From an optimization exercise on the open Yosys and OpenROAD flow, aimed at small area and a short achievable clock period; shortcuts taken in it are not production practice.
At most, simulation tests tie the RTL to the original design; equivalence was not proved.
Some runs may be left out. An edit can pass the tests and still lose a function that they never use.
The RTL of runs 1 to 3 and 15 was laid out without a check of its function.

[design/flow/design.v]
  parameter OR  = 2'b00;     
  parameter AND = 2'b01;     
  parameter XOR = 2'b10;     
  parameter ADC = 2'b11;     
  parameter SHR = 2'b00;     
  parameter SHL = 2'b01;     
  parameter INC = 2'b10;     
  parameter DEC = 2'b11;     
  parameter PCL_to_ADL    = 3'b000;
  parameter SP_to_ADL     = 3'b001;
  parameter DIR_to_ADL    = 3'b010;
  parameter ALUout_to_ADL = 3'b011;
  parameter DMABy_to_ADL  = 3'b100;
  parameter PPU04_to_ADL  = 3'b101;
  parameter PCH_to_ADH    = 3'b000;
  parameter SB_to_ADH     = 3'b001;
  parameter DIR_to_ADH    = 3'b010;
  parameter Pg0_to_ADH    = 3'b011;
  parameter Pg1_to_ADH    = 3'b100;
  parameter DMAPg_to_ADH  = 3'b101;
  parameter PPU20_to_ADH  = 3'b110;
  parameter PR_to_DB      = 3'b000;
  parameter DIR_to_DB     = 3'b001;
  parameter PCL_to_DB     = 3'b010;
  parameter PCH_to_DB     = 3'b011;
  parameter ACC_to_DB     = 3'b100;
  parameter SB_to_DB      = 3'b101;
  parameter ADL_to_SB      = 3'b000;
  parameter ADH_to_SB     = 3'b001;
  parameter XR_to_SB      = 3'b010;
  parameter YR_to_SB      = 3'b011;
  parameter ACC_to_SB     = 3'b100;
  parameter SP_to_SB      = 3'b101;
  parameter ALUout_to_SB  = 3'b110;
  parameter Zero_to_OpAB  = 1'b0;
  parameter SB_to_OpAB    = 1'b1;
  parameter ADH_to_OpBB   = 2'b00;
  parameter ADL_to_OpBB   = 2'b01;
  parameter DB_to_OpBB    = 2'b10;
  parameter bDB_to_OpBB   = 2'b11;
  parameter PCp1_to_PCB     = 3'b000;
  parameter ADDp1_to_PCB    = 3'b001;
  parameter VctIRQ_to_PCB   = 3'b010;
  parameter VctNMI_to_PCB   = 3'b011;
  parameter VctSTART_to_PCB = 3'b100;
  parameter ADD_to_PCB      = 3'b101;   
 parameter En    = 1'b1,
           Dis   = 1'b0,
           Read  = 1'b1,
           Write = 1'b0,
           On    = 1'b1,
           Off   = 1'b0,
           bOn   = 1'b0,
           bOff  = 1'b1;
 parameter [5:0] IS0 = 6'b000000,
                 IS1 = 6'b000001,
                 IS2 = 6'b000010,
                 IS3 = 6'b000011,
                 IS4 = 6'b000100,
                 IS5 = 6'b000101,
                 IS6 = 6'b000110,
                 ST0 = 6'b000111,
              ST1_01 = 6'b001000,
              ST1_02 = 6'b001001,
              ST1_03 = 6'b001010,
              ST1_04 = 6'b001011,
              ST1_05 = 6'b001100,
              ST1_06 = 6'b001101,
              ST1_07 = 6'b001110,
              ST2_01 = 6'b001111,
              ST2_02 = 6'b010000,
              ST2_03 = 6'b010001,
              ST2_04 = 6'b010010,
              ST2_05 = 6'b010011,
              ST2_06 = 6'b010100,
              ST2_07 = 6'b010101,
              ST2_08 = 6'b010110,
              ST2_09 = 6'b010111,
              ST2_10 = 6'b011000,
              ST3_01 = 6'b011001,
              ST3_02 = 6'b011010,
              ST3_03 = 6'b011011,
              ST3_04 = 6'b011100,
              ST3_05 = 6'b011101,
              ST3_06 = 6'b011110,
              ST3_07 = 6'b011111,
              ST3_08 = 6'b100000,
              ST3_09 = 6'b100001,
              ST4_01 = 6'b100010,
              ST4_02 = 6'b100011,
              ST4_03 = 6'b100100,
              ST4_04 = 6'b100101,
              ST5_01 = 6'b100110,
              ST5_02 = 6'b100111,
                DMA0 = 6'b101000,
                DMA1 = 6'b101001;
module NES_ALU #(parameter NumB=8)(
  input [1:0] ALU_Funct,                
  input [1:0] ALU_OpB_Funct,            
  input       ALU_OpB_FunctEn,          
  input       Cin,                      
  output reg [NumB-1:0] ALU_Rslt,       
  output      CFlg, NFlg, VFlg, ZFlg,   
	input [NumB-1:0] OpA,			            
	input [NumB-1:0] OpB			            
  );
  parameter OR  = 2'b00;     
  parameter AND = 2'b01;     
  parameter XOR = 2'b10;     
  parameter ADC = 2'b11;     
  parameter SHR = 2'b00;     
  parameter SHL = 2'b01;     
  parameter INC = 2'b10;     
  parameter DEC = 2'b11;     
  reg [NumB-1:0] OpB_reg;
  reg            CShFlg_reg;
  reg            CAdFlg_reg;
  wire           dec = ALU_OpB_Funct[0];
  wire [NumB-1:0] OpB_x = OpB ^ {NumB{dec}};
  wire [NumB:0]   OpB_inc = {1'b0, OpB_x} + 1'b1;
  always @*
  begin
    if(ALU_OpB_FunctEn)
      case (ALU_OpB_Funct)
        SHR:     {OpB_reg, CShFlg_reg} = {Cin, OpB[NumB-1:0]};
        SHL:     {CShFlg_reg, OpB_reg} = {OpB[NumB-1:0], Cin};
        default: {CShFlg_reg, OpB_reg} = {OpB_inc[NumB], OpB_inc[NumB-1:0] ^ {NumB{dec}}};
      endcase
    else
      {CShFlg_reg, OpB_reg} = {1'b0, OpB};
  end
  wire [NumB:0] Sum = OpA + OpB + Cin;
  always @*
  begin
    case (ALU_Funct)
      OR:       {CAdFlg_reg, ALU_Rslt} = {1'b0, OpA | OpB_reg};
      AND:      {CAdFlg_reg, ALU_Rslt} = {1'b0, OpA & OpB_reg};
      XOR:      {CAdFlg_reg, ALU_Rslt} = {1'b0, OpA ^ OpB_reg};
      default:  {CAdFlg_reg, ALU_Rslt} = Sum;
    endcase
  end
  assign NFlg = ALU_Rslt[NumB-1];
  assign ZFlg = (ALU_Rslt) ? 1'b0 : 1'b1;
  assign VFlg = (ALU_Funct == AND) ? ALU_Rslt[NumB-2] :
                (ALU_Funct == ADC) ? ( (OpA[NumB-1] ~^ OpB[NumB-1]) & (OpA[NumB-1] ^ ALU_Rslt[NumB-1]) ) :
                1'b0;
  assign CFlg = (ALU_Funct == ADC) ? CAdFlg_reg : CShFlg_reg;
endmodule:NES_ALU
module CPU_DP #(parameter NumDb=8)(
  input clk, b_rst,
  input CU_R_bW,
  input CU_PCH_EN, CU_PCL_EN, CU_SP_EN, CU_ABL_EN, CU_ABH_EN, CU_DIR_EN, CU_DMA_By_EN, CU_InstrR_EN,
        CU_PstInstrR_EN, CU_PstInstrR_Clr,
        CU_XR_EN, CU_YR_EN, CU_ACC_EN, CU_OpA_EN, CU_OpB_EN,
  input [2:0] CU_PCB_Sel, CU_ADL_Sel, CU_ADH_Sel, CU_DB_Sel, CU_SB_Sel,
  input       CU_OpAB_Sel,
  input [1:0] CU_OpBB_Sel,
  input CU_NFlgB, CU_VFlgB, CU_BFlgB, CU_DFlgB, CU_IFlgB, CU_ZFlgB, CU_CFlgB,
  input CU_PR_EN, CU_NFlg_EN, CU_VFlg_EN, CU_BFlg_EN, CU_DFlg_EN, CU_IFlg_EN, CU_ZFlg_EN, CU_CFlg_EN,
  output reg [NumDb-1:0] o_DP_InstrR, o_DP_PstInstrR, o_DP_DMA_By,
  output reg o_DP_bDMA_Flg, o_DP_NFlg, o_DP_ZFlg, o_DP_CFlg, o_DP_VFlg, o_DP_IFlg,
  output o_DP_OpB_sign,
  output [NumDb-1:0] o_DP_InstrR_D, o_DP_PstInstrR_D,    
  input [NumDb-1:0] ALU_Rslt,
  output [NumDb-1:0] ALU_OpA, ALU_OpB,
  output reg r_bw,
  output [2*NumDb-1:0] addr,
  input  [NumDb-1:0] data_in,
  output [NumDb-1:0] data_out
  );
  parameter OR  = 2'b00;     
  parameter AND = 2'b01;     
  parameter XOR = 2'b10;     
  parameter ADC = 2'b11;     
  parameter SHR = 2'b00;     
  parameter SHL = 2'b01;     
  parameter INC = 2'b10;     
  parameter DEC = 2'b11;     
  parameter PCL_to_ADL    = 3'b000;
  parameter SP_to_ADL     = 3'b001;
  parameter DIR_to_ADL    = 3'b010;
  parameter ALUout_to_ADL = 3'b011;
  parameter DMABy_to_ADL  = 3'b100;
  parameter PPU04_to_ADL  = 3'b101;
  parameter PCH_to_ADH    = 3'b000;
  parameter SB_to_ADH     = 3'b001;
  parameter DIR_to_ADH    = 3'b010;
  parameter Pg0_to_ADH    = 3'b011;
  parameter Pg1_to_ADH    = 3'b100;
  parameter DMAPg_to_ADH  = 3'b101;
  parameter PPU20_to_ADH  = 3'b110;
  parameter PR_to_DB      = 3'b000;
  parameter DIR_to_DB     = 3'b001;
  parameter PCL_to_DB     = 3'b010;
  parameter PCH_to_DB     = 3'b011;
  parameter ACC_to_DB     = 3'b100;
  parameter SB_to_DB      = 3'b101;
  parameter ADL_to_SB      = 3'b000;
  parameter ADH_to_SB     = 3'b001;
  parameter XR_to_SB      = 3'b010;
  parameter YR_to_SB      = 3'b011;
  parameter ACC_to_SB     = 3'b100;
  parameter SP_to_SB      = 3'b101;
  parameter ALUout_to_SB  = 3'b110;
  parameter Zero_to_OpAB  = 1'b0;
  parameter SB_to_OpAB    = 1'b1;
  parameter ADH_to_OpBB   = 2'b00;
  parameter ADL_to_OpBB   = 2'b01;
  parameter DB_to_OpBB    = 2'b10;
  parameter bDB_to_OpBB   = 2'b11;
  parameter PCp1_to_PCB     = 3'b000;
  parameter ADDp1_to_PCB    = 3'b001;
  parameter VctIRQ_to_PCB   = 3'b010;
  parameter VctNMI_to_PCB   = 3'b011;
  parameter VctSTART_to_PCB = 3'b100;
  parameter ADD_to_PCB      = 3'b101;   
 parameter En    = 1'b1,
           Dis   = 1'b0,
           Read  = 1'b1,
           Write = 1'b0,
           On    = 1'b1,
           Off   = 1'b0,
           bOn   = 1'b0,
           bOff  = 1'b1;
 parameter [5:0] IS0 = 6'b000000,
                 IS1 = 6'b000001,
                 IS2 = 6'b000010,
                 IS3 = 6'b000011,
                 IS4 = 6'b000100,
                 IS5 = 6'b000101,
                 IS6 = 6'b000110,
                 ST0 = 6'b000111,
              ST1_01 = 6'b001000,
              ST1_02 = 6'b001001,
              ST1_03 = 6'b001010,
              ST1_04 = 6'b001011,
              ST1_05 = 6'b001100,
              ST1_06 = 6'b001101,
              ST1_07 = 6'b001110,
              ST2_01 = 6'b001111,
              ST2_02 = 6'b010000,
              ST2_03 = 6'b010001,
              ST2_04 = 6'b010010,
              ST2_05 = 6'b010011,
              ST2_06 = 6'b010100,
              ST2_07 = 6'b010101,
              ST2_08 = 6'b010110,
              ST2_09 = 6'b010111,
              ST2_10 = 6'b011000,
              ST3_01 = 6'b011001,
              ST3_02 = 6'b011010,
              ST3_03 = 6'b011011,
              ST3_04 = 6'b011100,
              ST3_05 = 6'b011101,
              ST3_06 = 6'b011110,
              ST3_07 = 6'b011111,
              ST3_08 = 6'b100000,
              ST3_09 = 6'b100001,
              ST4_01 = 6'b100010,
              ST4_02 = 6'b100011,
              ST4_03 = 6'b100100,
              ST4_04 = 6'b100101,
              ST5_01 = 6'b100110,
              ST5_02 = 6'b100111,
                DMA0 = 6'b101000,
                DMA1 = 6'b101001;
  wire [NumDb-1:0] DP_PCLB;    
  wire [NumDb-1:0] DP_PCHB;    
  reg [NumDb-1:0] DP_PCL;     
  reg [NumDb-1:0] DP_PCH;     
  reg [NumDb-1:0] DP_SP; 
  wire [NumDb-1:0] DP_ADL;     
  wire [NumDb-1:0] DP_ADH;     
  reg [NumDb-1:0] DP_ABL;     
  reg [NumDb-1:0] DP_ABH;     
  reg [NumDb-1:0] DP_DOR;         
  reg [NumDb-1:0] DP_DIR;         
  reg [NumDb-1:0] DP_InstrR;      
  reg [NumDb-1:0] DP_PstInstrR;   
  reg [NumDb-1:0] DP_XR;          
  reg [NumDb-1:0] DP_YR;          
  reg [NumDb-1:0] DP_ACC;         
  reg [NumDb-1:0] DP_OpA;         
  reg [NumDb-1:0] DP_OpB;         
  wire [NumDb-1:0] DP_DB;      
  wire [NumDb-1:0] DP_SB;      
  wire [NumDb-1:0] DP_OpAB;    
  wire [NumDb-1:0] DP_OpBB;    
  reg DP_NFlg;          
  reg DP_ZFlg;          
  reg DP_CFlg;          
  reg DP_VFlg;          
  reg DP_IFlg;          
  reg DP_BFlg;          
  reg DP_DFlg;          
  wire [NumDb-1:0] DP_PR;
  assign DP_PR = {DP_NFlg,DP_VFlg,1'b1,DP_BFlg,DP_DFlg,DP_IFlg,DP_ZFlg,DP_CFlg};
  wire [NumDb-1:0] DP_ALUout;
  reg   DP_bDMA_Flg;
  reg [NumDb-1:0] DP_DMA_Pg;
  reg [NumDb-1:0] DP_DMA_By;
  always_comb
    begin
      o_DP_InstrR = DP_InstrR;
      o_DP_PstInstrR = DP_PstInstrR;
      o_DP_bDMA_Flg = DP_bDMA_Flg;
      o_DP_DMA_By = DP_DMA_By;
      o_DP_NFlg = DP_NFlg;
      o_DP_ZFlg = DP_ZFlg;
      o_DP_CFlg = DP_CFlg;
      o_DP_VFlg = DP_VFlg;
      o_DP_IFlg = DP_IFlg;
    end
  always @ (posedge clk or negedge b_rst)    
  begin
    if (!b_rst)
    begin
      DP_bDMA_Flg <= bOff;
      DP_DMA_Pg <= {NumDb{1'b0}};
      DP_DMA_By <= {NumDb{1'b0}};
    end
    else if (!r_bw & addr==16'h4014)
    begin
      DP_bDMA_Flg <= bOn;
      DP_DMA_Pg <= ext_data;
      DP_DMA_By <= {NumDb{1'b0}};
    end
    else if (CU_DMA_By_EN)
      DP_DMA_By <= DP_DMA_By + 8'd1;
    else
      DP_bDMA_Flg <= bOff;
  end
  reg [NumDb-1:0] DP_ABL_q, DP_ABH_q;
  always @(posedge clk or negedge b_rst)
  begin
    if (!b_rst)
    begin
      DP_ABL_q <= {NumDb{1'b0}};
      DP_ABH_q <= {NumDb{1'b0}};
    end
    else
    begin
      DP_ABL_q <= DP_ABL;
      DP_ABH_q <= DP_ABH;
    end
  end
  always @*
  begin
    DP_DOR = DP_DB;
    DP_ABL = CU_ABL_EN ? DP_ADL : DP_ABL_q;
    DP_ABH = CU_ABH_EN ? DP_ADH : DP_ABH_q;
    r_bw = CU_R_bW;
  end
  wire [NumDb-1:0] ext_data;
  assign ext_data = r_bw ? data_in : DP_DOR;
  assign data_out = DP_DOR;
  assign addr = {DP_ABH,DP_ABL};
  assign o_DP_InstrR_D = CU_InstrR_EN ? ext_data : DP_InstrR;
  assign o_DP_PstInstrR_D = CU_PstInstrR_Clr ? {NumDb{1'b0}} : CU_PstInstrR_EN ? DP_InstrR : DP_PstInstrR;
  always @(posedge clk or negedge b_rst)
  begin
    if (!b_rst)
    begin
      DP_InstrR <= 8'hEA;
      DP_PstInstrR <= {NumDb{1'b0}};
      DP_PCL <= {NumDb{1'b0}};
      DP_PCH <= {NumDb{1'b0}};
      DP_SP <= {NumDb{1'b0}};
      DP_DIR <= {NumDb{1'b0}};
      DP_XR <= {NumDb{1'b0}};
      DP_YR <= {NumDb{1'b0}};
      DP_ACC <= {NumDb{1'b0}};
      DP_OpA <= {NumDb{1'b0}};
      DP_OpB <= {NumDb{1'b0}};
      {DP_NFlg,DP_VFlg,DP_BFlg,DP_DFlg,DP_IFlg,DP_ZFlg,DP_CFlg} <= 7'b0;
    end
    else
    begin
    if (CU_InstrR_EN)
      DP_InstrR <= ext_data;
    if (CU_PstInstrR_Clr)
      DP_PstInstrR <= {NumDb{1'b0}};
    else if (CU_PstInstrR_EN)
      DP_PstInstrR <= DP_InstrR;
    if (CU_PCL_EN)
      DP_PCL <= DP_PCLB;
    if (CU_PCH_EN)
      DP_PCH <= DP_PCHB;
    if (CU_SP_EN)
      DP_SP <= DP_SB;
    if (CU_DIR_EN)
      DP_DIR <= ext_data;
    if (CU_XR_EN)
      DP_XR <= DP_SB;
    if (CU_YR_EN)
      DP_YR <= DP_SB;
    if (CU_ACC_EN)
      DP_ACC <= DP_SB;
    if (CU_OpA_EN)
      DP_OpA <= DP_OpAB;
    if (CU_OpB_EN)
      DP_OpB <= DP_OpBB;
    if (CU_PR_EN)
      {DP_NFlg,DP_VFlg,DP_BFlg,DP_DFlg,DP_IFlg,DP_ZFlg,DP_CFlg} <= {DP_DB[7:6],DP_DB[4:0]};
    else
    begin
      if (CU_NFlg_EN)
        DP_NFlg <= CU_NFlgB;
      if (CU_VFlg_EN)
        DP_VFlg <= CU_VFlgB;
      if (CU_BFlg_EN)
        DP_BFlg <= CU_BFlgB;
      if (CU_DFlg_EN)
        DP_DFlg <= CU_DFlgB;
      if (CU_IFlg_EN)
        DP_IFlg <= CU_IFlgB;
      if (CU_ZFlg_EN)
        DP_ZFlg <= CU_ZFlgB;
      if (CU_CFlg_EN)
        DP_CFlg <= CU_CFlgB;
    end  
    end
  end
  reg [NumDb-1:0] DP_ADL_m, DP_ADH_base, DP_SB_m, DP_ADH_m, DP_DB_m, DP_OpAB_m, DP_OpBB_m;
  reg [2*NumDb-1:0] DP_PCB_m, DP_PCB_inc;
  always @*
  begin
    case (CU_ADL_Sel)
      PCL_to_ADL:    DP_ADL_m = DP_PCL;
      SP_to_ADL:     DP_ADL_m = DP_SP;
      DIR_to_ADL:    DP_ADL_m = DP_DIR;
      ALUout_to_ADL: DP_ADL_m = DP_ALUout;
      DMABy_to_ADL:  DP_ADL_m = DP_DMA_By;
      PPU04_to_ADL:  DP_ADL_m = 8'h04;
      default:       DP_ADL_m = {NumDb{1'b0}};
    endcase
    case (CU_ADH_Sel)
      PCH_to_ADH:    DP_ADH_base = DP_PCH;
      DIR_to_ADH:    DP_ADH_base = DP_DIR;
      Pg0_to_ADH:    DP_ADH_base = {NumDb{1'b0}};
      Pg1_to_ADH:    DP_ADH_base = {{(NumDb-1){1'b0}},1'b1};
      DMAPg_to_ADH:  DP_ADH_base = DP_DMA_Pg;
      PPU20_to_ADH:  DP_ADH_base = 8'h20;
      default:       DP_ADH_base = {NumDb{1'b0}};
    endcase
    case (CU_SB_Sel)
      ADL_to_SB:     DP_SB_m = DP_ADL_m;
      ADH_to_SB:     DP_SB_m = DP_ADH_base;
      XR_to_SB:      DP_SB_m = DP_XR;
      YR_to_SB:      DP_SB_m = DP_YR;
      ACC_to_SB:     DP_SB_m = DP_ACC;
      SP_to_SB:      DP_SB_m = DP_SP;
      ALUout_to_SB:  DP_SB_m = DP_ALUout;
      default:       DP_SB_m = {NumDb{1'b0}};
    endcase
    DP_ADH_m = (CU_ADH_Sel==SB_to_ADH) ? DP_SB_m : DP_ADH_base;
    case (CU_DB_Sel)
      SB_to_DB:      DP_DB_m = DP_SB_m;
      PR_to_DB:      DP_DB_m = DP_PR;
      DIR_to_DB:     DP_DB_m = DP_DIR;
      PCL_to_DB:     DP_DB_m = DP_PCL;
      PCH_to_DB:     DP_DB_m = DP_PCH;
      ACC_to_DB:     DP_DB_m = DP_ACC;
      default:       DP_DB_m = {NumDb{1'b0}};
    endcase
    DP_OpAB_m = (CU_OpAB_Sel==SB_to_OpAB) ? DP_SB_m : {NumDb{1'b0}};
    case (CU_OpBB_Sel)
      ADH_to_OpBB:   DP_OpBB_m = DP_ADH_m;
      ADL_to_OpBB:   DP_OpBB_m = DP_ADL_m;
      DB_to_OpBB:    DP_OpBB_m = DP_DB_m;
      default:       DP_OpBB_m = ~DP_DB_m;
    endcase
    DP_PCB_inc = ((CU_PCB_Sel==PCp1_to_PCB) ? {DP_PCH,DP_PCL} : {DP_ADH_m,DP_ADL_m})
                 + (CU_PCB_Sel==PCp1_to_PCB || CU_PCB_Sel==ADDp1_to_PCB);
    case (CU_PCB_Sel)
      PCp1_to_PCB,
      ADDp1_to_PCB,
      ADD_to_PCB:      DP_PCB_m = DP_PCB_inc;
      VctIRQ_to_PCB:   DP_PCB_m = {{2*NumDb-3{1'b1}},3'b110};
      VctNMI_to_PCB:   DP_PCB_m = {{2*NumDb-3{1'b1}},3'b010};
      VctSTART_to_PCB: DP_PCB_m = {{2*NumDb-3{1'b1}},3'b100};
      default:         DP_PCB_m = {2*NumDb{1'b0}};
    endcase
  end
  assign DP_ADL = DP_ADL_m;
  assign DP_ADH = DP_ADH_m;
  assign DP_SB  = DP_SB_m;
  assign DP_DB  = DP_DB_m;
  assign DP_OpAB = DP_OpAB_m;
  assign DP_OpBB = DP_OpBB_m;
  assign {DP_PCHB,DP_PCLB} = DP_PCB_m;
 	assign o_DP_OpB_sign = DP_OpB[NumDb-1];
 	assign DP_ALUout = ALU_Rslt;
  assign ALU_OpA = DP_OpA;
  assign ALU_OpB = DP_OpB;
endmodule:CPU_DP
module CU_IntCpt(
  input  CU_clk, CU_bRST,    
  input  CU_bNMI, CU_bIRQ,   
  input  CU_bNMI_SD,         
  input  CU_bIRQ_SD,         
  output reg CU_bNMI_Flg,    
  output reg CU_bIRQ_Flg,    
  output CU_bNMI_Flg_D,      
  output CU_bIRQ_Flg_D
  );
  parameter OR  = 2'b00;     
  parameter AND = 2'b01;     
  parameter XOR = 2'b10;     
  parameter ADC = 2'b11;     
  parameter SHR = 2'b00;     
  parameter SHL = 2'b01;     
  parameter INC = 2'b10;     
  parameter DEC = 2'b11;     
  parameter PCL_to_ADL    = 3'b000;
  parameter SP_to_ADL     = 3'b001;
  parameter DIR_to_ADL    = 3'b010;
  parameter ALUout_to_ADL = 3'b011;
  parameter DMABy_to_ADL  = 3'b100;
  parameter PPU04_to_ADL  = 3'b101;
  parameter PCH_to_ADH    = 3'b000;
  parameter SB_to_ADH     = 3'b001;
  parameter DIR_to_ADH    = 3'b010;
  parameter Pg0_to_ADH    = 3'b011;
  parameter Pg1_to_ADH    = 3'b100;
  parameter DMAPg_to_ADH  = 3'b101;
  parameter PPU20_to_ADH  = 3'b110;
  parameter PR_to_DB      = 3'b000;
  parameter DIR_to_DB     = 3'b001;
  parameter PCL_to_DB     = 3'b010;
  parameter PCH_to_DB     = 3'b011;
  parameter ACC_to_DB     = 3'b100;
  parameter SB_to_DB      = 3'b101;
  parameter ADL_to_SB      = 3'b000;
  parameter ADH_to_SB     = 3'b001;
  parameter XR_to_SB      = 3'b010;
  parameter YR_to_SB      = 3'b011;
  parameter ACC_to_SB     = 3'b100;
  parameter SP_to_SB      = 3'b101;
  parameter ALUout_to_SB  = 3'b110;
  parameter Zero_to_OpAB  = 1'b0;
  parameter SB_to_OpAB    = 1'b1;
  parameter ADH_to_OpBB   = 2'b00;
  parameter ADL_to_OpBB   = 2'b01;
  parameter DB_to_OpBB    = 2'b10;
  parameter bDB_to_OpBB   = 2'b11;
  parameter PCp1_to_PCB     = 3'b000;
  parameter ADDp1_to_PCB    = 3'b001;
  parameter VctIRQ_to_PCB   = 3'b010;
  parameter VctNMI_to_PCB   = 3'b011;
  parameter VctSTART_to_PCB = 3'b100;
  parameter ADD_to_PCB      = 3'b101;   
 parameter En    = 1'b1,
           Dis   = 1'b0,
           Read  = 1'b1,
           Write = 1'b0,
           On    = 1'b1,
           Off   = 1'b0,
           bOn   = 1'b0,
           bOff  = 1'b1;
 parameter [5:0] IS0 = 6'b000000,
                 IS1 = 6'b000001,
                 IS2 = 6'b000010,
                 IS3 = 6'b000011,
                 IS4 = 6'b000100,
                 IS5 = 6'b000101,
                 IS6 = 6'b000110,
                 ST0 = 6'b000111,
              ST1_01 = 6'b001000,
              ST1_02 = 6'b001001,
              ST1_03 = 6'b001010,
              ST1_04 = 6'b001011,
              ST1_05 = 6'b001100,
              ST1_06 = 6'b001101,
              ST1_07 = 6'b001110,
              ST2_01 = 6'b001111,
              ST2_02 = 6'b010000,
              ST2_03 = 6'b010001,
              ST2_04 = 6'b010010,
              ST2_05 = 6'b010011,
              ST2_06 = 6'b010100,
              ST2_07 = 6'b010101,
              ST2_08 = 6'b010110,
              ST2_09 = 6'b010111,
              ST2_10 = 6'b011000,
              ST3_01 = 6'b011001,
              ST3_02 = 6'b011010,
              ST3_03 = 6'b011011,
              ST3_04 = 6'b011100,
              ST3_05 = 6'b011101,
              ST3_06 = 6'b011110,
              ST3_07 = 6'b011111,
              ST3_08 = 6'b100000,
              ST3_09 = 6'b100001,
              ST4_01 = 6'b100010,
              ST4_02 = 6'b100011,
              ST4_03 = 6'b100100,
              ST4_04 = 6'b100101,
              ST5_01 = 6'b100110,
              ST5_02 = 6'b100111,
                DMA0 = 6'b101000,
                DMA1 = 6'b101001;
  reg CU_bNMI_d, CU_bIRQ_d;
  assign CU_bNMI_Flg_D = ~CU_bNMI_SD ? bOff : (CU_bNMI_d & ~CU_bNMI) ? bOn : CU_bNMI_Flg;
  assign CU_bIRQ_Flg_D = ~CU_bIRQ_SD ? bOff : (CU_bIRQ_d & ~CU_bIRQ) ? bOn : CU_bIRQ_Flg;
always @ (posedge CU_clk or negedge CU_bRST)
  begin
    if (!CU_bRST)
    begin
      CU_bNMI_d   <= 1'b1;
      CU_bIRQ_d   <= 1'b1;
      CU_bNMI_Flg <= bOff;
      CU_bIRQ_Flg <= bOff;
    end
    else
    begin
      CU_bNMI_d <= CU_bNMI;
      CU_bIRQ_d <= CU_bIRQ;
      if (~CU_bNMI_SD)
        CU_bNMI_Flg <= bOff;
      else if (CU_bNMI_d & ~CU_bNMI)
        CU_bNMI_Flg <= bOn;
      if (~CU_bIRQ_SD)
        CU_bIRQ_Flg <= bOff;
      else if (CU_bIRQ_d & ~CU_bIRQ)
        CU_bIRQ_Flg <= bOn;
    end
  end
endmodule:CU_IntCpt
module CU_FSM(
  input CU_phi2, CU_bRST,      
  input CU_bIRQ_Flg, CU_bNMI_Flg, CU_ALU_CFlg, CU_OpB_sign,
        CU_IFlg, CU_NFlg, CU_VFlg, CU_CFlg, CU_ZFlg,
        CU_bDMA_Flg,
  input [7:0] CU_DMA_By,
  input [2:0] CU_InstrX,
  input [2:0] CU_InstrY,
  input [1:0] CU_InstrZ,
  input [2:0] CU_PstInstrX,
  output reg [5:0] cur_state,
  output reg [5:0] next_state
  );
  parameter OR  = 2'b00;     
  parameter AND = 2'b01;     
  parameter XOR = 2'b10;     
  parameter ADC = 2'b11;     
  parameter SHR = 2'b00;     
  parameter SHL = 2'b01;     
  parameter INC = 2'b10;     
  parameter DEC = 2'b11;     
  parameter PCL_to_ADL    = 3'b000;
  parameter SP_to_ADL     = 3'b001;
  parameter DIR_to_ADL    = 3'b010;
  parameter ALUout_to_ADL = 3'b011;
  parameter DMABy_to_ADL  = 3'b100;
  parameter PPU04_to_ADL  = 3'b101;
  parameter PCH_to_ADH    = 3'b000;
  parameter SB_to_ADH     = 3'b001;
  parameter DIR_to_ADH    = 3'b010;
  parameter Pg0_to_ADH    = 3'b011;
  parameter Pg1_to_ADH    = 3'b100;
  parameter DMAPg_to_ADH  = 3'b101;
  parameter PPU20_to_ADH  = 3'b110;
  parameter PR_to_DB      = 3'b000;
  parameter DIR_to_DB     = 3'b001;
  parameter PCL_to_DB     = 3'b010;
  parameter PCH_to_DB     = 3'b011;
  parameter ACC_to_DB     = 3'b100;
  parameter SB_to_DB      = 3'b101;
  parameter ADL_to_SB      = 3'b000;
  parameter ADH_to_SB     = 3'b001;
  parameter XR_to_SB      = 3'b010;
  parameter YR_to_SB      = 3'b011;
  parameter ACC_to_SB     = 3'b100;
  parameter SP_to_SB      = 3'b101;
  parameter ALUout_to_SB  = 3'b110;
  parameter Zero_to_OpAB  = 1'b0;
  parameter SB_to_OpAB    = 1'b1;
  parameter ADH_to_OpBB   = 2'b00;
  parameter ADL_to_OpBB   = 2'b01;
  parameter DB_to_OpBB    = 2'b10;
  parameter bDB_to_OpBB   = 2'b11;
  parameter PCp1_to_PCB     = 3'b000;
  parameter ADDp1_to_PCB    = 3'b001;
  parameter VctIRQ_to_PCB   = 3'b010;
  parameter VctNMI_to_PCB   = 3'b011;
  parameter VctSTART_to_PCB = 3'b100;
  parameter ADD_to_PCB      = 3'b101;   
 parameter En    = 1'b1,
           Dis   = 1'b0,
           Read  = 1'b1,
           Write = 1'b0,
           On    = 1'b1,
           Off   = 1'b0,
           bOn   = 1'b0,
           bOff  = 1'b1;
 parameter [5:0] IS0 = 6'b000000,
                 IS1 = 6'b000001,
                 IS2 = 6'b000010,
                 IS3 = 6'b000011,
                 IS4 = 6'b000100,
                 IS5 = 6'b000101,
                 IS6 = 6'b000110,
                 ST0 = 6'b000111,
              ST1_01 = 6'b001000,
              ST1_02 = 6'b001001,
              ST1_03 = 6'b001010,
              ST1_04 = 6'b001011,
              ST1_05 = 6'b001100,
              ST1_06 = 6'b001101,
              ST1_07 = 6'b001110,
              ST2_01 = 6'b001111,
              ST2_02 = 6'b010000,
              ST2_03 = 6'b010001,
              ST2_04 = 6'b010010,
              ST2_05 = 6'b010011,
              ST2_06 = 6'b010100,
              ST2_07 = 6'b010101,
              ST2_08 = 6'b010110,
              ST2_09 = 6'b010111,
              ST2_10 = 6'b011000,
              ST3_01 = 6'b011001,
              ST3_02 = 6'b011010,
              ST3_03 = 6'b011011,
              ST3_04 = 6'b011100,
              ST3_05 = 6'b011101,
              ST3_06 = 6'b011110,
              ST3_07 = 6'b011111,
              ST3_08 = 6'b100000,
              ST3_09 = 6'b100001,
              ST4_01 = 6'b100010,
              ST4_02 = 6'b100011,
              ST4_03 = 6'b100100,
              ST4_04 = 6'b100101,
              ST5_01 = 6'b100110,
              ST5_02 = 6'b100111,
                DMA0 = 6'b101000,
                DMA1 = 6'b101001;
always @(posedge CU_phi2 or negedge CU_bRST)
  begin
    if (!CU_bRST)
      cur_state <= IS0;
    else
      cur_state <= next_state;  
  end
always @*
begin
  case (cur_state)
    IS0:
      next_state = IS1;
    IS1:
      next_state = IS2;
    IS2:
      next_state = IS3;
    IS3:
      next_state = IS4;
    IS4:
      next_state = IS5;
    IS5:
      next_state = IS6;
    IS6:
    begin
      if ((!CU_bIRQ_Flg & !CU_IFlg) | (!CU_bNMI_Flg))
        next_state = IS0;
      else
        next_state = ST0;
    end
    ST0:
      begin
        if ((((CU_InstrX[2:1]==2'b11)|(CU_InstrX[2]==1'b0))&(CU_InstrY==3'b101)&(CU_InstrZ==2'b10)) | ((CU_InstrY==3'b101)&(((CU_InstrX[2:1]==2'b10)&(CU_InstrZ[0]==1'b0))|(CU_InstrZ==2'b01))) | ((CU_InstrY==3'b100)&(CU_InstrZ==2'b01)))
          next_state = ST1_01;
        else if ((((CU_InstrY[2:1]==2'b11)&(CU_InstrZ==2'b01))|((CU_InstrX==3'b101)&(CU_InstrY==3'b111)&(CU_InstrZ[0]==1'b0))) |(((CU_InstrX[2]==1'b0)|(CU_InstrX[2:1]==2'b11))&(CU_InstrY==3'b111)&(CU_InstrZ==2'b10))|(((CU_InstrY==3'b010)&(CU_InstrZ==2'b01)&(CU_InstrX!=3'b100))|((CU_InstrY==3'b000)&(((CU_InstrX==3'b101)&(CU_InstrZ[0]==1'b0))|((CU_InstrX[2:1]==2'b11)&(CU_InstrZ==2'b00))))))
          next_state = ST1_02;
        else if (((((((CU_InstrX[2]==1'b0)|(CU_InstrX[2:1]==2'b11))&(CU_InstrY==3'b010))|((CU_InstrX[2:1]==2'b10)&(CU_InstrY[1:0]==2'b10)))&(CU_InstrZ==2'b10))|(((CU_InstrY==3'b110)|((CU_InstrX[2]==1'b1)&(CU_InstrY==3'b010)))&(CU_InstrZ==2'b00))))
          next_state = ST1_03;
        else if (((CU_InstrY==3'b011)&((CU_InstrZ==2'b01)|((CU_InstrX[2:1]==2'b10)&(CU_InstrZ[0]==1'b0))|((CU_InstrZ==2'b00)&((CU_InstrX[2:1]==2'b11)|(CU_InstrX==3'b001))))) | (((CU_InstrX[2]==1'b0)|(CU_InstrX[2:1]==2'b11))&(CU_InstrY==3'b011)&(CU_InstrZ==2'b10)) | ((CU_InstrX==3'b010)&(CU_InstrY==3'b011)&(CU_InstrZ==2'b00)) | ((CU_InstrX==3'b011)&(CU_InstrY==3'b011)&(CU_InstrZ==2'b00)) | ((CU_InstrY==3'b100)&(CU_InstrZ==2'b00)))
          next_state = ST1_04;
        else if (((CU_InstrY==3'b000)&(CU_InstrZ==2'b01)) | (((CU_InstrX[2]==1'b0)|(CU_InstrX[2:1]==2'b11))&(CU_InstrY==3'b001)&(CU_InstrZ==2'b10)) | ((CU_InstrY==3'b001)&((CU_InstrZ==2'b01)|((CU_InstrX[2:1]==2'b10)&(CU_InstrZ[0]==1'b0))|(((CU_InstrX[2:1]==2'b11)|(CU_InstrX==3'b001))&(CU_InstrZ==2'b00)))))
          next_state = ST1_05;
        else if (((CU_InstrX==3'b001)&(CU_InstrY==3'b000)&(CU_InstrZ==2'b00)))
          next_state = ST1_06;
        else if (((CU_InstrX[2]==1'b0)&(CU_InstrX[0]==1'b1)&(CU_InstrY==3'b010)&(CU_InstrZ==2'b00)) | ((CU_InstrX==3'b010)&(CU_InstrY==3'b000)&(CU_InstrZ==2'b00)) | ((CU_InstrX==3'b011)&(CU_InstrY==3'b000)&(CU_InstrZ==2'b00)) | ((CU_InstrX[2]==1'b0)&(CU_InstrX[0]==1'b0)&(CU_InstrY==3'b010)&(CU_InstrZ==2'b00)))
          next_state = ST1_07;
        else
          next_state = IS1;
      end
    ST1_01:
      begin
        if ((((CU_InstrX[2:1]==2'b11)|(CU_InstrX[2]==1'b0))&(CU_InstrY==3'b101)&(CU_InstrZ==2'b10)) | ((CU_InstrY==3'b101)&(((CU_InstrX[2:1]==2'b10)&(CU_InstrZ[0]==1'b0))|(CU_InstrZ==2'b01))))
          next_state = ST2_01;
        else if (((CU_InstrY==3'b100)&(CU_InstrZ==2'b01)))
          next_state = ST2_02;
        else
          next_state = IS1;
      end 
    ST1_02:
      begin
        if ((((CU_InstrY[2:1]==2'b11)&(CU_InstrZ==2'b01))|((CU_InstrX==3'b101)&(CU_InstrY==3'b111)&(CU_InstrZ[0]==1'b0)))|(((CU_InstrX[2]==1'b0)|(CU_InstrX[2:1]==2'b11))&(CU_InstrY==3'b111)&(CU_InstrZ==2'b10)))
          next_state = ST2_03;
        else if ((((CU_InstrY==3'b010)&(CU_InstrZ==2'b01)&(CU_InstrX!=3'b100))|((CU_InstrY==3'b000)&(((CU_InstrX==3'b101)&(CU_InstrZ[0]==1'b0))|((CU_InstrX[2:1]==2'b11)&(CU_InstrZ==2'b00))))))
        begin
          if ((!CU_bIRQ_Flg & !CU_IFlg) | (!CU_bNMI_Flg))
            next_state = IS0;
          else
            next_state = ST0;
        end
        else
          next_state = IS1;
      end
    ST1_03:
    begin
      if ((!CU_bIRQ_Flg & !CU_IFlg) | (!CU_bNMI_Flg))
        next_state = IS0;
      else
        next_state = ST0;
    end
    ST1_04:
      begin
        if (((CU_InstrY==3'b011)&((CU_InstrZ==2'b01)|((CU_InstrX[2:1]==2'b10)&(CU_InstrZ[0]==1'b0))|((CU_InstrZ==2'b00)&((CU_InstrX[2:1]==2'b11)|(CU_InstrX==3'b001))))) | (((CU_InstrX[2]==1'b0)|(CU_InstrX[2:1]==2'b11))&(CU_InstrY==3'b011)&(CU_InstrZ==2'b10)) | ((CU_InstrX==3'b010)&(CU_InstrY==3'b011)&(CU_InstrZ==2'b00)) | ((CU_InstrX==3'b011)&(CU_InstrY==3'b011)&(CU_InstrZ==2'b00)))
          next_state = ST2_04;
        else if (((CU_InstrY==3'b100)&(CU_InstrZ==2'b00)))
          next_state = ST2_05;
        else
          next_state = IS1;
      end
    ST1_05:
    begin
      if (((CU_InstrY==3'b000)&(CU_InstrZ==2'b01)))
        next_state = ST2_01;
      else if ((((CU_InstrX[2]==1'b0)|(CU_InstrX[2:1]==2'b11))&(CU_InstrY==3'b001)&(CU_InstrZ==2'b10)))
        next_state = ST2_06;
      else if (((CU_InstrY==3'b001)&((CU_InstrZ==2'b01)|((CU_InstrX[2:1]==2'b10)&(CU_InstrZ[0]==1'b0))|(((CU_InstrX[2:1]==2'b11)|(CU_InstrX==3'b001))&(CU_InstrZ==2'b00)))))
        next_state = ST2_07;
      else
        next_state = IS1;
    end
    ST1_06:
	  next_state = ST2_08;
    ST1_07:
    begin
      if (((CU_InstrX[2]==1'b0)&(CU_InstrX[0]==1'b1)&(CU_InstrY==3'b010)&(CU_InstrZ==2'b00)) | ((CU_InstrX==3'b010)&(CU_InstrY==3'b000)&(CU_InstrZ==2'b00)) | ((CU_InstrX==3'b011)&(CU_InstrY==3'b000)&(CU_InstrZ==2'b00)))
        next_state = ST2_09;
      else if (((CU_InstrX[2]==1'b0)&(CU_InstrX[0]==1'b0)&(CU_InstrY==3'b010)&(CU_InstrZ==2'b00)))
        next_state = ST2_10;
      else
          next_state = IS1;
    end
    ST2_01:
    begin
      if ((((CU_InstrX[2:1]==2'b11)|(CU_InstrX[2]==1'b0))&(CU_InstrY==3'b101)&(CU_InstrZ==2'b10)))
        next_state = ST2_06;
      else if (((CU_InstrY==3'b101)&(((CU_InstrX[2:1]==2'b10)&(CU_InstrZ[0]==1'b0))|(CU_InstrZ==2'b01))))
        next_state = ST2_07;
      else if (((CU_InstrY==3'b000)&(CU_InstrZ==2'b01)))
        next_state = ST3_05;
      else
        next_state = IS1;
    end
    ST2_02:
      next_state = ST2_03;
    ST2_03:
    begin
      if (((((CU_InstrY[2:1]==2'b11)&(CU_InstrZ==2'b01))|((CU_InstrX==3'b101)&(CU_InstrY==3'b111)&(CU_InstrZ[0]==1'b0))) | ((CU_InstrY==3'b100)&(CU_InstrZ==2'b01))) & (CU_ALU_CFlg))
        next_state = ST3_01;
      else if ((((CU_InstrX[2]==1'b0)|(CU_InstrX[2:1]==2'b11))&(CU_InstrY==3'b111)&(CU_InstrZ==2'b10)))
        next_state = ST3_02;
      else if (((((CU_InstrY[2:1]==2'b11)&(CU_InstrZ==2'b01))|((CU_InstrX==3'b101)&(CU_InstrY==3'b111)&(CU_InstrZ[0]==1'b0))) | ((CU_InstrY==3'b100)&(CU_InstrZ==2'b01))))
        next_state = ST2_07;      
      else 
        next_state = IS1;
    end
    ST2_04:
    begin
      if (((CU_InstrY==3'b011)&((CU_InstrZ==2'b01)|((CU_InstrX[2:1]==2'b10)&(CU_InstrZ[0]==1'b0))|((CU_InstrZ==2'b00)&((CU_InstrX[2:1]==2'b11)|(CU_InstrX==3'b001))))) |((CU_InstrY==3'b000)&(CU_InstrZ==2'b01)))
        next_state = ST2_07;
      else if ((((CU_InstrX[2]==1'b0)|(CU_InstrX[2:1]==2'b11))&(CU_InstrY==3'b011)&(CU_InstrZ==2'b10)))
        next_state = ST2_06;
      else if (((CU_InstrX==3'b011)&(CU_InstrY==3'b011)&(CU_InstrZ==2'b00)))
        next_state = ST3_03;
      else if (((CU_InstrX==3'b010)&(CU_InstrY==3'b011)&(CU_InstrZ==2'b00)) | ((CU_InstrX==3'b011)&(CU_InstrY==3'b011)&(CU_InstrZ==2'b00)))
      begin
        if ((!CU_bIRQ_Flg & !CU_IFlg) | (!CU_bNMI_Flg))
          next_state = IS0;
        else
          next_state = ST0;
      end
      else
        next_state = IS1;
    end
    ST2_05:     
    begin
      if (((CU_PstInstrX==3'b000) & ~CU_NFlg) | ((CU_PstInstrX==3'b001) & CU_NFlg) | ((CU_PstInstrX==3'b010) & ~CU_VFlg) | ((CU_PstInstrX==3'b011) & CU_VFlg) | ((CU_PstInstrX==3'b100) & ~CU_CFlg) | ((CU_PstInstrX==3'b101) & CU_CFlg) | ((CU_PstInstrX==3'b110) & ~CU_ZFlg) | ((CU_PstInstrX==3'b111) & CU_ZFlg))
      begin  
        if (((~CU_OpB_sign & CU_ALU_CFlg)|(CU_OpB_sign & ~CU_ALU_CFlg)))
          next_state = ST3_04;
        else 
        begin
          if ((!CU_bIRQ_Flg & !CU_IFlg) | (!CU_bNMI_Flg))
            next_state = IS0;
          else
            next_state = ST0;
        end
      end
      else
      begin
        if ((((CU_InstrX[2:1]==2'b11)|(CU_InstrX[2]==1'b0))&(CU_InstrY==3'b101)&(CU_InstrZ==2'b10)) | ((CU_InstrY==3'b101)&(((CU_InstrX[2:1]==2'b10)&(CU_InstrZ[0]==1'b0))|(CU_InstrZ==2'b01))) | ((CU_InstrY==3'b100)&(CU_InstrZ==2'b01)))
          next_state = ST1_01;
        else if ((((CU_InstrY[2:1]==2'b11)&(CU_InstrZ==2'b01))|((CU_InstrX==3'b101)&(CU_InstrY==3'b111)&(CU_InstrZ[0]==1'b0))) |(((CU_InstrX[2]==1'b0)|(CU_InstrX[2:1]==2'b11))&(CU_InstrY==3'b111)&(CU_InstrZ==2'b10))|(((CU_InstrY==3'b010)&(CU_InstrZ==2'b01)&(CU_InstrX!=3'b100))|((CU_InstrY==3'b000)&(((CU_InstrX==3'b101)&(CU_InstrZ[0]==1'b0))|((CU_InstrX[2:1]==2'b11)&(CU_InstrZ==2'b00))))))
          next_state = ST1_02;
        else if (((((((CU_InstrX[2]==1'b0)|(CU_InstrX[2:1]==2'b11))&(CU_InstrY==3'b010))|((CU_InstrX[2:1]==2'b10)&(CU_InstrY[1:0]==2'b10)))&(CU_InstrZ==2'b10))|(((CU_InstrY==3'b110)|((CU_InstrX[2]==1'b1)&(CU_InstrY==3'b010)))&(CU_InstrZ==2'b00))))
          next_state = ST1_03;
        else if (((CU_InstrY==3'b011)&((CU_InstrZ==2'b01)|((CU_InstrX[2:1]==2'b10)&(CU_InstrZ[0]==1'b0))|((CU_InstrZ==2'b00)&((CU_InstrX[2:1]==2'b11)|(CU_InstrX==3'b001))))) | (((CU_InstrX[2]==1'b0)|(CU_InstrX[2:1]==2'b11))&(CU_InstrY==3'b011)&(CU_InstrZ==2'b10)) | ((CU_InstrX==3'b010)&(CU_InstrY==3'b011)&(CU_InstrZ==2'b00)) | ((CU_InstrX==3'b011)&(CU_InstrY==3'b011)&(CU_InstrZ==2'b00)) | ((CU_InstrY==3'b100)&(CU_InstrZ==2'b00)))
          next_state = ST1_04;
        else if (((CU_InstrY==3'b000)&(CU_InstrZ==2'b01)) | (((CU_InstrX[2]==1'b0)|(CU_InstrX[2:1]==2'b11))&(CU_InstrY==3'b001)&(CU_InstrZ==2'b10)) | ((CU_InstrY==3'b001)&((CU_InstrZ==2'b01)|((CU_InstrX[2:1]==2'b10)&(CU_InstrZ[0]==1'b0))|(((CU_InstrX[2:1]==2'b11)|(CU_InstrX==3'b001))&(CU_InstrZ==2'b00)))))
          next_state = ST1_05;
        else if (((CU_InstrX==3'b001)&(CU_InstrY==3'b000)&(CU_InstrZ==2'b00)))
          next_state = ST1_06;
        else if (((CU_InstrX[2]==1'b0)&(CU_InstrX[0]==1'b1)&(CU_InstrY==3'b010)&(CU_InstrZ==2'b00)) | ((CU_InstrX==3'b010)&(CU_InstrY==3'b000)&(CU_InstrZ==2'b00)) | ((CU_InstrX==3'b011)&(CU_InstrY==3'b000)&(CU_InstrZ==2'b00)) | ((CU_InstrX[2]==1'b0)&(CU_InstrX[0]==1'b0)&(CU_InstrY==3'b010)&(CU_InstrZ==2'b00)))
          next_state = ST1_07;
        else
          next_state = IS1;
      end
    end
    ST2_06:
    begin
      if ((((CU_InstrX[2]==1'b0)|(CU_InstrX[2:1]==2'b11))&(CU_InstrY==3'b001)&(CU_InstrZ==2'b10))|(((CU_InstrX[2]==1'b0)|(CU_InstrX[2:1]==2'b11))&(CU_InstrY==3'b011)&(CU_InstrZ==2'b10))|(((CU_InstrX[2]==1'b0)|(CU_InstrX[2:1]==2'b11))&(CU_InstrY==3'b111)&(CU_InstrZ==2'b10))|(((CU_InstrX[2:1]==2'b11)|(CU_InstrX[2]==1'b0))&(CU_InstrY==3'b101)&(CU_InstrZ==2'b10)))
	    next_state = ST3_06;
	  else
        next_state = IS1;
    end
    ST2_07:
    begin
      if(((CU_InstrY==3'b001)&((CU_InstrZ==2'b01)|((CU_InstrX[2:1]==2'b10)&(CU_InstrZ[0]==1'b0))|(((CU_InstrX[2:1]==2'b11)|(CU_InstrX==3'b001))&(CU_InstrZ==2'b00))))|((CU_InstrY==3'b011)&((CU_InstrZ==2'b01)|((CU_InstrX[2:1]==2'b10)&(CU_InstrZ[0]==1'b0))|((CU_InstrZ==2'b00)&((CU_InstrX[2:1]==2'b11)|(CU_InstrX==3'b001)))))|((CU_InstrY==3'b101)&(((CU_InstrX[2:1]==2'b10)&(CU_InstrZ[0]==1'b0))|(CU_InstrZ==2'b01))) |(((CU_InstrY[2:1]==2'b11)&(CU_InstrZ==2'b01))|((CU_InstrX==3'b101)&(CU_InstrY==3'b111)&(CU_InstrZ[0]==1'b0))) |((CU_InstrY==3'b000)&(CU_InstrZ==2'b01)) | ((CU_InstrY==3'b100)&(CU_InstrZ==2'b01)))
      begin
        if (!CU_bDMA_Flg)
          next_state = DMA0;
        else if ((!CU_bIRQ_Flg & !CU_IFlg) | (!CU_bNMI_Flg))
          next_state = IS0;
        else
          next_state = ST0;
      end
      else
        next_state = IS1;
    end
    ST2_08:
      next_state = ST3_07;
    ST2_09:
    begin
      if (((CU_InstrX[2]==1'b0)&(CU_InstrX[0]==1'b1)&(CU_InstrY==3'b010)&(CU_InstrZ==2'b00)))
        next_state = ST3_08;
      else if (((CU_InstrX==3'b010)&(CU_InstrY==3'b000)&(CU_InstrZ==2'b00)) | ((CU_InstrX==3'b011)&(CU_InstrY==3'b000)&(CU_InstrZ==2'b00)))
        next_state = ST3_09;
      else
        next_state = IS1;
    end
    ST2_10:
    begin
      if (((CU_InstrX[2]==1'b0)&(CU_InstrX[0]==1'b0)&(CU_InstrY==3'b010)&(CU_InstrZ==2'b00)))
      begin
        if ((!CU_bIRQ_Flg & !CU_IFlg) | (!CU_bNMI_Flg))
          next_state = IS0;
        else
          next_state = ST0;
      end
      else if (((CU_InstrX==3'b001)&(CU_InstrY==3'b000)&(CU_InstrZ==2'b00)))
        next_state = ST5_01;
      else
        next_state = IS1;
    end
    ST3_01:
    begin
      if ((((CU_InstrY[2:1]==2'b11)&(CU_InstrZ==2'b01))|((CU_InstrX==3'b101)&(CU_InstrY==3'b111)&(CU_InstrZ[0]==1'b0))) | ((CU_InstrY==3'b100)&(CU_InstrZ==2'b01)))
        next_state = ST2_07;
      else
        next_state = IS1;
    end
    ST3_02:
      next_state = ST2_06;
    ST3_03:
      next_state = ST4_04;
    ST3_04:
    begin
      if ((!CU_bIRQ_Flg & !CU_IFlg) | (!CU_bNMI_Flg))
        next_state = IS0;
      else
        next_state = ST0;
    end
    ST3_05:
      next_state = ST2_04;
    ST3_06:
    begin
      if ((((CU_InstrX[2]==1'b0)|(CU_InstrX[2:1]==2'b11))&(CU_InstrY==3'b001)&(CU_InstrZ==2'b10))|(((CU_InstrX[2]==1'b0)|(CU_InstrX[2:1]==2'b11))&(CU_InstrY==3'b011)&(CU_InstrZ==2'b10))|(((CU_InstrX[2]==1'b0)|(CU_InstrX[2:1]==2'b11))&(CU_InstrY==3'b111)&(CU_InstrZ==2'b10))|(((CU_InstrX[2:1]==2'b11)|(CU_InstrX[2]==1'b0))&(CU_InstrY==3'b101)&(CU_InstrZ==2'b10)))
        next_state = ST4_01;
      else
        next_state = IS1;
    end
    ST3_07:
      next_state = ST2_10;
    ST3_08:
    begin
      if ((!CU_bIRQ_Flg & !CU_IFlg) | (!CU_bNMI_Flg))
        next_state = IS0;
      else
        next_state = ST0;
    end
    ST3_09:
    begin
      if (((CU_InstrX==3'b010)&(CU_InstrY==3'b000)&(CU_InstrZ==2'b00)))
        next_state = ST4_02;
      else if (((CU_InstrX==3'b011)&(CU_InstrY==3'b000)&(CU_InstrZ==2'b00)))
        next_state = ST4_03;
      else
        next_state = IS1;
    end
    ST4_01:
    begin
      if((((CU_InstrX[2]==1'b0)|(CU_InstrX[2:1]==2'b11))&(CU_InstrY==3'b001)&(CU_InstrZ==2'b10))|(((CU_InstrX[2]==1'b0)|(CU_InstrX[2:1]==2'b11))&(CU_InstrY==3'b011)&(CU_InstrZ==2'b10))|(((CU_InstrX[2]==1'b0)|(CU_InstrX[2:1]==2'b11))&(CU_InstrY==3'b111)&(CU_InstrZ==2'b10))|(((CU_InstrX[2:1]==2'b11)|(CU_InstrX[2]==1'b0))&(CU_InstrY==3'b101)&(CU_InstrZ==2'b10)))
      begin
        if ((!CU_bIRQ_Flg & !CU_IFlg) | (!CU_bNMI_Flg))
          next_state = IS0;
        else
          next_state = ST0;
      end
      else
        next_state = IS1;
    end
    ST4_02:
      next_state = ST5_01;
    ST4_03:
      next_state = ST5_02;
    ST4_04:
    begin
      if ((!CU_bIRQ_Flg & !CU_IFlg) | (!CU_bNMI_Flg))
        next_state = IS0;
      else
        next_state = ST0;
    end
    ST5_01:
    begin
      if (((CU_InstrX==3'b010)&(CU_InstrY==3'b000)&(CU_InstrZ==2'b00)) |((CU_InstrX==3'b001)&(CU_InstrY==3'b000)&(CU_InstrZ==2'b00)))
      begin
        if ((!CU_bIRQ_Flg & !CU_IFlg) | (!CU_bNMI_Flg))
          next_state = IS0;
        else
          next_state = ST0;
      end
      else
        next_state = IS1;
    end
    ST5_02:
    begin
      if ((!CU_bIRQ_Flg & !CU_IFlg) | (!CU_bNMI_Flg))
        next_state = IS0;
      else
        next_state = ST0;
    end
    DMA0:
      next_state = DMA1;
    DMA1:
    begin
      if (CU_DMA_By == 8'h00)
      begin
        if ((!CU_bIRQ_Flg & !CU_IFlg) | (!CU_bNMI_Flg))
          next_state = IS0;
        else
          next_state = ST0;
      end
      else
        next_state = DMA0;
    end
    default: 
		next_state = IS0;
  endcase
end
endmodule:CU_FSM
module CU_CurDec (
  input [5:0] cur_state,
  input [7:0] CU_InstrR,
  input [7:0] CU_PstInstrR,
  input CU_bIRQ_Flg, CU_bNMI_Flg,
  output [29:0] ctl
  );
  parameter OR  = 2'b00;     
  parameter AND = 2'b01;     
  parameter XOR = 2'b10;     
  parameter ADC = 2'b11;     
  parameter SHR = 2'b00;     
  parameter SHL = 2'b01;     
  parameter INC = 2'b10;     
  parameter DEC = 2'b11;     
  parameter PCL_to_ADL    = 3'b000;
  parameter SP_to_ADL     = 3'b001;
  parameter DIR_to_ADL    = 3'b010;
  parameter ALUout_to_ADL = 3'b011;
  parameter DMABy_to_ADL  = 3'b100;
  parameter PPU04_to_ADL  = 3'b101;
  parameter PCH_to_ADH    = 3'b000;
  parameter SB_to_ADH     = 3'b001;
  parameter DIR_to_ADH    = 3'b010;
  parameter Pg0_to_ADH    = 3'b011;
  parameter Pg1_to_ADH    = 3'b100;
  parameter DMAPg_to_ADH  = 3'b101;
  parameter PPU20_to_ADH  = 3'b110;
  parameter PR_to_DB      = 3'b000;
  parameter DIR_to_DB     = 3'b001;
  parameter PCL_to_DB     = 3'b010;
  parameter PCH_to_DB     = 3'b011;
  parameter ACC_to_DB     = 3'b100;
  parameter SB_to_DB      = 3'b101;
  parameter ADL_to_SB      = 3'b000;
  parameter ADH_to_SB     = 3'b001;
  parameter XR_to_SB      = 3'b010;
  parameter YR_to_SB      = 3'b011;
  parameter ACC_to_SB     = 3'b100;
  parameter SP_to_SB      = 3'b101;
  parameter ALUout_to_SB  = 3'b110;
  parameter Zero_to_OpAB  = 1'b0;
  parameter SB_to_OpAB    = 1'b1;
  parameter ADH_to_OpBB   = 2'b00;
  parameter ADL_to_OpBB   = 2'b01;
  parameter DB_to_OpBB    = 2'b10;
  parameter bDB_to_OpBB   = 2'b11;
  parameter PCp1_to_PCB     = 3'b000;
  parameter ADDp1_to_PCB    = 3'b001;
  parameter VctIRQ_to_PCB   = 3'b010;
  parameter VctNMI_to_PCB   = 3'b011;
  parameter VctSTART_to_PCB = 3'b100;
  parameter ADD_to_PCB      = 3'b101;   
 parameter En    = 1'b1,
           Dis   = 1'b0,
           Read  = 1'b1,
           Write = 1'b0,
           On    = 1'b1,
           Off   = 1'b0,
           bOn   = 1'b0,
           bOff  = 1'b1;
 parameter [5:0] IS0 = 6'b000000,
                 IS1 = 6'b000001,
                 IS2 = 6'b000010,
                 IS3 = 6'b000011,
                 IS4 = 6'b000100,
                 IS5 = 6'b000101,
                 IS6 = 6'b000110,
                 ST0 = 6'b000111,
              ST1_01 = 6'b001000,
              ST1_02 = 6'b001001,
              ST1_03 = 6'b001010,
              ST1_04 = 6'b001011,
              ST1_05 = 6'b001100,
              ST1_06 = 6'b001101,
              ST1_07 = 6'b001110,
              ST2_01 = 6'b001111,
              ST2_02 = 6'b010000,
              ST2_03 = 6'b010001,
              ST2_04 = 6'b010010,
              ST2_05 = 6'b010011,
              ST2_06 = 6'b010100,
              ST2_07 = 6'b010101,
              ST2_08 = 6'b010110,
              ST2_09 = 6'b010111,
              ST2_10 = 6'b011000,
              ST3_01 = 6'b011001,
              ST3_02 = 6'b011010,
              ST3_03 = 6'b011011,
              ST3_04 = 6'b011100,
              ST3_05 = 6'b011101,
              ST3_06 = 6'b011110,
              ST3_07 = 6'b011111,
              ST3_08 = 6'b100000,
              ST3_09 = 6'b100001,
              ST4_01 = 6'b100010,
              ST4_02 = 6'b100011,
              ST4_03 = 6'b100100,
              ST4_04 = 6'b100101,
              ST5_01 = 6'b100110,
              ST5_02 = 6'b100111,
                DMA0 = 6'b101000,
                DMA1 = 6'b101001;
  wire [2:0] CU_InstrX = CU_InstrR[7:5];
  wire [2:0] CU_InstrY = CU_InstrR[4:2];
  wire [1:0] CU_InstrZ = CU_InstrR[1:0];
  wire [2:0] CU_PstInstrX = CU_PstInstrR[7:5];
  wire [2:0] CU_PstInstrY = CU_PstInstrR[4:2];
  wire [1:0] CU_PstInstrZ = CU_PstInstrR[1:0];
  reg CU_ALU_Cin, CinUseC;
  reg [1:0] CU_ALU_Funct, CU_ALU_OpBFunct;
  reg CU_ALU_OpBFunctEN, CU_R_bW, W203, S205, S207, S304, SDMA1;
  reg [2:0] CU_ADL_Sel, CU_ADH_Sel, CU_DB_Sel, CU_SB_Sel;
  reg CU_bNMI_SD, CU_bIRQ_SD, CU_IFlgB, CU_ABL_EN, CU_ABH_EN;
  assign ctl = {CU_ALU_Cin, CinUseC, CU_ALU_Funct, CU_ALU_OpBFunct, CU_ALU_OpBFunctEN, CU_R_bW,
                W203, S205, S207, S304, SDMA1,
                CU_ADL_Sel, CU_ADH_Sel, CU_DB_Sel, CU_SB_Sel,
                CU_bNMI_SD, CU_bIRQ_SD, CU_IFlgB, CU_ABL_EN, CU_ABH_EN};
always @*
 begin
 CU_ALU_Cin = Off;
 CinUseC = 1'b0;
 CU_ALU_Funct = OR;
 CU_ALU_OpBFunct = INC;
 CU_ALU_OpBFunctEN = Dis;
 CU_R_bW = Read;
 W203 = 1'b0;
 S205 = 1'b0;
 S207 = 1'b0;
 S304 = 1'b0;
 SDMA1 = 1'b0;
 CU_ABL_EN = En;
 CU_ABH_EN = En;
 CU_ADL_Sel = PCL_to_ADL;
 CU_ADH_Sel = PCH_to_ADH;
 CU_DB_Sel = DIR_to_DB;
 CU_SB_Sel = ALUout_to_SB;
 CU_IFlgB = Off;
 CU_bNMI_SD = bOff;
 CU_bIRQ_SD = bOff;
   case (cur_state)
    IS0:                          
    begin
      CU_R_bW = Read;
      CU_ADL_Sel = PCL_to_ADL;
      CU_ADH_Sel = PCH_to_ADH;
    end
    IS1:
    begin
      if (!CU_bIRQ_Flg |((CU_InstrX==3'b000)&(CU_InstrY==3'b000)&(CU_InstrZ==2'b00)) |!CU_bNMI_Flg)
        CU_R_bW = Write;
      else 
        CU_R_bW = Read;
      CU_IFlgB = On;
      CU_ADL_Sel = SP_to_ADL;
      CU_ADH_Sel = Pg1_to_ADH;
      CU_DB_Sel = PCH_to_DB;
    end
    IS2:
    begin
      if (!CU_bIRQ_Flg |((CU_InstrX==3'b000)&(CU_InstrY==3'b000)&(CU_InstrZ==2'b00)) |!CU_bNMI_Flg)
        CU_R_bW = Write;
      else 
        CU_R_bW = Read;
      CU_ALU_Funct = OR;
      CU_ALU_OpBFunct = DEC;
      CU_ALU_OpBFunctEN = En;
      CU_ADL_Sel = ALUout_to_ADL;
      CU_ADH_Sel = Pg1_to_ADH;
      CU_DB_Sel = PCL_to_DB;
    end
    IS3:
    begin
      if (!CU_bIRQ_Flg |((CU_InstrX==3'b000)&(CU_InstrY==3'b000)&(CU_InstrZ==2'b00)) |!CU_bNMI_Flg)
        CU_R_bW = Write;
      else 
        CU_R_bW = Read;
      CU_ALU_Funct = OR;
      CU_ALU_OpBFunct = DEC;
      CU_ALU_OpBFunctEN = En;
      CU_ADL_Sel = ALUout_to_ADL;
      CU_ADH_Sel = Pg1_to_ADH;
      CU_DB_Sel = PR_to_DB;
    end
    IS4:
    begin
      CU_R_bW = Read;
      CU_ALU_Funct = OR;
      CU_ALU_OpBFunct = DEC;
      CU_ALU_OpBFunctEN = En;
      CU_SB_Sel = ALUout_to_SB;
      CU_ADL_Sel = PCL_to_ADL;
      CU_ADH_Sel = PCH_to_ADH;
    end
    IS5:
    begin
      CU_R_bW = Read;
      CU_ADL_Sel = PCL_to_ADL;
      CU_ADH_Sel = PCH_to_ADH;
      CU_DB_Sel = DIR_to_DB;
      CU_bNMI_SD = bOn;
      CU_bIRQ_SD = bOn;
    end
    IS6:
    begin
      CU_R_bW = Read;
      CU_ALU_Funct = OR;
      CU_ADH_Sel = DIR_to_ADH;
      CU_ADL_Sel = ALUout_to_ADL;
      CU_bNMI_SD = bOff;
      CU_bIRQ_SD = bOff;
    end
    ST0:
    begin
      CU_R_bW = Read;
      CU_ADH_Sel = PCH_to_ADH;
      CU_ADL_Sel = PCL_to_ADL;      
    end
    ST1_01:
    begin
      CU_R_bW = Read;
      CU_ADH_Sel = Pg0_to_ADH;
      CU_ADL_Sel = DIR_to_ADL;
      if (((CU_InstrX[2:1]==2'b10)&(CU_InstrZ==2'b10)))
        CU_SB_Sel = YR_to_SB;
      else
        CU_SB_Sel = XR_to_SB;
    end
    ST1_02:
    begin
      CU_R_bW = Read;
      CU_DB_Sel = DIR_to_DB;
      CU_ADH_Sel = PCH_to_ADH;
      CU_ADL_Sel = PCL_to_ADL;
      if ((((CU_InstrY==3'b010)&(CU_InstrZ==2'b01)&(CU_InstrX!=3'b100))|((CU_InstrY==3'b000)&(((CU_InstrX==3'b101)&(CU_InstrZ[0]==1'b0))|((CU_InstrX[2:1]==2'b11)&(CU_InstrZ==2'b00))))) & ((CU_InstrX==3'b111) & ((CU_InstrY==3'b011)|(CU_InstrY==3'b001)|(CU_InstrY==3'b000)) & (CU_InstrZ==2'b00)))
        CU_SB_Sel = XR_to_SB;
      else if ((((CU_InstrY==3'b010)&(CU_InstrZ==2'b01)&(CU_InstrX!=3'b100))|((CU_InstrY==3'b000)&(((CU_InstrX==3'b101)&(CU_InstrZ[0]==1'b0))|((CU_InstrX[2:1]==2'b11)&(CU_InstrZ==2'b00))))) & ((CU_InstrX==3'b110) & ((CU_InstrY==3'b011)|(CU_InstrY==3'b001)|(CU_InstrY==3'b000)) & (CU_InstrZ==2'b00)))
        CU_SB_Sel = YR_to_SB;
      else if ((((CU_InstrY==3'b010)&(CU_InstrZ==2'b01)&(CU_InstrX!=3'b100))|((CU_InstrY==3'b000)&(((CU_InstrX==3'b101)&(CU_InstrZ[0]==1'b0))|((CU_InstrX[2:1]==2'b11)&(CU_InstrZ==2'b00))))))
        CU_SB_Sel = ACC_to_SB;
      else if (((CU_InstrY[0]==1'b1) & (CU_InstrZ[1]==1'b0)) | (((CU_InstrX[2]==1'b0)|(CU_InstrX[2:1]==2'b11))&(CU_InstrY==3'b111)&(CU_InstrZ==2'b10)))
        CU_SB_Sel = XR_to_SB;
      else if (((CU_InstrY[0]==1'b0) | (CU_InstrZ[1]==1'b1)))
        CU_SB_Sel = YR_to_SB;      
    end
    ST1_03:
    begin
      CU_R_bW = Read;
      CU_DB_Sel = SB_to_DB;
      CU_ADH_Sel = PCH_to_ADH;
      CU_ADL_Sel = PCL_to_ADL;
      if ((((CU_InstrX==3'b101)&(CU_InstrY==3'b010))&(CU_InstrZ[0]==1'b0)) | ((CU_InstrX[2]==1'b0) & (CU_InstrY==3'b010) & (CU_InstrZ==2'b10)))
        CU_SB_Sel = ACC_to_SB;
      else if (((CU_InstrR==8'hE8)|(((((CU_InstrX==3'b100)|(CU_InstrX==3'b110))&(CU_InstrY==3'b010))|((CU_InstrX==3'b100)&(CU_InstrY==3'b110)))&(CU_InstrZ==2'b10))))
        CU_SB_Sel = XR_to_SB;
      else if (((CU_InstrZ==2'b00)&(((CU_InstrX==3'b100)&((CU_InstrY==3'b110)|(CU_InstrY==3'b010)))|((CU_InstrX==3'b110)&(CU_InstrY==3'b010)))))
        CU_SB_Sel = YR_to_SB;
      else if (((CU_InstrX==3'b101)&(CU_InstrY==3'b110)&(CU_InstrZ==2'b10)))
        CU_SB_Sel = SP_to_SB;
    end
    ST1_04:
    begin
      CU_R_bW = Read;
      CU_DB_Sel = DIR_to_DB;
      CU_SB_Sel = ADL_to_SB;
      CU_ADH_Sel = PCH_to_ADH;
      CU_ADL_Sel = PCL_to_ADL;
    end
    ST1_05:
    begin
      CU_ADH_Sel = Pg0_to_ADH;
      CU_ADL_Sel = DIR_to_ADL;
      if((CU_InstrX==3'b100) & ~((CU_InstrY==3'b000)&(CU_InstrZ==2'b01)))
        begin
        CU_R_bW = Write;
        CU_DB_Sel = SB_to_DB;
        end
      else
        CU_R_bW = Read;
      if ((CU_InstrX==3'b100) & (CU_InstrZ==2'b00))
        CU_SB_Sel = YR_to_SB;
      else if ((CU_InstrX==3'b100) & (CU_InstrZ==2'b01))
        CU_SB_Sel = ACC_to_SB;
      else
        CU_SB_Sel = XR_to_SB;
    end
    ST1_06:
    begin
      CU_R_bW = Read;
      CU_ADH_Sel = Pg1_to_ADH;
      CU_ADL_Sel = SP_to_ADL;
    end
    ST1_07:
    begin
      CU_ADH_Sel = Pg1_to_ADH;
      CU_ADL_Sel = SP_to_ADL;
      if(((CU_InstrX[2]==1'b0)&(CU_InstrX[0]==1'b0)&(CU_InstrY==3'b010)&(CU_InstrZ==2'b00)))
        CU_R_bW = Write;
      else
        CU_R_bW = Read;
      if ((CU_InstrX[1]==1'b0) & ((CU_InstrX[2]==1'b0)&(CU_InstrX[0]==1'b0)&(CU_InstrY==3'b010)&(CU_InstrZ==2'b00)))
        CU_DB_Sel = PR_to_DB;
      else if ((CU_InstrX[1]==1'b1) & ((CU_InstrX[2]==1'b0)&(CU_InstrX[0]==1'b0)&(CU_InstrY==3'b010)&(CU_InstrZ==2'b00)))
        CU_DB_Sel = ACC_to_DB;
      else
        CU_DB_Sel = PR_to_DB;   
    end
    ST2_01:
    begin
      CU_ALU_Funct = ADC;
      CU_ALU_Cin = Off;
      CU_ADH_Sel = Pg0_to_ADH;
      CU_ADL_Sel = ALUout_to_ADL;
      if((CU_InstrX==3'b100) & ~((CU_InstrY==3'b000)&(CU_InstrZ==2'b01)))
        begin
        CU_R_bW = Write;
        CU_DB_Sel = SB_to_DB;
        end
      else
        CU_R_bW = Read;
      if ((CU_InstrX==3'b100) & (CU_InstrZ==2'b00))
        CU_SB_Sel = YR_to_SB;
      else if ((CU_InstrX==3'b100) & (CU_InstrZ==2'b01))
        CU_SB_Sel = ACC_to_SB;
      else
        CU_SB_Sel = XR_to_SB;
    end
    ST2_02:
    begin
      CU_R_bW = Read;
      CU_SB_Sel = YR_to_SB;
      CU_DB_Sel = DIR_to_DB;
      CU_ALU_Funct = OR;
      CU_ALU_OpBFunct = INC;
      CU_ALU_OpBFunctEN = En;
      CU_ADH_Sel = Pg0_to_ADH;
      CU_ADL_Sel = ALUout_to_ADL;
    end
    ST2_03:
    begin 
      CU_DB_Sel = ACC_to_DB;
      CU_ALU_Funct = ADC;
      CU_ALU_Cin = Dis;
      CU_ADL_Sel = ALUout_to_ADL;
      CU_ADH_Sel = DIR_to_ADH;
      CU_R_bW = Read;
      W203 = (CU_InstrX==3'b100);
        CU_ABL_EN = En;
        CU_ABH_EN = En;
    end
    ST2_04:
    begin
      CU_R_bW = Read;
      CU_ALU_Funct = OR;
      CU_ADH_Sel = DIR_to_ADH;
      CU_ADL_Sel = ALUout_to_ADL;
      if((CU_InstrX==3'b100))
        begin
        CU_R_bW = Write;
        CU_DB_Sel = SB_to_DB;
        end
      else
        CU_R_bW = Read;
      if ((CU_InstrX==3'b100) & (CU_InstrZ==2'b00))
        CU_SB_Sel = YR_to_SB;
      else if ((CU_InstrX==3'b100) & (CU_InstrZ==2'b01))
        CU_SB_Sel = ACC_to_SB;
      else
        CU_SB_Sel = XR_to_SB;
    end
    ST2_05:
    begin
      S205 = 1'b1;
      CU_R_bW = Read;
      CU_ADH_Sel = PCH_to_ADH;
      CU_ADL_Sel = PCL_to_ADL;
    end
    ST2_06:
    begin
      CU_ABL_EN = Dis;  
      CU_ABH_EN = Dis;
      CU_R_bW = Write;
      CU_DB_Sel = DIR_to_DB;
    end
    ST2_07:
    begin
      S207 = 1'b1;
      begin
        CU_R_bW = Read;
        CU_DB_Sel = DIR_to_DB;
        CU_ADH_Sel = PCH_to_ADH;
        CU_ADL_Sel = PCL_to_ADL;
        if (((CU_InstrX==3'b111) & ((CU_InstrY==3'b011)|(CU_InstrY==3'b001)|(CU_InstrY==3'b000)) & (CU_InstrZ==2'b00)))
          CU_SB_Sel = XR_to_SB;
        else if (((CU_InstrX==3'b110) & ((CU_InstrY==3'b011)|(CU_InstrY==3'b001)|(CU_InstrY==3'b000)) & (CU_InstrZ==2'b00)))
          CU_SB_Sel = YR_to_SB;
        else 
          CU_SB_Sel = ACC_to_SB;
      end
    end
    ST2_08:
    begin
      CU_R_bW = Write;
      CU_DB_Sel = PCH_to_DB;
      CU_ADH_Sel = Pg1_to_ADH;
      CU_ADL_Sel = SP_to_ADL;  
    end
    ST2_09:
    begin
      CU_R_bW = Read;
      CU_ALU_Funct = OR;
      CU_ALU_OpBFunct = INC;
      CU_ALU_OpBFunctEN = En;
      CU_DB_Sel = DIR_to_DB;
      CU_SB_Sel = ALUout_to_SB;
      CU_ADL_Sel = ALUout_to_ADL;
      CU_ADH_Sel = Pg1_to_ADH;
   end
    ST2_10:
    begin
      CU_R_bW = Read;
      CU_ALU_Funct = OR;
      CU_ALU_OpBFunct = DEC;
      CU_ALU_OpBFunctEN = En;
      CU_DB_Sel = DIR_to_DB;
      CU_SB_Sel = ALUout_to_SB;
      CU_ADL_Sel = PCL_to_ADL;
      CU_ADH_Sel = PCH_to_ADH;
    end
    ST3_01:
    begin
      CU_ALU_Funct = OR;
      CU_ALU_OpBFunct = INC;
      CU_ALU_OpBFunctEN = En;
      CU_SB_Sel = ALUout_to_SB;
      CU_ADH_Sel = SB_to_ADH;
      if((CU_InstrX==3'b100))
        begin
          CU_R_bW = Write;
        end
      else
        CU_R_bW = Read; 
      CU_ABL_EN = Dis;
      CU_ABH_EN = En;
    end
    ST3_02:
    begin
      CU_ABH_EN = Dis;
      CU_ABL_EN = Dis;
      CU_R_bW = Read;  
    end
    ST3_03: 
    begin
      CU_R_bW = Read;
      CU_DB_Sel = DIR_to_DB;
      CU_ADL_Sel = PCL_to_ADL;
      CU_ADH_Sel = PCH_to_ADH;
    end
    ST3_04:
    begin
      S304 = 1'b1;
      CU_ALU_Funct = OR;
      CU_ALU_OpBFunct = INC;
      CU_ALU_OpBFunctEN = En;
      CU_SB_Sel = ALUout_to_SB;
      CU_ADH_Sel = SB_to_ADH;
    end
    ST3_05:
    begin
      CU_R_bW = Read;
      CU_DB_Sel = DIR_to_DB;
      CU_ALU_Funct = ADC;
      CU_ALU_Cin = On;
      CU_ADL_Sel = ALUout_to_ADL;
      CU_ADH_Sel = Pg0_to_ADH;
    end
    ST3_06:
    begin
      CU_ABH_EN = Dis;
      CU_ABL_EN = Dis;
      CU_R_bW = Write; 
      if ((CU_InstrX==3'b000))
        begin
        CU_ALU_Funct = OR;
        CU_ALU_OpBFunct = SHL;
        CU_ALU_OpBFunctEN = En;
        CU_ALU_Cin = Off; 
        end
      else if ((CU_InstrX==3'b010))
      begin
        CU_ALU_Funct = OR;
        CU_ALU_OpBFunct = SHR;
        CU_ALU_OpBFunctEN = En;
        CU_ALU_Cin = Off;
      end
      else if ((CU_InstrX==3'b001))
      begin
        CU_ALU_Funct = OR;
        CU_ALU_OpBFunct = SHL;
        CU_ALU_OpBFunctEN = En;
        CU_ALU_Cin = Off; CinUseC = 1'b1;
      end
      else if ((CU_InstrX==3'b011))
      begin
        CU_ALU_Funct = OR;
        CU_ALU_OpBFunct = SHR;
        CU_ALU_OpBFunctEN = En;
        CU_ALU_Cin = Off; CinUseC = 1'b1;
      end
      else if ((CU_InstrX==3'b110))
      begin
        CU_ALU_Funct = OR;
        CU_ALU_OpBFunct = DEC;
        CU_ALU_OpBFunctEN = En;
      end
      else if ((CU_InstrX==3'b111))
      begin
        CU_ALU_Funct = OR;
        CU_ALU_OpBFunct = INC;
        CU_ALU_OpBFunctEN = En;
      end
        CU_SB_Sel = ALUout_to_SB;
        CU_DB_Sel = SB_to_DB;
    end
    ST3_07:
    begin
      CU_R_bW = Write;
      CU_DB_Sel = PCL_to_DB;
      CU_ALU_Funct = OR;
      CU_ALU_OpBFunct = DEC;
      CU_ALU_OpBFunctEN = En;
      CU_ADL_Sel = ALUout_to_ADL;
      CU_ADH_Sel = Pg1_to_ADH;      
    end
    ST3_08:
    begin
      CU_R_bW = Read;
      CU_DB_Sel = DIR_to_DB;
      CU_ADL_Sel = PCL_to_ADL;
      CU_ADH_Sel = PCH_to_ADH;
    end
    ST3_09:
    begin
      CU_R_bW = Read;
      CU_ALU_Funct = OR;
      CU_ALU_OpBFunct = INC;
      CU_ALU_OpBFunctEN = En;
      CU_DB_Sel = DIR_to_DB;
      CU_SB_Sel = ALUout_to_SB;
      CU_ADL_Sel = ALUout_to_ADL;
      CU_ADH_Sel = Pg1_to_ADH;
    end
    ST4_01:
    begin
      CU_ABH_EN = En;
      CU_ABL_EN = En;
      CU_R_bW = Read;
      CU_ADL_Sel = PCL_to_ADL;
      CU_ADH_Sel = PCH_to_ADH;
    end
    ST4_02:
    begin
      CU_R_bW = Read;
      CU_ALU_Funct = OR;
      CU_ALU_OpBFunct = INC;
      CU_ALU_OpBFunctEN = En;
      CU_SB_Sel = ALUout_to_SB;
      CU_ADL_Sel = ALUout_to_ADL;
      CU_ADH_Sel = Pg1_to_ADH;
      CU_DB_Sel = DIR_to_DB;
    end
    ST4_03:
    begin
      CU_R_bW = Read;
      CU_ALU_Funct = OR;
      CU_ADL_Sel = ALUout_to_ADL;
      CU_ADH_Sel = DIR_to_ADH;
    end
    ST4_04:
    begin
      CU_R_bW = Read;
      CU_ALU_Funct = OR;
      CU_ADH_Sel = DIR_to_ADH;
      CU_ADL_Sel = ALUout_to_ADL;
      CU_R_bW = Read;
    end
    ST5_01:
    begin
      CU_R_bW = Read;
      CU_ALU_Funct = OR;
      CU_ADL_Sel = ALUout_to_ADL;
      CU_ADH_Sel = DIR_to_ADH;
    end
    ST5_02:
    begin
      CU_R_bW = Read;
      CU_ADL_Sel = PCL_to_ADL;
      CU_ADH_Sel = PCH_to_ADH;
    end
    DMA0:
    begin
      CU_R_bW = Write;
      CU_ADL_Sel = PPU04_to_ADL;
      CU_ADH_Sel = PPU20_to_ADH;
    end
    DMA1:
    begin
      SDMA1 = 1'b1;
      begin
        CU_R_bW = Read;
        CU_DB_Sel = DIR_to_DB;
        CU_ADH_Sel = PCH_to_ADH;
        CU_ADL_Sel = PCL_to_ADL;
        if (((CU_InstrX==3'b111) & ((CU_InstrY==3'b011)|(CU_InstrY==3'b001)|(CU_InstrY==3'b000)) & (CU_InstrZ==2'b00)))
          CU_SB_Sel = XR_to_SB;
        else if (((CU_InstrX==3'b110) & ((CU_InstrY==3'b011)|(CU_InstrY==3'b001)|(CU_InstrY==3'b000)) & (CU_InstrZ==2'b00)))
          CU_SB_Sel = YR_to_SB;
        else 
          CU_SB_Sel = ACC_to_SB;
      end
    end
  endcase
    if (cur_state == ST0 | cur_state == IS0)
    if (((CU_PstInstrX==3'b000) & (CU_PstInstrZ==2'b01)))
    begin
      CU_ALU_Funct = OR;
      CU_SB_Sel = ALUout_to_SB;
    end
    else if (((CU_PstInstrX==3'b001) & (CU_PstInstrZ==2'b01)))
    begin
      CU_ALU_Funct = AND;
      CU_SB_Sel = ALUout_to_SB;
    end
    else if (((CU_PstInstrX==3'b010) & (CU_PstInstrZ==2'b01)))
    begin
      CU_ALU_Funct = XOR;
      CU_SB_Sel = ALUout_to_SB;
    end
    else if (((CU_PstInstrX==3'b011) & (CU_PstInstrZ==2'b01)))
    begin
      CU_ALU_Funct = ADC;
      CU_SB_Sel = ALUout_to_SB;
      CU_ALU_Cin = Off; CinUseC = 1'b1;
    end
    else if (((CU_PstInstrX==3'b101) & (CU_PstInstrZ==2'b01)) | ((CU_PstInstrX==3'b101) & (CU_PstInstrZ==2'b10) & (CU_PstInstrY!=3'b010) & (CU_PstInstrY!=3'b100) & (CU_PstInstrY!=3'b110)) | ((CU_PstInstrX==3'b101) & (CU_PstInstrZ==2'b00) & (CU_PstInstrY!=3'b010) & (CU_PstInstrY!=3'b100) & (CU_PstInstrY!=3'b110)) |((CU_PstInstrX==3'b101)&(CU_PstInstrY==3'b110)&(CU_PstInstrZ==2'b10)) |((CU_PstInstrX==3'b100)&(CU_PstInstrY[1:0]==2'b10)&(CU_PstInstrZ==2'b10)) |((CU_PstInstrX==3'b100)&(CU_PstInstrY==3'b110)&(CU_PstInstrZ==2'b00)) |((CU_PstInstrX==3'b101)&(CU_PstInstrY==3'b010)&(CU_PstInstrZ[0]==1'b0)) | ((CU_PstInstrX[2]==1'b0)&(CU_PstInstrX[0]==1'b1)&(CU_PstInstrY==3'b010)&(CU_PstInstrZ==2'b00)))
    begin
      CU_ALU_Funct = OR;
      CU_DB_Sel = SB_to_DB;
      if (((CU_PstInstrX==3'b101)&(CU_PstInstrY==3'b010)&(CU_PstInstrZ[0]==1'b0)))
        CU_SB_Sel = ACC_to_SB;
      else if (((CU_PstInstrX==3'b100)&(CU_PstInstrY[1:0]==2'b10)&(CU_PstInstrZ==2'b10)))
        CU_SB_Sel = XR_to_SB;
      else if (((CU_PstInstrX==3'b100)&(CU_PstInstrY==3'b110)&(CU_PstInstrZ==2'b00)))
        CU_SB_Sel = YR_to_SB;
      else if (((CU_PstInstrX==3'b101)&(CU_PstInstrY==3'b110)&(CU_PstInstrZ==2'b10)))
        CU_SB_Sel = SP_to_SB;
      else
        CU_SB_Sel = ALUout_to_SB;
    end
    else if (((CU_PstInstrX==3'b110) & (CU_PstInstrZ==2'b01)))
    begin
      CU_ALU_Funct = ADC;
      CU_ALU_Cin = On;
      CU_SB_Sel = ALUout_to_SB;
    end
    else if (((CU_PstInstrX==3'b111) & (CU_PstInstrZ==2'b01)) )
    begin
      CU_ALU_Funct = ADC;
      CU_ALU_Cin = Off; CinUseC = 1'b1;
      CU_SB_Sel = ALUout_to_SB;
    end
    else if (((CU_PstInstrZ==2'b00) & (CU_PstInstrX==3'b111) & ((CU_PstInstrY==3'b000) | (CU_PstInstrY==3'b001) | (CU_PstInstrY==3'b011))) |((CU_PstInstrZ==2'b00) & (CU_PstInstrX==3'b110) & ((CU_PstInstrY==3'b000) | (CU_PstInstrY==3'b001) | (CU_PstInstrY==3'b011))))
    begin
      CU_ALU_Funct = ADC;
      CU_ALU_Cin = On;
      CU_SB_Sel = ALUout_to_SB;
    end
    else if (((CU_PstInstrX==3'b001) & ((CU_PstInstrY==3'b001)|(CU_PstInstrY==3'b011))&(CU_PstInstrZ==2'b00)))
    begin
      CU_ALU_Funct = AND;
      CU_SB_Sel = ALUout_to_SB;
    end
    else if (((CU_PstInstrX==3'b000) & (CU_PstInstrY==3'b010) & (CU_PstInstrZ==2'b10)))
    begin
      CU_ALU_Funct = OR;
      CU_ALU_OpBFunct = SHL;
      CU_ALU_OpBFunctEN = En;
      CU_SB_Sel = ALUout_to_SB;
    end
    else if (((CU_PstInstrX==3'b010) & (CU_PstInstrY==3'b010) & (CU_PstInstrZ==2'b10)))
    begin
      CU_ALU_Funct = OR;
      CU_ALU_OpBFunct = SHR;
      CU_ALU_OpBFunctEN = En;
      CU_SB_Sel = ALUout_to_SB;
    end
    else if (((CU_PstInstrX==3'b001) & (CU_PstInstrY==3'b010) & (CU_PstInstrZ==2'b10)))
    begin
      CU_ALU_Funct = OR;
      CU_ALU_OpBFunct = SHL;
      CU_ALU_OpBFunctEN = En;
      CU_ALU_Cin = Off; CinUseC = 1'b1;
      CU_SB_Sel = ALUout_to_SB;
    end
    else if (((CU_PstInstrX==3'b011) & (CU_PstInstrY==3'b010) & (CU_PstInstrZ==2'b10)))
    begin
      CU_ALU_Funct = OR;
      CU_ALU_OpBFunct = SHR;
      CU_ALU_OpBFunctEN = En;
      CU_ALU_Cin = Off; CinUseC = 1'b1;
      CU_SB_Sel = ALUout_to_SB;
    end
    else if (((((CU_PstInstrX==3'b100) & (CU_PstInstrZ==2'b00)) | ((CU_PstInstrX==3'b110) & (CU_PstInstrZ==2'b10))) & (CU_PstInstrY==3'b010)))
    begin
      CU_ALU_Funct = OR;
      CU_ALU_OpBFunct = DEC;
      CU_ALU_OpBFunctEN = En;
      CU_SB_Sel = ALUout_to_SB;
    end
    else if (((CU_PstInstrX[2:1]==2'b11) & (CU_PstInstrY==3'b010) & (CU_PstInstrZ==2'b00)))
    begin
      CU_ALU_Funct = OR;
      CU_ALU_OpBFunct = INC;
      CU_ALU_OpBFunctEN = En;
      CU_SB_Sel = ALUout_to_SB;
    end    
end
endmodule:CU_CurDec
module CU_CtlGen (
  input CU_phi2, CU_bRST,       
  input [5:0] cur_state,
  input [5:0] next_state,
  input CU_bIRQ_Flg, CU_bNMI_Flg,
  input CU_bDMA_Flg,
  input [7:0] CU_DMA_By,
  input [7:0] CU_InstrR,
  input [7:0] CU_PstInstrR,
  input [7:0] CU_InstrR_D,
  input [7:0] CU_PstInstrR_D,
  input CU_bIRQ_Flg_D, CU_bNMI_Flg_D,
  input CU_OpB_sign,
  input CU_ZFlg, CU_NFlg, CU_CFlg, CU_VFlg, CU_IFlg,
  input CU_ALU_ZFlg, CU_ALU_VFlg, CU_ALU_CFlg, CU_ALU_NFlg,
  output reg CU_ALU_Cin,
  output reg [1:0] CU_ALU_Funct,
  output reg [1:0] CU_ALU_OpBFunct,
  output reg CU_ALU_OpBFunctEN,
  output reg CU_R_bW,
  output reg CU_DMA_By_EN, CU_PCH_EN, CU_PCL_EN, CU_SP_EN, CU_ABL_EN, CU_ABH_EN, CU_DIR_EN, CU_InstrR_EN, CU_PstInstrR_EN,
  output reg CU_PstInstrR_Clr,
  output reg CU_XR_EN, CU_YR_EN, CU_ACC_EN, CU_OpA_EN, CU_OpB_EN,
  output reg [2:0] CU_PC_Bus_Sel,
  output reg [2:0] CU_ADL_Sel,
  output reg [2:0] CU_ADH_Sel,
  output reg [2:0] CU_DB_Sel,
  output reg [2:0] CU_SB_Sel,
  output reg       CU_OpA_Bus_Sel,
  output reg [1:0] CU_OpB_Bus_Sel,
  output reg CU_BFlgB, CU_DFlgB, CU_IFlgB, CU_ZFlgB, CU_NFlgB, CU_CFlgB, CU_VFlgB,
  output reg CU_PR_EN, CU_NFlg_EN, CU_VFlg_EN, CU_BFlg_EN, CU_DFlg_EN, CU_IFlg_EN, CU_ZFlg_EN, CU_CFlg_EN,
  output reg CU_bNMI_SD, CU_bIRQ_SD,
  output [2:0] CU_InstrX,
  output [2:0] CU_InstrY,
  output [1:0] CU_InstrZ,
  output [2:0] CU_PstInstrX
  );
  parameter OR  = 2'b00;     
  parameter AND = 2'b01;     
  parameter XOR = 2'b10;     
  parameter ADC = 2'b11;     
  parameter SHR = 2'b00;     
  parameter SHL = 2'b01;     
  parameter INC = 2'b10;     
  parameter DEC = 2'b11;     
  parameter PCL_to_ADL    = 3'b000;
  parameter SP_to_ADL     = 3'b001;
  parameter DIR_to_ADL    = 3'b010;
  parameter ALUout_to_ADL = 3'b011;
  parameter DMABy_to_ADL  = 3'b100;
  parameter PPU04_to_ADL  = 3'b101;
  parameter PCH_to_ADH    = 3'b000;
  parameter SB_to_ADH     = 3'b001;
  parameter DIR_to_ADH    = 3'b010;
  parameter Pg0_to_ADH    = 3'b011;
  parameter Pg1_to_ADH    = 3'b100;
  parameter DMAPg_to_ADH  = 3'b101;
  parameter PPU20_to_ADH  = 3'b110;
  parameter PR_to_DB      = 3'b000;
  parameter DIR_to_DB     = 3'b001;
  parameter PCL_to_DB     = 3'b010;
  parameter PCH_to_DB     = 3'b011;
  parameter ACC_to_DB     = 3'b100;
  parameter SB_to_DB      = 3'b101;
  parameter ADL_to_SB      = 3'b000;
  parameter ADH_to_SB     = 3'b001;
  parameter XR_to_SB      = 3'b010;
  parameter YR_to_SB      = 3'b011;
  parameter ACC_to_SB     = 3'b100;
  parameter SP_to_SB      = 3'b101;
  parameter ALUout_to_SB  = 3'b110;
  parameter Zero_to_OpAB  = 1'b0;
  parameter SB_to_OpAB    = 1'b1;
  parameter ADH_to_OpBB   = 2'b00;
  parameter ADL_to_OpBB   = 2'b01;
  parameter DB_to_OpBB    = 2'b10;
  parameter bDB_to_OpBB   = 2'b11;
  parameter PCp1_to_PCB     = 3'b000;
  parameter ADDp1_to_PCB    = 3'b001;
  parameter VctIRQ_to_PCB   = 3'b010;
  parameter VctNMI_to_PCB   = 3'b011;
  parameter VctSTART_to_PCB = 3'b100;
  parameter ADD_to_PCB      = 3'b101;   
 parameter En    = 1'b1,
           Dis   = 1'b0,
           Read  = 1'b1,
           Write = 1'b0,
           On    = 1'b1,
           Off   = 1'b0,
           bOn   = 1'b0,
           bOff  = 1'b1;
 parameter [5:0] IS0 = 6'b000000,
                 IS1 = 6'b000001,
                 IS2 = 6'b000010,
                 IS3 = 6'b000011,
                 IS4 = 6'b000100,
                 IS5 = 6'b000101,
                 IS6 = 6'b000110,
                 ST0 = 6'b000111,
              ST1_01 = 6'b001000,
              ST1_02 = 6'b001001,
              ST1_03 = 6'b001010,
              ST1_04 = 6'b001011,
              ST1_05 = 6'b001100,
              ST1_06 = 6'b001101,
              ST1_07 = 6'b001110,
              ST2_01 = 6'b001111,
              ST2_02 = 6'b010000,
              ST2_03 = 6'b010001,
              ST2_04 = 6'b010010,
              ST2_05 = 6'b010011,
              ST2_06 = 6'b010100,
              ST2_07 = 6'b010101,
              ST2_08 = 6'b010110,
              ST2_09 = 6'b010111,
              ST2_10 = 6'b011000,
              ST3_01 = 6'b011001,
              ST3_02 = 6'b011010,
              ST3_03 = 6'b011011,
              ST3_04 = 6'b011100,
              ST3_05 = 6'b011101,
              ST3_06 = 6'b011110,
              ST3_07 = 6'b011111,
              ST3_08 = 6'b100000,
              ST3_09 = 6'b100001,
              ST4_01 = 6'b100010,
              ST4_02 = 6'b100011,
              ST4_03 = 6'b100100,
              ST4_04 = 6'b100101,
              ST5_01 = 6'b100110,
              ST5_02 = 6'b100111,
                DMA0 = 6'b101000,
                DMA1 = 6'b101001;
  reg Offset_sign;
  wire [2:0] CU_PstInstrY;
  wire [1:0] CU_PstInstrZ;
  assign CU_InstrX = CU_InstrR[7:5];
  assign CU_InstrY = CU_InstrR[4:2];
  assign CU_InstrZ = CU_InstrR[1:0];
  assign CU_PstInstrX = CU_PstInstrR[7:5];
  assign CU_PstInstrY = CU_PstInstrR[4:2];
  assign CU_PstInstrZ = CU_PstInstrR[1:0];
always @(posedge CU_phi2 or negedge CU_bRST)
  begin      
    if (!CU_bRST)
      Offset_sign <= 1'b0;
    else if (cur_state == ST2_05)
      Offset_sign <= CU_OpB_sign;
  end
  wire [29:0] ctl_d;
  reg  [29:0] ctl_q;
  CU_CurDec CU_CurDec_I0(
    .cur_state(next_state), .CU_InstrR(CU_InstrR_D), .CU_PstInstrR(CU_PstInstrR_D),
    .CU_bIRQ_Flg(CU_bIRQ_Flg_D), .CU_bNMI_Flg(CU_bNMI_Flg_D), .ctl(ctl_d));
  always @(posedge CU_phi2 or negedge CU_bRST)
    if (!CU_bRST)
      ctl_q <= {1'b0, 1'b0, OR, INC, Dis, Read, 5'b00000,
                PCL_to_ADL, PCH_to_ADH, DIR_to_DB, ALUout_to_SB,
                bOff, bOff, Off, En, En};
    else
      ctl_q <= ctl_d;
  wire cq_Cin, cq_CinUseC, cq_OpBFEN, cq_RbW, cq_W203, cq_S205, cq_S207, cq_S304, cq_SDMA1;
  wire [1:0] cq_Funct, cq_OpBF;
  wire [2:0] cq_ADL, cq_ADH, cq_DB, cq_SB;
  wire cq_NMI_SD, cq_IRQ_SD, cq_IFlgB, cq_ABL_EN, cq_ABH_EN;
  assign {cq_Cin, cq_CinUseC, cq_Funct, cq_OpBF, cq_OpBFEN, cq_RbW,
          cq_W203, cq_S205, cq_S207, cq_S304, cq_SDMA1,
          cq_ADL, cq_ADH, cq_DB, cq_SB,
          cq_NMI_SD, cq_IRQ_SD, cq_IFlgB, cq_ABL_EN, cq_ABH_EN} = ctl_q;
  wire br_taken = ((CU_PstInstrX==3'b000) & ~CU_NFlg) | ((CU_PstInstrX==3'b001) & CU_NFlg) | ((CU_PstInstrX==3'b010) & ~CU_VFlg) | ((CU_PstInstrX==3'b011) & CU_VFlg) | ((CU_PstInstrX==3'b100) & ~CU_CFlg) | ((CU_PstInstrX==3'b101) & CU_CFlg) | ((CU_PstInstrX==3'b110) & ~CU_ZFlg) | ((CU_PstInstrX==3'b111) & CU_ZFlg);
  wire cs_S205 = (cur_state == ST2_05);
  wire cs_S304 = (cur_state == ST3_04);
  wire cs_W203 = (cur_state == ST2_03) & (CU_InstrX==3'b100);
  wire br_add = cs_S205 & br_taken;
  wire dma_sel = ((cur_state == ST2_07) & !CU_bDMA_Flg) | ((cur_state == DMA1) & (CU_DMA_By != 8'h00));
  always @*
  begin
    CU_ALU_Cin = cq_Cin | (cq_CinUseC & CU_CFlg);
    CU_ALU_Funct = br_add ? ADC : cq_Funct;
    CU_ALU_OpBFunct = {cq_OpBF[1], cq_OpBF[0] | (cs_S304 & Offset_sign)};
    CU_ALU_OpBFunctEN = cq_OpBFEN;
    CU_R_bW = cq_RbW & ~(cs_W203 & ~CU_ALU_CFlg);
    CU_ADL_Sel = br_add ? ALUout_to_ADL : dma_sel ? DMABy_to_ADL : cq_ADL;
    CU_ADH_Sel = dma_sel ? DMAPg_to_ADH : cq_ADH;
    CU_DB_Sel = cq_DB;
    CU_SB_Sel = dma_sel ? ALUout_to_SB : cq_SB;
    CU_bNMI_SD = cq_NMI_SD;
    CU_bIRQ_SD = cq_IRQ_SD;
  end
always @*
 begin
 begin
 CU_DMA_By_EN = Dis;
 CU_PCH_EN = Dis;
 CU_PCL_EN = Dis;
 CU_SP_EN = Dis;
 CU_ABL_EN = cq_ABL_EN & ~(br_add & (CU_OpB_sign ^ CU_ALU_CFlg));
 CU_ABH_EN = cq_ABH_EN;
 CU_DIR_EN = Dis;
 CU_InstrR_EN = Dis;
 CU_PstInstrR_EN = Dis;
 CU_PstInstrR_Clr = Off;
 CU_XR_EN = Dis;
 CU_YR_EN = Dis;
 CU_ACC_EN = Dis;
 CU_OpA_EN = Dis;
 CU_OpB_EN = Dis;
 CU_PC_Bus_Sel = PCp1_to_PCB;
 CU_OpA_Bus_Sel = Zero_to_OpAB;
 CU_OpB_Bus_Sel = ADH_to_OpBB;
 CU_BFlgB = Off;
 CU_DFlgB = Off;
 CU_IFlgB = cq_IFlgB;
 CU_ZFlgB = Off;
 CU_NFlgB = Off;
 CU_CFlgB = Off;
 CU_VFlgB = Off;
 CU_PR_EN = Dis;
 CU_NFlg_EN = Dis;
 CU_VFlg_EN = Dis;
 CU_BFlg_EN = Dis;
 CU_DFlg_EN = Dis;
 CU_IFlg_EN = Dis;
 CU_ZFlg_EN = Dis;
 CU_CFlg_EN = Dis;
    case (next_state)
    IS0:
    begin
      CU_InstrR_EN =  En;
      CU_PCH_EN = En;
      CU_PCL_EN = En;
      CU_PC_Bus_Sel = ADD_to_PCB;
    end
    IS1:
    begin
     CU_DIR_EN = Dis; 
     CU_PstInstrR_Clr = On;
    end
    IS2:
    begin
      CU_IFlg_EN = En;
      CU_OpB_Bus_Sel = ADL_to_OpBB;
      CU_OpA_Bus_Sel = Zero_to_OpAB;
      CU_OpA_EN = En;
      CU_OpB_EN = En;
    end
    IS3:
    begin
      CU_OpB_Bus_Sel = ADL_to_OpBB;
      CU_OpA_Bus_Sel = Zero_to_OpAB;
      CU_OpA_EN = En;
      CU_OpB_EN = En;
    end
    IS4:
    begin
      CU_OpB_Bus_Sel = ADL_to_OpBB;
      CU_OpA_Bus_Sel = Zero_to_OpAB;
      CU_OpA_EN = En;
      CU_OpB_EN = En;
      if (!CU_bNMI_Flg)
        CU_PC_Bus_Sel = VctNMI_to_PCB;
      else if (!CU_bIRQ_Flg | ((CU_InstrX==3'b000)&(CU_InstrY==3'b000)&(CU_InstrZ==2'b00)))
        CU_PC_Bus_Sel = VctIRQ_to_PCB;
      else 
        CU_PC_Bus_Sel = VctSTART_to_PCB;
      CU_PCH_EN = En;
      CU_PCL_EN = En;
    end
    IS5:
    begin
      CU_DIR_EN = En;
      CU_PC_Bus_Sel = PCp1_to_PCB;
      CU_PCH_EN = En;
      CU_PCL_EN = En;
      CU_SP_EN = En;
    end
    IS6:
    begin
      CU_DIR_EN = En;
      CU_OpB_Bus_Sel = DB_to_OpBB;
      CU_OpA_Bus_Sel = Zero_to_OpAB;
      CU_OpA_EN = En;
      CU_OpB_EN = En;
    end
    ST0:
    begin
      CU_InstrR_EN =  En;
      CU_PCH_EN = En;
      CU_PCL_EN = En;
      if (((CU_PstInstrX==3'b001)&(CU_PstInstrY==3'b000)&(CU_PstInstrZ==2'b00)) | ((CU_PstInstrX==3'b010)&(CU_PstInstrY==3'b011)&(CU_PstInstrZ==2'b00)) | ((CU_PstInstrX==3'b011)&(CU_PstInstrY==3'b011)&(CU_PstInstrZ==2'b00)) | ((CU_PstInstrX[2]==1'b0)&(CU_PstInstrX[0]==1'b0)&(CU_PstInstrY==3'b010)&(CU_PstInstrZ==2'b00)) | ((CU_PstInstrX==3'b010)&(CU_PstInstrY==3'b000)&(CU_PstInstrZ==2'b00)))  
        CU_PC_Bus_Sel = ADDp1_to_PCB;
      else
        CU_PC_Bus_Sel = ADDp1_to_PCB;
    end
    ST1_01:
    begin
      CU_DIR_EN = En;
      CU_PC_Bus_Sel = PCp1_to_PCB;
      CU_PCH_EN = En;
      CU_PCL_EN = En;
      CU_PstInstrR_EN = En;
    end
    ST1_02:
    begin
      CU_DIR_EN = En;
      CU_PC_Bus_Sel = PCp1_to_PCB;
      CU_PCH_EN = En;
      CU_PCL_EN = En;
      CU_PstInstrR_EN = En;
    end
    ST1_03:
    begin
      CU_DIR_EN = Dis; 
      CU_PstInstrR_EN = En;
    end
    ST1_04:
    begin
      CU_DIR_EN = En;
      CU_PC_Bus_Sel = PCp1_to_PCB;
      CU_PCH_EN = En;
      CU_PCL_EN = En;
      CU_PstInstrR_EN = En;
    end
    ST1_05:
    begin
      CU_DIR_EN = En;
      CU_PC_Bus_Sel = PCp1_to_PCB;
      CU_PCH_EN = En;
      CU_PCL_EN = En;
      CU_PstInstrR_EN = En;
    end
    ST1_06:
    begin
      CU_DIR_EN = En;
      CU_PC_Bus_Sel = PCp1_to_PCB;
      CU_PCH_EN = En;
      CU_PCL_EN = En;
      CU_PstInstrR_EN = En;
    end
    ST1_07:
    begin
      CU_DIR_EN = Dis;
      CU_PstInstrR_EN = En;
    end
    ST2_01:
    begin
      CU_DIR_EN = Dis;
      CU_OpB_Bus_Sel = ADL_to_OpBB;
      CU_OpA_Bus_Sel = SB_to_OpAB;
      CU_OpA_EN = En;
      CU_OpB_EN = En;
    end
    ST2_02:
    begin
      CU_DIR_EN = En;
      CU_OpB_Bus_Sel = ADL_to_OpBB;
      CU_OpA_Bus_Sel = Zero_to_OpAB;
      CU_OpA_EN = En;
      CU_OpB_EN = En;
    end
    ST2_03:
    begin
      CU_DIR_EN = En;
      CU_OpB_Bus_Sel = DB_to_OpBB;
      CU_OpA_Bus_Sel = SB_to_OpAB;
      CU_OpA_EN = En;
      CU_OpB_EN = En;
      CU_PC_Bus_Sel = PCp1_to_PCB;
      if (((CU_InstrY==3'b100)&(CU_InstrZ==2'b01)))
      begin
        CU_PCH_EN = Dis;
        CU_PCL_EN = Dis;
      end
      else
      begin
        CU_PCH_EN = En;
        CU_PCL_EN = En;
      end
    end
    ST2_04:
    begin
      CU_DIR_EN = En;
      CU_OpB_Bus_Sel = DB_to_OpBB;
      CU_OpA_Bus_Sel = Zero_to_OpAB;
      CU_OpA_EN = En;
      CU_OpB_EN = En;
      CU_PC_Bus_Sel = PCp1_to_PCB;
      if (((CU_InstrY==3'b000)&(CU_InstrZ==2'b01)))
        begin
        CU_PCH_EN = Dis;
        CU_PCL_EN = Dis;
        end
      else
        begin
        CU_PCH_EN = En;
        CU_PCL_EN = En;
        end
    end
    ST2_05:
    begin
      CU_InstrR_EN = En;
      CU_OpB_Bus_Sel = DB_to_OpBB;
      CU_OpA_Bus_Sel = SB_to_OpAB;
      CU_OpA_EN = En;
      CU_OpB_EN = En;
      if (((CU_PstInstrX==3'b000) & ~CU_NFlg) | ((CU_PstInstrX==3'b001) & CU_NFlg) | ((CU_PstInstrX==3'b010) & ~CU_VFlg) | ((CU_PstInstrX==3'b011) & CU_VFlg) | ((CU_PstInstrX==3'b100) & ~CU_CFlg) | ((CU_PstInstrX==3'b101) & CU_CFlg) | ((CU_PstInstrX==3'b110) & ~CU_ZFlg) | ((CU_PstInstrX==3'b111) & CU_ZFlg) )
        CU_PC_Bus_Sel = ADD_to_PCB;
      else
        CU_PC_Bus_Sel = ADDp1_to_PCB;
      CU_PCH_EN = En;
      CU_PCL_EN = En;
    end
    ST2_06:
    begin
      CU_DIR_EN = En;
    end
    ST2_07:
    begin
      if ((CU_InstrX==3'b100))
        CU_DIR_EN = Dis;
      else
        CU_DIR_EN = En; 
    end
    ST2_08:
    begin
      CU_DIR_EN = Dis;
    end
    ST2_09:
    begin
      CU_DIR_EN = Dis;
      CU_OpB_Bus_Sel = ADL_to_OpBB;
      CU_OpA_Bus_Sel = Zero_to_OpAB;
      CU_OpA_EN = En;
      CU_OpB_EN = En;
    end
    ST2_10:
    begin
      CU_OpB_Bus_Sel = ADL_to_OpBB;
      CU_OpA_Bus_Sel = Zero_to_OpAB;
      CU_OpA_EN = En;
      CU_OpB_EN = En;
      CU_PCH_EN = Dis;
      CU_PCL_EN = Dis;
    end
    ST3_01:
    begin
      CU_DIR_EN = Dis;
      CU_OpB_Bus_Sel = ADH_to_OpBB;
      CU_OpA_Bus_Sel = Zero_to_OpAB;
      CU_OpA_EN = En;
      CU_OpB_EN = En;
    end
    ST3_02:
    begin
      CU_DIR_EN = Dis;
    end
    ST3_03:
    begin
      CU_DIR_EN = En;
      CU_PC_Bus_Sel = ADDp1_to_PCB;
      CU_PCH_EN = En;
      CU_PCL_EN = En;
    end
    ST3_04:
    begin
      CU_PC_Bus_Sel = ADD_to_PCB;
      CU_OpB_Bus_Sel = ADH_to_OpBB;
      CU_OpA_Bus_Sel = Zero_to_OpAB;
      CU_OpA_EN = En;
      CU_OpB_EN = En;
      CU_DIR_EN = Dis;
      CU_PCH_EN = Dis;
      CU_PCL_EN = En;
    end
    ST3_05:
    begin
      CU_DIR_EN = En;
    end
    ST3_06:
    begin
      CU_DIR_EN = Dis;
      CU_OpB_Bus_Sel = DB_to_OpBB;
      CU_OpA_Bus_Sel = Zero_to_OpAB;
      CU_OpA_EN = En;
      CU_OpB_EN = En;
    end
    ST3_07:
    begin
      CU_OpB_Bus_Sel = ADL_to_OpBB;
      CU_OpA_Bus_Sel = Zero_to_OpAB;
      CU_OpA_EN = En;
      CU_OpB_EN = En;
    end
    ST3_08:
    begin
      CU_DIR_EN = En;
      CU_SP_EN = En;
    end
    ST3_09:
    begin
      CU_DIR_EN = En;
      CU_OpB_Bus_Sel = ADL_to_OpBB;
      CU_OpA_Bus_Sel = Zero_to_OpAB;
      CU_OpA_EN = En;
      CU_OpB_EN = En;
    end
    ST4_01:
    begin
      CU_NFlgB = CU_ALU_NFlg;
      CU_ZFlgB = CU_ALU_ZFlg;
      CU_CFlgB = CU_ALU_CFlg;
      CU_NFlg_EN = En;
      CU_ZFlg_EN = En;
      if (((CU_InstrX[2]==1'b0)&(CU_InstrZ==2'b10)))
        CU_CFlg_EN = En; 
    end
    ST4_02:
    begin
      CU_DIR_EN = En;
      CU_OpB_Bus_Sel = ADL_to_OpBB;
      CU_OpA_Bus_Sel = Zero_to_OpAB;
      CU_OpA_EN = En;
      CU_OpB_EN = En;
      CU_PR_EN = En;
    end
    ST4_03:
    begin
      CU_DIR_EN = En;
      CU_SP_EN = En;
      CU_OpB_Bus_Sel = DB_to_OpBB;
      CU_OpA_Bus_Sel = Zero_to_OpAB;
      CU_OpA_EN = En;
      CU_OpB_EN = En;  
    end
    ST4_04:
    begin
      CU_DIR_EN = En;
      CU_OpB_Bus_Sel = DB_to_OpBB;
      CU_OpA_Bus_Sel = Zero_to_OpAB;
      CU_OpA_EN = En;
      CU_OpB_EN = En;
      CU_PC_Bus_Sel = PCp1_to_PCB;
      CU_PCH_EN = En;
      CU_PCL_EN = En;   
    end
    ST5_01:
    begin
      CU_DIR_EN = En;
      CU_SP_EN = En;
      CU_OpB_Bus_Sel = DB_to_OpBB;
      CU_OpA_Bus_Sel = Zero_to_OpAB;
      CU_OpA_EN = En;
      CU_OpB_EN = En;  
    end
    ST5_02:
    begin
      CU_DIR_EN = Dis;
      CU_PC_Bus_Sel = ADDp1_to_PCB;
      CU_PCH_EN = En;
      CU_PCL_EN = En;
    end
    DMA0:
    begin
      CU_DMA_By_EN = En;
      CU_DIR_EN = En;
    end
    DMA1:
    begin
      if(CU_DMA_By == 8'hFF)
      begin
        if ((CU_InstrX==3'b100))
          CU_DIR_EN = Dis;
        else
          CU_DIR_EN = En; 
      end
    end 
  endcase
  if (next_state == ST0 | next_state == IS0)
    if (((CU_PstInstrX==3'b000) & (CU_PstInstrZ==2'b01)) | ((CU_PstInstrX==3'b001) & (CU_PstInstrZ==2'b01)) | ((CU_PstInstrX==3'b010) & (CU_PstInstrZ==2'b01)) | ((CU_PstInstrX==3'b011) & (CU_PstInstrZ==2'b01)) | ((CU_PstInstrX==3'b001) & ((CU_PstInstrY==3'b001)|(CU_PstInstrY==3'b011))&(CU_PstInstrZ==2'b00)))
      begin
        CU_OpA_Bus_Sel = SB_to_OpAB;
        CU_OpB_Bus_Sel = DB_to_OpBB;
        CU_OpA_EN = En;
        CU_OpB_EN = En;
      end
    else if (((CU_PstInstrX==3'b101) & (CU_PstInstrZ==2'b01)) | ((CU_PstInstrX==3'b101) & (CU_PstInstrZ==2'b10) & (CU_PstInstrY!=3'b010) & (CU_PstInstrY!=3'b100) & (CU_PstInstrY!=3'b110)) | ((CU_PstInstrX==3'b101) & (CU_PstInstrZ==2'b00) & (CU_PstInstrY!=3'b010) & (CU_PstInstrY!=3'b100) & (CU_PstInstrY!=3'b110)) |((CU_PstInstrX==3'b101)&(CU_PstInstrY==3'b110)&(CU_PstInstrZ==2'b10)) |((CU_PstInstrX==3'b100)&(CU_PstInstrY[1:0]==2'b10)&(CU_PstInstrZ==2'b10)) |((CU_PstInstrX==3'b100)&(CU_PstInstrY==3'b110)&(CU_PstInstrZ==2'b00)) |((CU_PstInstrX==3'b101)&(CU_PstInstrY==3'b010)&(CU_PstInstrZ[0]==1'b0)) | ((CU_PstInstrX[2]==1'b0)&(CU_PstInstrX[0]==1'b1)&(CU_PstInstrY==3'b010)&(CU_PstInstrZ==2'b00)) |((CU_PstInstrX==3'b000) & (CU_PstInstrY==3'b010) & (CU_PstInstrZ==2'b10)) | ((CU_PstInstrX==3'b010) & (CU_PstInstrY==3'b010) & (CU_PstInstrZ==2'b10)) |((CU_PstInstrX==3'b001) & (CU_PstInstrY==3'b010) & (CU_PstInstrZ==2'b10)) |((CU_PstInstrX==3'b011) & (CU_PstInstrY==3'b010) & (CU_PstInstrZ==2'b10)) |((((CU_PstInstrX==3'b100) & (CU_PstInstrZ==2'b00)) | ((CU_PstInstrX==3'b110) & (CU_PstInstrZ==2'b10))) & (CU_PstInstrY==3'b010)) |((CU_PstInstrX[2:1]==2'b11) & (CU_PstInstrY==3'b010) & (CU_PstInstrZ==2'b00)))
      begin
        CU_OpA_Bus_Sel = Zero_to_OpAB;
        CU_OpB_Bus_Sel = DB_to_OpBB;
        CU_OpA_EN = En;
        CU_OpB_EN = En;
      end
    else if (((CU_PstInstrX==3'b110) & (CU_PstInstrZ==2'b01)) | ((CU_PstInstrX==3'b111) & (CU_PstInstrZ==2'b01)) |((CU_PstInstrZ==2'b00) & (CU_PstInstrX==3'b111) & ((CU_PstInstrY==3'b000) | (CU_PstInstrY==3'b001) | (CU_PstInstrY==3'b011))) |((CU_PstInstrZ==2'b00) & (CU_PstInstrX==3'b110) & ((CU_PstInstrY==3'b000) | (CU_PstInstrY==3'b001) | (CU_PstInstrY==3'b011))))
      begin
        CU_OpA_Bus_Sel = SB_to_OpAB;
        CU_OpB_Bus_Sel = bDB_to_OpBB;
        CU_OpA_EN = En;
        CU_OpB_EN = En;
      end
    else if (((CU_PstInstrX[2]==1'b0)&(CU_PstInstrX[0]==1'b0)&(CU_PstInstrY==3'b010)&(CU_PstInstrZ==2'b00))) 
      begin
          CU_SP_EN = En;
      end
    else if (((CU_PstInstrY==3'b110) & (CU_PstInstrZ==2'b00) &(CU_PstInstrX==3'b010)))
      begin
        CU_IFlgB = Off;
        CU_IFlg_EN = En;
      end
    else if (((CU_PstInstrY==3'b110) & (CU_PstInstrZ==2'b00) &(CU_PstInstrX==3'b011)))
      begin
        CU_IFlgB = On;
        CU_IFlg_EN = En;
      end
    else if (((CU_PstInstrY==3'b110) & (CU_PstInstrZ==2'b00) &(CU_PstInstrX==3'b000)))
      begin
        CU_CFlgB = Off;
        CU_CFlg_EN = En;
      end
    else if (((CU_PstInstrY==3'b110) & (CU_PstInstrZ==2'b00) &(CU_PstInstrX==3'b001)))
      begin
        CU_CFlgB = On;
        CU_CFlg_EN = En;
      end
    else if (((CU_PstInstrY==3'b110) & (CU_PstInstrZ==2'b00) &(CU_PstInstrX==3'b101)))
      begin
        CU_VFlgB = Off;
        CU_VFlg_EN = En;
      end
    else if (((CU_PstInstrY==3'b110) & (CU_PstInstrZ==2'b00) &(CU_PstInstrX==3'b111)))
      begin
        CU_DFlgB = On;
        CU_DFlg_EN = En;
      end
    else if (((CU_PstInstrY==3'b110) & (CU_PstInstrZ==2'b00) &(CU_PstInstrX==3'b110)))
      begin
        CU_DFlgB = Off;
        CU_DFlg_EN = En;
      end
    if ((next_state == ST1_01) | (next_state == ST1_02) | (next_state == ST1_03) | (next_state == ST1_04) | (next_state == ST1_05) | (next_state == ST1_06) | (next_state == ST1_07) | (next_state == IS1))
      begin
        CU_NFlgB = CU_ALU_NFlg;
        CU_ZFlgB = CU_ALU_ZFlg; 
        CU_CFlgB = CU_ALU_CFlg;
        CU_VFlgB = CU_ALU_VFlg;
        if (((CU_PstInstrZ==2'b01) & (CU_PstInstrX!=3'b100) & (CU_PstInstrX!=3'b110)) | (((CU_PstInstrX==3'b011) |(CU_PstInstrX==3'b000)|(CU_PstInstrX==3'b001)|(CU_PstInstrX==3'b010)) & (CU_PstInstrY==3'b010) & (CU_PstInstrZ==2'b10)) | ((CU_PstInstrX==3'b101) & (CU_PstInstrZ==2'b10) & (CU_PstInstrY!=3'b010) & (CU_PstInstrY!=3'b100) & (CU_PstInstrY!=3'b110)) |((CU_PstInstrX==3'b101) & (CU_PstInstrZ==2'b00) & (CU_PstInstrY!=3'b010) & (CU_PstInstrY!=3'b100) & (CU_PstInstrY!=3'b110)) | ((CU_PstInstrX==3'b110) & (CU_PstInstrZ==2'b01)) | ((CU_PstInstrZ==2'b00) & (CU_PstInstrX==3'b111) & ((CU_PstInstrY==3'b000) | (CU_PstInstrY==3'b001) | (CU_PstInstrY==3'b011))) | ((CU_PstInstrZ==2'b00) & (CU_PstInstrX==3'b110) & ((CU_PstInstrY==3'b000) | (CU_PstInstrY==3'b001) | (CU_PstInstrY==3'b011))) | ((CU_PstInstrX==3'b011)&(CU_PstInstrY==3'b010)&(CU_PstInstrZ==2'b00)) | ((CU_PstInstrX==3'b100)&(((CU_PstInstrY==3'b010)&(CU_PstInstrZ==2'b10))|((CU_PstInstrY==3'b110)&(CU_PstInstrZ==2'b00)))) |((((((CU_PstInstrX==3'b110)|(CU_PstInstrX==3'b101))&(CU_PstInstrY==3'b010))|((CU_PstInstrX==3'b101)&(CU_PstInstrY==3'b110)))&(CU_PstInstrZ==2'b10))|(CU_PstInstrR==8'hE8)) | (((CU_PstInstrX==3'b101)|(CU_PstInstrX==3'b100)|(CU_PstInstrX==3'b110))&(CU_PstInstrY==3'b010)&(CU_PstInstrZ==2'b00)) | ((CU_PstInstrX==3'b001) & ((CU_PstInstrY==3'b001)|(CU_PstInstrY==3'b011))&(CU_PstInstrZ==2'b00)))
        begin
          CU_NFlg_EN = En;
          CU_ZFlg_EN = En;
        end
        if (((CU_PstInstrX==3'b110) & (CU_PstInstrZ==2'b01)) | ((CU_PstInstrZ==2'b00) & (CU_PstInstrX==3'b111) & ((CU_PstInstrY==3'b000) | (CU_PstInstrY==3'b001) | (CU_PstInstrY==3'b011))) | ((CU_PstInstrZ==2'b00) & (CU_PstInstrX==3'b110) & ((CU_PstInstrY==3'b000) | (CU_PstInstrY==3'b001) | (CU_PstInstrY==3'b011))) | ((CU_PstInstrX==3'b011) & (CU_PstInstrZ==2'b01)) | ((CU_PstInstrX==3'b111) & (CU_PstInstrZ==2'b01)) | (((CU_PstInstrX==3'b011) |(CU_PstInstrX==3'b000)|(CU_PstInstrX==3'b001)|(CU_PstInstrX==3'b010)) & (CU_PstInstrY==3'b010) & (CU_PstInstrZ==2'b10)))
          CU_CFlg_EN = En;
        if (((CU_PstInstrX==3'b001) & ((CU_PstInstrY==3'b001)|(CU_PstInstrY==3'b011))&(CU_PstInstrZ==2'b00)) | ((CU_PstInstrX==3'b011) & (CU_PstInstrZ==2'b01)) | ((CU_PstInstrX==3'b111) & (CU_PstInstrZ==2'b01)))
          CU_VFlg_EN = En;
        if (((CU_PstInstrX==3'b100)&(CU_PstInstrY==3'b110)&(CU_PstInstrZ==2'b10)))
          CU_SP_EN = En;
        else if(((CU_PstInstrZ==2'b01) & (CU_PstInstrX!=3'b100) & (CU_PstInstrX!=3'b110)) | (((CU_PstInstrX==3'b011) |(CU_PstInstrX==3'b000)|(CU_PstInstrX==3'b001)|(CU_PstInstrX==3'b010)) & (CU_PstInstrY==3'b010) & (CU_PstInstrZ==2'b10)) | ((CU_PstInstrX==3'b011)&(CU_PstInstrY==3'b010)&(CU_PstInstrZ==2'b00)) | ((CU_PstInstrX==3'b100)&(((CU_PstInstrY==3'b010)&(CU_PstInstrZ==2'b10))|((CU_PstInstrY==3'b110)&(CU_PstInstrZ==2'b00)))))
          CU_ACC_EN = En;
        else if (((CU_PstInstrX==3'b101) & (CU_PstInstrZ==2'b10) & (CU_PstInstrY!=3'b010) & (CU_PstInstrY!=3'b100) & (CU_PstInstrY!=3'b110)) | ((((((CU_PstInstrX==3'b110)|(CU_PstInstrX==3'b101))&(CU_PstInstrY==3'b010))|((CU_PstInstrX==3'b101)&(CU_PstInstrY==3'b110)))&(CU_PstInstrZ==2'b10))|(CU_PstInstrR==8'hE8)))
          CU_XR_EN = En;
        else if (((CU_PstInstrX==3'b101) & (CU_PstInstrZ==2'b00) & (CU_PstInstrY!=3'b010) & (CU_PstInstrY!=3'b100) & (CU_PstInstrY!=3'b110)) | (((CU_PstInstrX==3'b101)|(CU_PstInstrX==3'b100)|(CU_PstInstrX==3'b110))&(CU_PstInstrY==3'b010)&(CU_PstInstrZ==2'b00)))
          CU_YR_EN = En;
        if (((CU_PstInstrX==3'b001)&(CU_PstInstrY==3'b010)&(CU_PstInstrZ==2'b00)))
          CU_PR_EN = En;
      end           
end
end
endmodule:CU_CtlGen
module nes_cpu (
  input         clk,        
  input         b_rst,      
  input         b_nmi,      
  input         b_irq,      
  input  [7:0]  data_in,    
  output [15:0] addr,       
  output        r_bw,       
  output [7:0]  data_out    
  );
  wire CU_R_bW;
  wire CU_DMA_By_EN, CU_PCH_EN, CU_PCL_EN, CU_SP_EN, CU_ABL_EN, CU_ABH_EN, CU_DIR_EN, CU_InstrR_EN, CU_PstInstrR_EN;
  wire CU_PstInstrR_Clr;
  wire CU_XR_EN, CU_YR_EN, CU_ACC_EN, CU_OpA_EN, CU_OpB_EN;
  wire [2:0] CU_PCB_Sel, CU_ADL_Sel, CU_ADH_Sel, CU_DB_Sel, CU_SB_Sel;
  wire       CU_OpAB_Sel;
  wire [1:0] CU_OpBB_Sel;
  wire CU_BFlgB, CU_DFlgB, CU_IFlgB, CU_ZFlgB, CU_NFlgB, CU_CFlgB, CU_VFlgB;
  wire CU_PR_EN, CU_NFlg_EN, CU_VFlg_EN, CU_BFlg_EN, CU_DFlg_EN, CU_IFlg_EN, CU_ZFlg_EN, CU_CFlg_EN;
  wire [7:0] DP_InstrR, DP_PstInstrR, DP_DMA_By;
  wire DP_bDMA_Flg, DP_NFlg, DP_ZFlg, DP_CFlg, DP_VFlg, DP_IFlg, DP_OpB_sign;
  wire [1:0] ALU_Funct, ALU_OpB_Funct;
  wire ALU_OpB_FunctEn, ALU_Cin;
  wire [7:0] ALU_Rslt, ALU_OpA, ALU_OpB;
  wire ALU_CFlg, ALU_NFlg, ALU_VFlg, ALU_ZFlg;
  wire [5:0] cur_state, nxt_state;
  wire bnmi_flg, birq_flg, bnmi_sd, birq_sd, bnmi_flg_d, birq_flg_d;
  wire [7:0] DP_InstrR_D, DP_PstInstrR_D;
  wire [2:0] instrX, instrY, pst_instrX;
  wire [1:0] instrZ;
  CPU_DP CPU_DP_I0(
    .clk(clk), .b_rst(b_rst),
    .CU_R_bW(CU_R_bW),
    .CU_PCH_EN(CU_PCH_EN), .CU_PCL_EN(CU_PCL_EN), .CU_SP_EN(CU_SP_EN), .CU_ABL_EN(CU_ABL_EN),
    .CU_ABH_EN(CU_ABH_EN), .CU_DIR_EN(CU_DIR_EN), .CU_DMA_By_EN(CU_DMA_By_EN), .CU_InstrR_EN(CU_InstrR_EN),
    .CU_PstInstrR_EN(CU_PstInstrR_EN), .CU_PstInstrR_Clr(CU_PstInstrR_Clr),
    .CU_XR_EN(CU_XR_EN), .CU_YR_EN(CU_YR_EN), .CU_ACC_EN(CU_ACC_EN), .CU_OpA_EN(CU_OpA_EN), .CU_OpB_EN(CU_OpB_EN),
    .CU_PCB_Sel(CU_PCB_Sel), .CU_ADL_Sel(CU_ADL_Sel), .CU_ADH_Sel(CU_ADH_Sel), .CU_DB_Sel(CU_DB_Sel),
    .CU_SB_Sel(CU_SB_Sel), .CU_OpAB_Sel(CU_OpAB_Sel), .CU_OpBB_Sel(CU_OpBB_Sel),
    .CU_NFlgB(CU_NFlgB), .CU_VFlgB(CU_VFlgB), .CU_BFlgB(CU_BFlgB), .CU_DFlgB(CU_DFlgB),
    .CU_IFlgB(CU_IFlgB), .CU_ZFlgB(CU_ZFlgB), .CU_CFlgB(CU_CFlgB),
    .CU_PR_EN(CU_PR_EN), .CU_NFlg_EN(CU_NFlg_EN), .CU_VFlg_EN(CU_VFlg_EN), .CU_BFlg_EN(CU_BFlg_EN),
    .CU_DFlg_EN(CU_DFlg_EN), .CU_IFlg_EN(CU_IFlg_EN), .CU_ZFlg_EN(CU_ZFlg_EN), .CU_CFlg_EN(CU_CFlg_EN),
    .o_DP_InstrR(DP_InstrR), .o_DP_PstInstrR(DP_PstInstrR), .o_DP_DMA_By(DP_DMA_By),
    .o_DP_bDMA_Flg(DP_bDMA_Flg), .o_DP_NFlg(DP_NFlg), .o_DP_ZFlg(DP_ZFlg), .o_DP_CFlg(DP_CFlg), .o_DP_VFlg(DP_VFlg), .o_DP_IFlg(DP_IFlg),
    .o_DP_OpB_sign(DP_OpB_sign), .o_DP_InstrR_D(DP_InstrR_D), .o_DP_PstInstrR_D(DP_PstInstrR_D),
    .ALU_Rslt(ALU_Rslt), .ALU_OpA(ALU_OpA), .ALU_OpB(ALU_OpB),
    .r_bw(r_bw), .addr(addr), .data_in(data_in), .data_out(data_out)
  );
  NES_ALU NES_ALU_I0(
    .ALU_Funct(ALU_Funct), .ALU_OpB_Funct(ALU_OpB_Funct), .ALU_OpB_FunctEn(ALU_OpB_FunctEn), .Cin(ALU_Cin),
    .ALU_Rslt(ALU_Rslt), .CFlg(ALU_CFlg), .NFlg(ALU_NFlg), .VFlg(ALU_VFlg), .ZFlg(ALU_ZFlg),
    .OpA(ALU_OpA), .OpB(ALU_OpB)
  );
  CU_IntCpt CU_IntCpt_I0(
    .CU_clk(clk), .CU_bRST(b_rst),
    .CU_bNMI(b_nmi), .CU_bIRQ(b_irq),
    .CU_bNMI_SD(bnmi_sd), .CU_bIRQ_SD(birq_sd),
    .CU_bNMI_Flg(bnmi_flg), .CU_bIRQ_Flg(birq_flg),
    .CU_bNMI_Flg_D(bnmi_flg_d), .CU_bIRQ_Flg_D(birq_flg_d)
  );
  CU_CtlGen CU_CtlGen_I0(
    .CU_phi2(clk), .CU_bRST(b_rst),
    .cur_state(cur_state), .next_state(nxt_state),
    .CU_bIRQ_Flg(birq_flg), .CU_bNMI_Flg(bnmi_flg),
    .CU_bDMA_Flg(DP_bDMA_Flg), .CU_DMA_By(DP_DMA_By), .CU_InstrR(DP_InstrR), .CU_PstInstrR(DP_PstInstrR),
    .CU_InstrR_D(DP_InstrR_D), .CU_PstInstrR_D(DP_PstInstrR_D), .CU_bIRQ_Flg_D(birq_flg_d), .CU_bNMI_Flg_D(bnmi_flg_d),
    .CU_OpB_sign(DP_OpB_sign),
    .CU_ZFlg(DP_ZFlg), .CU_NFlg(DP_NFlg), .CU_CFlg(DP_CFlg), .CU_VFlg(DP_VFlg), .CU_IFlg(DP_IFlg),
    .CU_ALU_ZFlg(ALU_ZFlg), .CU_ALU_VFlg(ALU_VFlg), .CU_ALU_CFlg(ALU_CFlg), .CU_ALU_NFlg(ALU_NFlg),
    .CU_ALU_Cin(ALU_Cin), .CU_ALU_Funct(ALU_Funct), .CU_ALU_OpBFunct(ALU_OpB_Funct), .CU_ALU_OpBFunctEN(ALU_OpB_FunctEn),
    .CU_R_bW(CU_R_bW),
    .CU_DMA_By_EN(CU_DMA_By_EN), .CU_PCH_EN(CU_PCH_EN), .CU_PCL_EN(CU_PCL_EN), .CU_SP_EN(CU_SP_EN),
    .CU_ABL_EN(CU_ABL_EN), .CU_ABH_EN(CU_ABH_EN), .CU_DIR_EN(CU_DIR_EN), .CU_InstrR_EN(CU_InstrR_EN),
    .CU_PstInstrR_EN(CU_PstInstrR_EN), .CU_PstInstrR_Clr(CU_PstInstrR_Clr),
    .CU_XR_EN(CU_XR_EN), .CU_YR_EN(CU_YR_EN), .CU_ACC_EN(CU_ACC_EN), .CU_OpA_EN(CU_OpA_EN), .CU_OpB_EN(CU_OpB_EN),
    .CU_PC_Bus_Sel(CU_PCB_Sel), .CU_ADL_Sel(CU_ADL_Sel), .CU_ADH_Sel(CU_ADH_Sel), .CU_DB_Sel(CU_DB_Sel),
    .CU_SB_Sel(CU_SB_Sel), .CU_OpA_Bus_Sel(CU_OpAB_Sel), .CU_OpB_Bus_Sel(CU_OpBB_Sel),
    .CU_BFlgB(CU_BFlgB), .CU_DFlgB(CU_DFlgB), .CU_IFlgB(CU_IFlgB), .CU_ZFlgB(CU_ZFlgB),
    .CU_NFlgB(CU_NFlgB), .CU_CFlgB(CU_CFlgB), .CU_VFlgB(CU_VFlgB),
    .CU_PR_EN(CU_PR_EN), .CU_NFlg_EN(CU_NFlg_EN), .CU_VFlg_EN(CU_VFlg_EN), .CU_BFlg_EN(CU_BFlg_EN),
    .CU_DFlg_EN(CU_DFlg_EN), .CU_IFlg_EN(CU_IFlg_EN), .CU_ZFlg_EN(CU_ZFlg_EN), .CU_CFlg_EN(CU_CFlg_EN),
    .CU_bNMI_SD(bnmi_sd), .CU_bIRQ_SD(birq_sd),
    .CU_InstrX(instrX), .CU_InstrY(instrY), .CU_InstrZ(instrZ), .CU_PstInstrX(pst_instrX)
  );
  CU_FSM CU_FSM_I0(
    .CU_phi2(clk), .CU_bRST(b_rst),
    .CU_bIRQ_Flg(birq_flg), .CU_bNMI_Flg(bnmi_flg), .CU_ALU_CFlg(ALU_CFlg), .CU_OpB_sign(DP_OpB_sign),
    .CU_IFlg(DP_IFlg), .CU_NFlg(DP_NFlg), .CU_VFlg(DP_VFlg), .CU_CFlg(DP_CFlg), .CU_ZFlg(DP_ZFlg),
    .CU_bDMA_Flg(DP_bDMA_Flg), .CU_DMA_By(DP_DMA_By),
    .CU_InstrX(instrX), .CU_InstrY(instrY), .CU_InstrZ(instrZ), .CU_PstInstrX(pst_instrX),
    .cur_state(cur_state), .next_state(nxt_state)
  );
endmodule
[design/flow/run.sh]
#!/bin/bash
# synth_recipe.tcl (not shown) runs the flow's synth.tcl, then flattens the netlist and writes it again
# the make line also repeats each setting of config.mk as NAME=value (left out here)
make -C /OpenROAD-flow-scripts/flow DESIGN_CONFIG=/design/flow/config.mk WORK_HOME=/design/flow/orfs CLKGATE_MAP_FILE= SYNTH_SCRIPT=/design/flow/synth_recipe.tcl finish
[design/flow/config.mk]
export PLATFORM = sky130hd
export DESIGN_NAME = nes_cpu
export DESIGN_NICKNAME = nes_cpu
export VERILOG_FILES = /design/flow/design.v
export SDC_FILE = /design/flow/constraint.sdc
export NUM_CORES = 4
export LEC_CHECK = 0
export ABC_AREA = 1
export CAP_MARGIN = 20
export CORE_MARGIN = 2
export CORE_UTILIZATION = 40
export SETUP_SLACK_MARGIN = 5
export SLEW_MARGIN = 20
[design/flow/constraint.sdc]
create_clock -name core_clock -period 12.0 [get_ports {clk}]
set_input_delay 2.4000 -clock core_clock [delete_from_list [all_inputs] [get_ports {clk}]]
set_output_delay 2.4000 -clock core_clock [all_outputs]
set_load 0.01 [all_outputs]
Run 1, finished layout with every layer on:
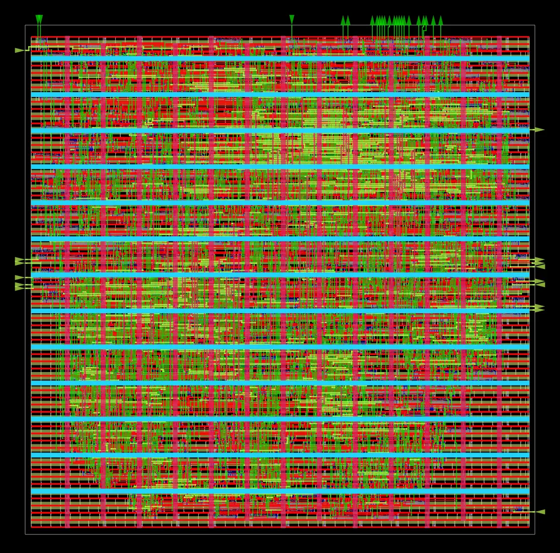
fin cells: 2767
chip height: 192 µm

Run 1, placement by cell class:
Drawn at 2 px/µm.
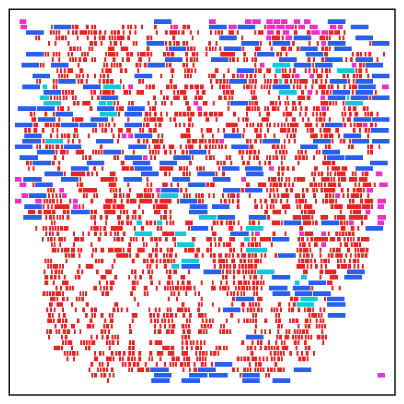
- remaining logic cells: red (cells 2047; share of their area 65%)
- clock drivers and dummy loads: cyan (cells 32; share of their area 3.8%)
- registers: blue (cells 163; share of their area 27%)
- remaining buffers and delay cells: magenta (cells 70; share of their area 4.2%)

Run 1, clock distribution:
Drawn at 2 px/µm.
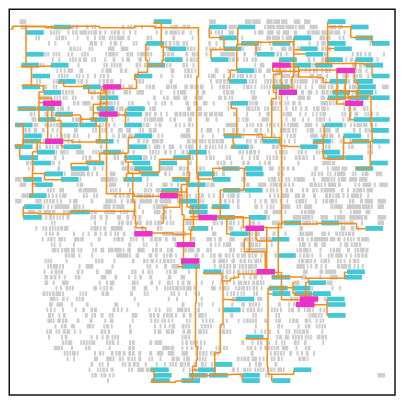
- clock wires: orange (length 2750 µm)
- flip-flops: cyan (count 163)
- clock-net drivers: magenta (count 17)
- flops lie: all over the die

==> results.cfg, run 1 <==
[synthesis]
synth_cells = 2246
syn_area_um2 = 14200
synth_mux_area_frac = 0
syn_nets = 2287
synth_area_leader_cell = dfrtp_1
netlist_top_cells_area = dfrtp_1 (26%), nand2_1 (16%), inv_1 (8.2%)
synth_ff_type = dfrtp_1

[clock_network]
ctsHoldBuffers = 0
htreeDepth = 4

[finish]
largestClassByArea = multi-input combinational cells
fill_cells = 3735
multi_input_comb_cells = 1681
buf_share = 0.0401
final_nets = 2340
regMostFlops = CU_CtlGen_I0.ctl_q
final-clk-cell-share = 0.0365
diodes = 0

[place]
place_area_um2 = 14900

[global_route]
antenna_found_initial = 1

[critical_path]
cp.buffers_inverters = 7
cp.required_ns = 9.60
slowest_stage = clkdlybuf4s50_1
criticalPathCategory = reg -> out
critPathMaxFanout = 5
rr_startpoint = CPU_DP_I0.DP_InstrR[4]$_DFF_PN0_

[detailed_routing]
drc = 0
vias = 16200
firstDrtPassIters = 6

[hold_path]
worstHoldEndpoint = CPU_DP_I0.DP_NFlg$_DFFE_PN0P_
min_path_type = reg -> reg

[floorplanning]
die_x_um = 192
taps = 455
row_count = 68

[timing]
setup-tns-final_ns = 0

[run_status]
status = no timing/DRC/antenna violations
--- run 2 (diff from run 1) ---
--- a/design/flow/design.v
+++ b/design/flow/design.v
@@ -635,2 +635,3 @@
   input [7:0] CU_DMA_By,
+  input [7:0] CU_InstrR,
   input [2:0] CU_InstrX,
@@ -745,2 +746,4 @@
   end
+  wire intr = (!CU_bIRQ_Flg & !CU_IFlg) | (!CU_bNMI_Flg);
+  wire br_taken = ((CU_PstInstrX==3'b000) & ~CU_NFlg) | ((CU_PstInstrX==3'b001) & CU_NFlg) | ((CU_PstInstrX==3'b010) & ~CU_VFlg) | ((CU_PstInstrX==3'b011) & CU_VFlg) | ((CU_PstInstrX==3'b100) & ~CU_CFlg) | ((CU_PstInstrX==3'b101) & CU_CFlg) | ((CU_PstInstrX==3'b110) & ~CU_ZFlg) | ((CU_PstInstrX==3'b111) & CU_ZFlg);
 always @*
@@ -748,21 +751,9 @@
   case (cur_state)
-    IS0:
-      next_state = IS1;
-    IS1:
-      next_state = IS2;
-    IS2:
-      next_state = IS3;
-    IS3:
-      next_state = IS4;
-    IS4:
-      next_state = IS5;
-    IS5:
-      next_state = IS6;
-    IS6:
-    begin
-      if ((!CU_bIRQ_Flg & !CU_IFlg) | (!CU_bNMI_Flg))
-        next_state = IS0;
-      else
-        next_state = ST0;
-    end
+    IS0: next_state = IS1;
+    IS1: next_state = IS2;
+    IS2: next_state = IS3;
+    IS3: next_state = IS4;
+    IS4: next_state = IS5;
+    IS5: next_state = IS6;
+    IS6: next_state = (intr ? IS0 : ST0);
     ST0:
@@ -787,104 +778,65 @@
     ST1_01:
-      begin
-        if ((((CU_InstrX[2:1]==2'b11)|(CU_InstrX[2]==1'b0))&(CU_InstrY==3'b101)&(CU_InstrZ==2'b10)) | ((CU_InstrY==3'b101)&(((CU_InstrX[2:1]==2'b10)&(CU_InstrZ[0]==1'b0))|(CU_InstrZ==2'b01))))
-          next_state = ST2_01;
-        else if (((CU_InstrY==3'b100)&(CU_InstrZ==2'b01)))
-          next_state = ST2_02;
-        else
-          next_state = IS1;
-      end 
+      case (CU_InstrR[2])
+        1'b1: next_state = ST2_01;
+        default: next_state = ST2_02;
+      endcase
     ST1_02:
-      begin
-        if ((((CU_InstrY[2:1]==2'b11)&(CU_InstrZ==2'b01))|((CU_InstrX==3'b101)&(CU_InstrY==3'b111)&(CU_InstrZ[0]==1'b0)))|(((CU_InstrX[2]==1'b0)|(CU_InstrX[2:1]==2'b11))&(CU_InstrY==3'b111)&(CU_InstrZ==2'b10)))
-          next_state = ST2_03;
-        else if ((((CU_InstrY==3'b010)&(CU_InstrZ==2'b01)&(CU_InstrX!=3'b100))|((CU_InstrY==3'b000)&(((CU_InstrX==3'b101)&(CU_InstrZ[0]==1'b0))|((CU_InstrX[2:1]==2'b11)&(CU_InstrZ==2'b00))))))
-        begin
-          if ((!CU_bIRQ_Flg & !CU_IFlg) | (!CU_bNMI_Flg))
-            next_state = IS0;
-          else
-            next_state = ST0;
-        end
-        else
-          next_state = IS1;
-      end
-    ST1_03:
-    begin
-      if ((!CU_bIRQ_Flg & !CU_IFlg) | (!CU_bNMI_Flg))
-        next_state = IS0;
-      else
-        next_state = ST0;
-    end
+      case (CU_InstrR[4])
+        1'b1: next_state = ST2_03;
+        default: next_state = (intr ? IS0 : ST0);
+      endcase
+    ST1_03: next_state = (intr ? IS0 : ST0);
     ST1_04:
-      begin
-        if (((CU_InstrY==3'b011)&((CU_InstrZ==2'b01)|((CU_InstrX[2:1]==2'b10)&(CU_InstrZ[0]==1'b0))|((CU_InstrZ==2'b00)&((CU_InstrX[2:1]==2'b11)|(CU_InstrX==3'b001))))) | (((CU_InstrX[2]==1'b0)|(CU_InstrX[2:1]==2'b11))&(CU_InstrY==3'b011)&(CU_InstrZ==2'b10)) | ((CU_InstrX==3'b010)&(CU_InstrY==3'b011)&(CU_InstrZ==2'b00)) | ((CU_InstrX==3'b011)&(CU_InstrY==3'b011)&(CU_InstrZ==2'b00)))
-          next_state = ST2_04;
-        else if (((CU_InstrY==3'b100)&(CU_InstrZ==2'b00)))
-          next_state = ST2_05;
-        else
-          next_state = IS1;
-      end
+      case (CU_InstrR[2])
+        1'b0: next_state = ST2_05;
+        default: next_state = ST2_04;
+      endcase
     ST1_05:
-    begin
-      if (((CU_InstrY==3'b000)&(CU_InstrZ==2'b01)))
-        next_state = ST2_01;
-      else if ((((CU_InstrX[2]==1'b0)|(CU_InstrX[2:1]==2'b11))&(CU_InstrY==3'b001)&(CU_InstrZ==2'b10)))
-        next_state = ST2_06;
-      else if (((CU_InstrY==3'b001)&((CU_InstrZ==2'b01)|((CU_InstrX[2:1]==2'b10)&(CU_InstrZ[0]==1'b0))|(((CU_InstrX[2:1]==2'b11)|(CU_InstrX==3'b001))&(CU_InstrZ==2'b00)))))
-        next_state = ST2_07;
-      else
-        next_state = IS1;
-    end
-    ST1_06:
-	  next_state = ST2_08;
+      case ({CU_InstrR[1],CU_InstrR[2],CU_InstrR[6],CU_InstrR[7]})
+        4'b0000: next_state = ST2_01;
+        4'b0001: next_state = ST2_01;
+        4'b0010: next_state = ST2_01;
+        4'b0011: next_state = ST2_01;
+        4'b1100: next_state = ST2_06;
+        4'b1110: next_state = ST2_06;
+        4'b1111: next_state = ST2_06;
+        default: next_state = ST2_07;
+      endcase
+    ST1_06: next_state = ST2_08;
     ST1_07:
-    begin
-      if (((CU_InstrX[2]==1'b0)&(CU_InstrX[0]==1'b1)&(CU_InstrY==3'b010)&(CU_InstrZ==2'b00)) | ((CU_InstrX==3'b010)&(CU_InstrY==3'b000)&(CU_InstrZ==2'b00)) | ((CU_InstrX==3'b011)&(CU_InstrY==3'b000)&(CU_InstrZ==2'b00)))
-        next_state = ST2_09;
-      else if (((CU_InstrX[2]==1'b0)&(CU_InstrX[0]==1'b0)&(CU_InstrY==3'b010)&(CU_InstrZ==2'b00)))
-        next_state = ST2_10;
-      else
-          next_state = IS1;
-    end
+      case ({CU_InstrR[3],CU_InstrR[5]})
+        2'b10: next_state = ST2_10;
+        default: next_state = ST2_09;
+      endcase
     ST2_01:
-    begin
-      if ((((CU_InstrX[2:1]==2'b11)|(CU_InstrX[2]==1'b0))&(CU_InstrY==3'b101)&(CU_InstrZ==2'b10)))
-        next_state = ST2_06;
-      else if (((CU_InstrY==3'b101)&(((CU_InstrX[2:1]==2'b10)&(CU_InstrZ[0]==1'b0))|(CU_InstrZ==2'b01))))
-        next_state = ST2_07;
-      else if (((CU_InstrY==3'b000)&(CU_InstrZ==2'b01)))
-        next_state = ST3_05;
-      else
-        next_state = IS1;
-    end
-    ST2_02:
-      next_state = ST2_03;
+      case ({CU_InstrR[0],CU_InstrR[2],CU_InstrR[6],CU_InstrR[7]})
+        4'b0100: next_state = ST2_06;
+        4'b0110: next_state = ST2_06;
+        4'b0111: next_state = ST2_06;
+        4'b1000: next_state = ST3_05;
+        4'b1001: next_state = ST3_05;
+        4'b1010: next_state = ST3_05;
+        4'b1011: next_state = ST3_05;
+        default: next_state = ST2_07;
+      endcase
+    ST2_02: next_state = ST2_03;
     ST2_03:
-    begin
-      if (((((CU_InstrY[2:1]==2'b11)&(CU_InstrZ==2'b01))|((CU_InstrX==3'b101)&(CU_InstrY==3'b111)&(CU_InstrZ[0]==1'b0))) | ((CU_InstrY==3'b100)&(CU_InstrZ==2'b01))) & (CU_ALU_CFlg))
-        next_state = ST3_01;
-      else if ((((CU_InstrX[2]==1'b0)|(CU_InstrX[2:1]==2'b11))&(CU_InstrY==3'b111)&(CU_InstrZ==2'b10)))
-        next_state = ST3_02;
-      else if (((((CU_InstrY[2:1]==2'b11)&(CU_InstrZ==2'b01))|((CU_InstrX==3'b101)&(CU_InstrY==3'b111)&(CU_InstrZ[0]==1'b0))) | ((CU_InstrY==3'b100)&(CU_InstrZ==2'b01))))
-        next_state = ST2_07;      
-      else 
-        next_state = IS1;
-    end
+      case ({CU_InstrR[0],CU_InstrR[6],CU_InstrR[7]})
+        3'b000: next_state = ST3_02;
+        3'b010: next_state = ST3_02;
+        3'b011: next_state = ST3_02;
+        default: next_state = (CU_ALU_CFlg ? ST3_01 : ST2_07);
+      endcase
     ST2_04:
-    begin
-      if (((CU_InstrY==3'b011)&((CU_InstrZ==2'b01)|((CU_InstrX[2:1]==2'b10)&(CU_InstrZ[0]==1'b0))|((CU_InstrZ==2'b00)&((CU_InstrX[2:1]==2'b11)|(CU_InstrX==3'b001))))) |((CU_InstrY==3'b000)&(CU_InstrZ==2'b01)))
-        next_state = ST2_07;
-      else if ((((CU_InstrX[2]==1'b0)|(CU_InstrX[2:1]==2'b11))&(CU_InstrY==3'b011)&(CU_InstrZ==2'b10)))
-        next_state = ST2_06;
-      else if (((CU_InstrX==3'b011)&(CU_InstrY==3'b011)&(CU_InstrZ==2'b00)))
-        next_state = ST3_03;
-      else if (((CU_InstrX==3'b010)&(CU_InstrY==3'b011)&(CU_InstrZ==2'b00)) | ((CU_InstrX==3'b011)&(CU_InstrY==3'b011)&(CU_InstrZ==2'b00)))
-      begin
-        if ((!CU_bIRQ_Flg & !CU_IFlg) | (!CU_bNMI_Flg))
-          next_state = IS0;
-        else
-          next_state = ST0;
-      end
-      else
-        next_state = IS1;
-    end
+      case ({CU_InstrR[0],CU_InstrR[1],CU_InstrR[5],CU_InstrR[6],CU_InstrR[7]})
+        5'b00010: next_state = (intr ? IS0 : ST0);
+        5'b00110: next_state = ST3_03;
+        5'b01000: next_state = ST2_06;
+        5'b01010: next_state = ST2_06;
+        5'b01011: next_state = ST2_06;
+        5'b01100: next_state = ST2_06;
+        5'b01110: next_state = ST2_06;
+        5'b01111: next_state = ST2_06;
+        default: next_state = ST2_07;
+      endcase
     ST2_05:     
@@ -923,149 +875,36 @@
     end
-    ST2_06:
-    begin
-      if ((((CU_InstrX[2]==1'b0)|(CU_InstrX[2:1]==2'b11))&(CU_InstrY==3'b001)&(CU_InstrZ==2'b10))|(((CU_InstrX[2]==1'b0)|(CU_InstrX[2:1]==2'b11))&(CU_InstrY==3'b011)&(CU_InstrZ==2'b10))|(((CU_InstrX[2]==1'b0)|(CU_InstrX[2:1]==2'b11))&(CU_InstrY==3'b111)&(CU_InstrZ==2'b10))|(((CU_InstrX[2:1]==2'b11)|(CU_InstrX[2]==1'b0))&(CU_InstrY==3'b101)&(CU_InstrZ==2'b10)))
-	    next_state = ST3_06;
-	  else
-        next_state = IS1;
-    end
-    ST2_07:
-    begin
-      if(((CU_InstrY==3'b001)&((CU_InstrZ==2'b01)|((CU_InstrX[2:1]==2'b10)&(CU_InstrZ[0]==1'b0))|(((CU_InstrX[2:1]==2'b11)|(CU_InstrX==3'b001))&(CU_InstrZ==2'b00))))|((CU_InstrY==3'b011)&((CU_InstrZ==2'b01)|((CU_InstrX[2:1]==2'b10)&(CU_InstrZ[0]==1'b0))|((CU_InstrZ==2'b00)&((CU_InstrX[2:1]==2'b11)|(CU_InstrX==3'b001)))))|((CU_InstrY==3'b101)&(((CU_InstrX[2:1]==2'b10)&(CU_InstrZ[0]==1'b0))|(CU_InstrZ==2'b01))) |(((CU_InstrY[2:1]==2'b11)&(CU_InstrZ==2'b01))|((CU_InstrX==3'b101)&(CU_InstrY==3'b111)&(CU_InstrZ[0]==1'b0))) |((CU_InstrY==3'b000)&(CU_InstrZ==2'b01)) | ((CU_InstrY==3'b100)&(CU_InstrZ==2'b01)))
-      begin
-        if (!CU_bDMA_Flg)
-          next_state = DMA0;
-        else if ((!CU_bIRQ_Flg & !CU_IFlg) | (!CU_bNMI_Flg))
-          next_state = IS0;
-        else
-          next_state = ST0;
-      end
-      else
-        next_state = IS1;
-    end
-    ST2_08:
-      next_state = ST3_07;
+    ST2_06: next_state = ST3_06;
+    ST2_07: next_state = (intr ? (!CU_bDMA_Flg ? DMA0 : IS0) : (!CU_bDMA_Flg ? DMA0 : ST0));
+    ST2_08: next_state = ST3_07;
     ST2_09:
-    begin
-      if (((CU_InstrX[2]==1'b0)&(CU_InstrX[0]==1'b1)&(CU_InstrY==3'b010)&(CU_InstrZ==2'b00)))
-        next_state = ST3_08;
-      else if (((CU_InstrX==3'b010)&(CU_InstrY==3'b000)&(CU_InstrZ==2'b00)) | ((CU_InstrX==3'b011)&(CU_InstrY==3'b000)&(CU_InstrZ==2'b00)))
-        next_state = ST3_09;
-      else
-        next_state = IS1;
-    end
+      case (CU_InstrR[3])
+        1'b0: next_state = ST3_09;
+        default: next_state = ST3_08;
+      endcase
     ST2_10:
-    begin
-      if (((CU_InstrX[2]==1'b0)&(CU_InstrX[0]==1'b0)&(CU_InstrY==3'b010)&(CU_InstrZ==2'b00)))
-      begin
-        if ((!CU_bIRQ_Flg & !CU_IFlg) | (!CU_bNMI_Flg))
-          next_state = IS0;
-        else
-          next_state = ST0;
-      end
-      else if (((CU_InstrX==3'b001)&(CU_InstrY==3'b000)&(CU_InstrZ==2'b00)))
-        next_state = ST5_01;
-      else
-        next_state = IS1;
-    end
-    ST3_01:
-    begin
-      if ((((CU_InstrY[2:1]==2'b11)&(CU_InstrZ==2'b01))|((CU_InstrX==3'b101)&(CU_InstrY==3'b111)&(CU_InstrZ[0]==1'b0))) | ((CU_InstrY==3'b100)&(CU_InstrZ==2'b01)))
-        next_state = ST2_07;
-      else
-        next_state = IS1;
-    end
-    ST3_02:
-      next_state = ST2_06;
-    ST3_03:
-      next_state = ST4_04;
-    ST3_04:
-    begin
-      if ((!CU_bIRQ_Flg & !CU_IFlg) | (!CU_bNMI_Flg))
-        next_state = IS0;
-      else
-        next_state = ST0;
-    end
-    ST3_05:
-      next_state = ST2_04;
-    ST3_06:
-    begin
-      if ((((CU_InstrX[2]==1'b0)|(CU_InstrX[2:1]==2'b11))&(CU_InstrY==3'b001)&(CU_InstrZ==2'b10))|(((CU_InstrX[2]==1'b0)|(CU_InstrX[2:1]==2'b11))&(CU_InstrY==3'b011)&(CU_InstrZ==2'b10))|(((CU_InstrX[2]==1'b0)|(CU_InstrX[2:1]==2'b11))&(CU_InstrY==3'b111)&(CU_InstrZ==2'b10))|(((CU_InstrX[2:1]==2'b11)|(CU_InstrX[2]==1'b0))&(CU_InstrY==3'b101)&(CU_InstrZ==2'b10)))
-        next_state = ST4_01;
-      else
-        next_state = IS1;
-    end
-    ST3_07:
-      next_state = ST2_10;
-    ST3_08:
-    begin
-      if ((!CU_bIRQ_Flg & !CU_IFlg) | (!CU_bNMI_Flg))
-        next_state = IS0;
-      else
-        next_state = ST0;
-    end
+      case (CU_InstrR[3])
+        1'b0: next_state = ST5_01;
+        default: next_state = (intr ? IS0 : ST0);
+      endcase
+    ST3_01: next_state = ST2_07;
+    ST3_02: next_state = ST2_06;
+    ST3_03: next_state = ST4_04;
+    ST3_04: next_state = (intr ? IS0 : ST0);
+    ST3_05: next_state = ST2_04;
+    ST3_06: next_state = ST4_01;
+    ST3_07: next_state = ST2_10;
+    ST3_08: next_state = (intr ? IS0 : ST0);
     ST3_09:
-    begin
-      if (((CU_InstrX==3'b010)&(CU_InstrY==3'b000)&(CU_InstrZ==2'b00)))
-        next_state = ST4_02;
-      else if (((CU_InstrX==3'b011)&(CU_InstrY==3'b000)&(CU_InstrZ==2'b00)))
-        next_state = ST4_03;
-      else
-        next_state = IS1;
-    end
-    ST4_01:
-    begin
-      if((((CU_InstrX[2]==1'b0)|(CU_InstrX[2:1]==2'b11))&(CU_InstrY==3'b001)&(CU_InstrZ==2'b10))|(((CU_InstrX[2]==1'b0)|(CU_InstrX[2:1]==2'b11))&(CU_InstrY==3'b011)&(CU_InstrZ==2'b10))|(((CU_InstrX[2]==1'b0)|(CU_InstrX[2:1]==2'b11))&(CU_InstrY==3'b111)&(CU_InstrZ==2'b10))|(((CU_InstrX[2:1]==2'b11)|(CU_InstrX[2]==1'b0))&(CU_InstrY==3'b101)&(CU_InstrZ==2'b10)))
-      begin
-        if ((!CU_bIRQ_Flg & !CU_IFlg) | (!CU_bNMI_Flg))
-          next_state = IS0;
-        else
-          next_state = ST0;
-      end
-      else
-        next_state = IS1;
-    end
-    ST4_02:
-      next_state = ST5_01;
-    ST4_03:
-      next_state = ST5_02;
-    ST4_04:
-    begin
-      if ((!CU_bIRQ_Flg & !CU_IFlg) | (!CU_bNMI_Flg))
-        next_state = IS0;
-      else
-        next_state = ST0;
-    end
-    ST5_01:
-    begin
-      if (((CU_InstrX==3'b010)&(CU_InstrY==3'b000)&(CU_InstrZ==2'b00)) |((CU_InstrX==3'b001)&(CU_InstrY==3'b000)&(CU_InstrZ==2'b00)))
-      begin
-        if ((!CU_bIRQ_Flg & !CU_IFlg) | (!CU_bNMI_Flg))
-          next_state = IS0;
-        else
-          next_state = ST0;
-      end
-      else
-        next_state = IS1;
-    end
-    ST5_02:
-    begin
-      if ((!CU_bIRQ_Flg & !CU_IFlg) | (!CU_bNMI_Flg))
-        next_state = IS0;
-      else
-        next_state = ST0;
-    end
-    DMA0:
-      next_state = DMA1;
-    DMA1:
-    begin
-      if (CU_DMA_By == 8'h00)
-      begin
-        if ((!CU_bIRQ_Flg & !CU_IFlg) | (!CU_bNMI_Flg))
-          next_state = IS0;
-        else
-          next_state = ST0;
-      end
-      else
-        next_state = DMA0;
-    end
+      case (CU_InstrR[5])
+        1'b1: next_state = ST4_03;
+        default: next_state = ST4_02;
+      endcase
+    ST4_01: next_state = (intr ? IS0 : ST0);
+    ST4_02: next_state = ST5_01;
+    ST4_03: next_state = ST5_02;
+    ST4_04: next_state = (intr ? IS0 : ST0);
+    ST5_01: next_state = (intr ? IS0 : ST0);
+    ST5_02: next_state = (intr ? IS0 : ST0);
+    DMA0: next_state = DMA1;
+    DMA1: next_state = (intr ? ((CU_DMA_By == 8'h00) ? IS0 : DMA0) : ((CU_DMA_By == 8'h00) ? ST0 : DMA0));
     default: 
@@ -2561,3 +2400,3 @@
     .CU_bDMA_Flg(DP_bDMA_Flg), .CU_DMA_By(DP_DMA_By),
-    .CU_InstrX(instrX), .CU_InstrY(instrY), .CU_InstrZ(instrZ), .CU_PstInstrX(pst_instrX),
+    .CU_InstrR(DP_InstrR), .CU_InstrX(instrX), .CU_InstrY(instrY), .CU_InstrZ(instrZ), .CU_PstInstrX(pst_instrX),
     .cur_state(cur_state), .next_state(nxt_state)
Run 2, clock distribution:
Drawn at 2 px/µm.
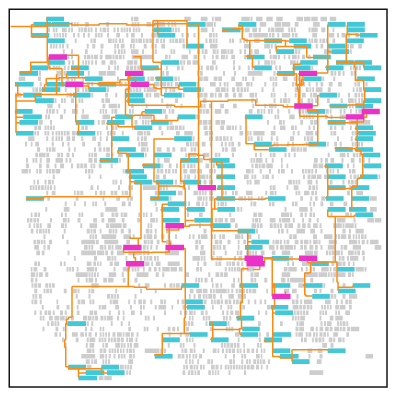
- clock-net drivers: magenta (count 17)
- flip-flops: cyan (count 163)
- clock wires: orange (length 2590 µm)
- routed clock nets: 18
Setup Skew: 0.0147 ns
worst skew pair latency: 0.46 ns

Run 2, flops by top-level scope:
Drawn at 2 px/µm. Other sequential cells in the stronger grey, the rest of the logic in the fainter grey.
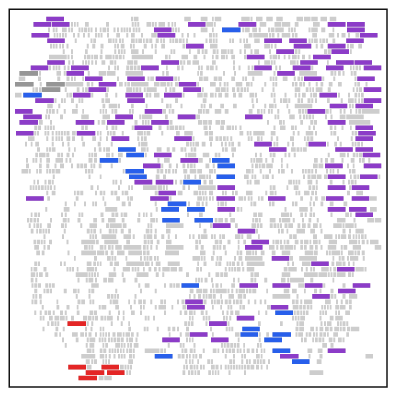
- `CU_CtlGen_I0`: blue (flops 25)
- `CU_FSM_I0`: red (flops 6; where bottom left)
- `CPU_DP_I0`: purple (flops 128; where all over the die)
- not coloured: 4

==> run 2 against run 1 <==
Effect of this change:
- critical path type unchanged
- still clean
- core utilization fell by 0.091 points
- wire length decreased by 4.4%
- sequential share of layout area rose by 1.0 points
- sequential cell count did not move
- highest routed layer unchanged
- design area decreased by 3.8%
==> results.cfg, run 2 <==
[finish]
fin_cells = 2637
largestClassByArea = multi-input combinational cells
final_nets = 2217
regMostFlops = CU_CtlGen_I0.ctl_q
fill_cells = 3505
multi_input_comb_cells = 1583
buf_share = 0.0409

[floorplanning]
taps = 448
die_x_um = 188
die_h_um = 188
row_count = 67

[critical_path]
cp.required_ns = 9.60
cp.buffers_inverters = 8
critPathMaxFanout = 5
rr_startpoint = CPU_DP_I0.DP_InstrR[6]$_DFF_PN1_
slowest_stage = clkdlybuf4s50_1
criticalPathCategory = reg -> out

[timing]
final-setup-viol-count = 0
setup-tns-final_ns = 0

[synthesis]
syn_area_um2 = 13600
synth_mux_area_frac = 0
syn_nets = 2160
netlist_top_cells_area = dfrtp_1 (27%), nand2_1 (16%), inv_1 (8.6%)

[place]
place_area_um2 = 14400

[clock_network]
htreeDepth = 4
ctsHoldBuffers = 0

[global_route]
antenna_found_initial = 0

[run_status]
status = no timing/DRC/antenna violations

[detailed_routing]
firstDrtPassIters = 8
vias = 15200

[hold_path]
min_path_type = reg -> reg
Run 2, placement by cell class:
Drawn at 2 px/µm.
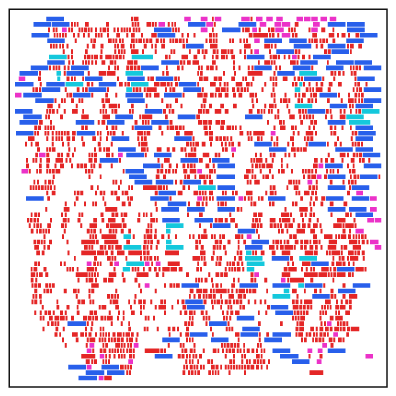
- remaining buffers and delay cells: magenta (cells 70; share of their area 4.2%)
- remaining logic cells: red (cells 1924; share of their area 64%)
- clock drivers and dummy loads: cyan (cells 32; share of their area 4.0%)
- registers: blue (cells 163; share of their area 28%)
Layout Cell Area excl Fill: 15400 µm²
Seq/total area: 0.267

--- run 3 (diff from run 2) ---
--- a/design/flow/design.v
+++ b/design/flow/design.v
@@ -1813,7 +1813,4 @@
   wire br_taken = ((CU_PstInstrX==3'b000) & ~CU_NFlg) | ((CU_PstInstrX==3'b001) & CU_NFlg) | ((CU_PstInstrX==3'b010) & ~CU_VFlg) | ((CU_PstInstrX==3'b011) & CU_VFlg) | ((CU_PstInstrX==3'b100) & ~CU_CFlg) | ((CU_PstInstrX==3'b101) & CU_CFlg) | ((CU_PstInstrX==3'b110) & ~CU_ZFlg) | ((CU_PstInstrX==3'b111) & CU_ZFlg);
-  wire cs_S205 = (cur_state == ST2_05);
-  wire cs_S304 = (cur_state == ST3_04);
-  wire cs_W203 = (cur_state == ST2_03) & (CU_InstrX==3'b100);
-  wire br_add = cs_S205 & br_taken;
-  wire dma_sel = ((cur_state == ST2_07) & !CU_bDMA_Flg) | ((cur_state == DMA1) & (CU_DMA_By != 8'h00));
+  wire br_add = cq_S205 & br_taken;
+  wire dma_sel = (cq_S207 & !CU_bDMA_Flg) | (cq_SDMA1 & (CU_DMA_By != 8'h00));
   always @*
@@ -1822,5 +1819,5 @@
     CU_ALU_Funct = br_add ? ADC : cq_Funct;
-    CU_ALU_OpBFunct = {cq_OpBF[1], cq_OpBF[0] | (cs_S304 & Offset_sign)};
+    CU_ALU_OpBFunct = {cq_OpBF[1], cq_OpBF[0] | (cq_S304 & Offset_sign)};
     CU_ALU_OpBFunctEN = cq_OpBFEN;
-    CU_R_bW = cq_RbW & ~(cs_W203 & ~CU_ALU_CFlg);
+    CU_R_bW = cq_RbW & ~(cq_W203 & ~CU_ALU_CFlg);
     CU_ADL_Sel = br_add ? ALUout_to_ADL : dma_sel ? DMABy_to_ADL : cq_ADL;
@@ -1839,3 +1836,3 @@
  CU_SP_EN = Dis;
- CU_ABL_EN = cq_ABL_EN & ~(br_add & (CU_OpB_sign ^ CU_ALU_CFlg));
+ CU_ABL_EN = cq_ABL_EN;
  CU_ABH_EN = cq_ABH_EN;
@@ -2048,2 +2045,4 @@
       CU_OpB_EN = En;
+      CU_ABH_EN = En;
+      CU_ABL_EN = En;
       if (((CU_PstInstrX==3'b000) & ~CU_NFlg) | ((CU_PstInstrX==3'b001) & CU_NFlg) | ((CU_PstInstrX==3'b010) & ~CU_VFlg) | ((CU_PstInstrX==3'b011) & CU_VFlg) | ((CU_PstInstrX==3'b100) & ~CU_CFlg) | ((CU_PstInstrX==3'b101) & CU_CFlg) | ((CU_PstInstrX==3'b110) & ~CU_ZFlg) | ((CU_PstInstrX==3'b111) & CU_ZFlg) )
@@ -2116,2 +2115,4 @@
       CU_PCL_EN = En;
+      CU_ABL_EN = Dis;
+      CU_ABH_EN = En;
     end
@@ -2120,2 +2121,4 @@
       CU_DIR_EN = En;
+      CU_ABL_EN = En;
+      CU_ABH_EN = En;
     end
Run 3, flops by top-level scope:
Drawn at 2 px/µm. Other sequential cells in the stronger grey, the rest of the logic in the fainter grey.
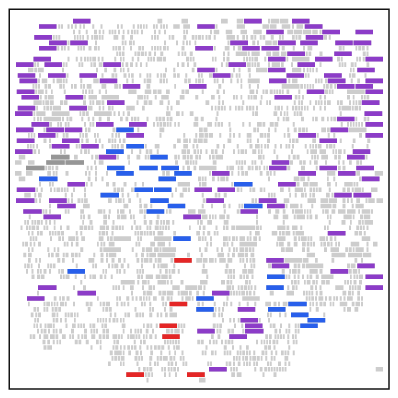
- `CPU_DP_I0`: purple (flops 128; where all over the die)
- `CU_FSM_I0`: red (flops 6; where bottom middle)
- `CU_CtlGen_I0`: blue (flops 30)
- not coloured: 4

Run 3, placement by cell class:
Drawn at 2 px/µm.
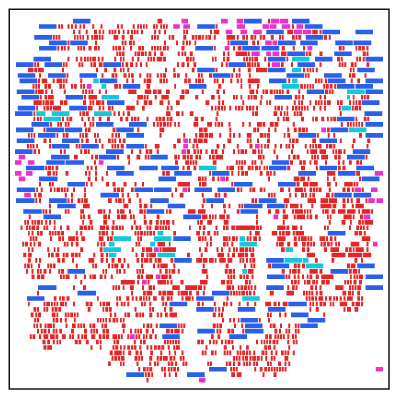
- clock drivers and dummy loads: cyan (cells 32; share of their area 3.8%)
- remaining buffers and delay cells: magenta (cells 55; share of their area 3.6%)
- registers: blue (cells 168; share of their area 29%)
- remaining logic cells: red (cells 2020; share of their area 64%)
Layout Cell Area excl Fill: 15400 µm²
post-layout utilization of the core: 0.458

==> run 3 against run 2 <==
Effect of this change:
- register-to-register slack better by 0.24 ns
- worst setup slack got worse by 0.074 ns
- final cell count is 3.3% higher
- fmax shrank 1.1%
- critical path depth down 4
- highest routed layer is now met5
==> results.cfg, run 3 <==
[critical_path]
critPathMaxFanout = 14
path_common_cell = nand3_1
criticalPathCategory = reg -> out
worstSetupEndpointType = output pin
slowest_stage = clkdlybuf4s50_1
cp.required_ns = 9.60
cp.buffers_inverters = 4
arrival_ns = 4.59
rr_startpoint = CU_FSM_I0.cur_state[5]$_DFF_PN0_

[finish]
regMostFlops = CU_CtlGen_I0.ctl_q
fill_cells = 3593
nClkBuffers = 20
buf_share = 0.0344
seqAreaFraction = 0.275
fin_cells = 2723
diodes = 0
final-clk-cell-share = 0.0370
largest_reg_flops = 29
multi_input_comb_cells = 1698
largestClassByArea = multi-input combinational cells
final_nets = 2303

[clock_network]
insertion_delay_ns = 0.46
htreeDepth = 4
ctsHoldBuffers = 0

[global_route]
use_met3 = 0.0612
met1_usage = 0.479
antenna_found_initial = 1

[timing]
final-setup-viol-count = 0
setup-tns-final_ns = 0
relSlewSlack = 0.246

[floorplanning]
die_x_um = 189
taps = 448
die_h_um = 189

[synthesis]
syn_area_um2 = 13700
synth_ff_type = dfrtp_1
synth_cells = 2222
syn_nets = 2263
synth_area_leader_cell = dfrtp_1
ys_ff_latch = 168
synth_mux_area_frac = 0
synth_edf_count = 0

[run_status]
status = no timing/DRC/antenna violations

[place]
place_area_um2 = 14500

[detailed_routing]
drc = 0
drt-wirelength-per-cell_um = 21.8
firstDrtPassIters = 6
vias = 15700

[hold_path]
min_path_type = reg -> reg
worstHoldEndpoint = CU_IntCpt_I0.CU_bIRQ_Flg$_DFF_PN1_
Run 3, finished layout with every layer on:
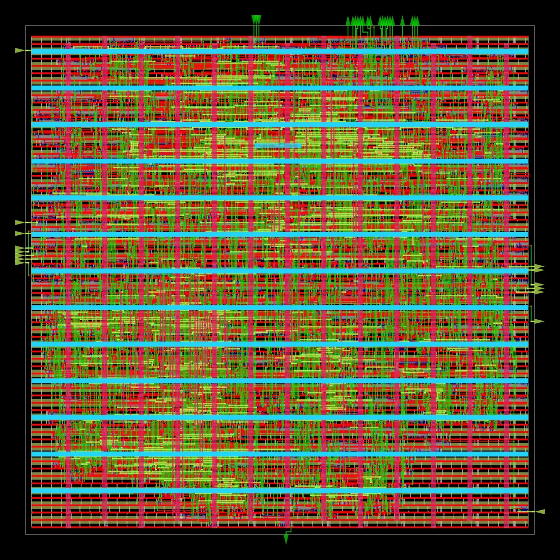
DRT Wirelength: 59500 µm
number of I/O pins: 37
# rows: 67

## Run 4: large edit since run 3, in outline
design/flow/design.v: 2407 -> 3639 lines; modules unchanged: 0
  nes_cpu: edited, 94 -> 3639 lines
  removed: NES_ALU, CPU_DP, CU_IntCpt, CU_FSM, CU_CurDec, CU_CtlGen
--- a/design/flow/config.mk
+++ b/design/flow/config.mk
@@ -12,2 +12,3 @@
 export SETUP_SLACK_MARGIN = 5
 export SLEW_MARGIN = 20
+export TNS_END_PERCENT = 5
Run 4, finished layout with every layer on:
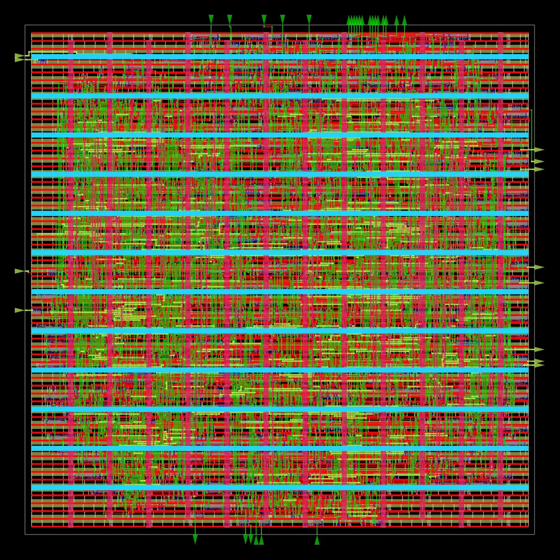
DRT Wirelength: 50700 µm
die area: 31300 µm²
fin cells: 2215
Layout Cell Area excl Fill: 13600 µm²

Run 4, cell area per tile:
Drawn at 2 px/µm. The die is cut into 18 by 18 equal tiles; dark blue is low, red is high, 0 to 100% covered.
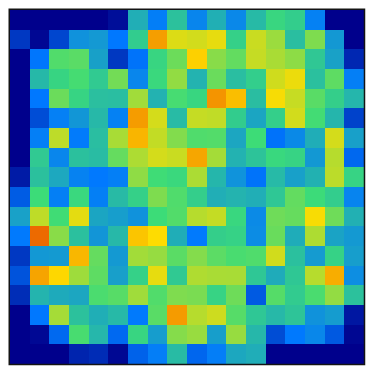
- emptiest ninth of the die: top left
- tiles over 75% full: 4.3%
- mean over tiles: 42%
- fullest tile: 88%
- nearly empty tiles: 8.6%

==> run 4 against run 3 <==
Effect of this change:
- die area down 12%
- final cell count decreased by 19%
- non-clock buffer count up 10
- global-route usage is 0.47 points lower
- clock skew up 0.0011 ns
- critical path depth increased by 10
- wire length is 15% lower
- design area shrank 11%
- via count shrank 19%
- core utilization is 0.37 points higher
- synthesized cell count down 21%
==> results.cfg, run 4 <==
[floorplanning]
row_count = 63
die_x_um = 177
taps = 390
ioPinCount = 37
die_h_um = 177

[critical_path]
slowest_stage = clkdlybuf4s50_1
rr_startpoint = ALU_OpB_reg_0_$_DFFE_PN0P_
arrival_ns = 4.71
criticalPathCategory = reg -> out
cp.required_ns = 9.60
cp.buffers_inverters = 8
critPathMaxFanout = 6
cp-endpoint = addr[14]

[finish]
final_nets = 1860
largestClassByArea = multi-input combinational cells
seqAreaFraction = 0.301
buf_share = 0.0436
final_util = 0.461
multi_input_comb_cells = 1278
nClkBuffers = 19
final-clk-cell-share = 0.0445
register_area_um2 = 4110

[clock_network]
insertion_delay_ns = 0.45
clkSinkCount = 168
ctsHoldBuffers = 0

[timing]
setup-tns-final_ns = 0
final-setup-viol-count = 0
skew_ns = 0.0145
relSlewSlack = 0.218

[synthesis]
synth_mux_area_frac = 0.00282
syn_area_um2 = 12000
synth_cells = 1760
ys_ff_latch = 168
synth_ff_type = dfrtp_1
netlist_top_cells_area = dfrtp_1 (26%), nand2_1 (14%), o21ai_0 (8.4%)
syn_nets = 1808
synth_edf_count = 0

[place]
dp.cells = 2161
place_area_um2 = 12700

[hold_path]
worstHoldEndpoint = CU_CtlGen_I0_CU_bIRQ_Flg$_DFF_PN1_
min_path_type = reg -> reg

[detailed_routing]
drc = 0
vias = 12800
drt-wirelength-per-cell_um = 22.9
firstDrtPassIters = 6

[global_route]
met1_usage = 0.434
antenna_found_initial = 0

[run_status]
status = no timing/DRC/antenna violations
Run 4, placement by cell class:
Drawn at 2 px/µm.
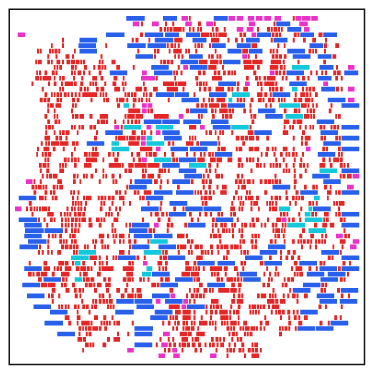
- remaining logic cells: red (cells 1560; share of their area 60%)
- remaining buffers and delay cells: magenta (cells 65; share of their area 4.5%)
- clock drivers and dummy loads: cyan (cells 32; share of their area 4.6%)
- registers: blue (cells 168; share of their area 31%)

--- run 5 (diff from run 4) ---
--- a/design/flow/config.mk
+++ b/design/flow/config.mk
@@ -13,2 +13 @@
 export SLEW_MARGIN = 20
-export TNS_END_PERCENT = 5
Run 5, cell area per tile:
Drawn at 2 px/µm. The die is cut into 18 by 18 equal tiles; dark blue is low, red is high, 0 to 100% covered.
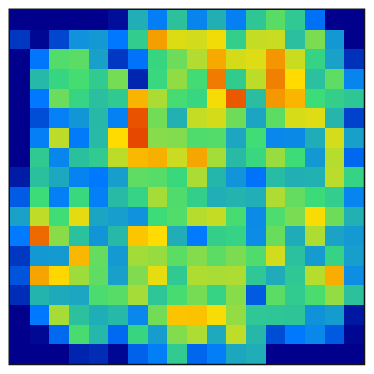
- emptiest ninth of the die: top left
- mean over tiles: 43%
- tiles over 75% full: 7.4%
- nearly empty tiles: 8.6%
post-layout utilization of the core: 0.475
core area: 29600 µm²

Run 5, clock distribution:
Drawn at 3 px/µm.
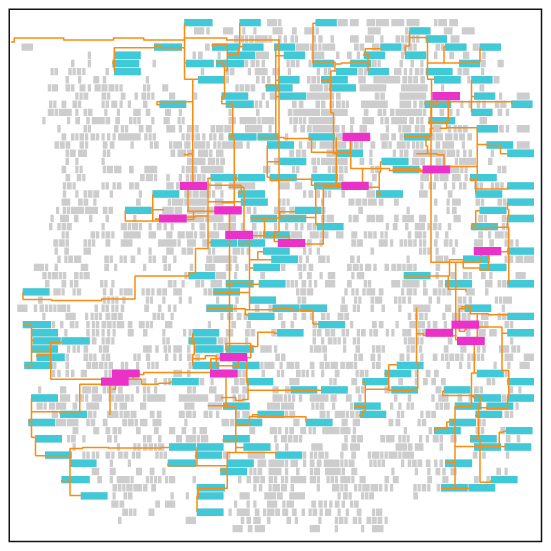
- clock wires: orange (length 2590 µm)
- flip-flops: cyan (count 168)
- clock-net drivers: magenta (count 17)
- flops lie: all over the die
- routed clock nets: 18
Setup Skew: 0.0163 ns
worst skew pair latency: 0.45 ns

==> run 5 against run 4 <==
Effect of this change:
- synthesized cell count did not move
- first-iteration DRC count rose by 12%
- critical endpoint is now addr[2]
- non-clock buffer count rose by 12
- area after synthesis did not move
- worst hold slack improved by 0.0011 ns
- sequential cell count did not move
- register-to-register slack improved by 0.17 ns
- count of clock-buffer cells in the layout did not move
- worst setup slack improved by 0.12 ns
==> results.cfg, run 5 <==
[run_status]
status = no timing/DRC/antenna violations

[critical_path]
arrival_ns = 4.58
cp.required_ns = 9.60
cp.buffers_inverters = 8
rr_startpoint = CU_CtlGen_I0_cq_CinUseC$_DFF_PN0_
path_common_cell = nand2_2
cp-endpoint = addr[2]
criticalPathCategory = reg -> out
critPathMaxFanout = 10
worstSetupEndpointType = output pin

[finish]
design_area_um2 = 14000
seqAreaFraction = 0.293
final_nets = 1872
multi_input_comb_cells = 1278
register_area_um2 = 4110
buf_share = 0.0503
largestClassByArea = multi-input combinational cells
nClkBuffers = 19
final-clk-cell-share = 0.0433

[floorplanning]
die_h_um = 177
dieArea_um2 = 31300
row_count = 63
ioPinCount = 37
taps = 390
die_x_um = 177

[clock_network]
htreeDepth = 4
ctsHoldBuffers = 0
clkSinkCount = 168

[synthesis]
syn_nets = 1808
synth-xor-area-share = 0.00282
synth_ff_type = dfrtp_1
syn_area_um2 = 12000
synth_edf_count = 0
synth_cells = 1760

[timing]
final-setup-viol-count = 0

[hold_path]
min_path_type = reg -> reg
worstHoldEndpoint = CU_CtlGen_I0_CU_bIRQ_Flg$_DFF_PN1_

[global_route]
antenna_found_initial = 0
use_met3 = 0.0393

[detailed_routing]
firstDrtPassIters = 5
drc = 0

[place]
dp.cells = 2161
place_area_um2 = 12700
Run 5, signal wires by layer:
Drawn at 4 px/µm.
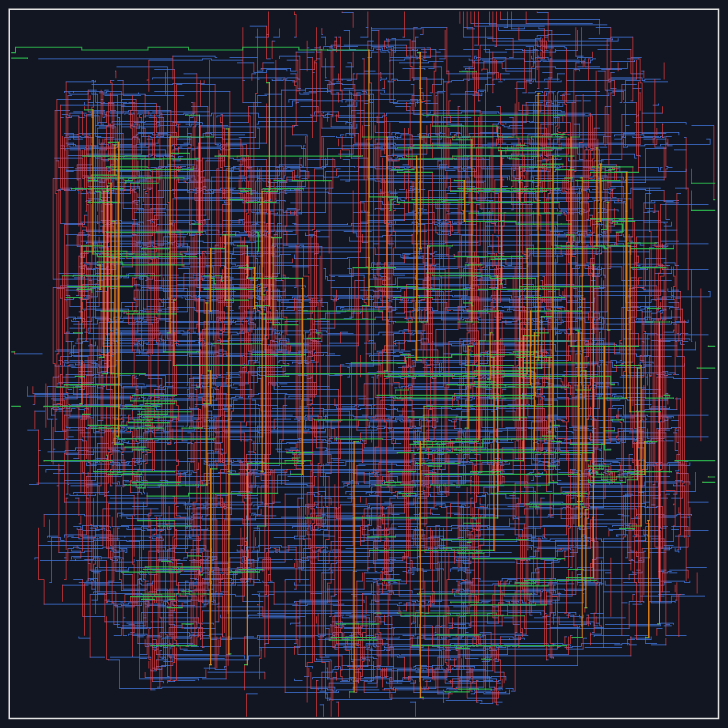
- M3: green (wire length 3420 µm)
- M1: blue (wire length 21.8 mm)
- M2: red (wire length 23.3 mm)
- M4: orange (wire length 2770 µm)
Total GRT Usage: 0.327
vias post-DR: 12900
DRT Wirelength: 51200 µm
detailed-route wire length per cell: 23.0 µm

--- run 6 (diff from run 5) ---
--- a/design/flow/config.mk
+++ b/design/flow/config.mk
@@ -11,2 +11,4 @@
 export CORE_UTILIZATION = 40
+export CTS_BUF_LIST = sky130_fd_sc_hd__clkbuf_8
+export CTS_CLUSTER_SIZE = 30
 export SETUP_SLACK_MARGIN = 5
Run 6, cell area per tile:
Drawn at 2 px/µm. The die is cut into 18 by 18 equal tiles; dark blue is low, red is high, 0 to 100% covered.
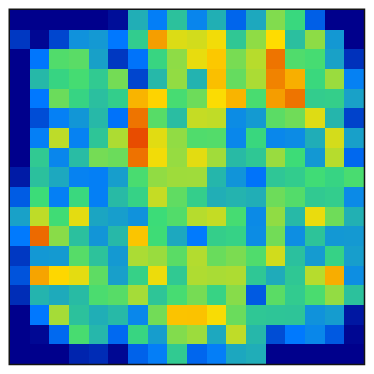
- emptiest ninth of the die: top left
- mean over tiles: 43%
- tiles over 75% full: 6.8%

Run 6, finished layout with every layer on:
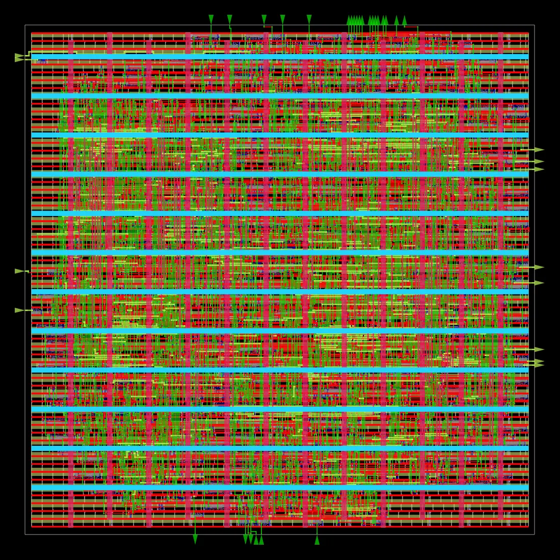
Layout Cell Area excl Fill: 13900 µm²
die width: 177 µm
DRT Wirelength: 51600 µm
# rows: 63
chip height: 177 µm

==> run 6 against run 5 <==
Effect of this change:
- final cell count grew 0.54%
- critical path depth grew 21
- clock skew grew 0.0077 ns
- via count grew 0.96%
- first-iteration DRC count grew 1.1%
- sequential share of layout area grew 0.33 points
- sequential cell count is the same
==> results.cfg, run 6 <==
[critical_path]
cp.buffers_inverters = 10
cp.required_ns = 12.43
cp-endpoint = CPU_DP_I0_DP_PCH[7]$_DFFE_PN0P_
criticalPathCategory = reg -> reg

[place]
place_area_um2 = 12700

[detailed_routing]
vias = 13000

[floorplanning]
taps = 390
core_um2 = 29600
ioPinCount = 37

[global_route]
antenna_found_initial = 0
met1_usage = 0.438

[synthesis]
ys_ff_latch = 168
syn_nets = 1808
netlist_top_cells_area = dfrtp_1 (26%), nand2_1 (14%), o21ai_0 (8.4%)

[timing]
final-setup-viol-count = 0

[run_status]
status = no timing/DRC/antenna violations

[finish]
multi_input_comb_cells = 1278
seqAreaFraction = 0.296

[clock_network]
htreeDepth = 4
Run 6, clock nets:
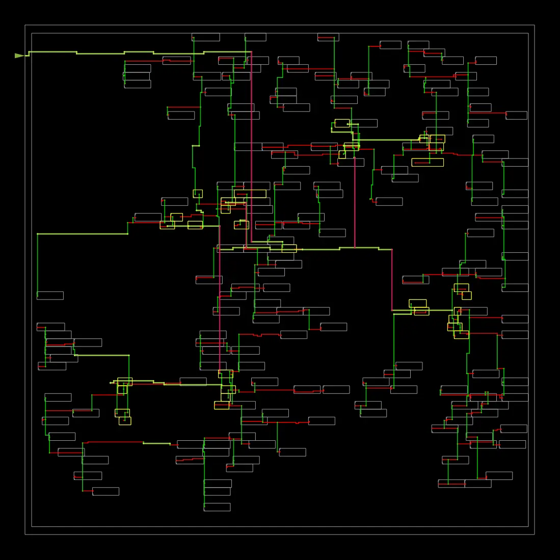
worst skew pair latency: 0.50 ns
clk sinks: 168

--- run 7: outline of the changes from run 6 ---
design/flow/design.v: 3639 -> 3571 lines; modules unchanged: 0
  nes_cpu: edited, 3639 -> 3571 lines
==> design/flow/config.mk (replaced) <==
export PLATFORM = sky130hd
export DESIGN_NAME = nes_cpu
export DESIGN_NICKNAME = nes_cpu
export VERILOG_FILES = /design/flow/design.v
export SDC_FILE = /design/flow/constraint.sdc
export NUM_CORES = 4
export LEC_CHECK = 0
export ABC_AREA = 1
export CAP_MARGIN = 5
export CORE_MARGIN = 2
export CORE_UTILIZATION = 40
export SETUP_SLACK_MARGIN = 5
export SLEW_MARGIN = 5
Run 7, clock distribution:
Drawn at 3 px/µm.
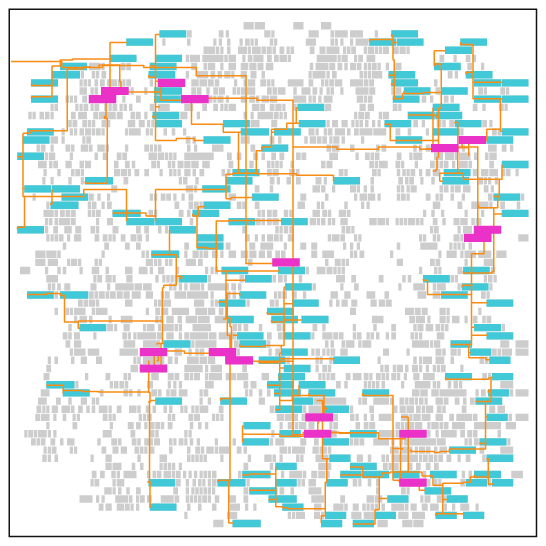
- clock-net drivers: magenta (count 17)
- flip-flops: cyan (count 164)
- clock wires: orange (length 2560 µm)
- routed clock nets: 18
Setup Skew: 0.0187 ns
worst skew pair latency: 0.46 ns

Run 7, clock nets:
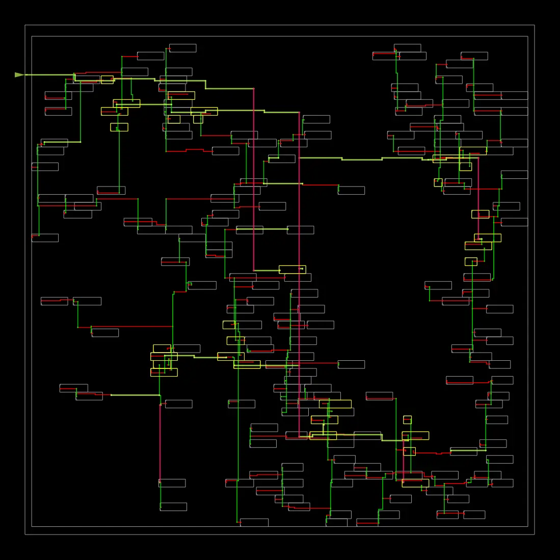
clk sinks: 164
total CTS buffers: 17

==> run 7 against run 6 <==
Effect of this change:
- worst hold slack gained 0.0082 ns
- largest cell class unchanged
- critical endpoint is now addr[13]
- synthesized cell count shrank 2.0%
- global-route usage shrank 1.2 points
- design area rose by 0.13%
==> results.cfg, run 7 <==
[critical_path]
cp-endpoint = addr[13]
criticalPathCategory = reg -> out
cp.buffers_inverters = 7
critPathMaxFanout = 5
slowest_stage = clkdlybuf4s50_1
path_common_cell = nand2_2
cp.required_ns = 9.60
rr_startpoint = ALU_OpB_Funct_reg_1_$_DFF_PN1_

[global_route]
met1_usage = 0.426
antenna_found_initial = 2
use_met3 = 0.0457

[synthesis]
synth-xor-area-share = 0.00512
netlist_top_cells_area = dfrtp_1 (27%), nand2_1 (12%), inv_1 (9.3%)
synth_area_leader_cell = dfrtp_1
syn_area_um2 = 11700
synth_mux_area_frac = 0.00341
synth_cells = 1724
syn_nets = 1772

[finish]
fin_cells = 2208
fill_cells = 2942
register_area_um2 = 4010
buf_share = 0.0612
design_area_um2 = 13900
diodes = 0
seqAreaFraction = 0.288
largestClassByArea = multi-input combinational cells
multi_input_comb_cells = 1226
final_nets = 1859
final-clk-cell-share = 0.0452
final_util = 0.483

[place]
dp.cells = 2124
place_area_um2 = 12500

[detailed_routing]
firstDrtPassIters = 6
drc = 0
wirelength_um = 48800

[hold_path]
min_path_type = reg -> reg
worstHoldEndpoint = CPU_DP_I0_DP_ABL_q[7]$_DFF_P_

[floorplanning]
taps = 384
ioPinCount = 37
die_x_um = 175
die_h_um = 175
dieArea_um2 = 30700
row_count = 62

[clock_network]
ctsHoldBuffers = 0

[timing]
relSlewSlack = 0.305
setup-tns-final_ns = 0

[run_status]
status = no timing/DRC/antenna violations
Run 7, signal wires by layer:
Drawn at 4 px/µm.
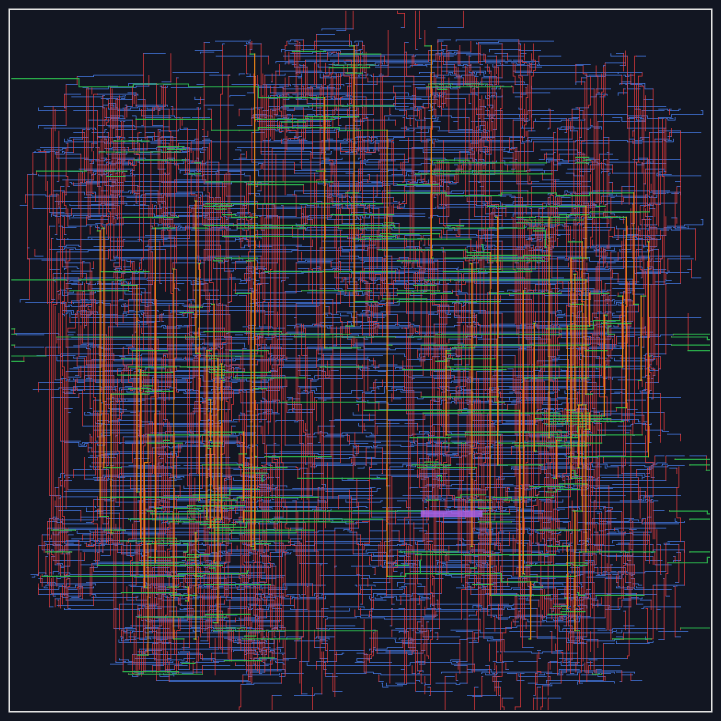
- M5: purple (wire length 13.8 µm)
- M3: green (wire length 3610 µm)
- M2: red (wire length 21.9 mm)
- M4: orange (wire length 2360 µm)
- M1: blue (wire length 20.9 mm)
vias post-DR: 12600
detailed-route wire length per cell: 22.1 µm
Total GRT Usage: 0.316

--- run 8 (diff from run 7) ---
--- a/design/flow/config.mk
+++ b/design/flow/config.mk
@@ -8,3 +8,3 @@
 export ABC_AREA = 1
-export CAP_MARGIN = 5
+export CAP_MARGIN = 20
 export CORE_MARGIN = 2
@@ -12,2 +12,2 @@
 export SETUP_SLACK_MARGIN = 5
-export SLEW_MARGIN = 5
+export SLEW_MARGIN = 20
Run 8, cell area per tile:
Drawn at 2 px/µm. The die is cut into 18 by 18 equal tiles; dark blue is low, red is high, 0 to 100% covered.
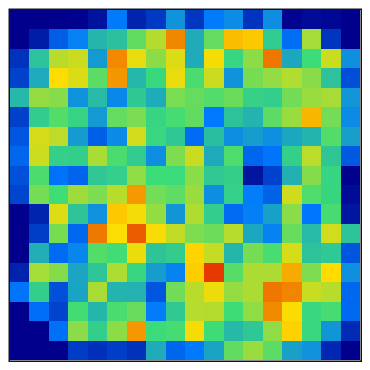
- fullest tile: 94%
- emptiest ninth of the die: bottom left
- mean over tiles: 44%

Run 8, placement by cell class:
Drawn at 2 px/µm.
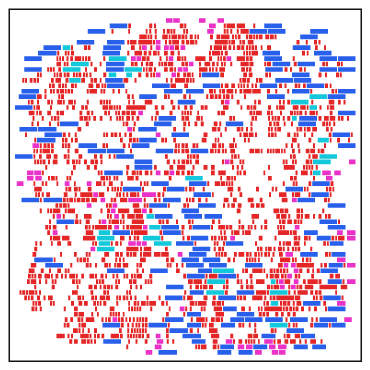
- clock drivers and dummy loads: cyan (cells 32; share of their area 4.7%)
- remaining buffers and delay cells: magenta (cells 94; share of their area 6.3%)
- registers: blue (cells 164; share of their area 30%)
- remaining logic cells: red (cells 1534; share of their area 59%)

==> run 8 against run 7 <==
Effect of this change:
- fmax unchanged
- wire length unchanged
- largest cell class unchanged
- non-clock buffer count unchanged
==> results.cfg, run 8 <==
[floorplanning]
row_count = 62
dieArea_um2 = 30700

[timing]
relSlewSlack = 0.305
final-setup-viol-count = 0
skew_ns = 0.0187

[critical_path]
criticalPathCategory = reg -> out
arrival_ns = 4.57
cp.buffers_inverters = 7
path_common_cell = nand2_2
cp.required_ns = 9.60
slowest_stage = clkdlybuf4s50_1

[synthesis]
synth_mux_area_frac = 0.00341
syn_area_um2 = 11700
netlist_top_cells_area = dfrtp_1 (27%), nand2_1 (12%), inv_1 (9.3%)
syn_nets = 1772
synth_edf_count = 0

[finish]
multi_input_comb_cells = 1226
design_area_um2 = 13900
seqAreaFraction = 0.288
buf_share = 0.0612
diodes = 0

[place]
place_area_um2 = 12500
dp.cells = 2124

[hold_path]
worstHoldEndpoint = CPU_DP_I0_DP_ABL_q[7]$_DFF_P_

[detailed_routing]
drc = 0
firstDrtPassIters = 6

[global_route]
met1_usage = 0.426
use_met3 = 0.0457

[clock_network]
htreeDepth = 4
clkSinkCount = 164
insertion_delay_ns = 0.46

[run_status]
status = no timing/DRC/antenna violations
Run 8, finished layout with every layer on:
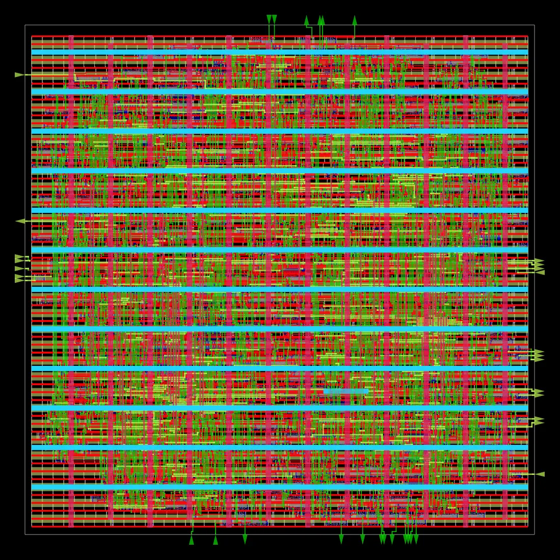
chip height: 175 µm
die width: 175 µm
DRT Wirelength: 48800 µm
fin cells: 2208

==> run 9: too many edits to list; what changed since run 8 <==
design/flow/design.v: 3571 -> 3587 lines; modules unchanged: 0
  nes_cpu: edited, 3571 -> 3587 lines
--- a/design/flow/config.mk
+++ b/design/flow/config.mk
@@ -10,4 +10,6 @@
 export CORE_MARGIN = 2
 export CORE_UTILIZATION = 40
+export CTS_CLUSTER_DIAMETER = 60
+export CTS_CLUSTER_SIZE = 20
 export SETUP_SLACK_MARGIN = 5
 export SLEW_MARGIN = 20
Run 9, clock nets:
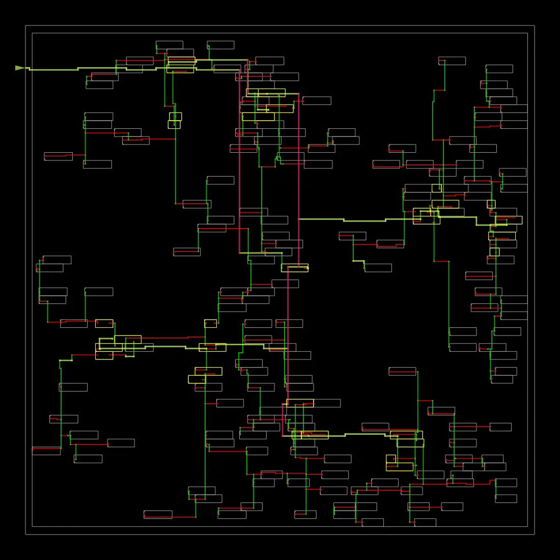
Setup Skew: 0.0130 ns

Run 9, placement by cell class:
Drawn at 2 px/µm.
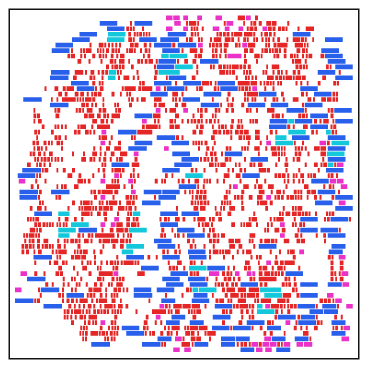
- registers: blue (cells 164; share of their area 31%)
- remaining logic cells: red (cells 1489; share of their area 59%)
- clock drivers and dummy loads: cyan (cells 32; share of their area 4.9%)
- remaining buffers and delay cells: magenta (cells 80; share of their area 5.5%)

==> run 9 against run 8 <==
Effect of this change:
- worst setup slack better by 0.11 ns
- core utilization is 0.98 points lower
- synthesized cell count is 2.6% lower
- sequential share of layout area is 0.90 points higher
- register-to-register slack better by 0.14 ns
- still clean
- highest routed layer is now met4
- clock skew is 0.0057 ns lower
==> results.cfg, run 9 <==
[floorplanning]
ioPinCount = 37
die_x_um = 174
row_count = 62
die_h_um = 174

[finish]
final_nets = 1793
final-clk-cell-share = 0.0473
fill_cells = 3049
register_area_um2 = 4020
multi_input_comb_cells = 1200
final_util = 0.473
seqAreaFraction = 0.297

[hold_path]
min_path_type = reg -> reg

[detailed_routing]
wirelength_um = 48200
firstDrtPassIters = 8
drt-wirelength-per-cell_um = 22.4

[critical_path]
worstSetupEndpointType = output pin
slowest_stage = clkdlybuf4s50_1
cp-endpoint = data_out[1]
critPathMaxFanout = 7
cp.buffers_inverters = 4
path_common_cell = nand2_1
rr_startpoint = CU_CtlGen_I0_cur_state[0]$_DFF_PN1_
cp.required_ns = 9.60

[global_route]
grtUsageTotal = 0.319
antenna_found_initial = 0
met1_usage = 0.417
use_met3 = 0.0472

[synthesis]
netlist_top_cells_area = dfrtp_1 (27%), nand2_1 (11%), inv_1 (8.3%)
ys_ff_latch = 164
synth_edf_count = 0
synth-xor-area-share = 0.00292
syn_area_um2 = 11600
synth_ff_type = dfrtp_1
synth_mux_area_frac = 0.00184

[clock_network]
numCtsBuffers = 17
ctsHoldBuffers = 0
htreeDepth = 4
clkSinkCount = 164

[place]
dp.cells = 2080
place_area_um2 = 12300

[timing]
relSlewSlack = 0.272
setup-tns-final_ns = 0

[run_status]
status = no timing/DRC/antenna violations
Run 9, clock distribution:
Drawn at 3 px/µm.
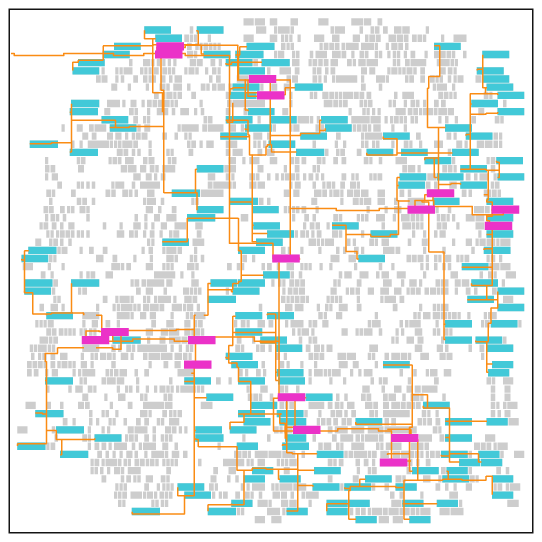
- clock wires: orange (length 2480 µm)
- flip-flops: cyan (count 164)
- clock-net drivers: magenta (count 17)
- routed clock nets: 18
- flops lie: all over the die

--- run 10 (diff from run 9) ---
--- a/design/flow/config.mk
+++ b/design/flow/config.mk
@@ -11,4 +11,2 @@
 export CORE_UTILIZATION = 40
-export CTS_CLUSTER_DIAMETER = 60
-export CTS_CLUSTER_SIZE = 20
 export SETUP_SLACK_MARGIN = 5
Run 10, finished layout with every layer on:
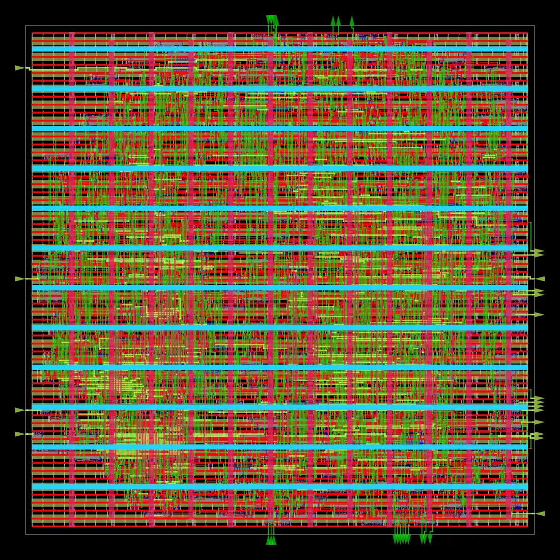
Layout Cell Area excl Fill: 13500 µm²
chip height: 174 µm
die area: 30300 µm²
# rows: 62
die width: 174 µm

Run 10, cell area per tile:
Drawn at 2 px/µm. The die is cut into 17 by 17 equal tiles; dark blue is low, red is high, 0 to 100% covered.
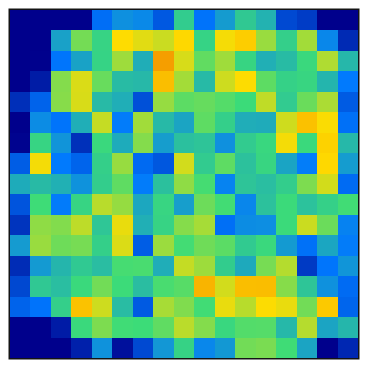
- emptiest ninth of the die: top left
- fullest tile: 82%
- mean over tiles: 43%
post-layout utilization of the core: 0.473
initial cell density of the core: 0.405
core area: 28500 µm²

==> run 10 against run 9 <==
Effect of this change:
- still clean on timing, DRC and antenna
- clock skew unchanged
- first-iteration DRC count did not move
- sequential share of layout area unchanged
- non-clock buffer count did not move
- final cell count stayed put
- wire length unchanged
- worst hold slack did not move
- core utilization did not move
- sequential cell count stayed put
==> results.cfg, run 10 <==
[run_status]
status = no timing/DRC/antenna violations

[synthesis]
ys_ff_latch = 164
synth_area_leader_cell = dfrtp_1

[critical_path]
cp.required_ns = 9.60
critPathMaxFanout = 7
worstSetupEndpointType = output pin
slowest_stage = clkdlybuf4s50_1
cp-endpoint = data_out[1]

[finish]
fin_cells = 2149
fill_cells = 3049
diodes = 0
largestClassByArea = multi-input combinational cells
buf_share = 0.0527

[clock_network]
insertion_delay_ns = 0.46
ctsHoldBuffers = 0

[floorplanning]
taps = 384

[global_route]
use_met3 = 0.0472
antenna_found_initial = 0

[timing]
skew_ns = 0.0130
final-setup-viol-count = 0

[hold_path]
worstHoldEndpoint = CPU_DP_I0_DP_ABH_q[7]$_DFF_P_
Run 10, signal wires by layer:
Drawn at 4 px/µm.
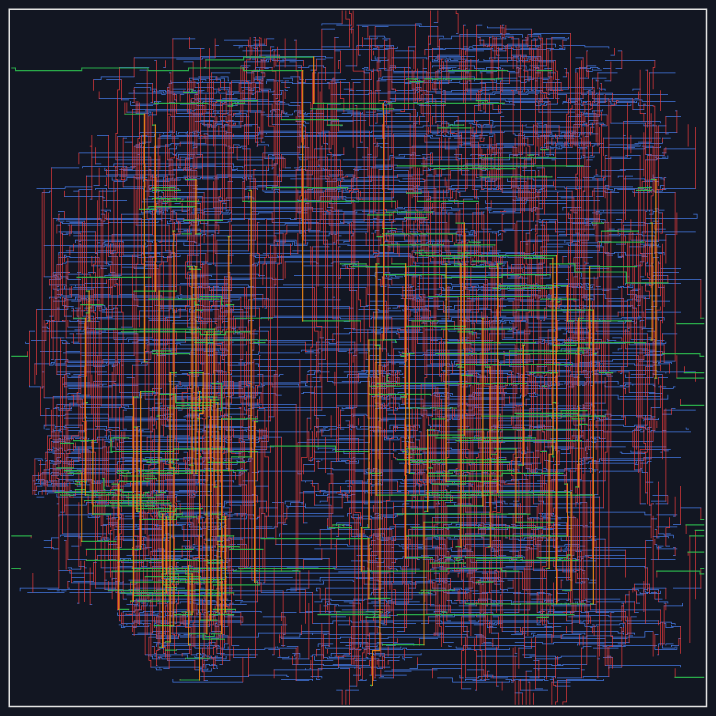
- M4: orange (wire length 2590 µm)
- M3: green (wire length 3170 µm)
- M2: red (wire length 22.1 mm)
- M1: blue (wire length 20.3 mm)
DRT Wirelength: 48200 µm
detailed-route wire length per cell: 22.4 µm
vias post-DR: 12300
Total GRT Usage: 0.319

--- run 11 (diff from run 10) ---
--- a/design/flow/config.mk
+++ b/design/flow/config.mk
@@ -11,2 +11,5 @@
 export CORE_UTILIZATION = 40
+export CTS_BUF_LIST = sky130_fd_sc_hd__clkbuf_16
+export CTS_CLUSTER_DIAMETER = 100
+export CTS_CLUSTER_SIZE = 40
 export SETUP_SLACK_MARGIN = 5
==> run 11 against run 10 <==
Effect of this change:
- still clean
- register-to-register slack hardly changed
- die area is the same
- area after synthesis did not move
- non-clock buffer count did not move
- fmax is the same
- first-iteration DRC count stayed put
- highest routed layer unchanged
==> results.cfg, run 11 <==
[finish]
multi_input_comb_cells = 1200
final-clk-cell-share = 0.0473
register_area_um2 = 4020
final_util = 0.473
fin_cells = 2149
buf_share = 0.0527
design_area_um2 = 13500
nClkBuffers = 17
diodes = 0
final_nets = 1793
fill_cells = 3049

[critical_path]
arrival_ns = 4.45
rr_startpoint = CU_CtlGen_I0_cur_state[0]$_DFF_PN1_
cp-endpoint = data_out[1]
cp.required_ns = 9.60
path_common_cell = nand2_1
criticalPathCategory = reg -> out
worstSetupEndpointType = output pin
slowest_stage = clkdlybuf4s50_1
cp.buffers_inverters = 4

[floorplanning]
die_h_um = 174
taps = 384
die_x_um = 174
row_count = 62
dieArea_um2 = 30300

[run_status]
status = no timing/DRC/antenna violations

[place]
place_area_um2 = 12300
dp.cells = 2080

[global_route]
met1_usage = 0.417
antenna_found_initial = 0
use_met3 = 0.0472

[clock_network]
clkSinkCount = 164
htreeDepth = 4
ctsHoldBuffers = 0
numCtsBuffers = 17

[detailed_routing]
firstDrtPassIters = 8
drc = 0
wirelength_um = 48200

[synthesis]
synth-xor-area-share = 0.00292
syn_nets = 1721
synth_area_leader_cell = dfrtp_1
syn_area_um2 = 11600
synth_ff_type = dfrtp_1
synth_cells = 1680
synth_mux_area_frac = 0.00184

[timing]
setup-tns-final_ns = 0
fin_hold_ws_ns = 0.487

[hold_path]
worstHoldEndpoint = CPU_DP_I0_DP_ABH_q[7]$_DFF_P_
min_path_type = reg -> reg
--- run 12 (diff from run 11) ---
==> design/flow/flow/run.sh (new file) <==
#!/bin/bash
# The standard layout, with clock tree synthesis told not to add dummy
# loads (unloaded clock inverters it otherwise adds to balance the tree).
set -euo pipefail
export CTS_ARGS="-sink_clustering_enable -repair_clock_nets -dont_use_dummy_load"
bash standard.sh finish > standard_flow.log 2>&1
==> design/flow/standard.sh (new file) <==
#!/bin/bash
# synth_recipe.tcl (not shown) runs the flow's synth.tcl, then flattens the netlist and writes it again
# the make line also repeats each setting of config.mk as NAME=value (left out here)
make -C /OpenROAD-flow-scripts/flow DESIGN_CONFIG=/design/flow/config.mk WORK_HOME=/design/flow/orfs CLKGATE_MAP_FILE= SYNTH_SCRIPT=/design/flow/synth_recipe.tcl "${@:-finish}"
--- a/design/flow/config.mk
+++ b/design/flow/config.mk
@@ -11,5 +11,3 @@
 export CORE_UTILIZATION = 40
-export CTS_BUF_LIST = sky130_fd_sc_hd__clkbuf_16
-export CTS_CLUSTER_DIAMETER = 100
-export CTS_CLUSTER_SIZE = 40
+export PLACE_DENSITY = 0.75
 export SETUP_SLACK_MARGIN = 5
removed: design/flow/run.sh
Run 12, finished layout with every layer on:
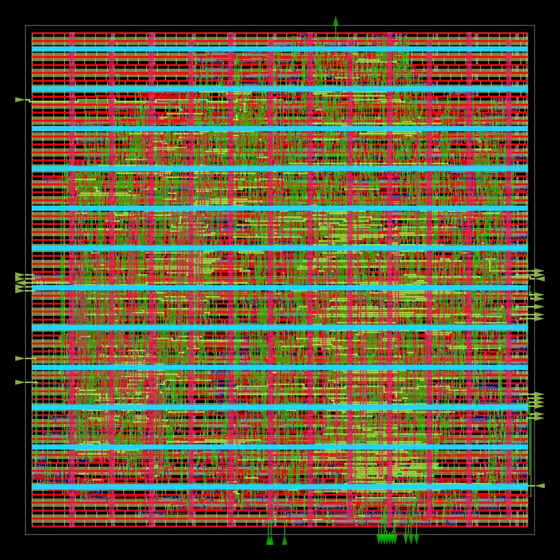
post-layout utilization of the core: 0.464
DRT Wirelength: 49300 µm
Layout Cell Area excl Fill: 13200 µm²

Run 12, signal wires by layer:
Drawn at 4 px/µm.
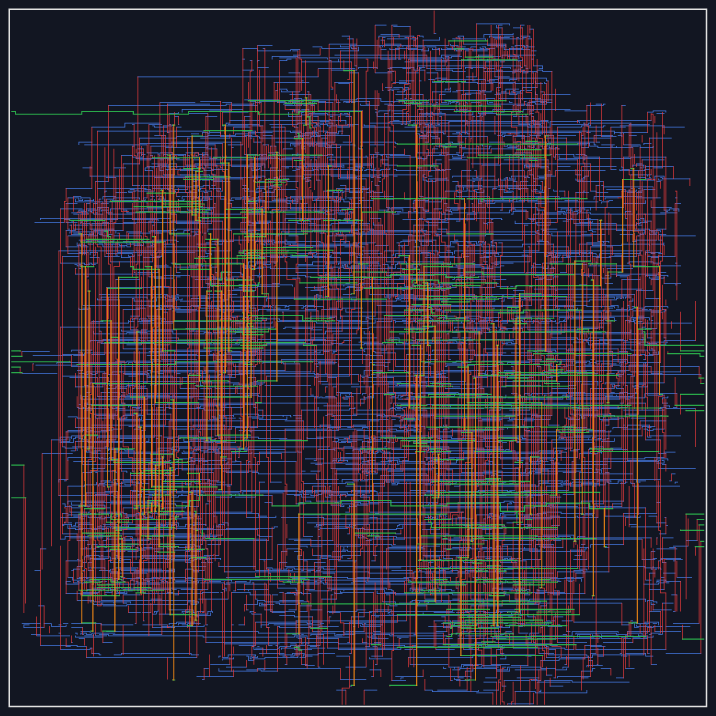
- M2: red (wire length 22.1 mm)
- M4: orange (wire length 3440 µm)
- M3: green (wire length 4050 µm)
- M1: blue (wire length 19800 µm)

==> run 12 against run 11 <==
Effect of this change:
- clock skew increased by 0.010 ns
- die area unchanged
- non-clock buffer count is 5 lower
- worst setup slack lost 0.010 ns
- still clean
- first-iteration DRC count fell by 1.5%
- critical endpoint is now CPU_DP_I0_DP_PCH[7]$_DFFE_PN0P_
- highest routed layer unchanged
- critical path type is now reg -> reg
- design area down 1.9%
- core utilization fell by 0.88 points
==> results.cfg, run 12 <==
[timing]
setup-tns-final_ns = 0
final-setup-viol-count = 0

[finish]
fill_cells = 2981
seqAreaFraction = 0.303
fin_cells = 2129

[synthesis]
syn_nets = 1721
syn_area_um2 = 11600
synth-xor-area-share = 0.00292
ys_ff_latch = 164
synth_ff_type = dfrtp_1
synth_cells = 1680
synth_mux_area_frac = 0.00184

[critical_path]
cp-endpoint = CPU_DP_I0_DP_PCH[7]$_DFFE_PN0P_
path_common_cell = ha_1
arrival_ns = 7.15
criticalPathCategory = reg -> reg
worstSetupEndpointType = flip-flop

[place]
place_area_um2 = 12300
dp.cells = 2081

[clock_network]
numCtsBuffers = 17

[run_status]
status = no timing/DRC/antenna violations

[floorplanning]
dieArea_um2 = 30300

[hold_path]
worstHoldEndpoint = CPU_DP_I0_DP_XR[0]$_DFFE_PN0P_
Run 12, clock nets:
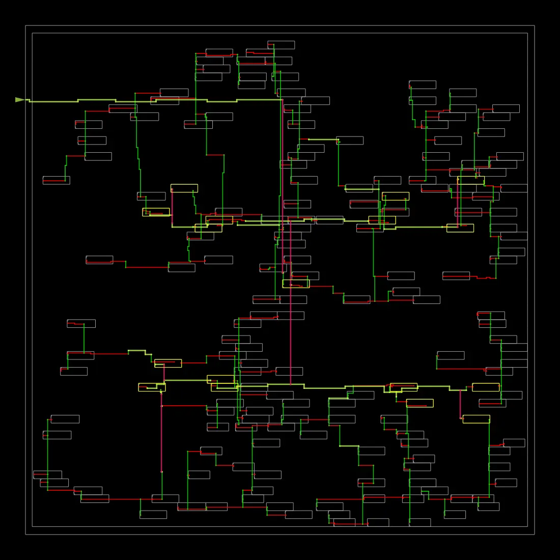
CLK BUF: 17
Setup Skew: 0.0230 ns
Seq cells: 164
worst skew pair latency: 0.44 ns

--- run 13 (diff from run 12) ---
--- a/design/flow/config.mk
+++ b/design/flow/config.mk
@@ -11,3 +11,2 @@
 export CORE_UTILIZATION = 40
-export PLACE_DENSITY = 0.75
 export SETUP_SLACK_MARGIN = 5
Run 13, finished layout with every layer on:
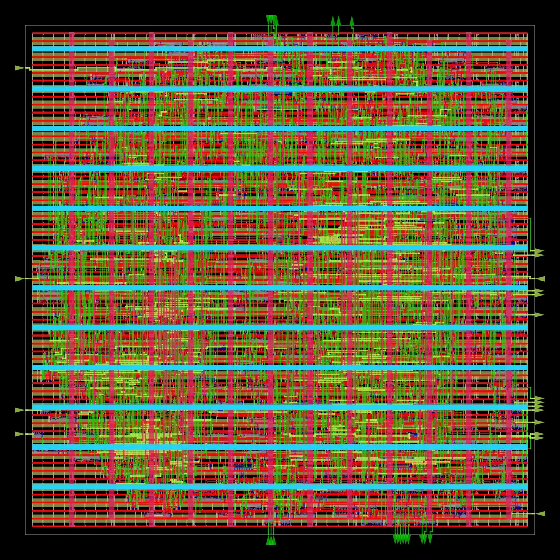
Layout Cell Area excl Fill: 13300 µm²
DRT Wirelength: 48000 µm
post-layout utilization of the core: 0.466
fin cells: 2134

Run 13, placement by cell class:
Drawn at 2 px/µm.
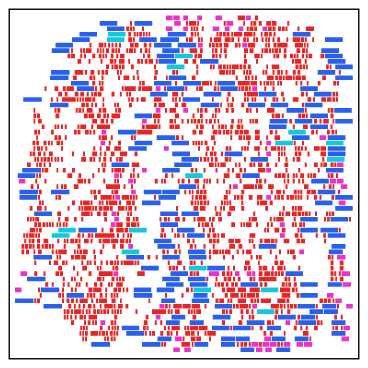
- clock-net drivers: cyan (cells 17; share of their area 3.3%)
- remaining buffers and delay cells: magenta (cells 80; share of their area 5.5%)
- registers: blue (cells 164; share of their area 31%)
- remaining logic cells: red (cells 1489; share of their area 60%)

==> run 13 against run 12 <==
Effect of this change:
- synthesized cell count is the same
- global-route usage down 0.37 points
- final cell count rose by 0.23%
- clock skew is 0.0051 ns higher
- worst setup slack improved by 0.0015 ns
- sequential share of layout area fell by 0.087 points
- worst hold slack lost 0.011 ns
- sequential cell count stayed put
- core utilization rose by 0.15 points
- first-iteration DRC count fell by 0.21%
==> results.cfg, run 13 <==
[synthesis]
netlist_top_cells_area = dfrtp_1 (27%), nand2_1 (11%), inv_1 (8.3%)
syn_nets = 1721
synth_ff_type = dfrtp_1
synth_cells = 1680
synth_edf_count = 0
ys_ff_latch = 164
synth_mux_area_frac = 0.00184

[timing]
fin_hold_ws_ns = 0.483
skew_ns = 0.0282
relSlewSlack = 0.268
final-setup-viol-count = 0
setup-tns-final_ns = 0

[finish]
register_area_um2 = 4020
multi_input_comb_cells = 1200
nClkBuffers = 17
seqAreaFraction = 0.302
final-clk-cell-share = 0.0320
buf_share = 0.0532

[critical_path]
rr_startpoint = CU_CtlGen_I0_Offset_sign$_DFFE_PN0P_
arrival_ns = 4.46
critPathMaxFanout = 7
cp-endpoint = data_out[1]

[floorplanning]
initial_core_util = 0.405
dieArea_um2 = 30300
row_count = 62
core_um2 = 28500
ioPinCount = 37

[place]
dp.cells = 2080

[global_route]
antenna_found_initial = 0
use_met3 = 0.0501

[hold_path]
min_path_type = reg -> reg

[run_status]
status = no timing/DRC/antenna violations

[clock_network]
numCtsBuffers = 17
clkSinkCount = 164
ctsHoldBuffers = 0

[detailed_routing]
drt-wirelength-per-cell_um = 22.5
firstDrtPassIters = 6
Run 13, clock distribution:
Drawn at 3 px/µm.
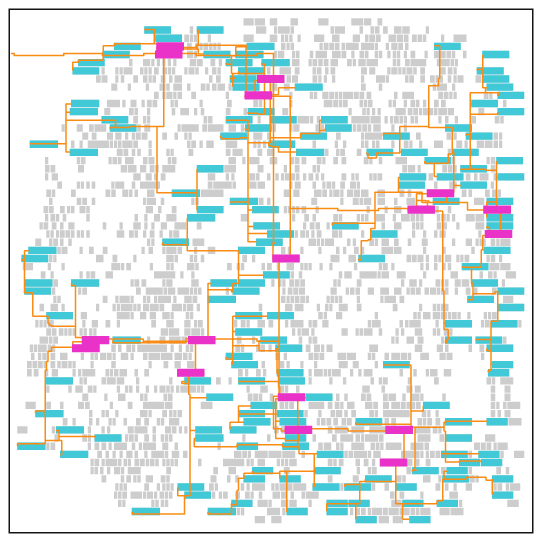
- clock-net drivers: magenta (count 17)
- clock wires: orange (length 2410 µm)
- flip-flops: cyan (count 164)
- routed clock nets: 18
worst skew pair latency: 0.46 ns

--- run 14 (diff from run 13) ---
--- a/design/flow/config.mk
+++ b/design/flow/config.mk
@@ -10,3 +10,3 @@
 export CORE_MARGIN = 2
-export CORE_UTILIZATION = 40
+export CORE_UTILIZATION = 55
 export SETUP_SLACK_MARGIN = 5
Run 14, placement by cell class:
Drawn at 2 px/µm.
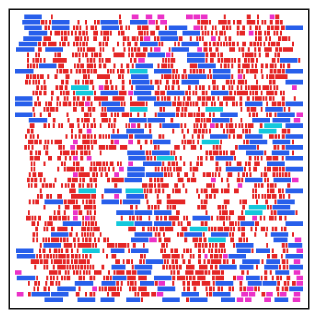
- remaining logic cells: red (cells 1489; share of their area 60%)
- clock-net drivers: cyan (cells 17; share of their area 3.3%)
- registers: blue (cells 164; share of their area 32%)
- remaining buffers and delay cells: magenta (cells 70; share of their area 4.9%)

Run 14, cell area per tile:
Drawn at 2 px/µm. The die is cut into 15 by 15 equal tiles; dark blue is low, red is high, 0 to 100% covered.
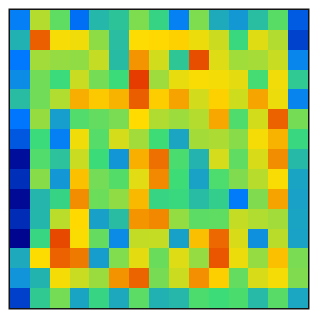
- mean over tiles: 57%
- tiles over 75% full: 18%
- emptiest ninth of the die: left middle
post-layout utilization of the core: 0.628
initial cell density of the core: 0.555
core area: 20800 µm²

==> run 14 against run 13 <==
Effect of this change:
- still clean on timing, DRC and antenna
- global-route usage grew 9.3 points
- design area decreased by 1.6%
- count of clock-buffer cells in the layout did not move
- core utilization increased by 16 points
- critical path type unchanged
- critical endpoint is now data_out[3]
- largest cell class unchanged
- highest routed layer unchanged
==> results.cfg, run 14 <==
[detailed_routing]
vias = 12800
drt-wirelength-per-cell_um = 22.7
wirelength_um = 45700
firstDrtPassIters = 12

[global_route]
antenna_found_initial = 0
grtUsageTotal = 0.410
use_met3 = 0.0786
met1_usage = 0.520

[synthesis]
synth_ff_type = dfrtp_1
synth_cells = 1680
synth_mux_area_frac = 0.00184
synth_edf_count = 0
netlist_top_cells_area = dfrtp_1 (27%), nand2_1 (11%), inv_1 (8.3%)
ys_ff_latch = 164
syn_nets = 1721
synth-xor-area-share = 0.00292

[critical_path]
critPathMaxFanout = 10
rr_startpoint = CU_CtlGen_I0_cur_state[2]$_DFF_PN0_
criticalPathCategory = reg -> out
slowest_stage = dfrtp_1
cp.buffers_inverters = 5
path_common_cell = o21ai_0
cp.required_ns = 9.60
arrival_ns = 4.60
cp-endpoint = data_out[3]

[run_status]
status = no timing/DRC/antenna violations

[hold_path]
min_path_type = reg -> reg

[clock_network]
insertion_delay_ns = 0.45
htreeDepth = 4
clkSinkCount = 164
ctsHoldBuffers = 0
numCtsBuffers = 17

[floorplanning]
dieArea_um2 = 22200
row_count = 53
ioPinCount = 37

[timing]
skew_ns = 0.0175
final-setup-viol-count = 0
relSlewSlack = 0.244

[finish]
buf_share = 0.0473
register_area_um2 = 4010
final_nets = 1783
multi_input_comb_cells = 1200

[place]
place_area_um2 = 12200
Run 14, finished layout with every layer on:
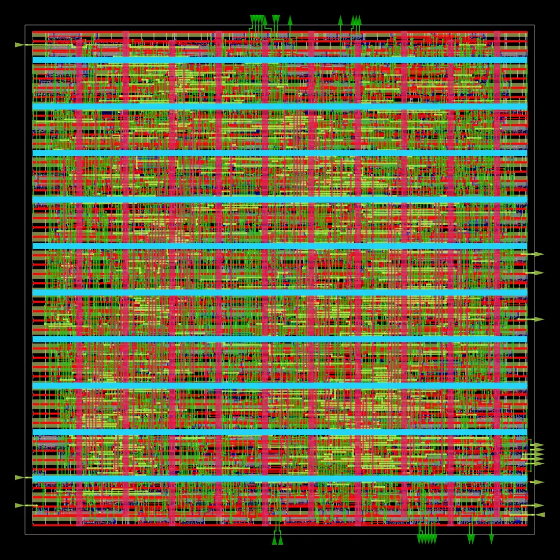
fin cells: 2016
chip height: 149 µm
die width: 149 µm
Layout Cell Area excl Fill: 13100 µm²

==> run 15: too many edits to list; what changed since run 14 <==
design/flow/design.v: 3587 -> 3601 lines; modules unchanged: 0
  nes_cpu: edited, 3587 -> 3601 lines
--- a/design/flow/config.mk
+++ b/design/flow/config.mk
@@ -9,5 +9,5 @@
 export CAP_MARGIN = 20
 export CORE_MARGIN = 2
-export CORE_UTILIZATION = 55
+export CORE_UTILIZATION = 40
 export SETUP_SLACK_MARGIN = 5
 export SLEW_MARGIN = 20
Run 15, clock nets:
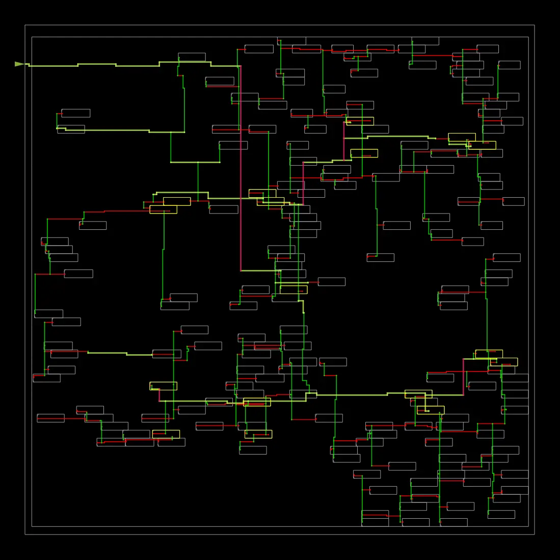
Setup Skew: 0.0207 ns
worst skew pair latency: 0.44 ns

Run 15, cell area per tile:
Drawn at 2 px/µm. The die is cut into 17 by 17 equal tiles; dark blue is low, red is high, 0 to 100% covered.
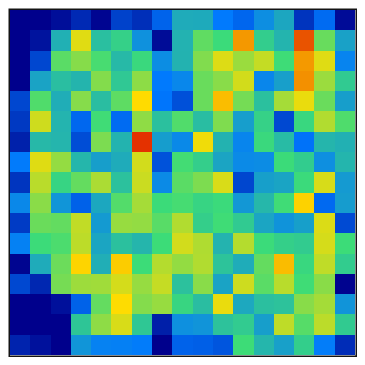
- fullest tile: 94%
- mean over tiles: 43%
- nearly empty tiles: 5.2%
- tiles over 75% full: 3.8%
initial cell density of the core: 0.408
post-layout utilization of the core: 0.472
core area: 27900 µm²

==> run 15 against run 14 <==
Effect of this change:
- sequential cell count unchanged
- synthesized cell count decreased by 1.4%
- worst setup slack improved by 0.078 ns
- global-route usage decreased by 9.5 points
- via count decreased by 3.3%
- critical path depth decreased by 4
==> results.cfg, run 15 <==
[finish]
nClkBuffers = 17
multi_input_comb_cells = 1193
buf_share = 0.0480
final-clk-cell-share = 0.0323
diodes = 0
seqAreaFraction = 0.304
register_area_um2 = 4020
final_nets = 1760

[global_route]
antenna_found_initial = 0
met1_usage = 0.443
grtUsageTotal = 0.315
use_met3 = 0.0424

[hold_path]
worstHoldEndpoint = CPU_DP_I0_DP_YR[2]$_DFFE_PN0P_
min_path_type = reg -> reg

[detailed_routing]
firstDrtPassIters = 6
drt-wirelength-per-cell_um = 23.0
drc = 0
wirelength_um = 48100
vias = 12400

[critical_path]
rr_startpoint = ALU_OpB_reg_0_$_DFFE_PN0P_
slowest_stage = clkdlybuf4s50_1
arrival_ns = 4.52
cp-endpoint = addr[13]
worstSetupEndpointType = output pin
cp.required_ns = 9.60
critPathMaxFanout = 7
path_common_cell = nand2_1

[synthesis]
syn_nets = 1699
ys_ff_latch = 164
synth_cells = 1656
synth_mux_area_frac = 0.00198
synth_edf_count = 0
synth-xor-area-share = 0.00308
netlist_top_cells_area = dfrtp_1 (27%), nand2_1 (12%), inv_1 (8.4%)
syn_area_um2 = 11400
synth_area_leader_cell = dfrtp_1

[floorplanning]
taps = 378
die_x_um = 173

[clock_network]
numCtsBuffers = 17
ctsHoldBuffers = 0
clkSinkCount = 164
htreeDepth = 4

[timing]
fin_hold_ws_ns = 0.486
setup-tns-final_ns = 0
final-setup-viol-count = 0
relSlewSlack = 0.216

[run_status]
status = no timing/DRC/antenna violations
Run 15, finished layout with every layer on:
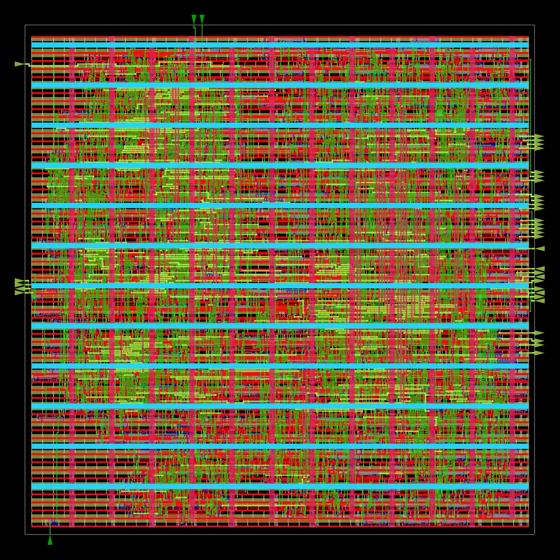
chip height: 173 µm
Layout Cell Area excl Fill: 13200 µm²
fin cells: 2093


==> layout pictures side by side <==
Clock nets.
picture 1
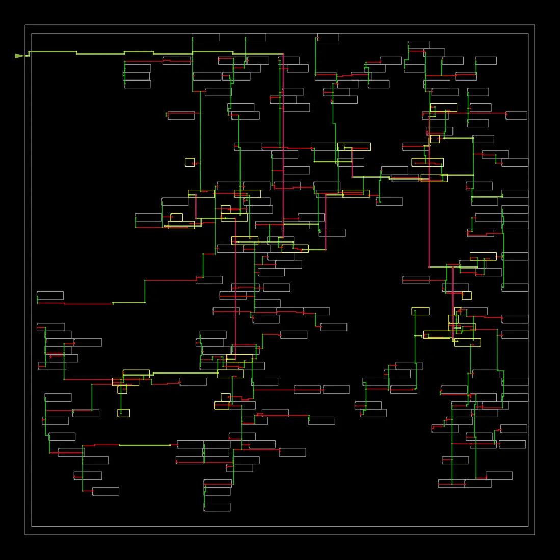
picture 2
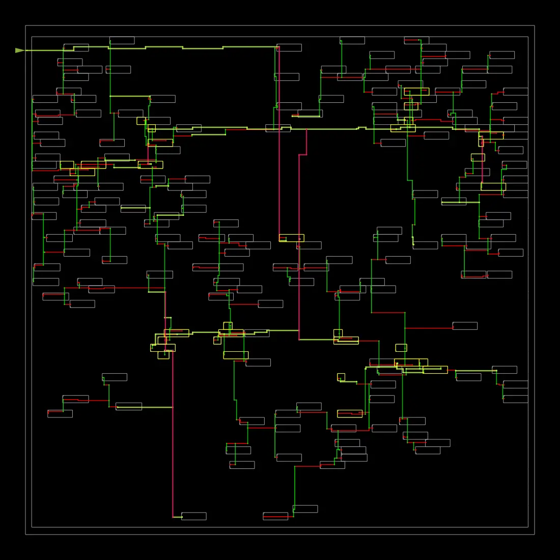
picture 3
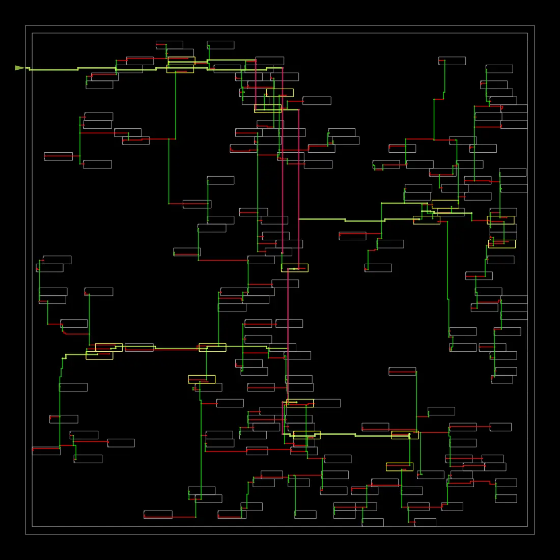
picture 4
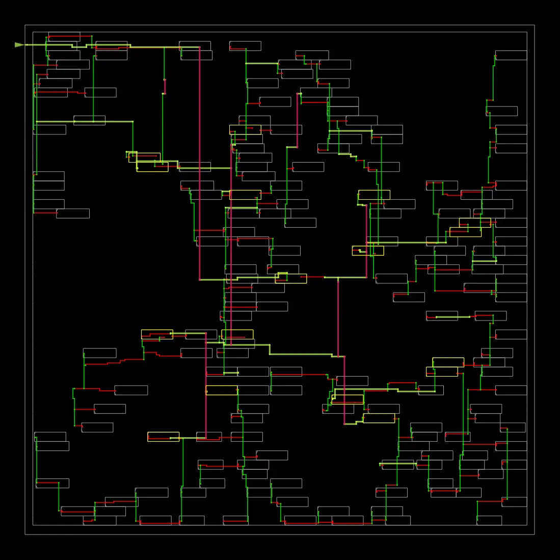
picture 5
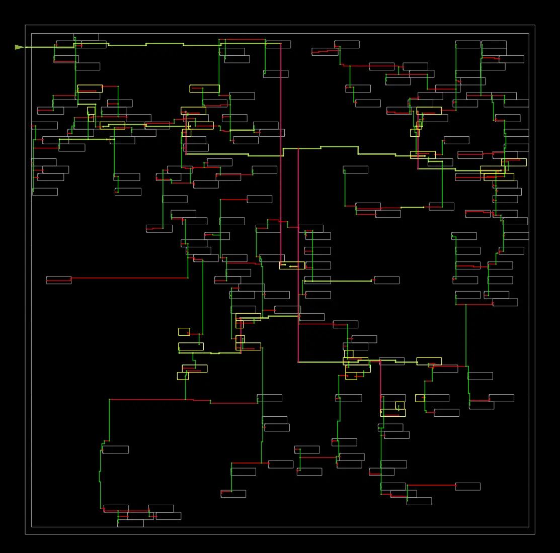
run 14 -> picture 4
run 5 -> picture 1
run 2 -> picture 5
run 13 -> picture 3
run 3 -> picture 2


==> gallery <==
Clock distribution.
shot_01.png
Drawn at 3 px/µm.
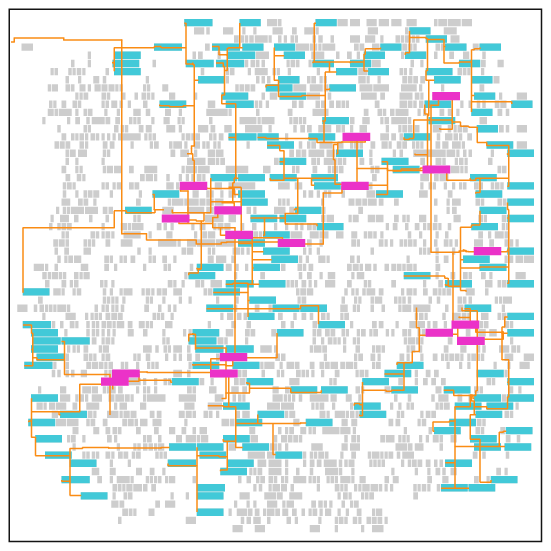
shot_02.png
Drawn at 3 px/µm.
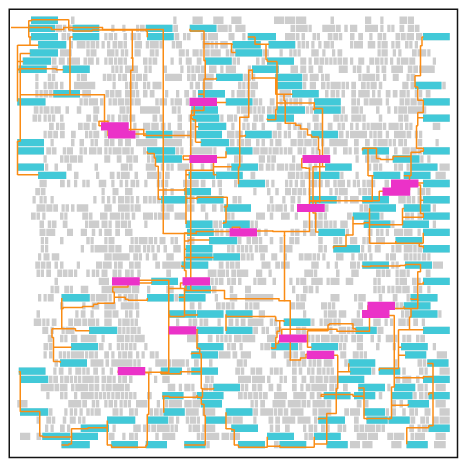
shot_03.png
Drawn at 2 px/µm.
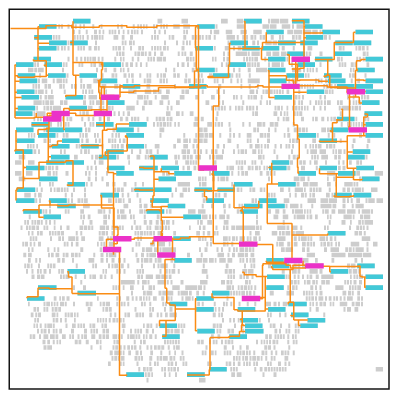
shot_04.png
Drawn at 3 px/µm.
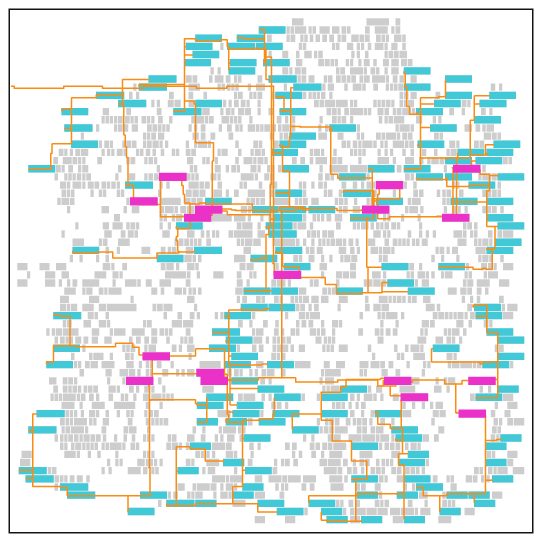
shot_05.png
Drawn at 3 px/µm.
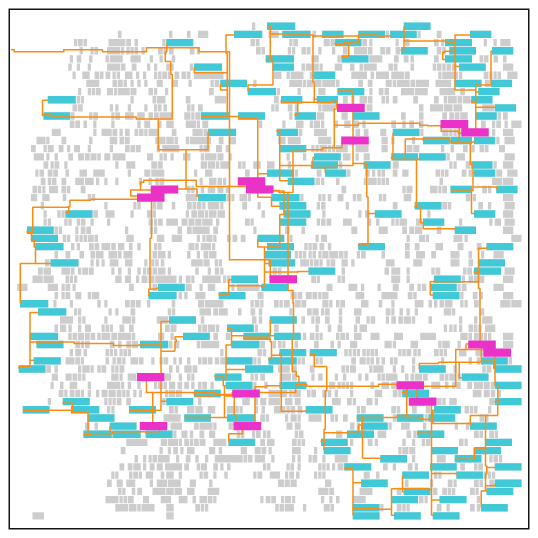
| picture | from |
|---|---|
| shot_02.png | run 14 |
| shot_05.png | run 15 |
| shot_03.png | run 3 |
| shot_04.png | run 12 |
| shot_01.png | run 4 |
- smallest die: shot_02.png

[afterwards: timing with drivers on the ports]
The flow's constraints put no driver on any port. The routed layouts listed below were extracted and timed again, unchanged, in two steps. Step 1 (the two cells are an assumption about what drives the block):
set clk [get_ports {clk}]
set_driving_cell -lib_cell sky130_fd_sc_hd__clkbuf_16 $clk
set_driving_cell -lib_cell sky130_fd_sc_hd__buf_2 [delete_from_list [all_inputs] $clk]
Step 2, shift: input delay + t, output delay - t, t = (earliest + latest rising clock arrival at the registers) / 2. This alone moves slack from input paths to output paths. Three values: ideal, step 1, step 2; two values: the first two.
run	t (ns)	slack for setup (ns)	hold WS [ns]	pins driven straight from the clock port
run 1	0.515	5.073 / 5.014 / 5.529	0.489 / 0.489 / 0.489	1
run 2	0.510	5.087 / 5.032 / 5.542	0.489 / 0.489 / 0.489	1
run 3	0.509	5.013 / 4.959 / 5.468	0.482 / 0.482 / 0.482	1
run 4	0.489	4.895 / 4.843 / 5.044	0.462 / 0.462 / 0.462	1
run 5	0.493	5.020 / 4.970 / 5.208	0.463 / 0.463 / 0.463	1
run 6	0.526	4.989 / 4.989 / 4.989	0.471 / 0.471 / 0.471	1
run 7	0.498	5.035 / 4.985 / 5.144	0.479 / 0.479 / 0.479	1
run 8	0.498	5.035 / 4.985 / 5.144	0.479 / 0.479 / 0.479	1
run 9	0.498	5.148 / 5.099 / 5.281	0.487 / 0.487 / 0.487	1
run 10	0.498	5.148 / 5.099 / 5.281	0.487 / 0.487 / 0.487	1
run 11	0.498	5.148 / 5.099 / 5.281	0.487 / 0.487 / 0.487	1
run 12	0.482	5.138 / 5.121 / 5.138	0.494 / 0.494 / 0.494	1
run 13	0.490	5.139 / 5.091 / 5.312	0.483 / 0.483 / 0.483	1
run 14	0.487	4.999 / 4.948 / 5.076	0.473 / 0.473 / 0.473	1
run 15	0.487	5.077 / 5.025 / 5.217	0.486 / 0.486 / 0.486	1
After both steps every run listed still meets setup and hold.
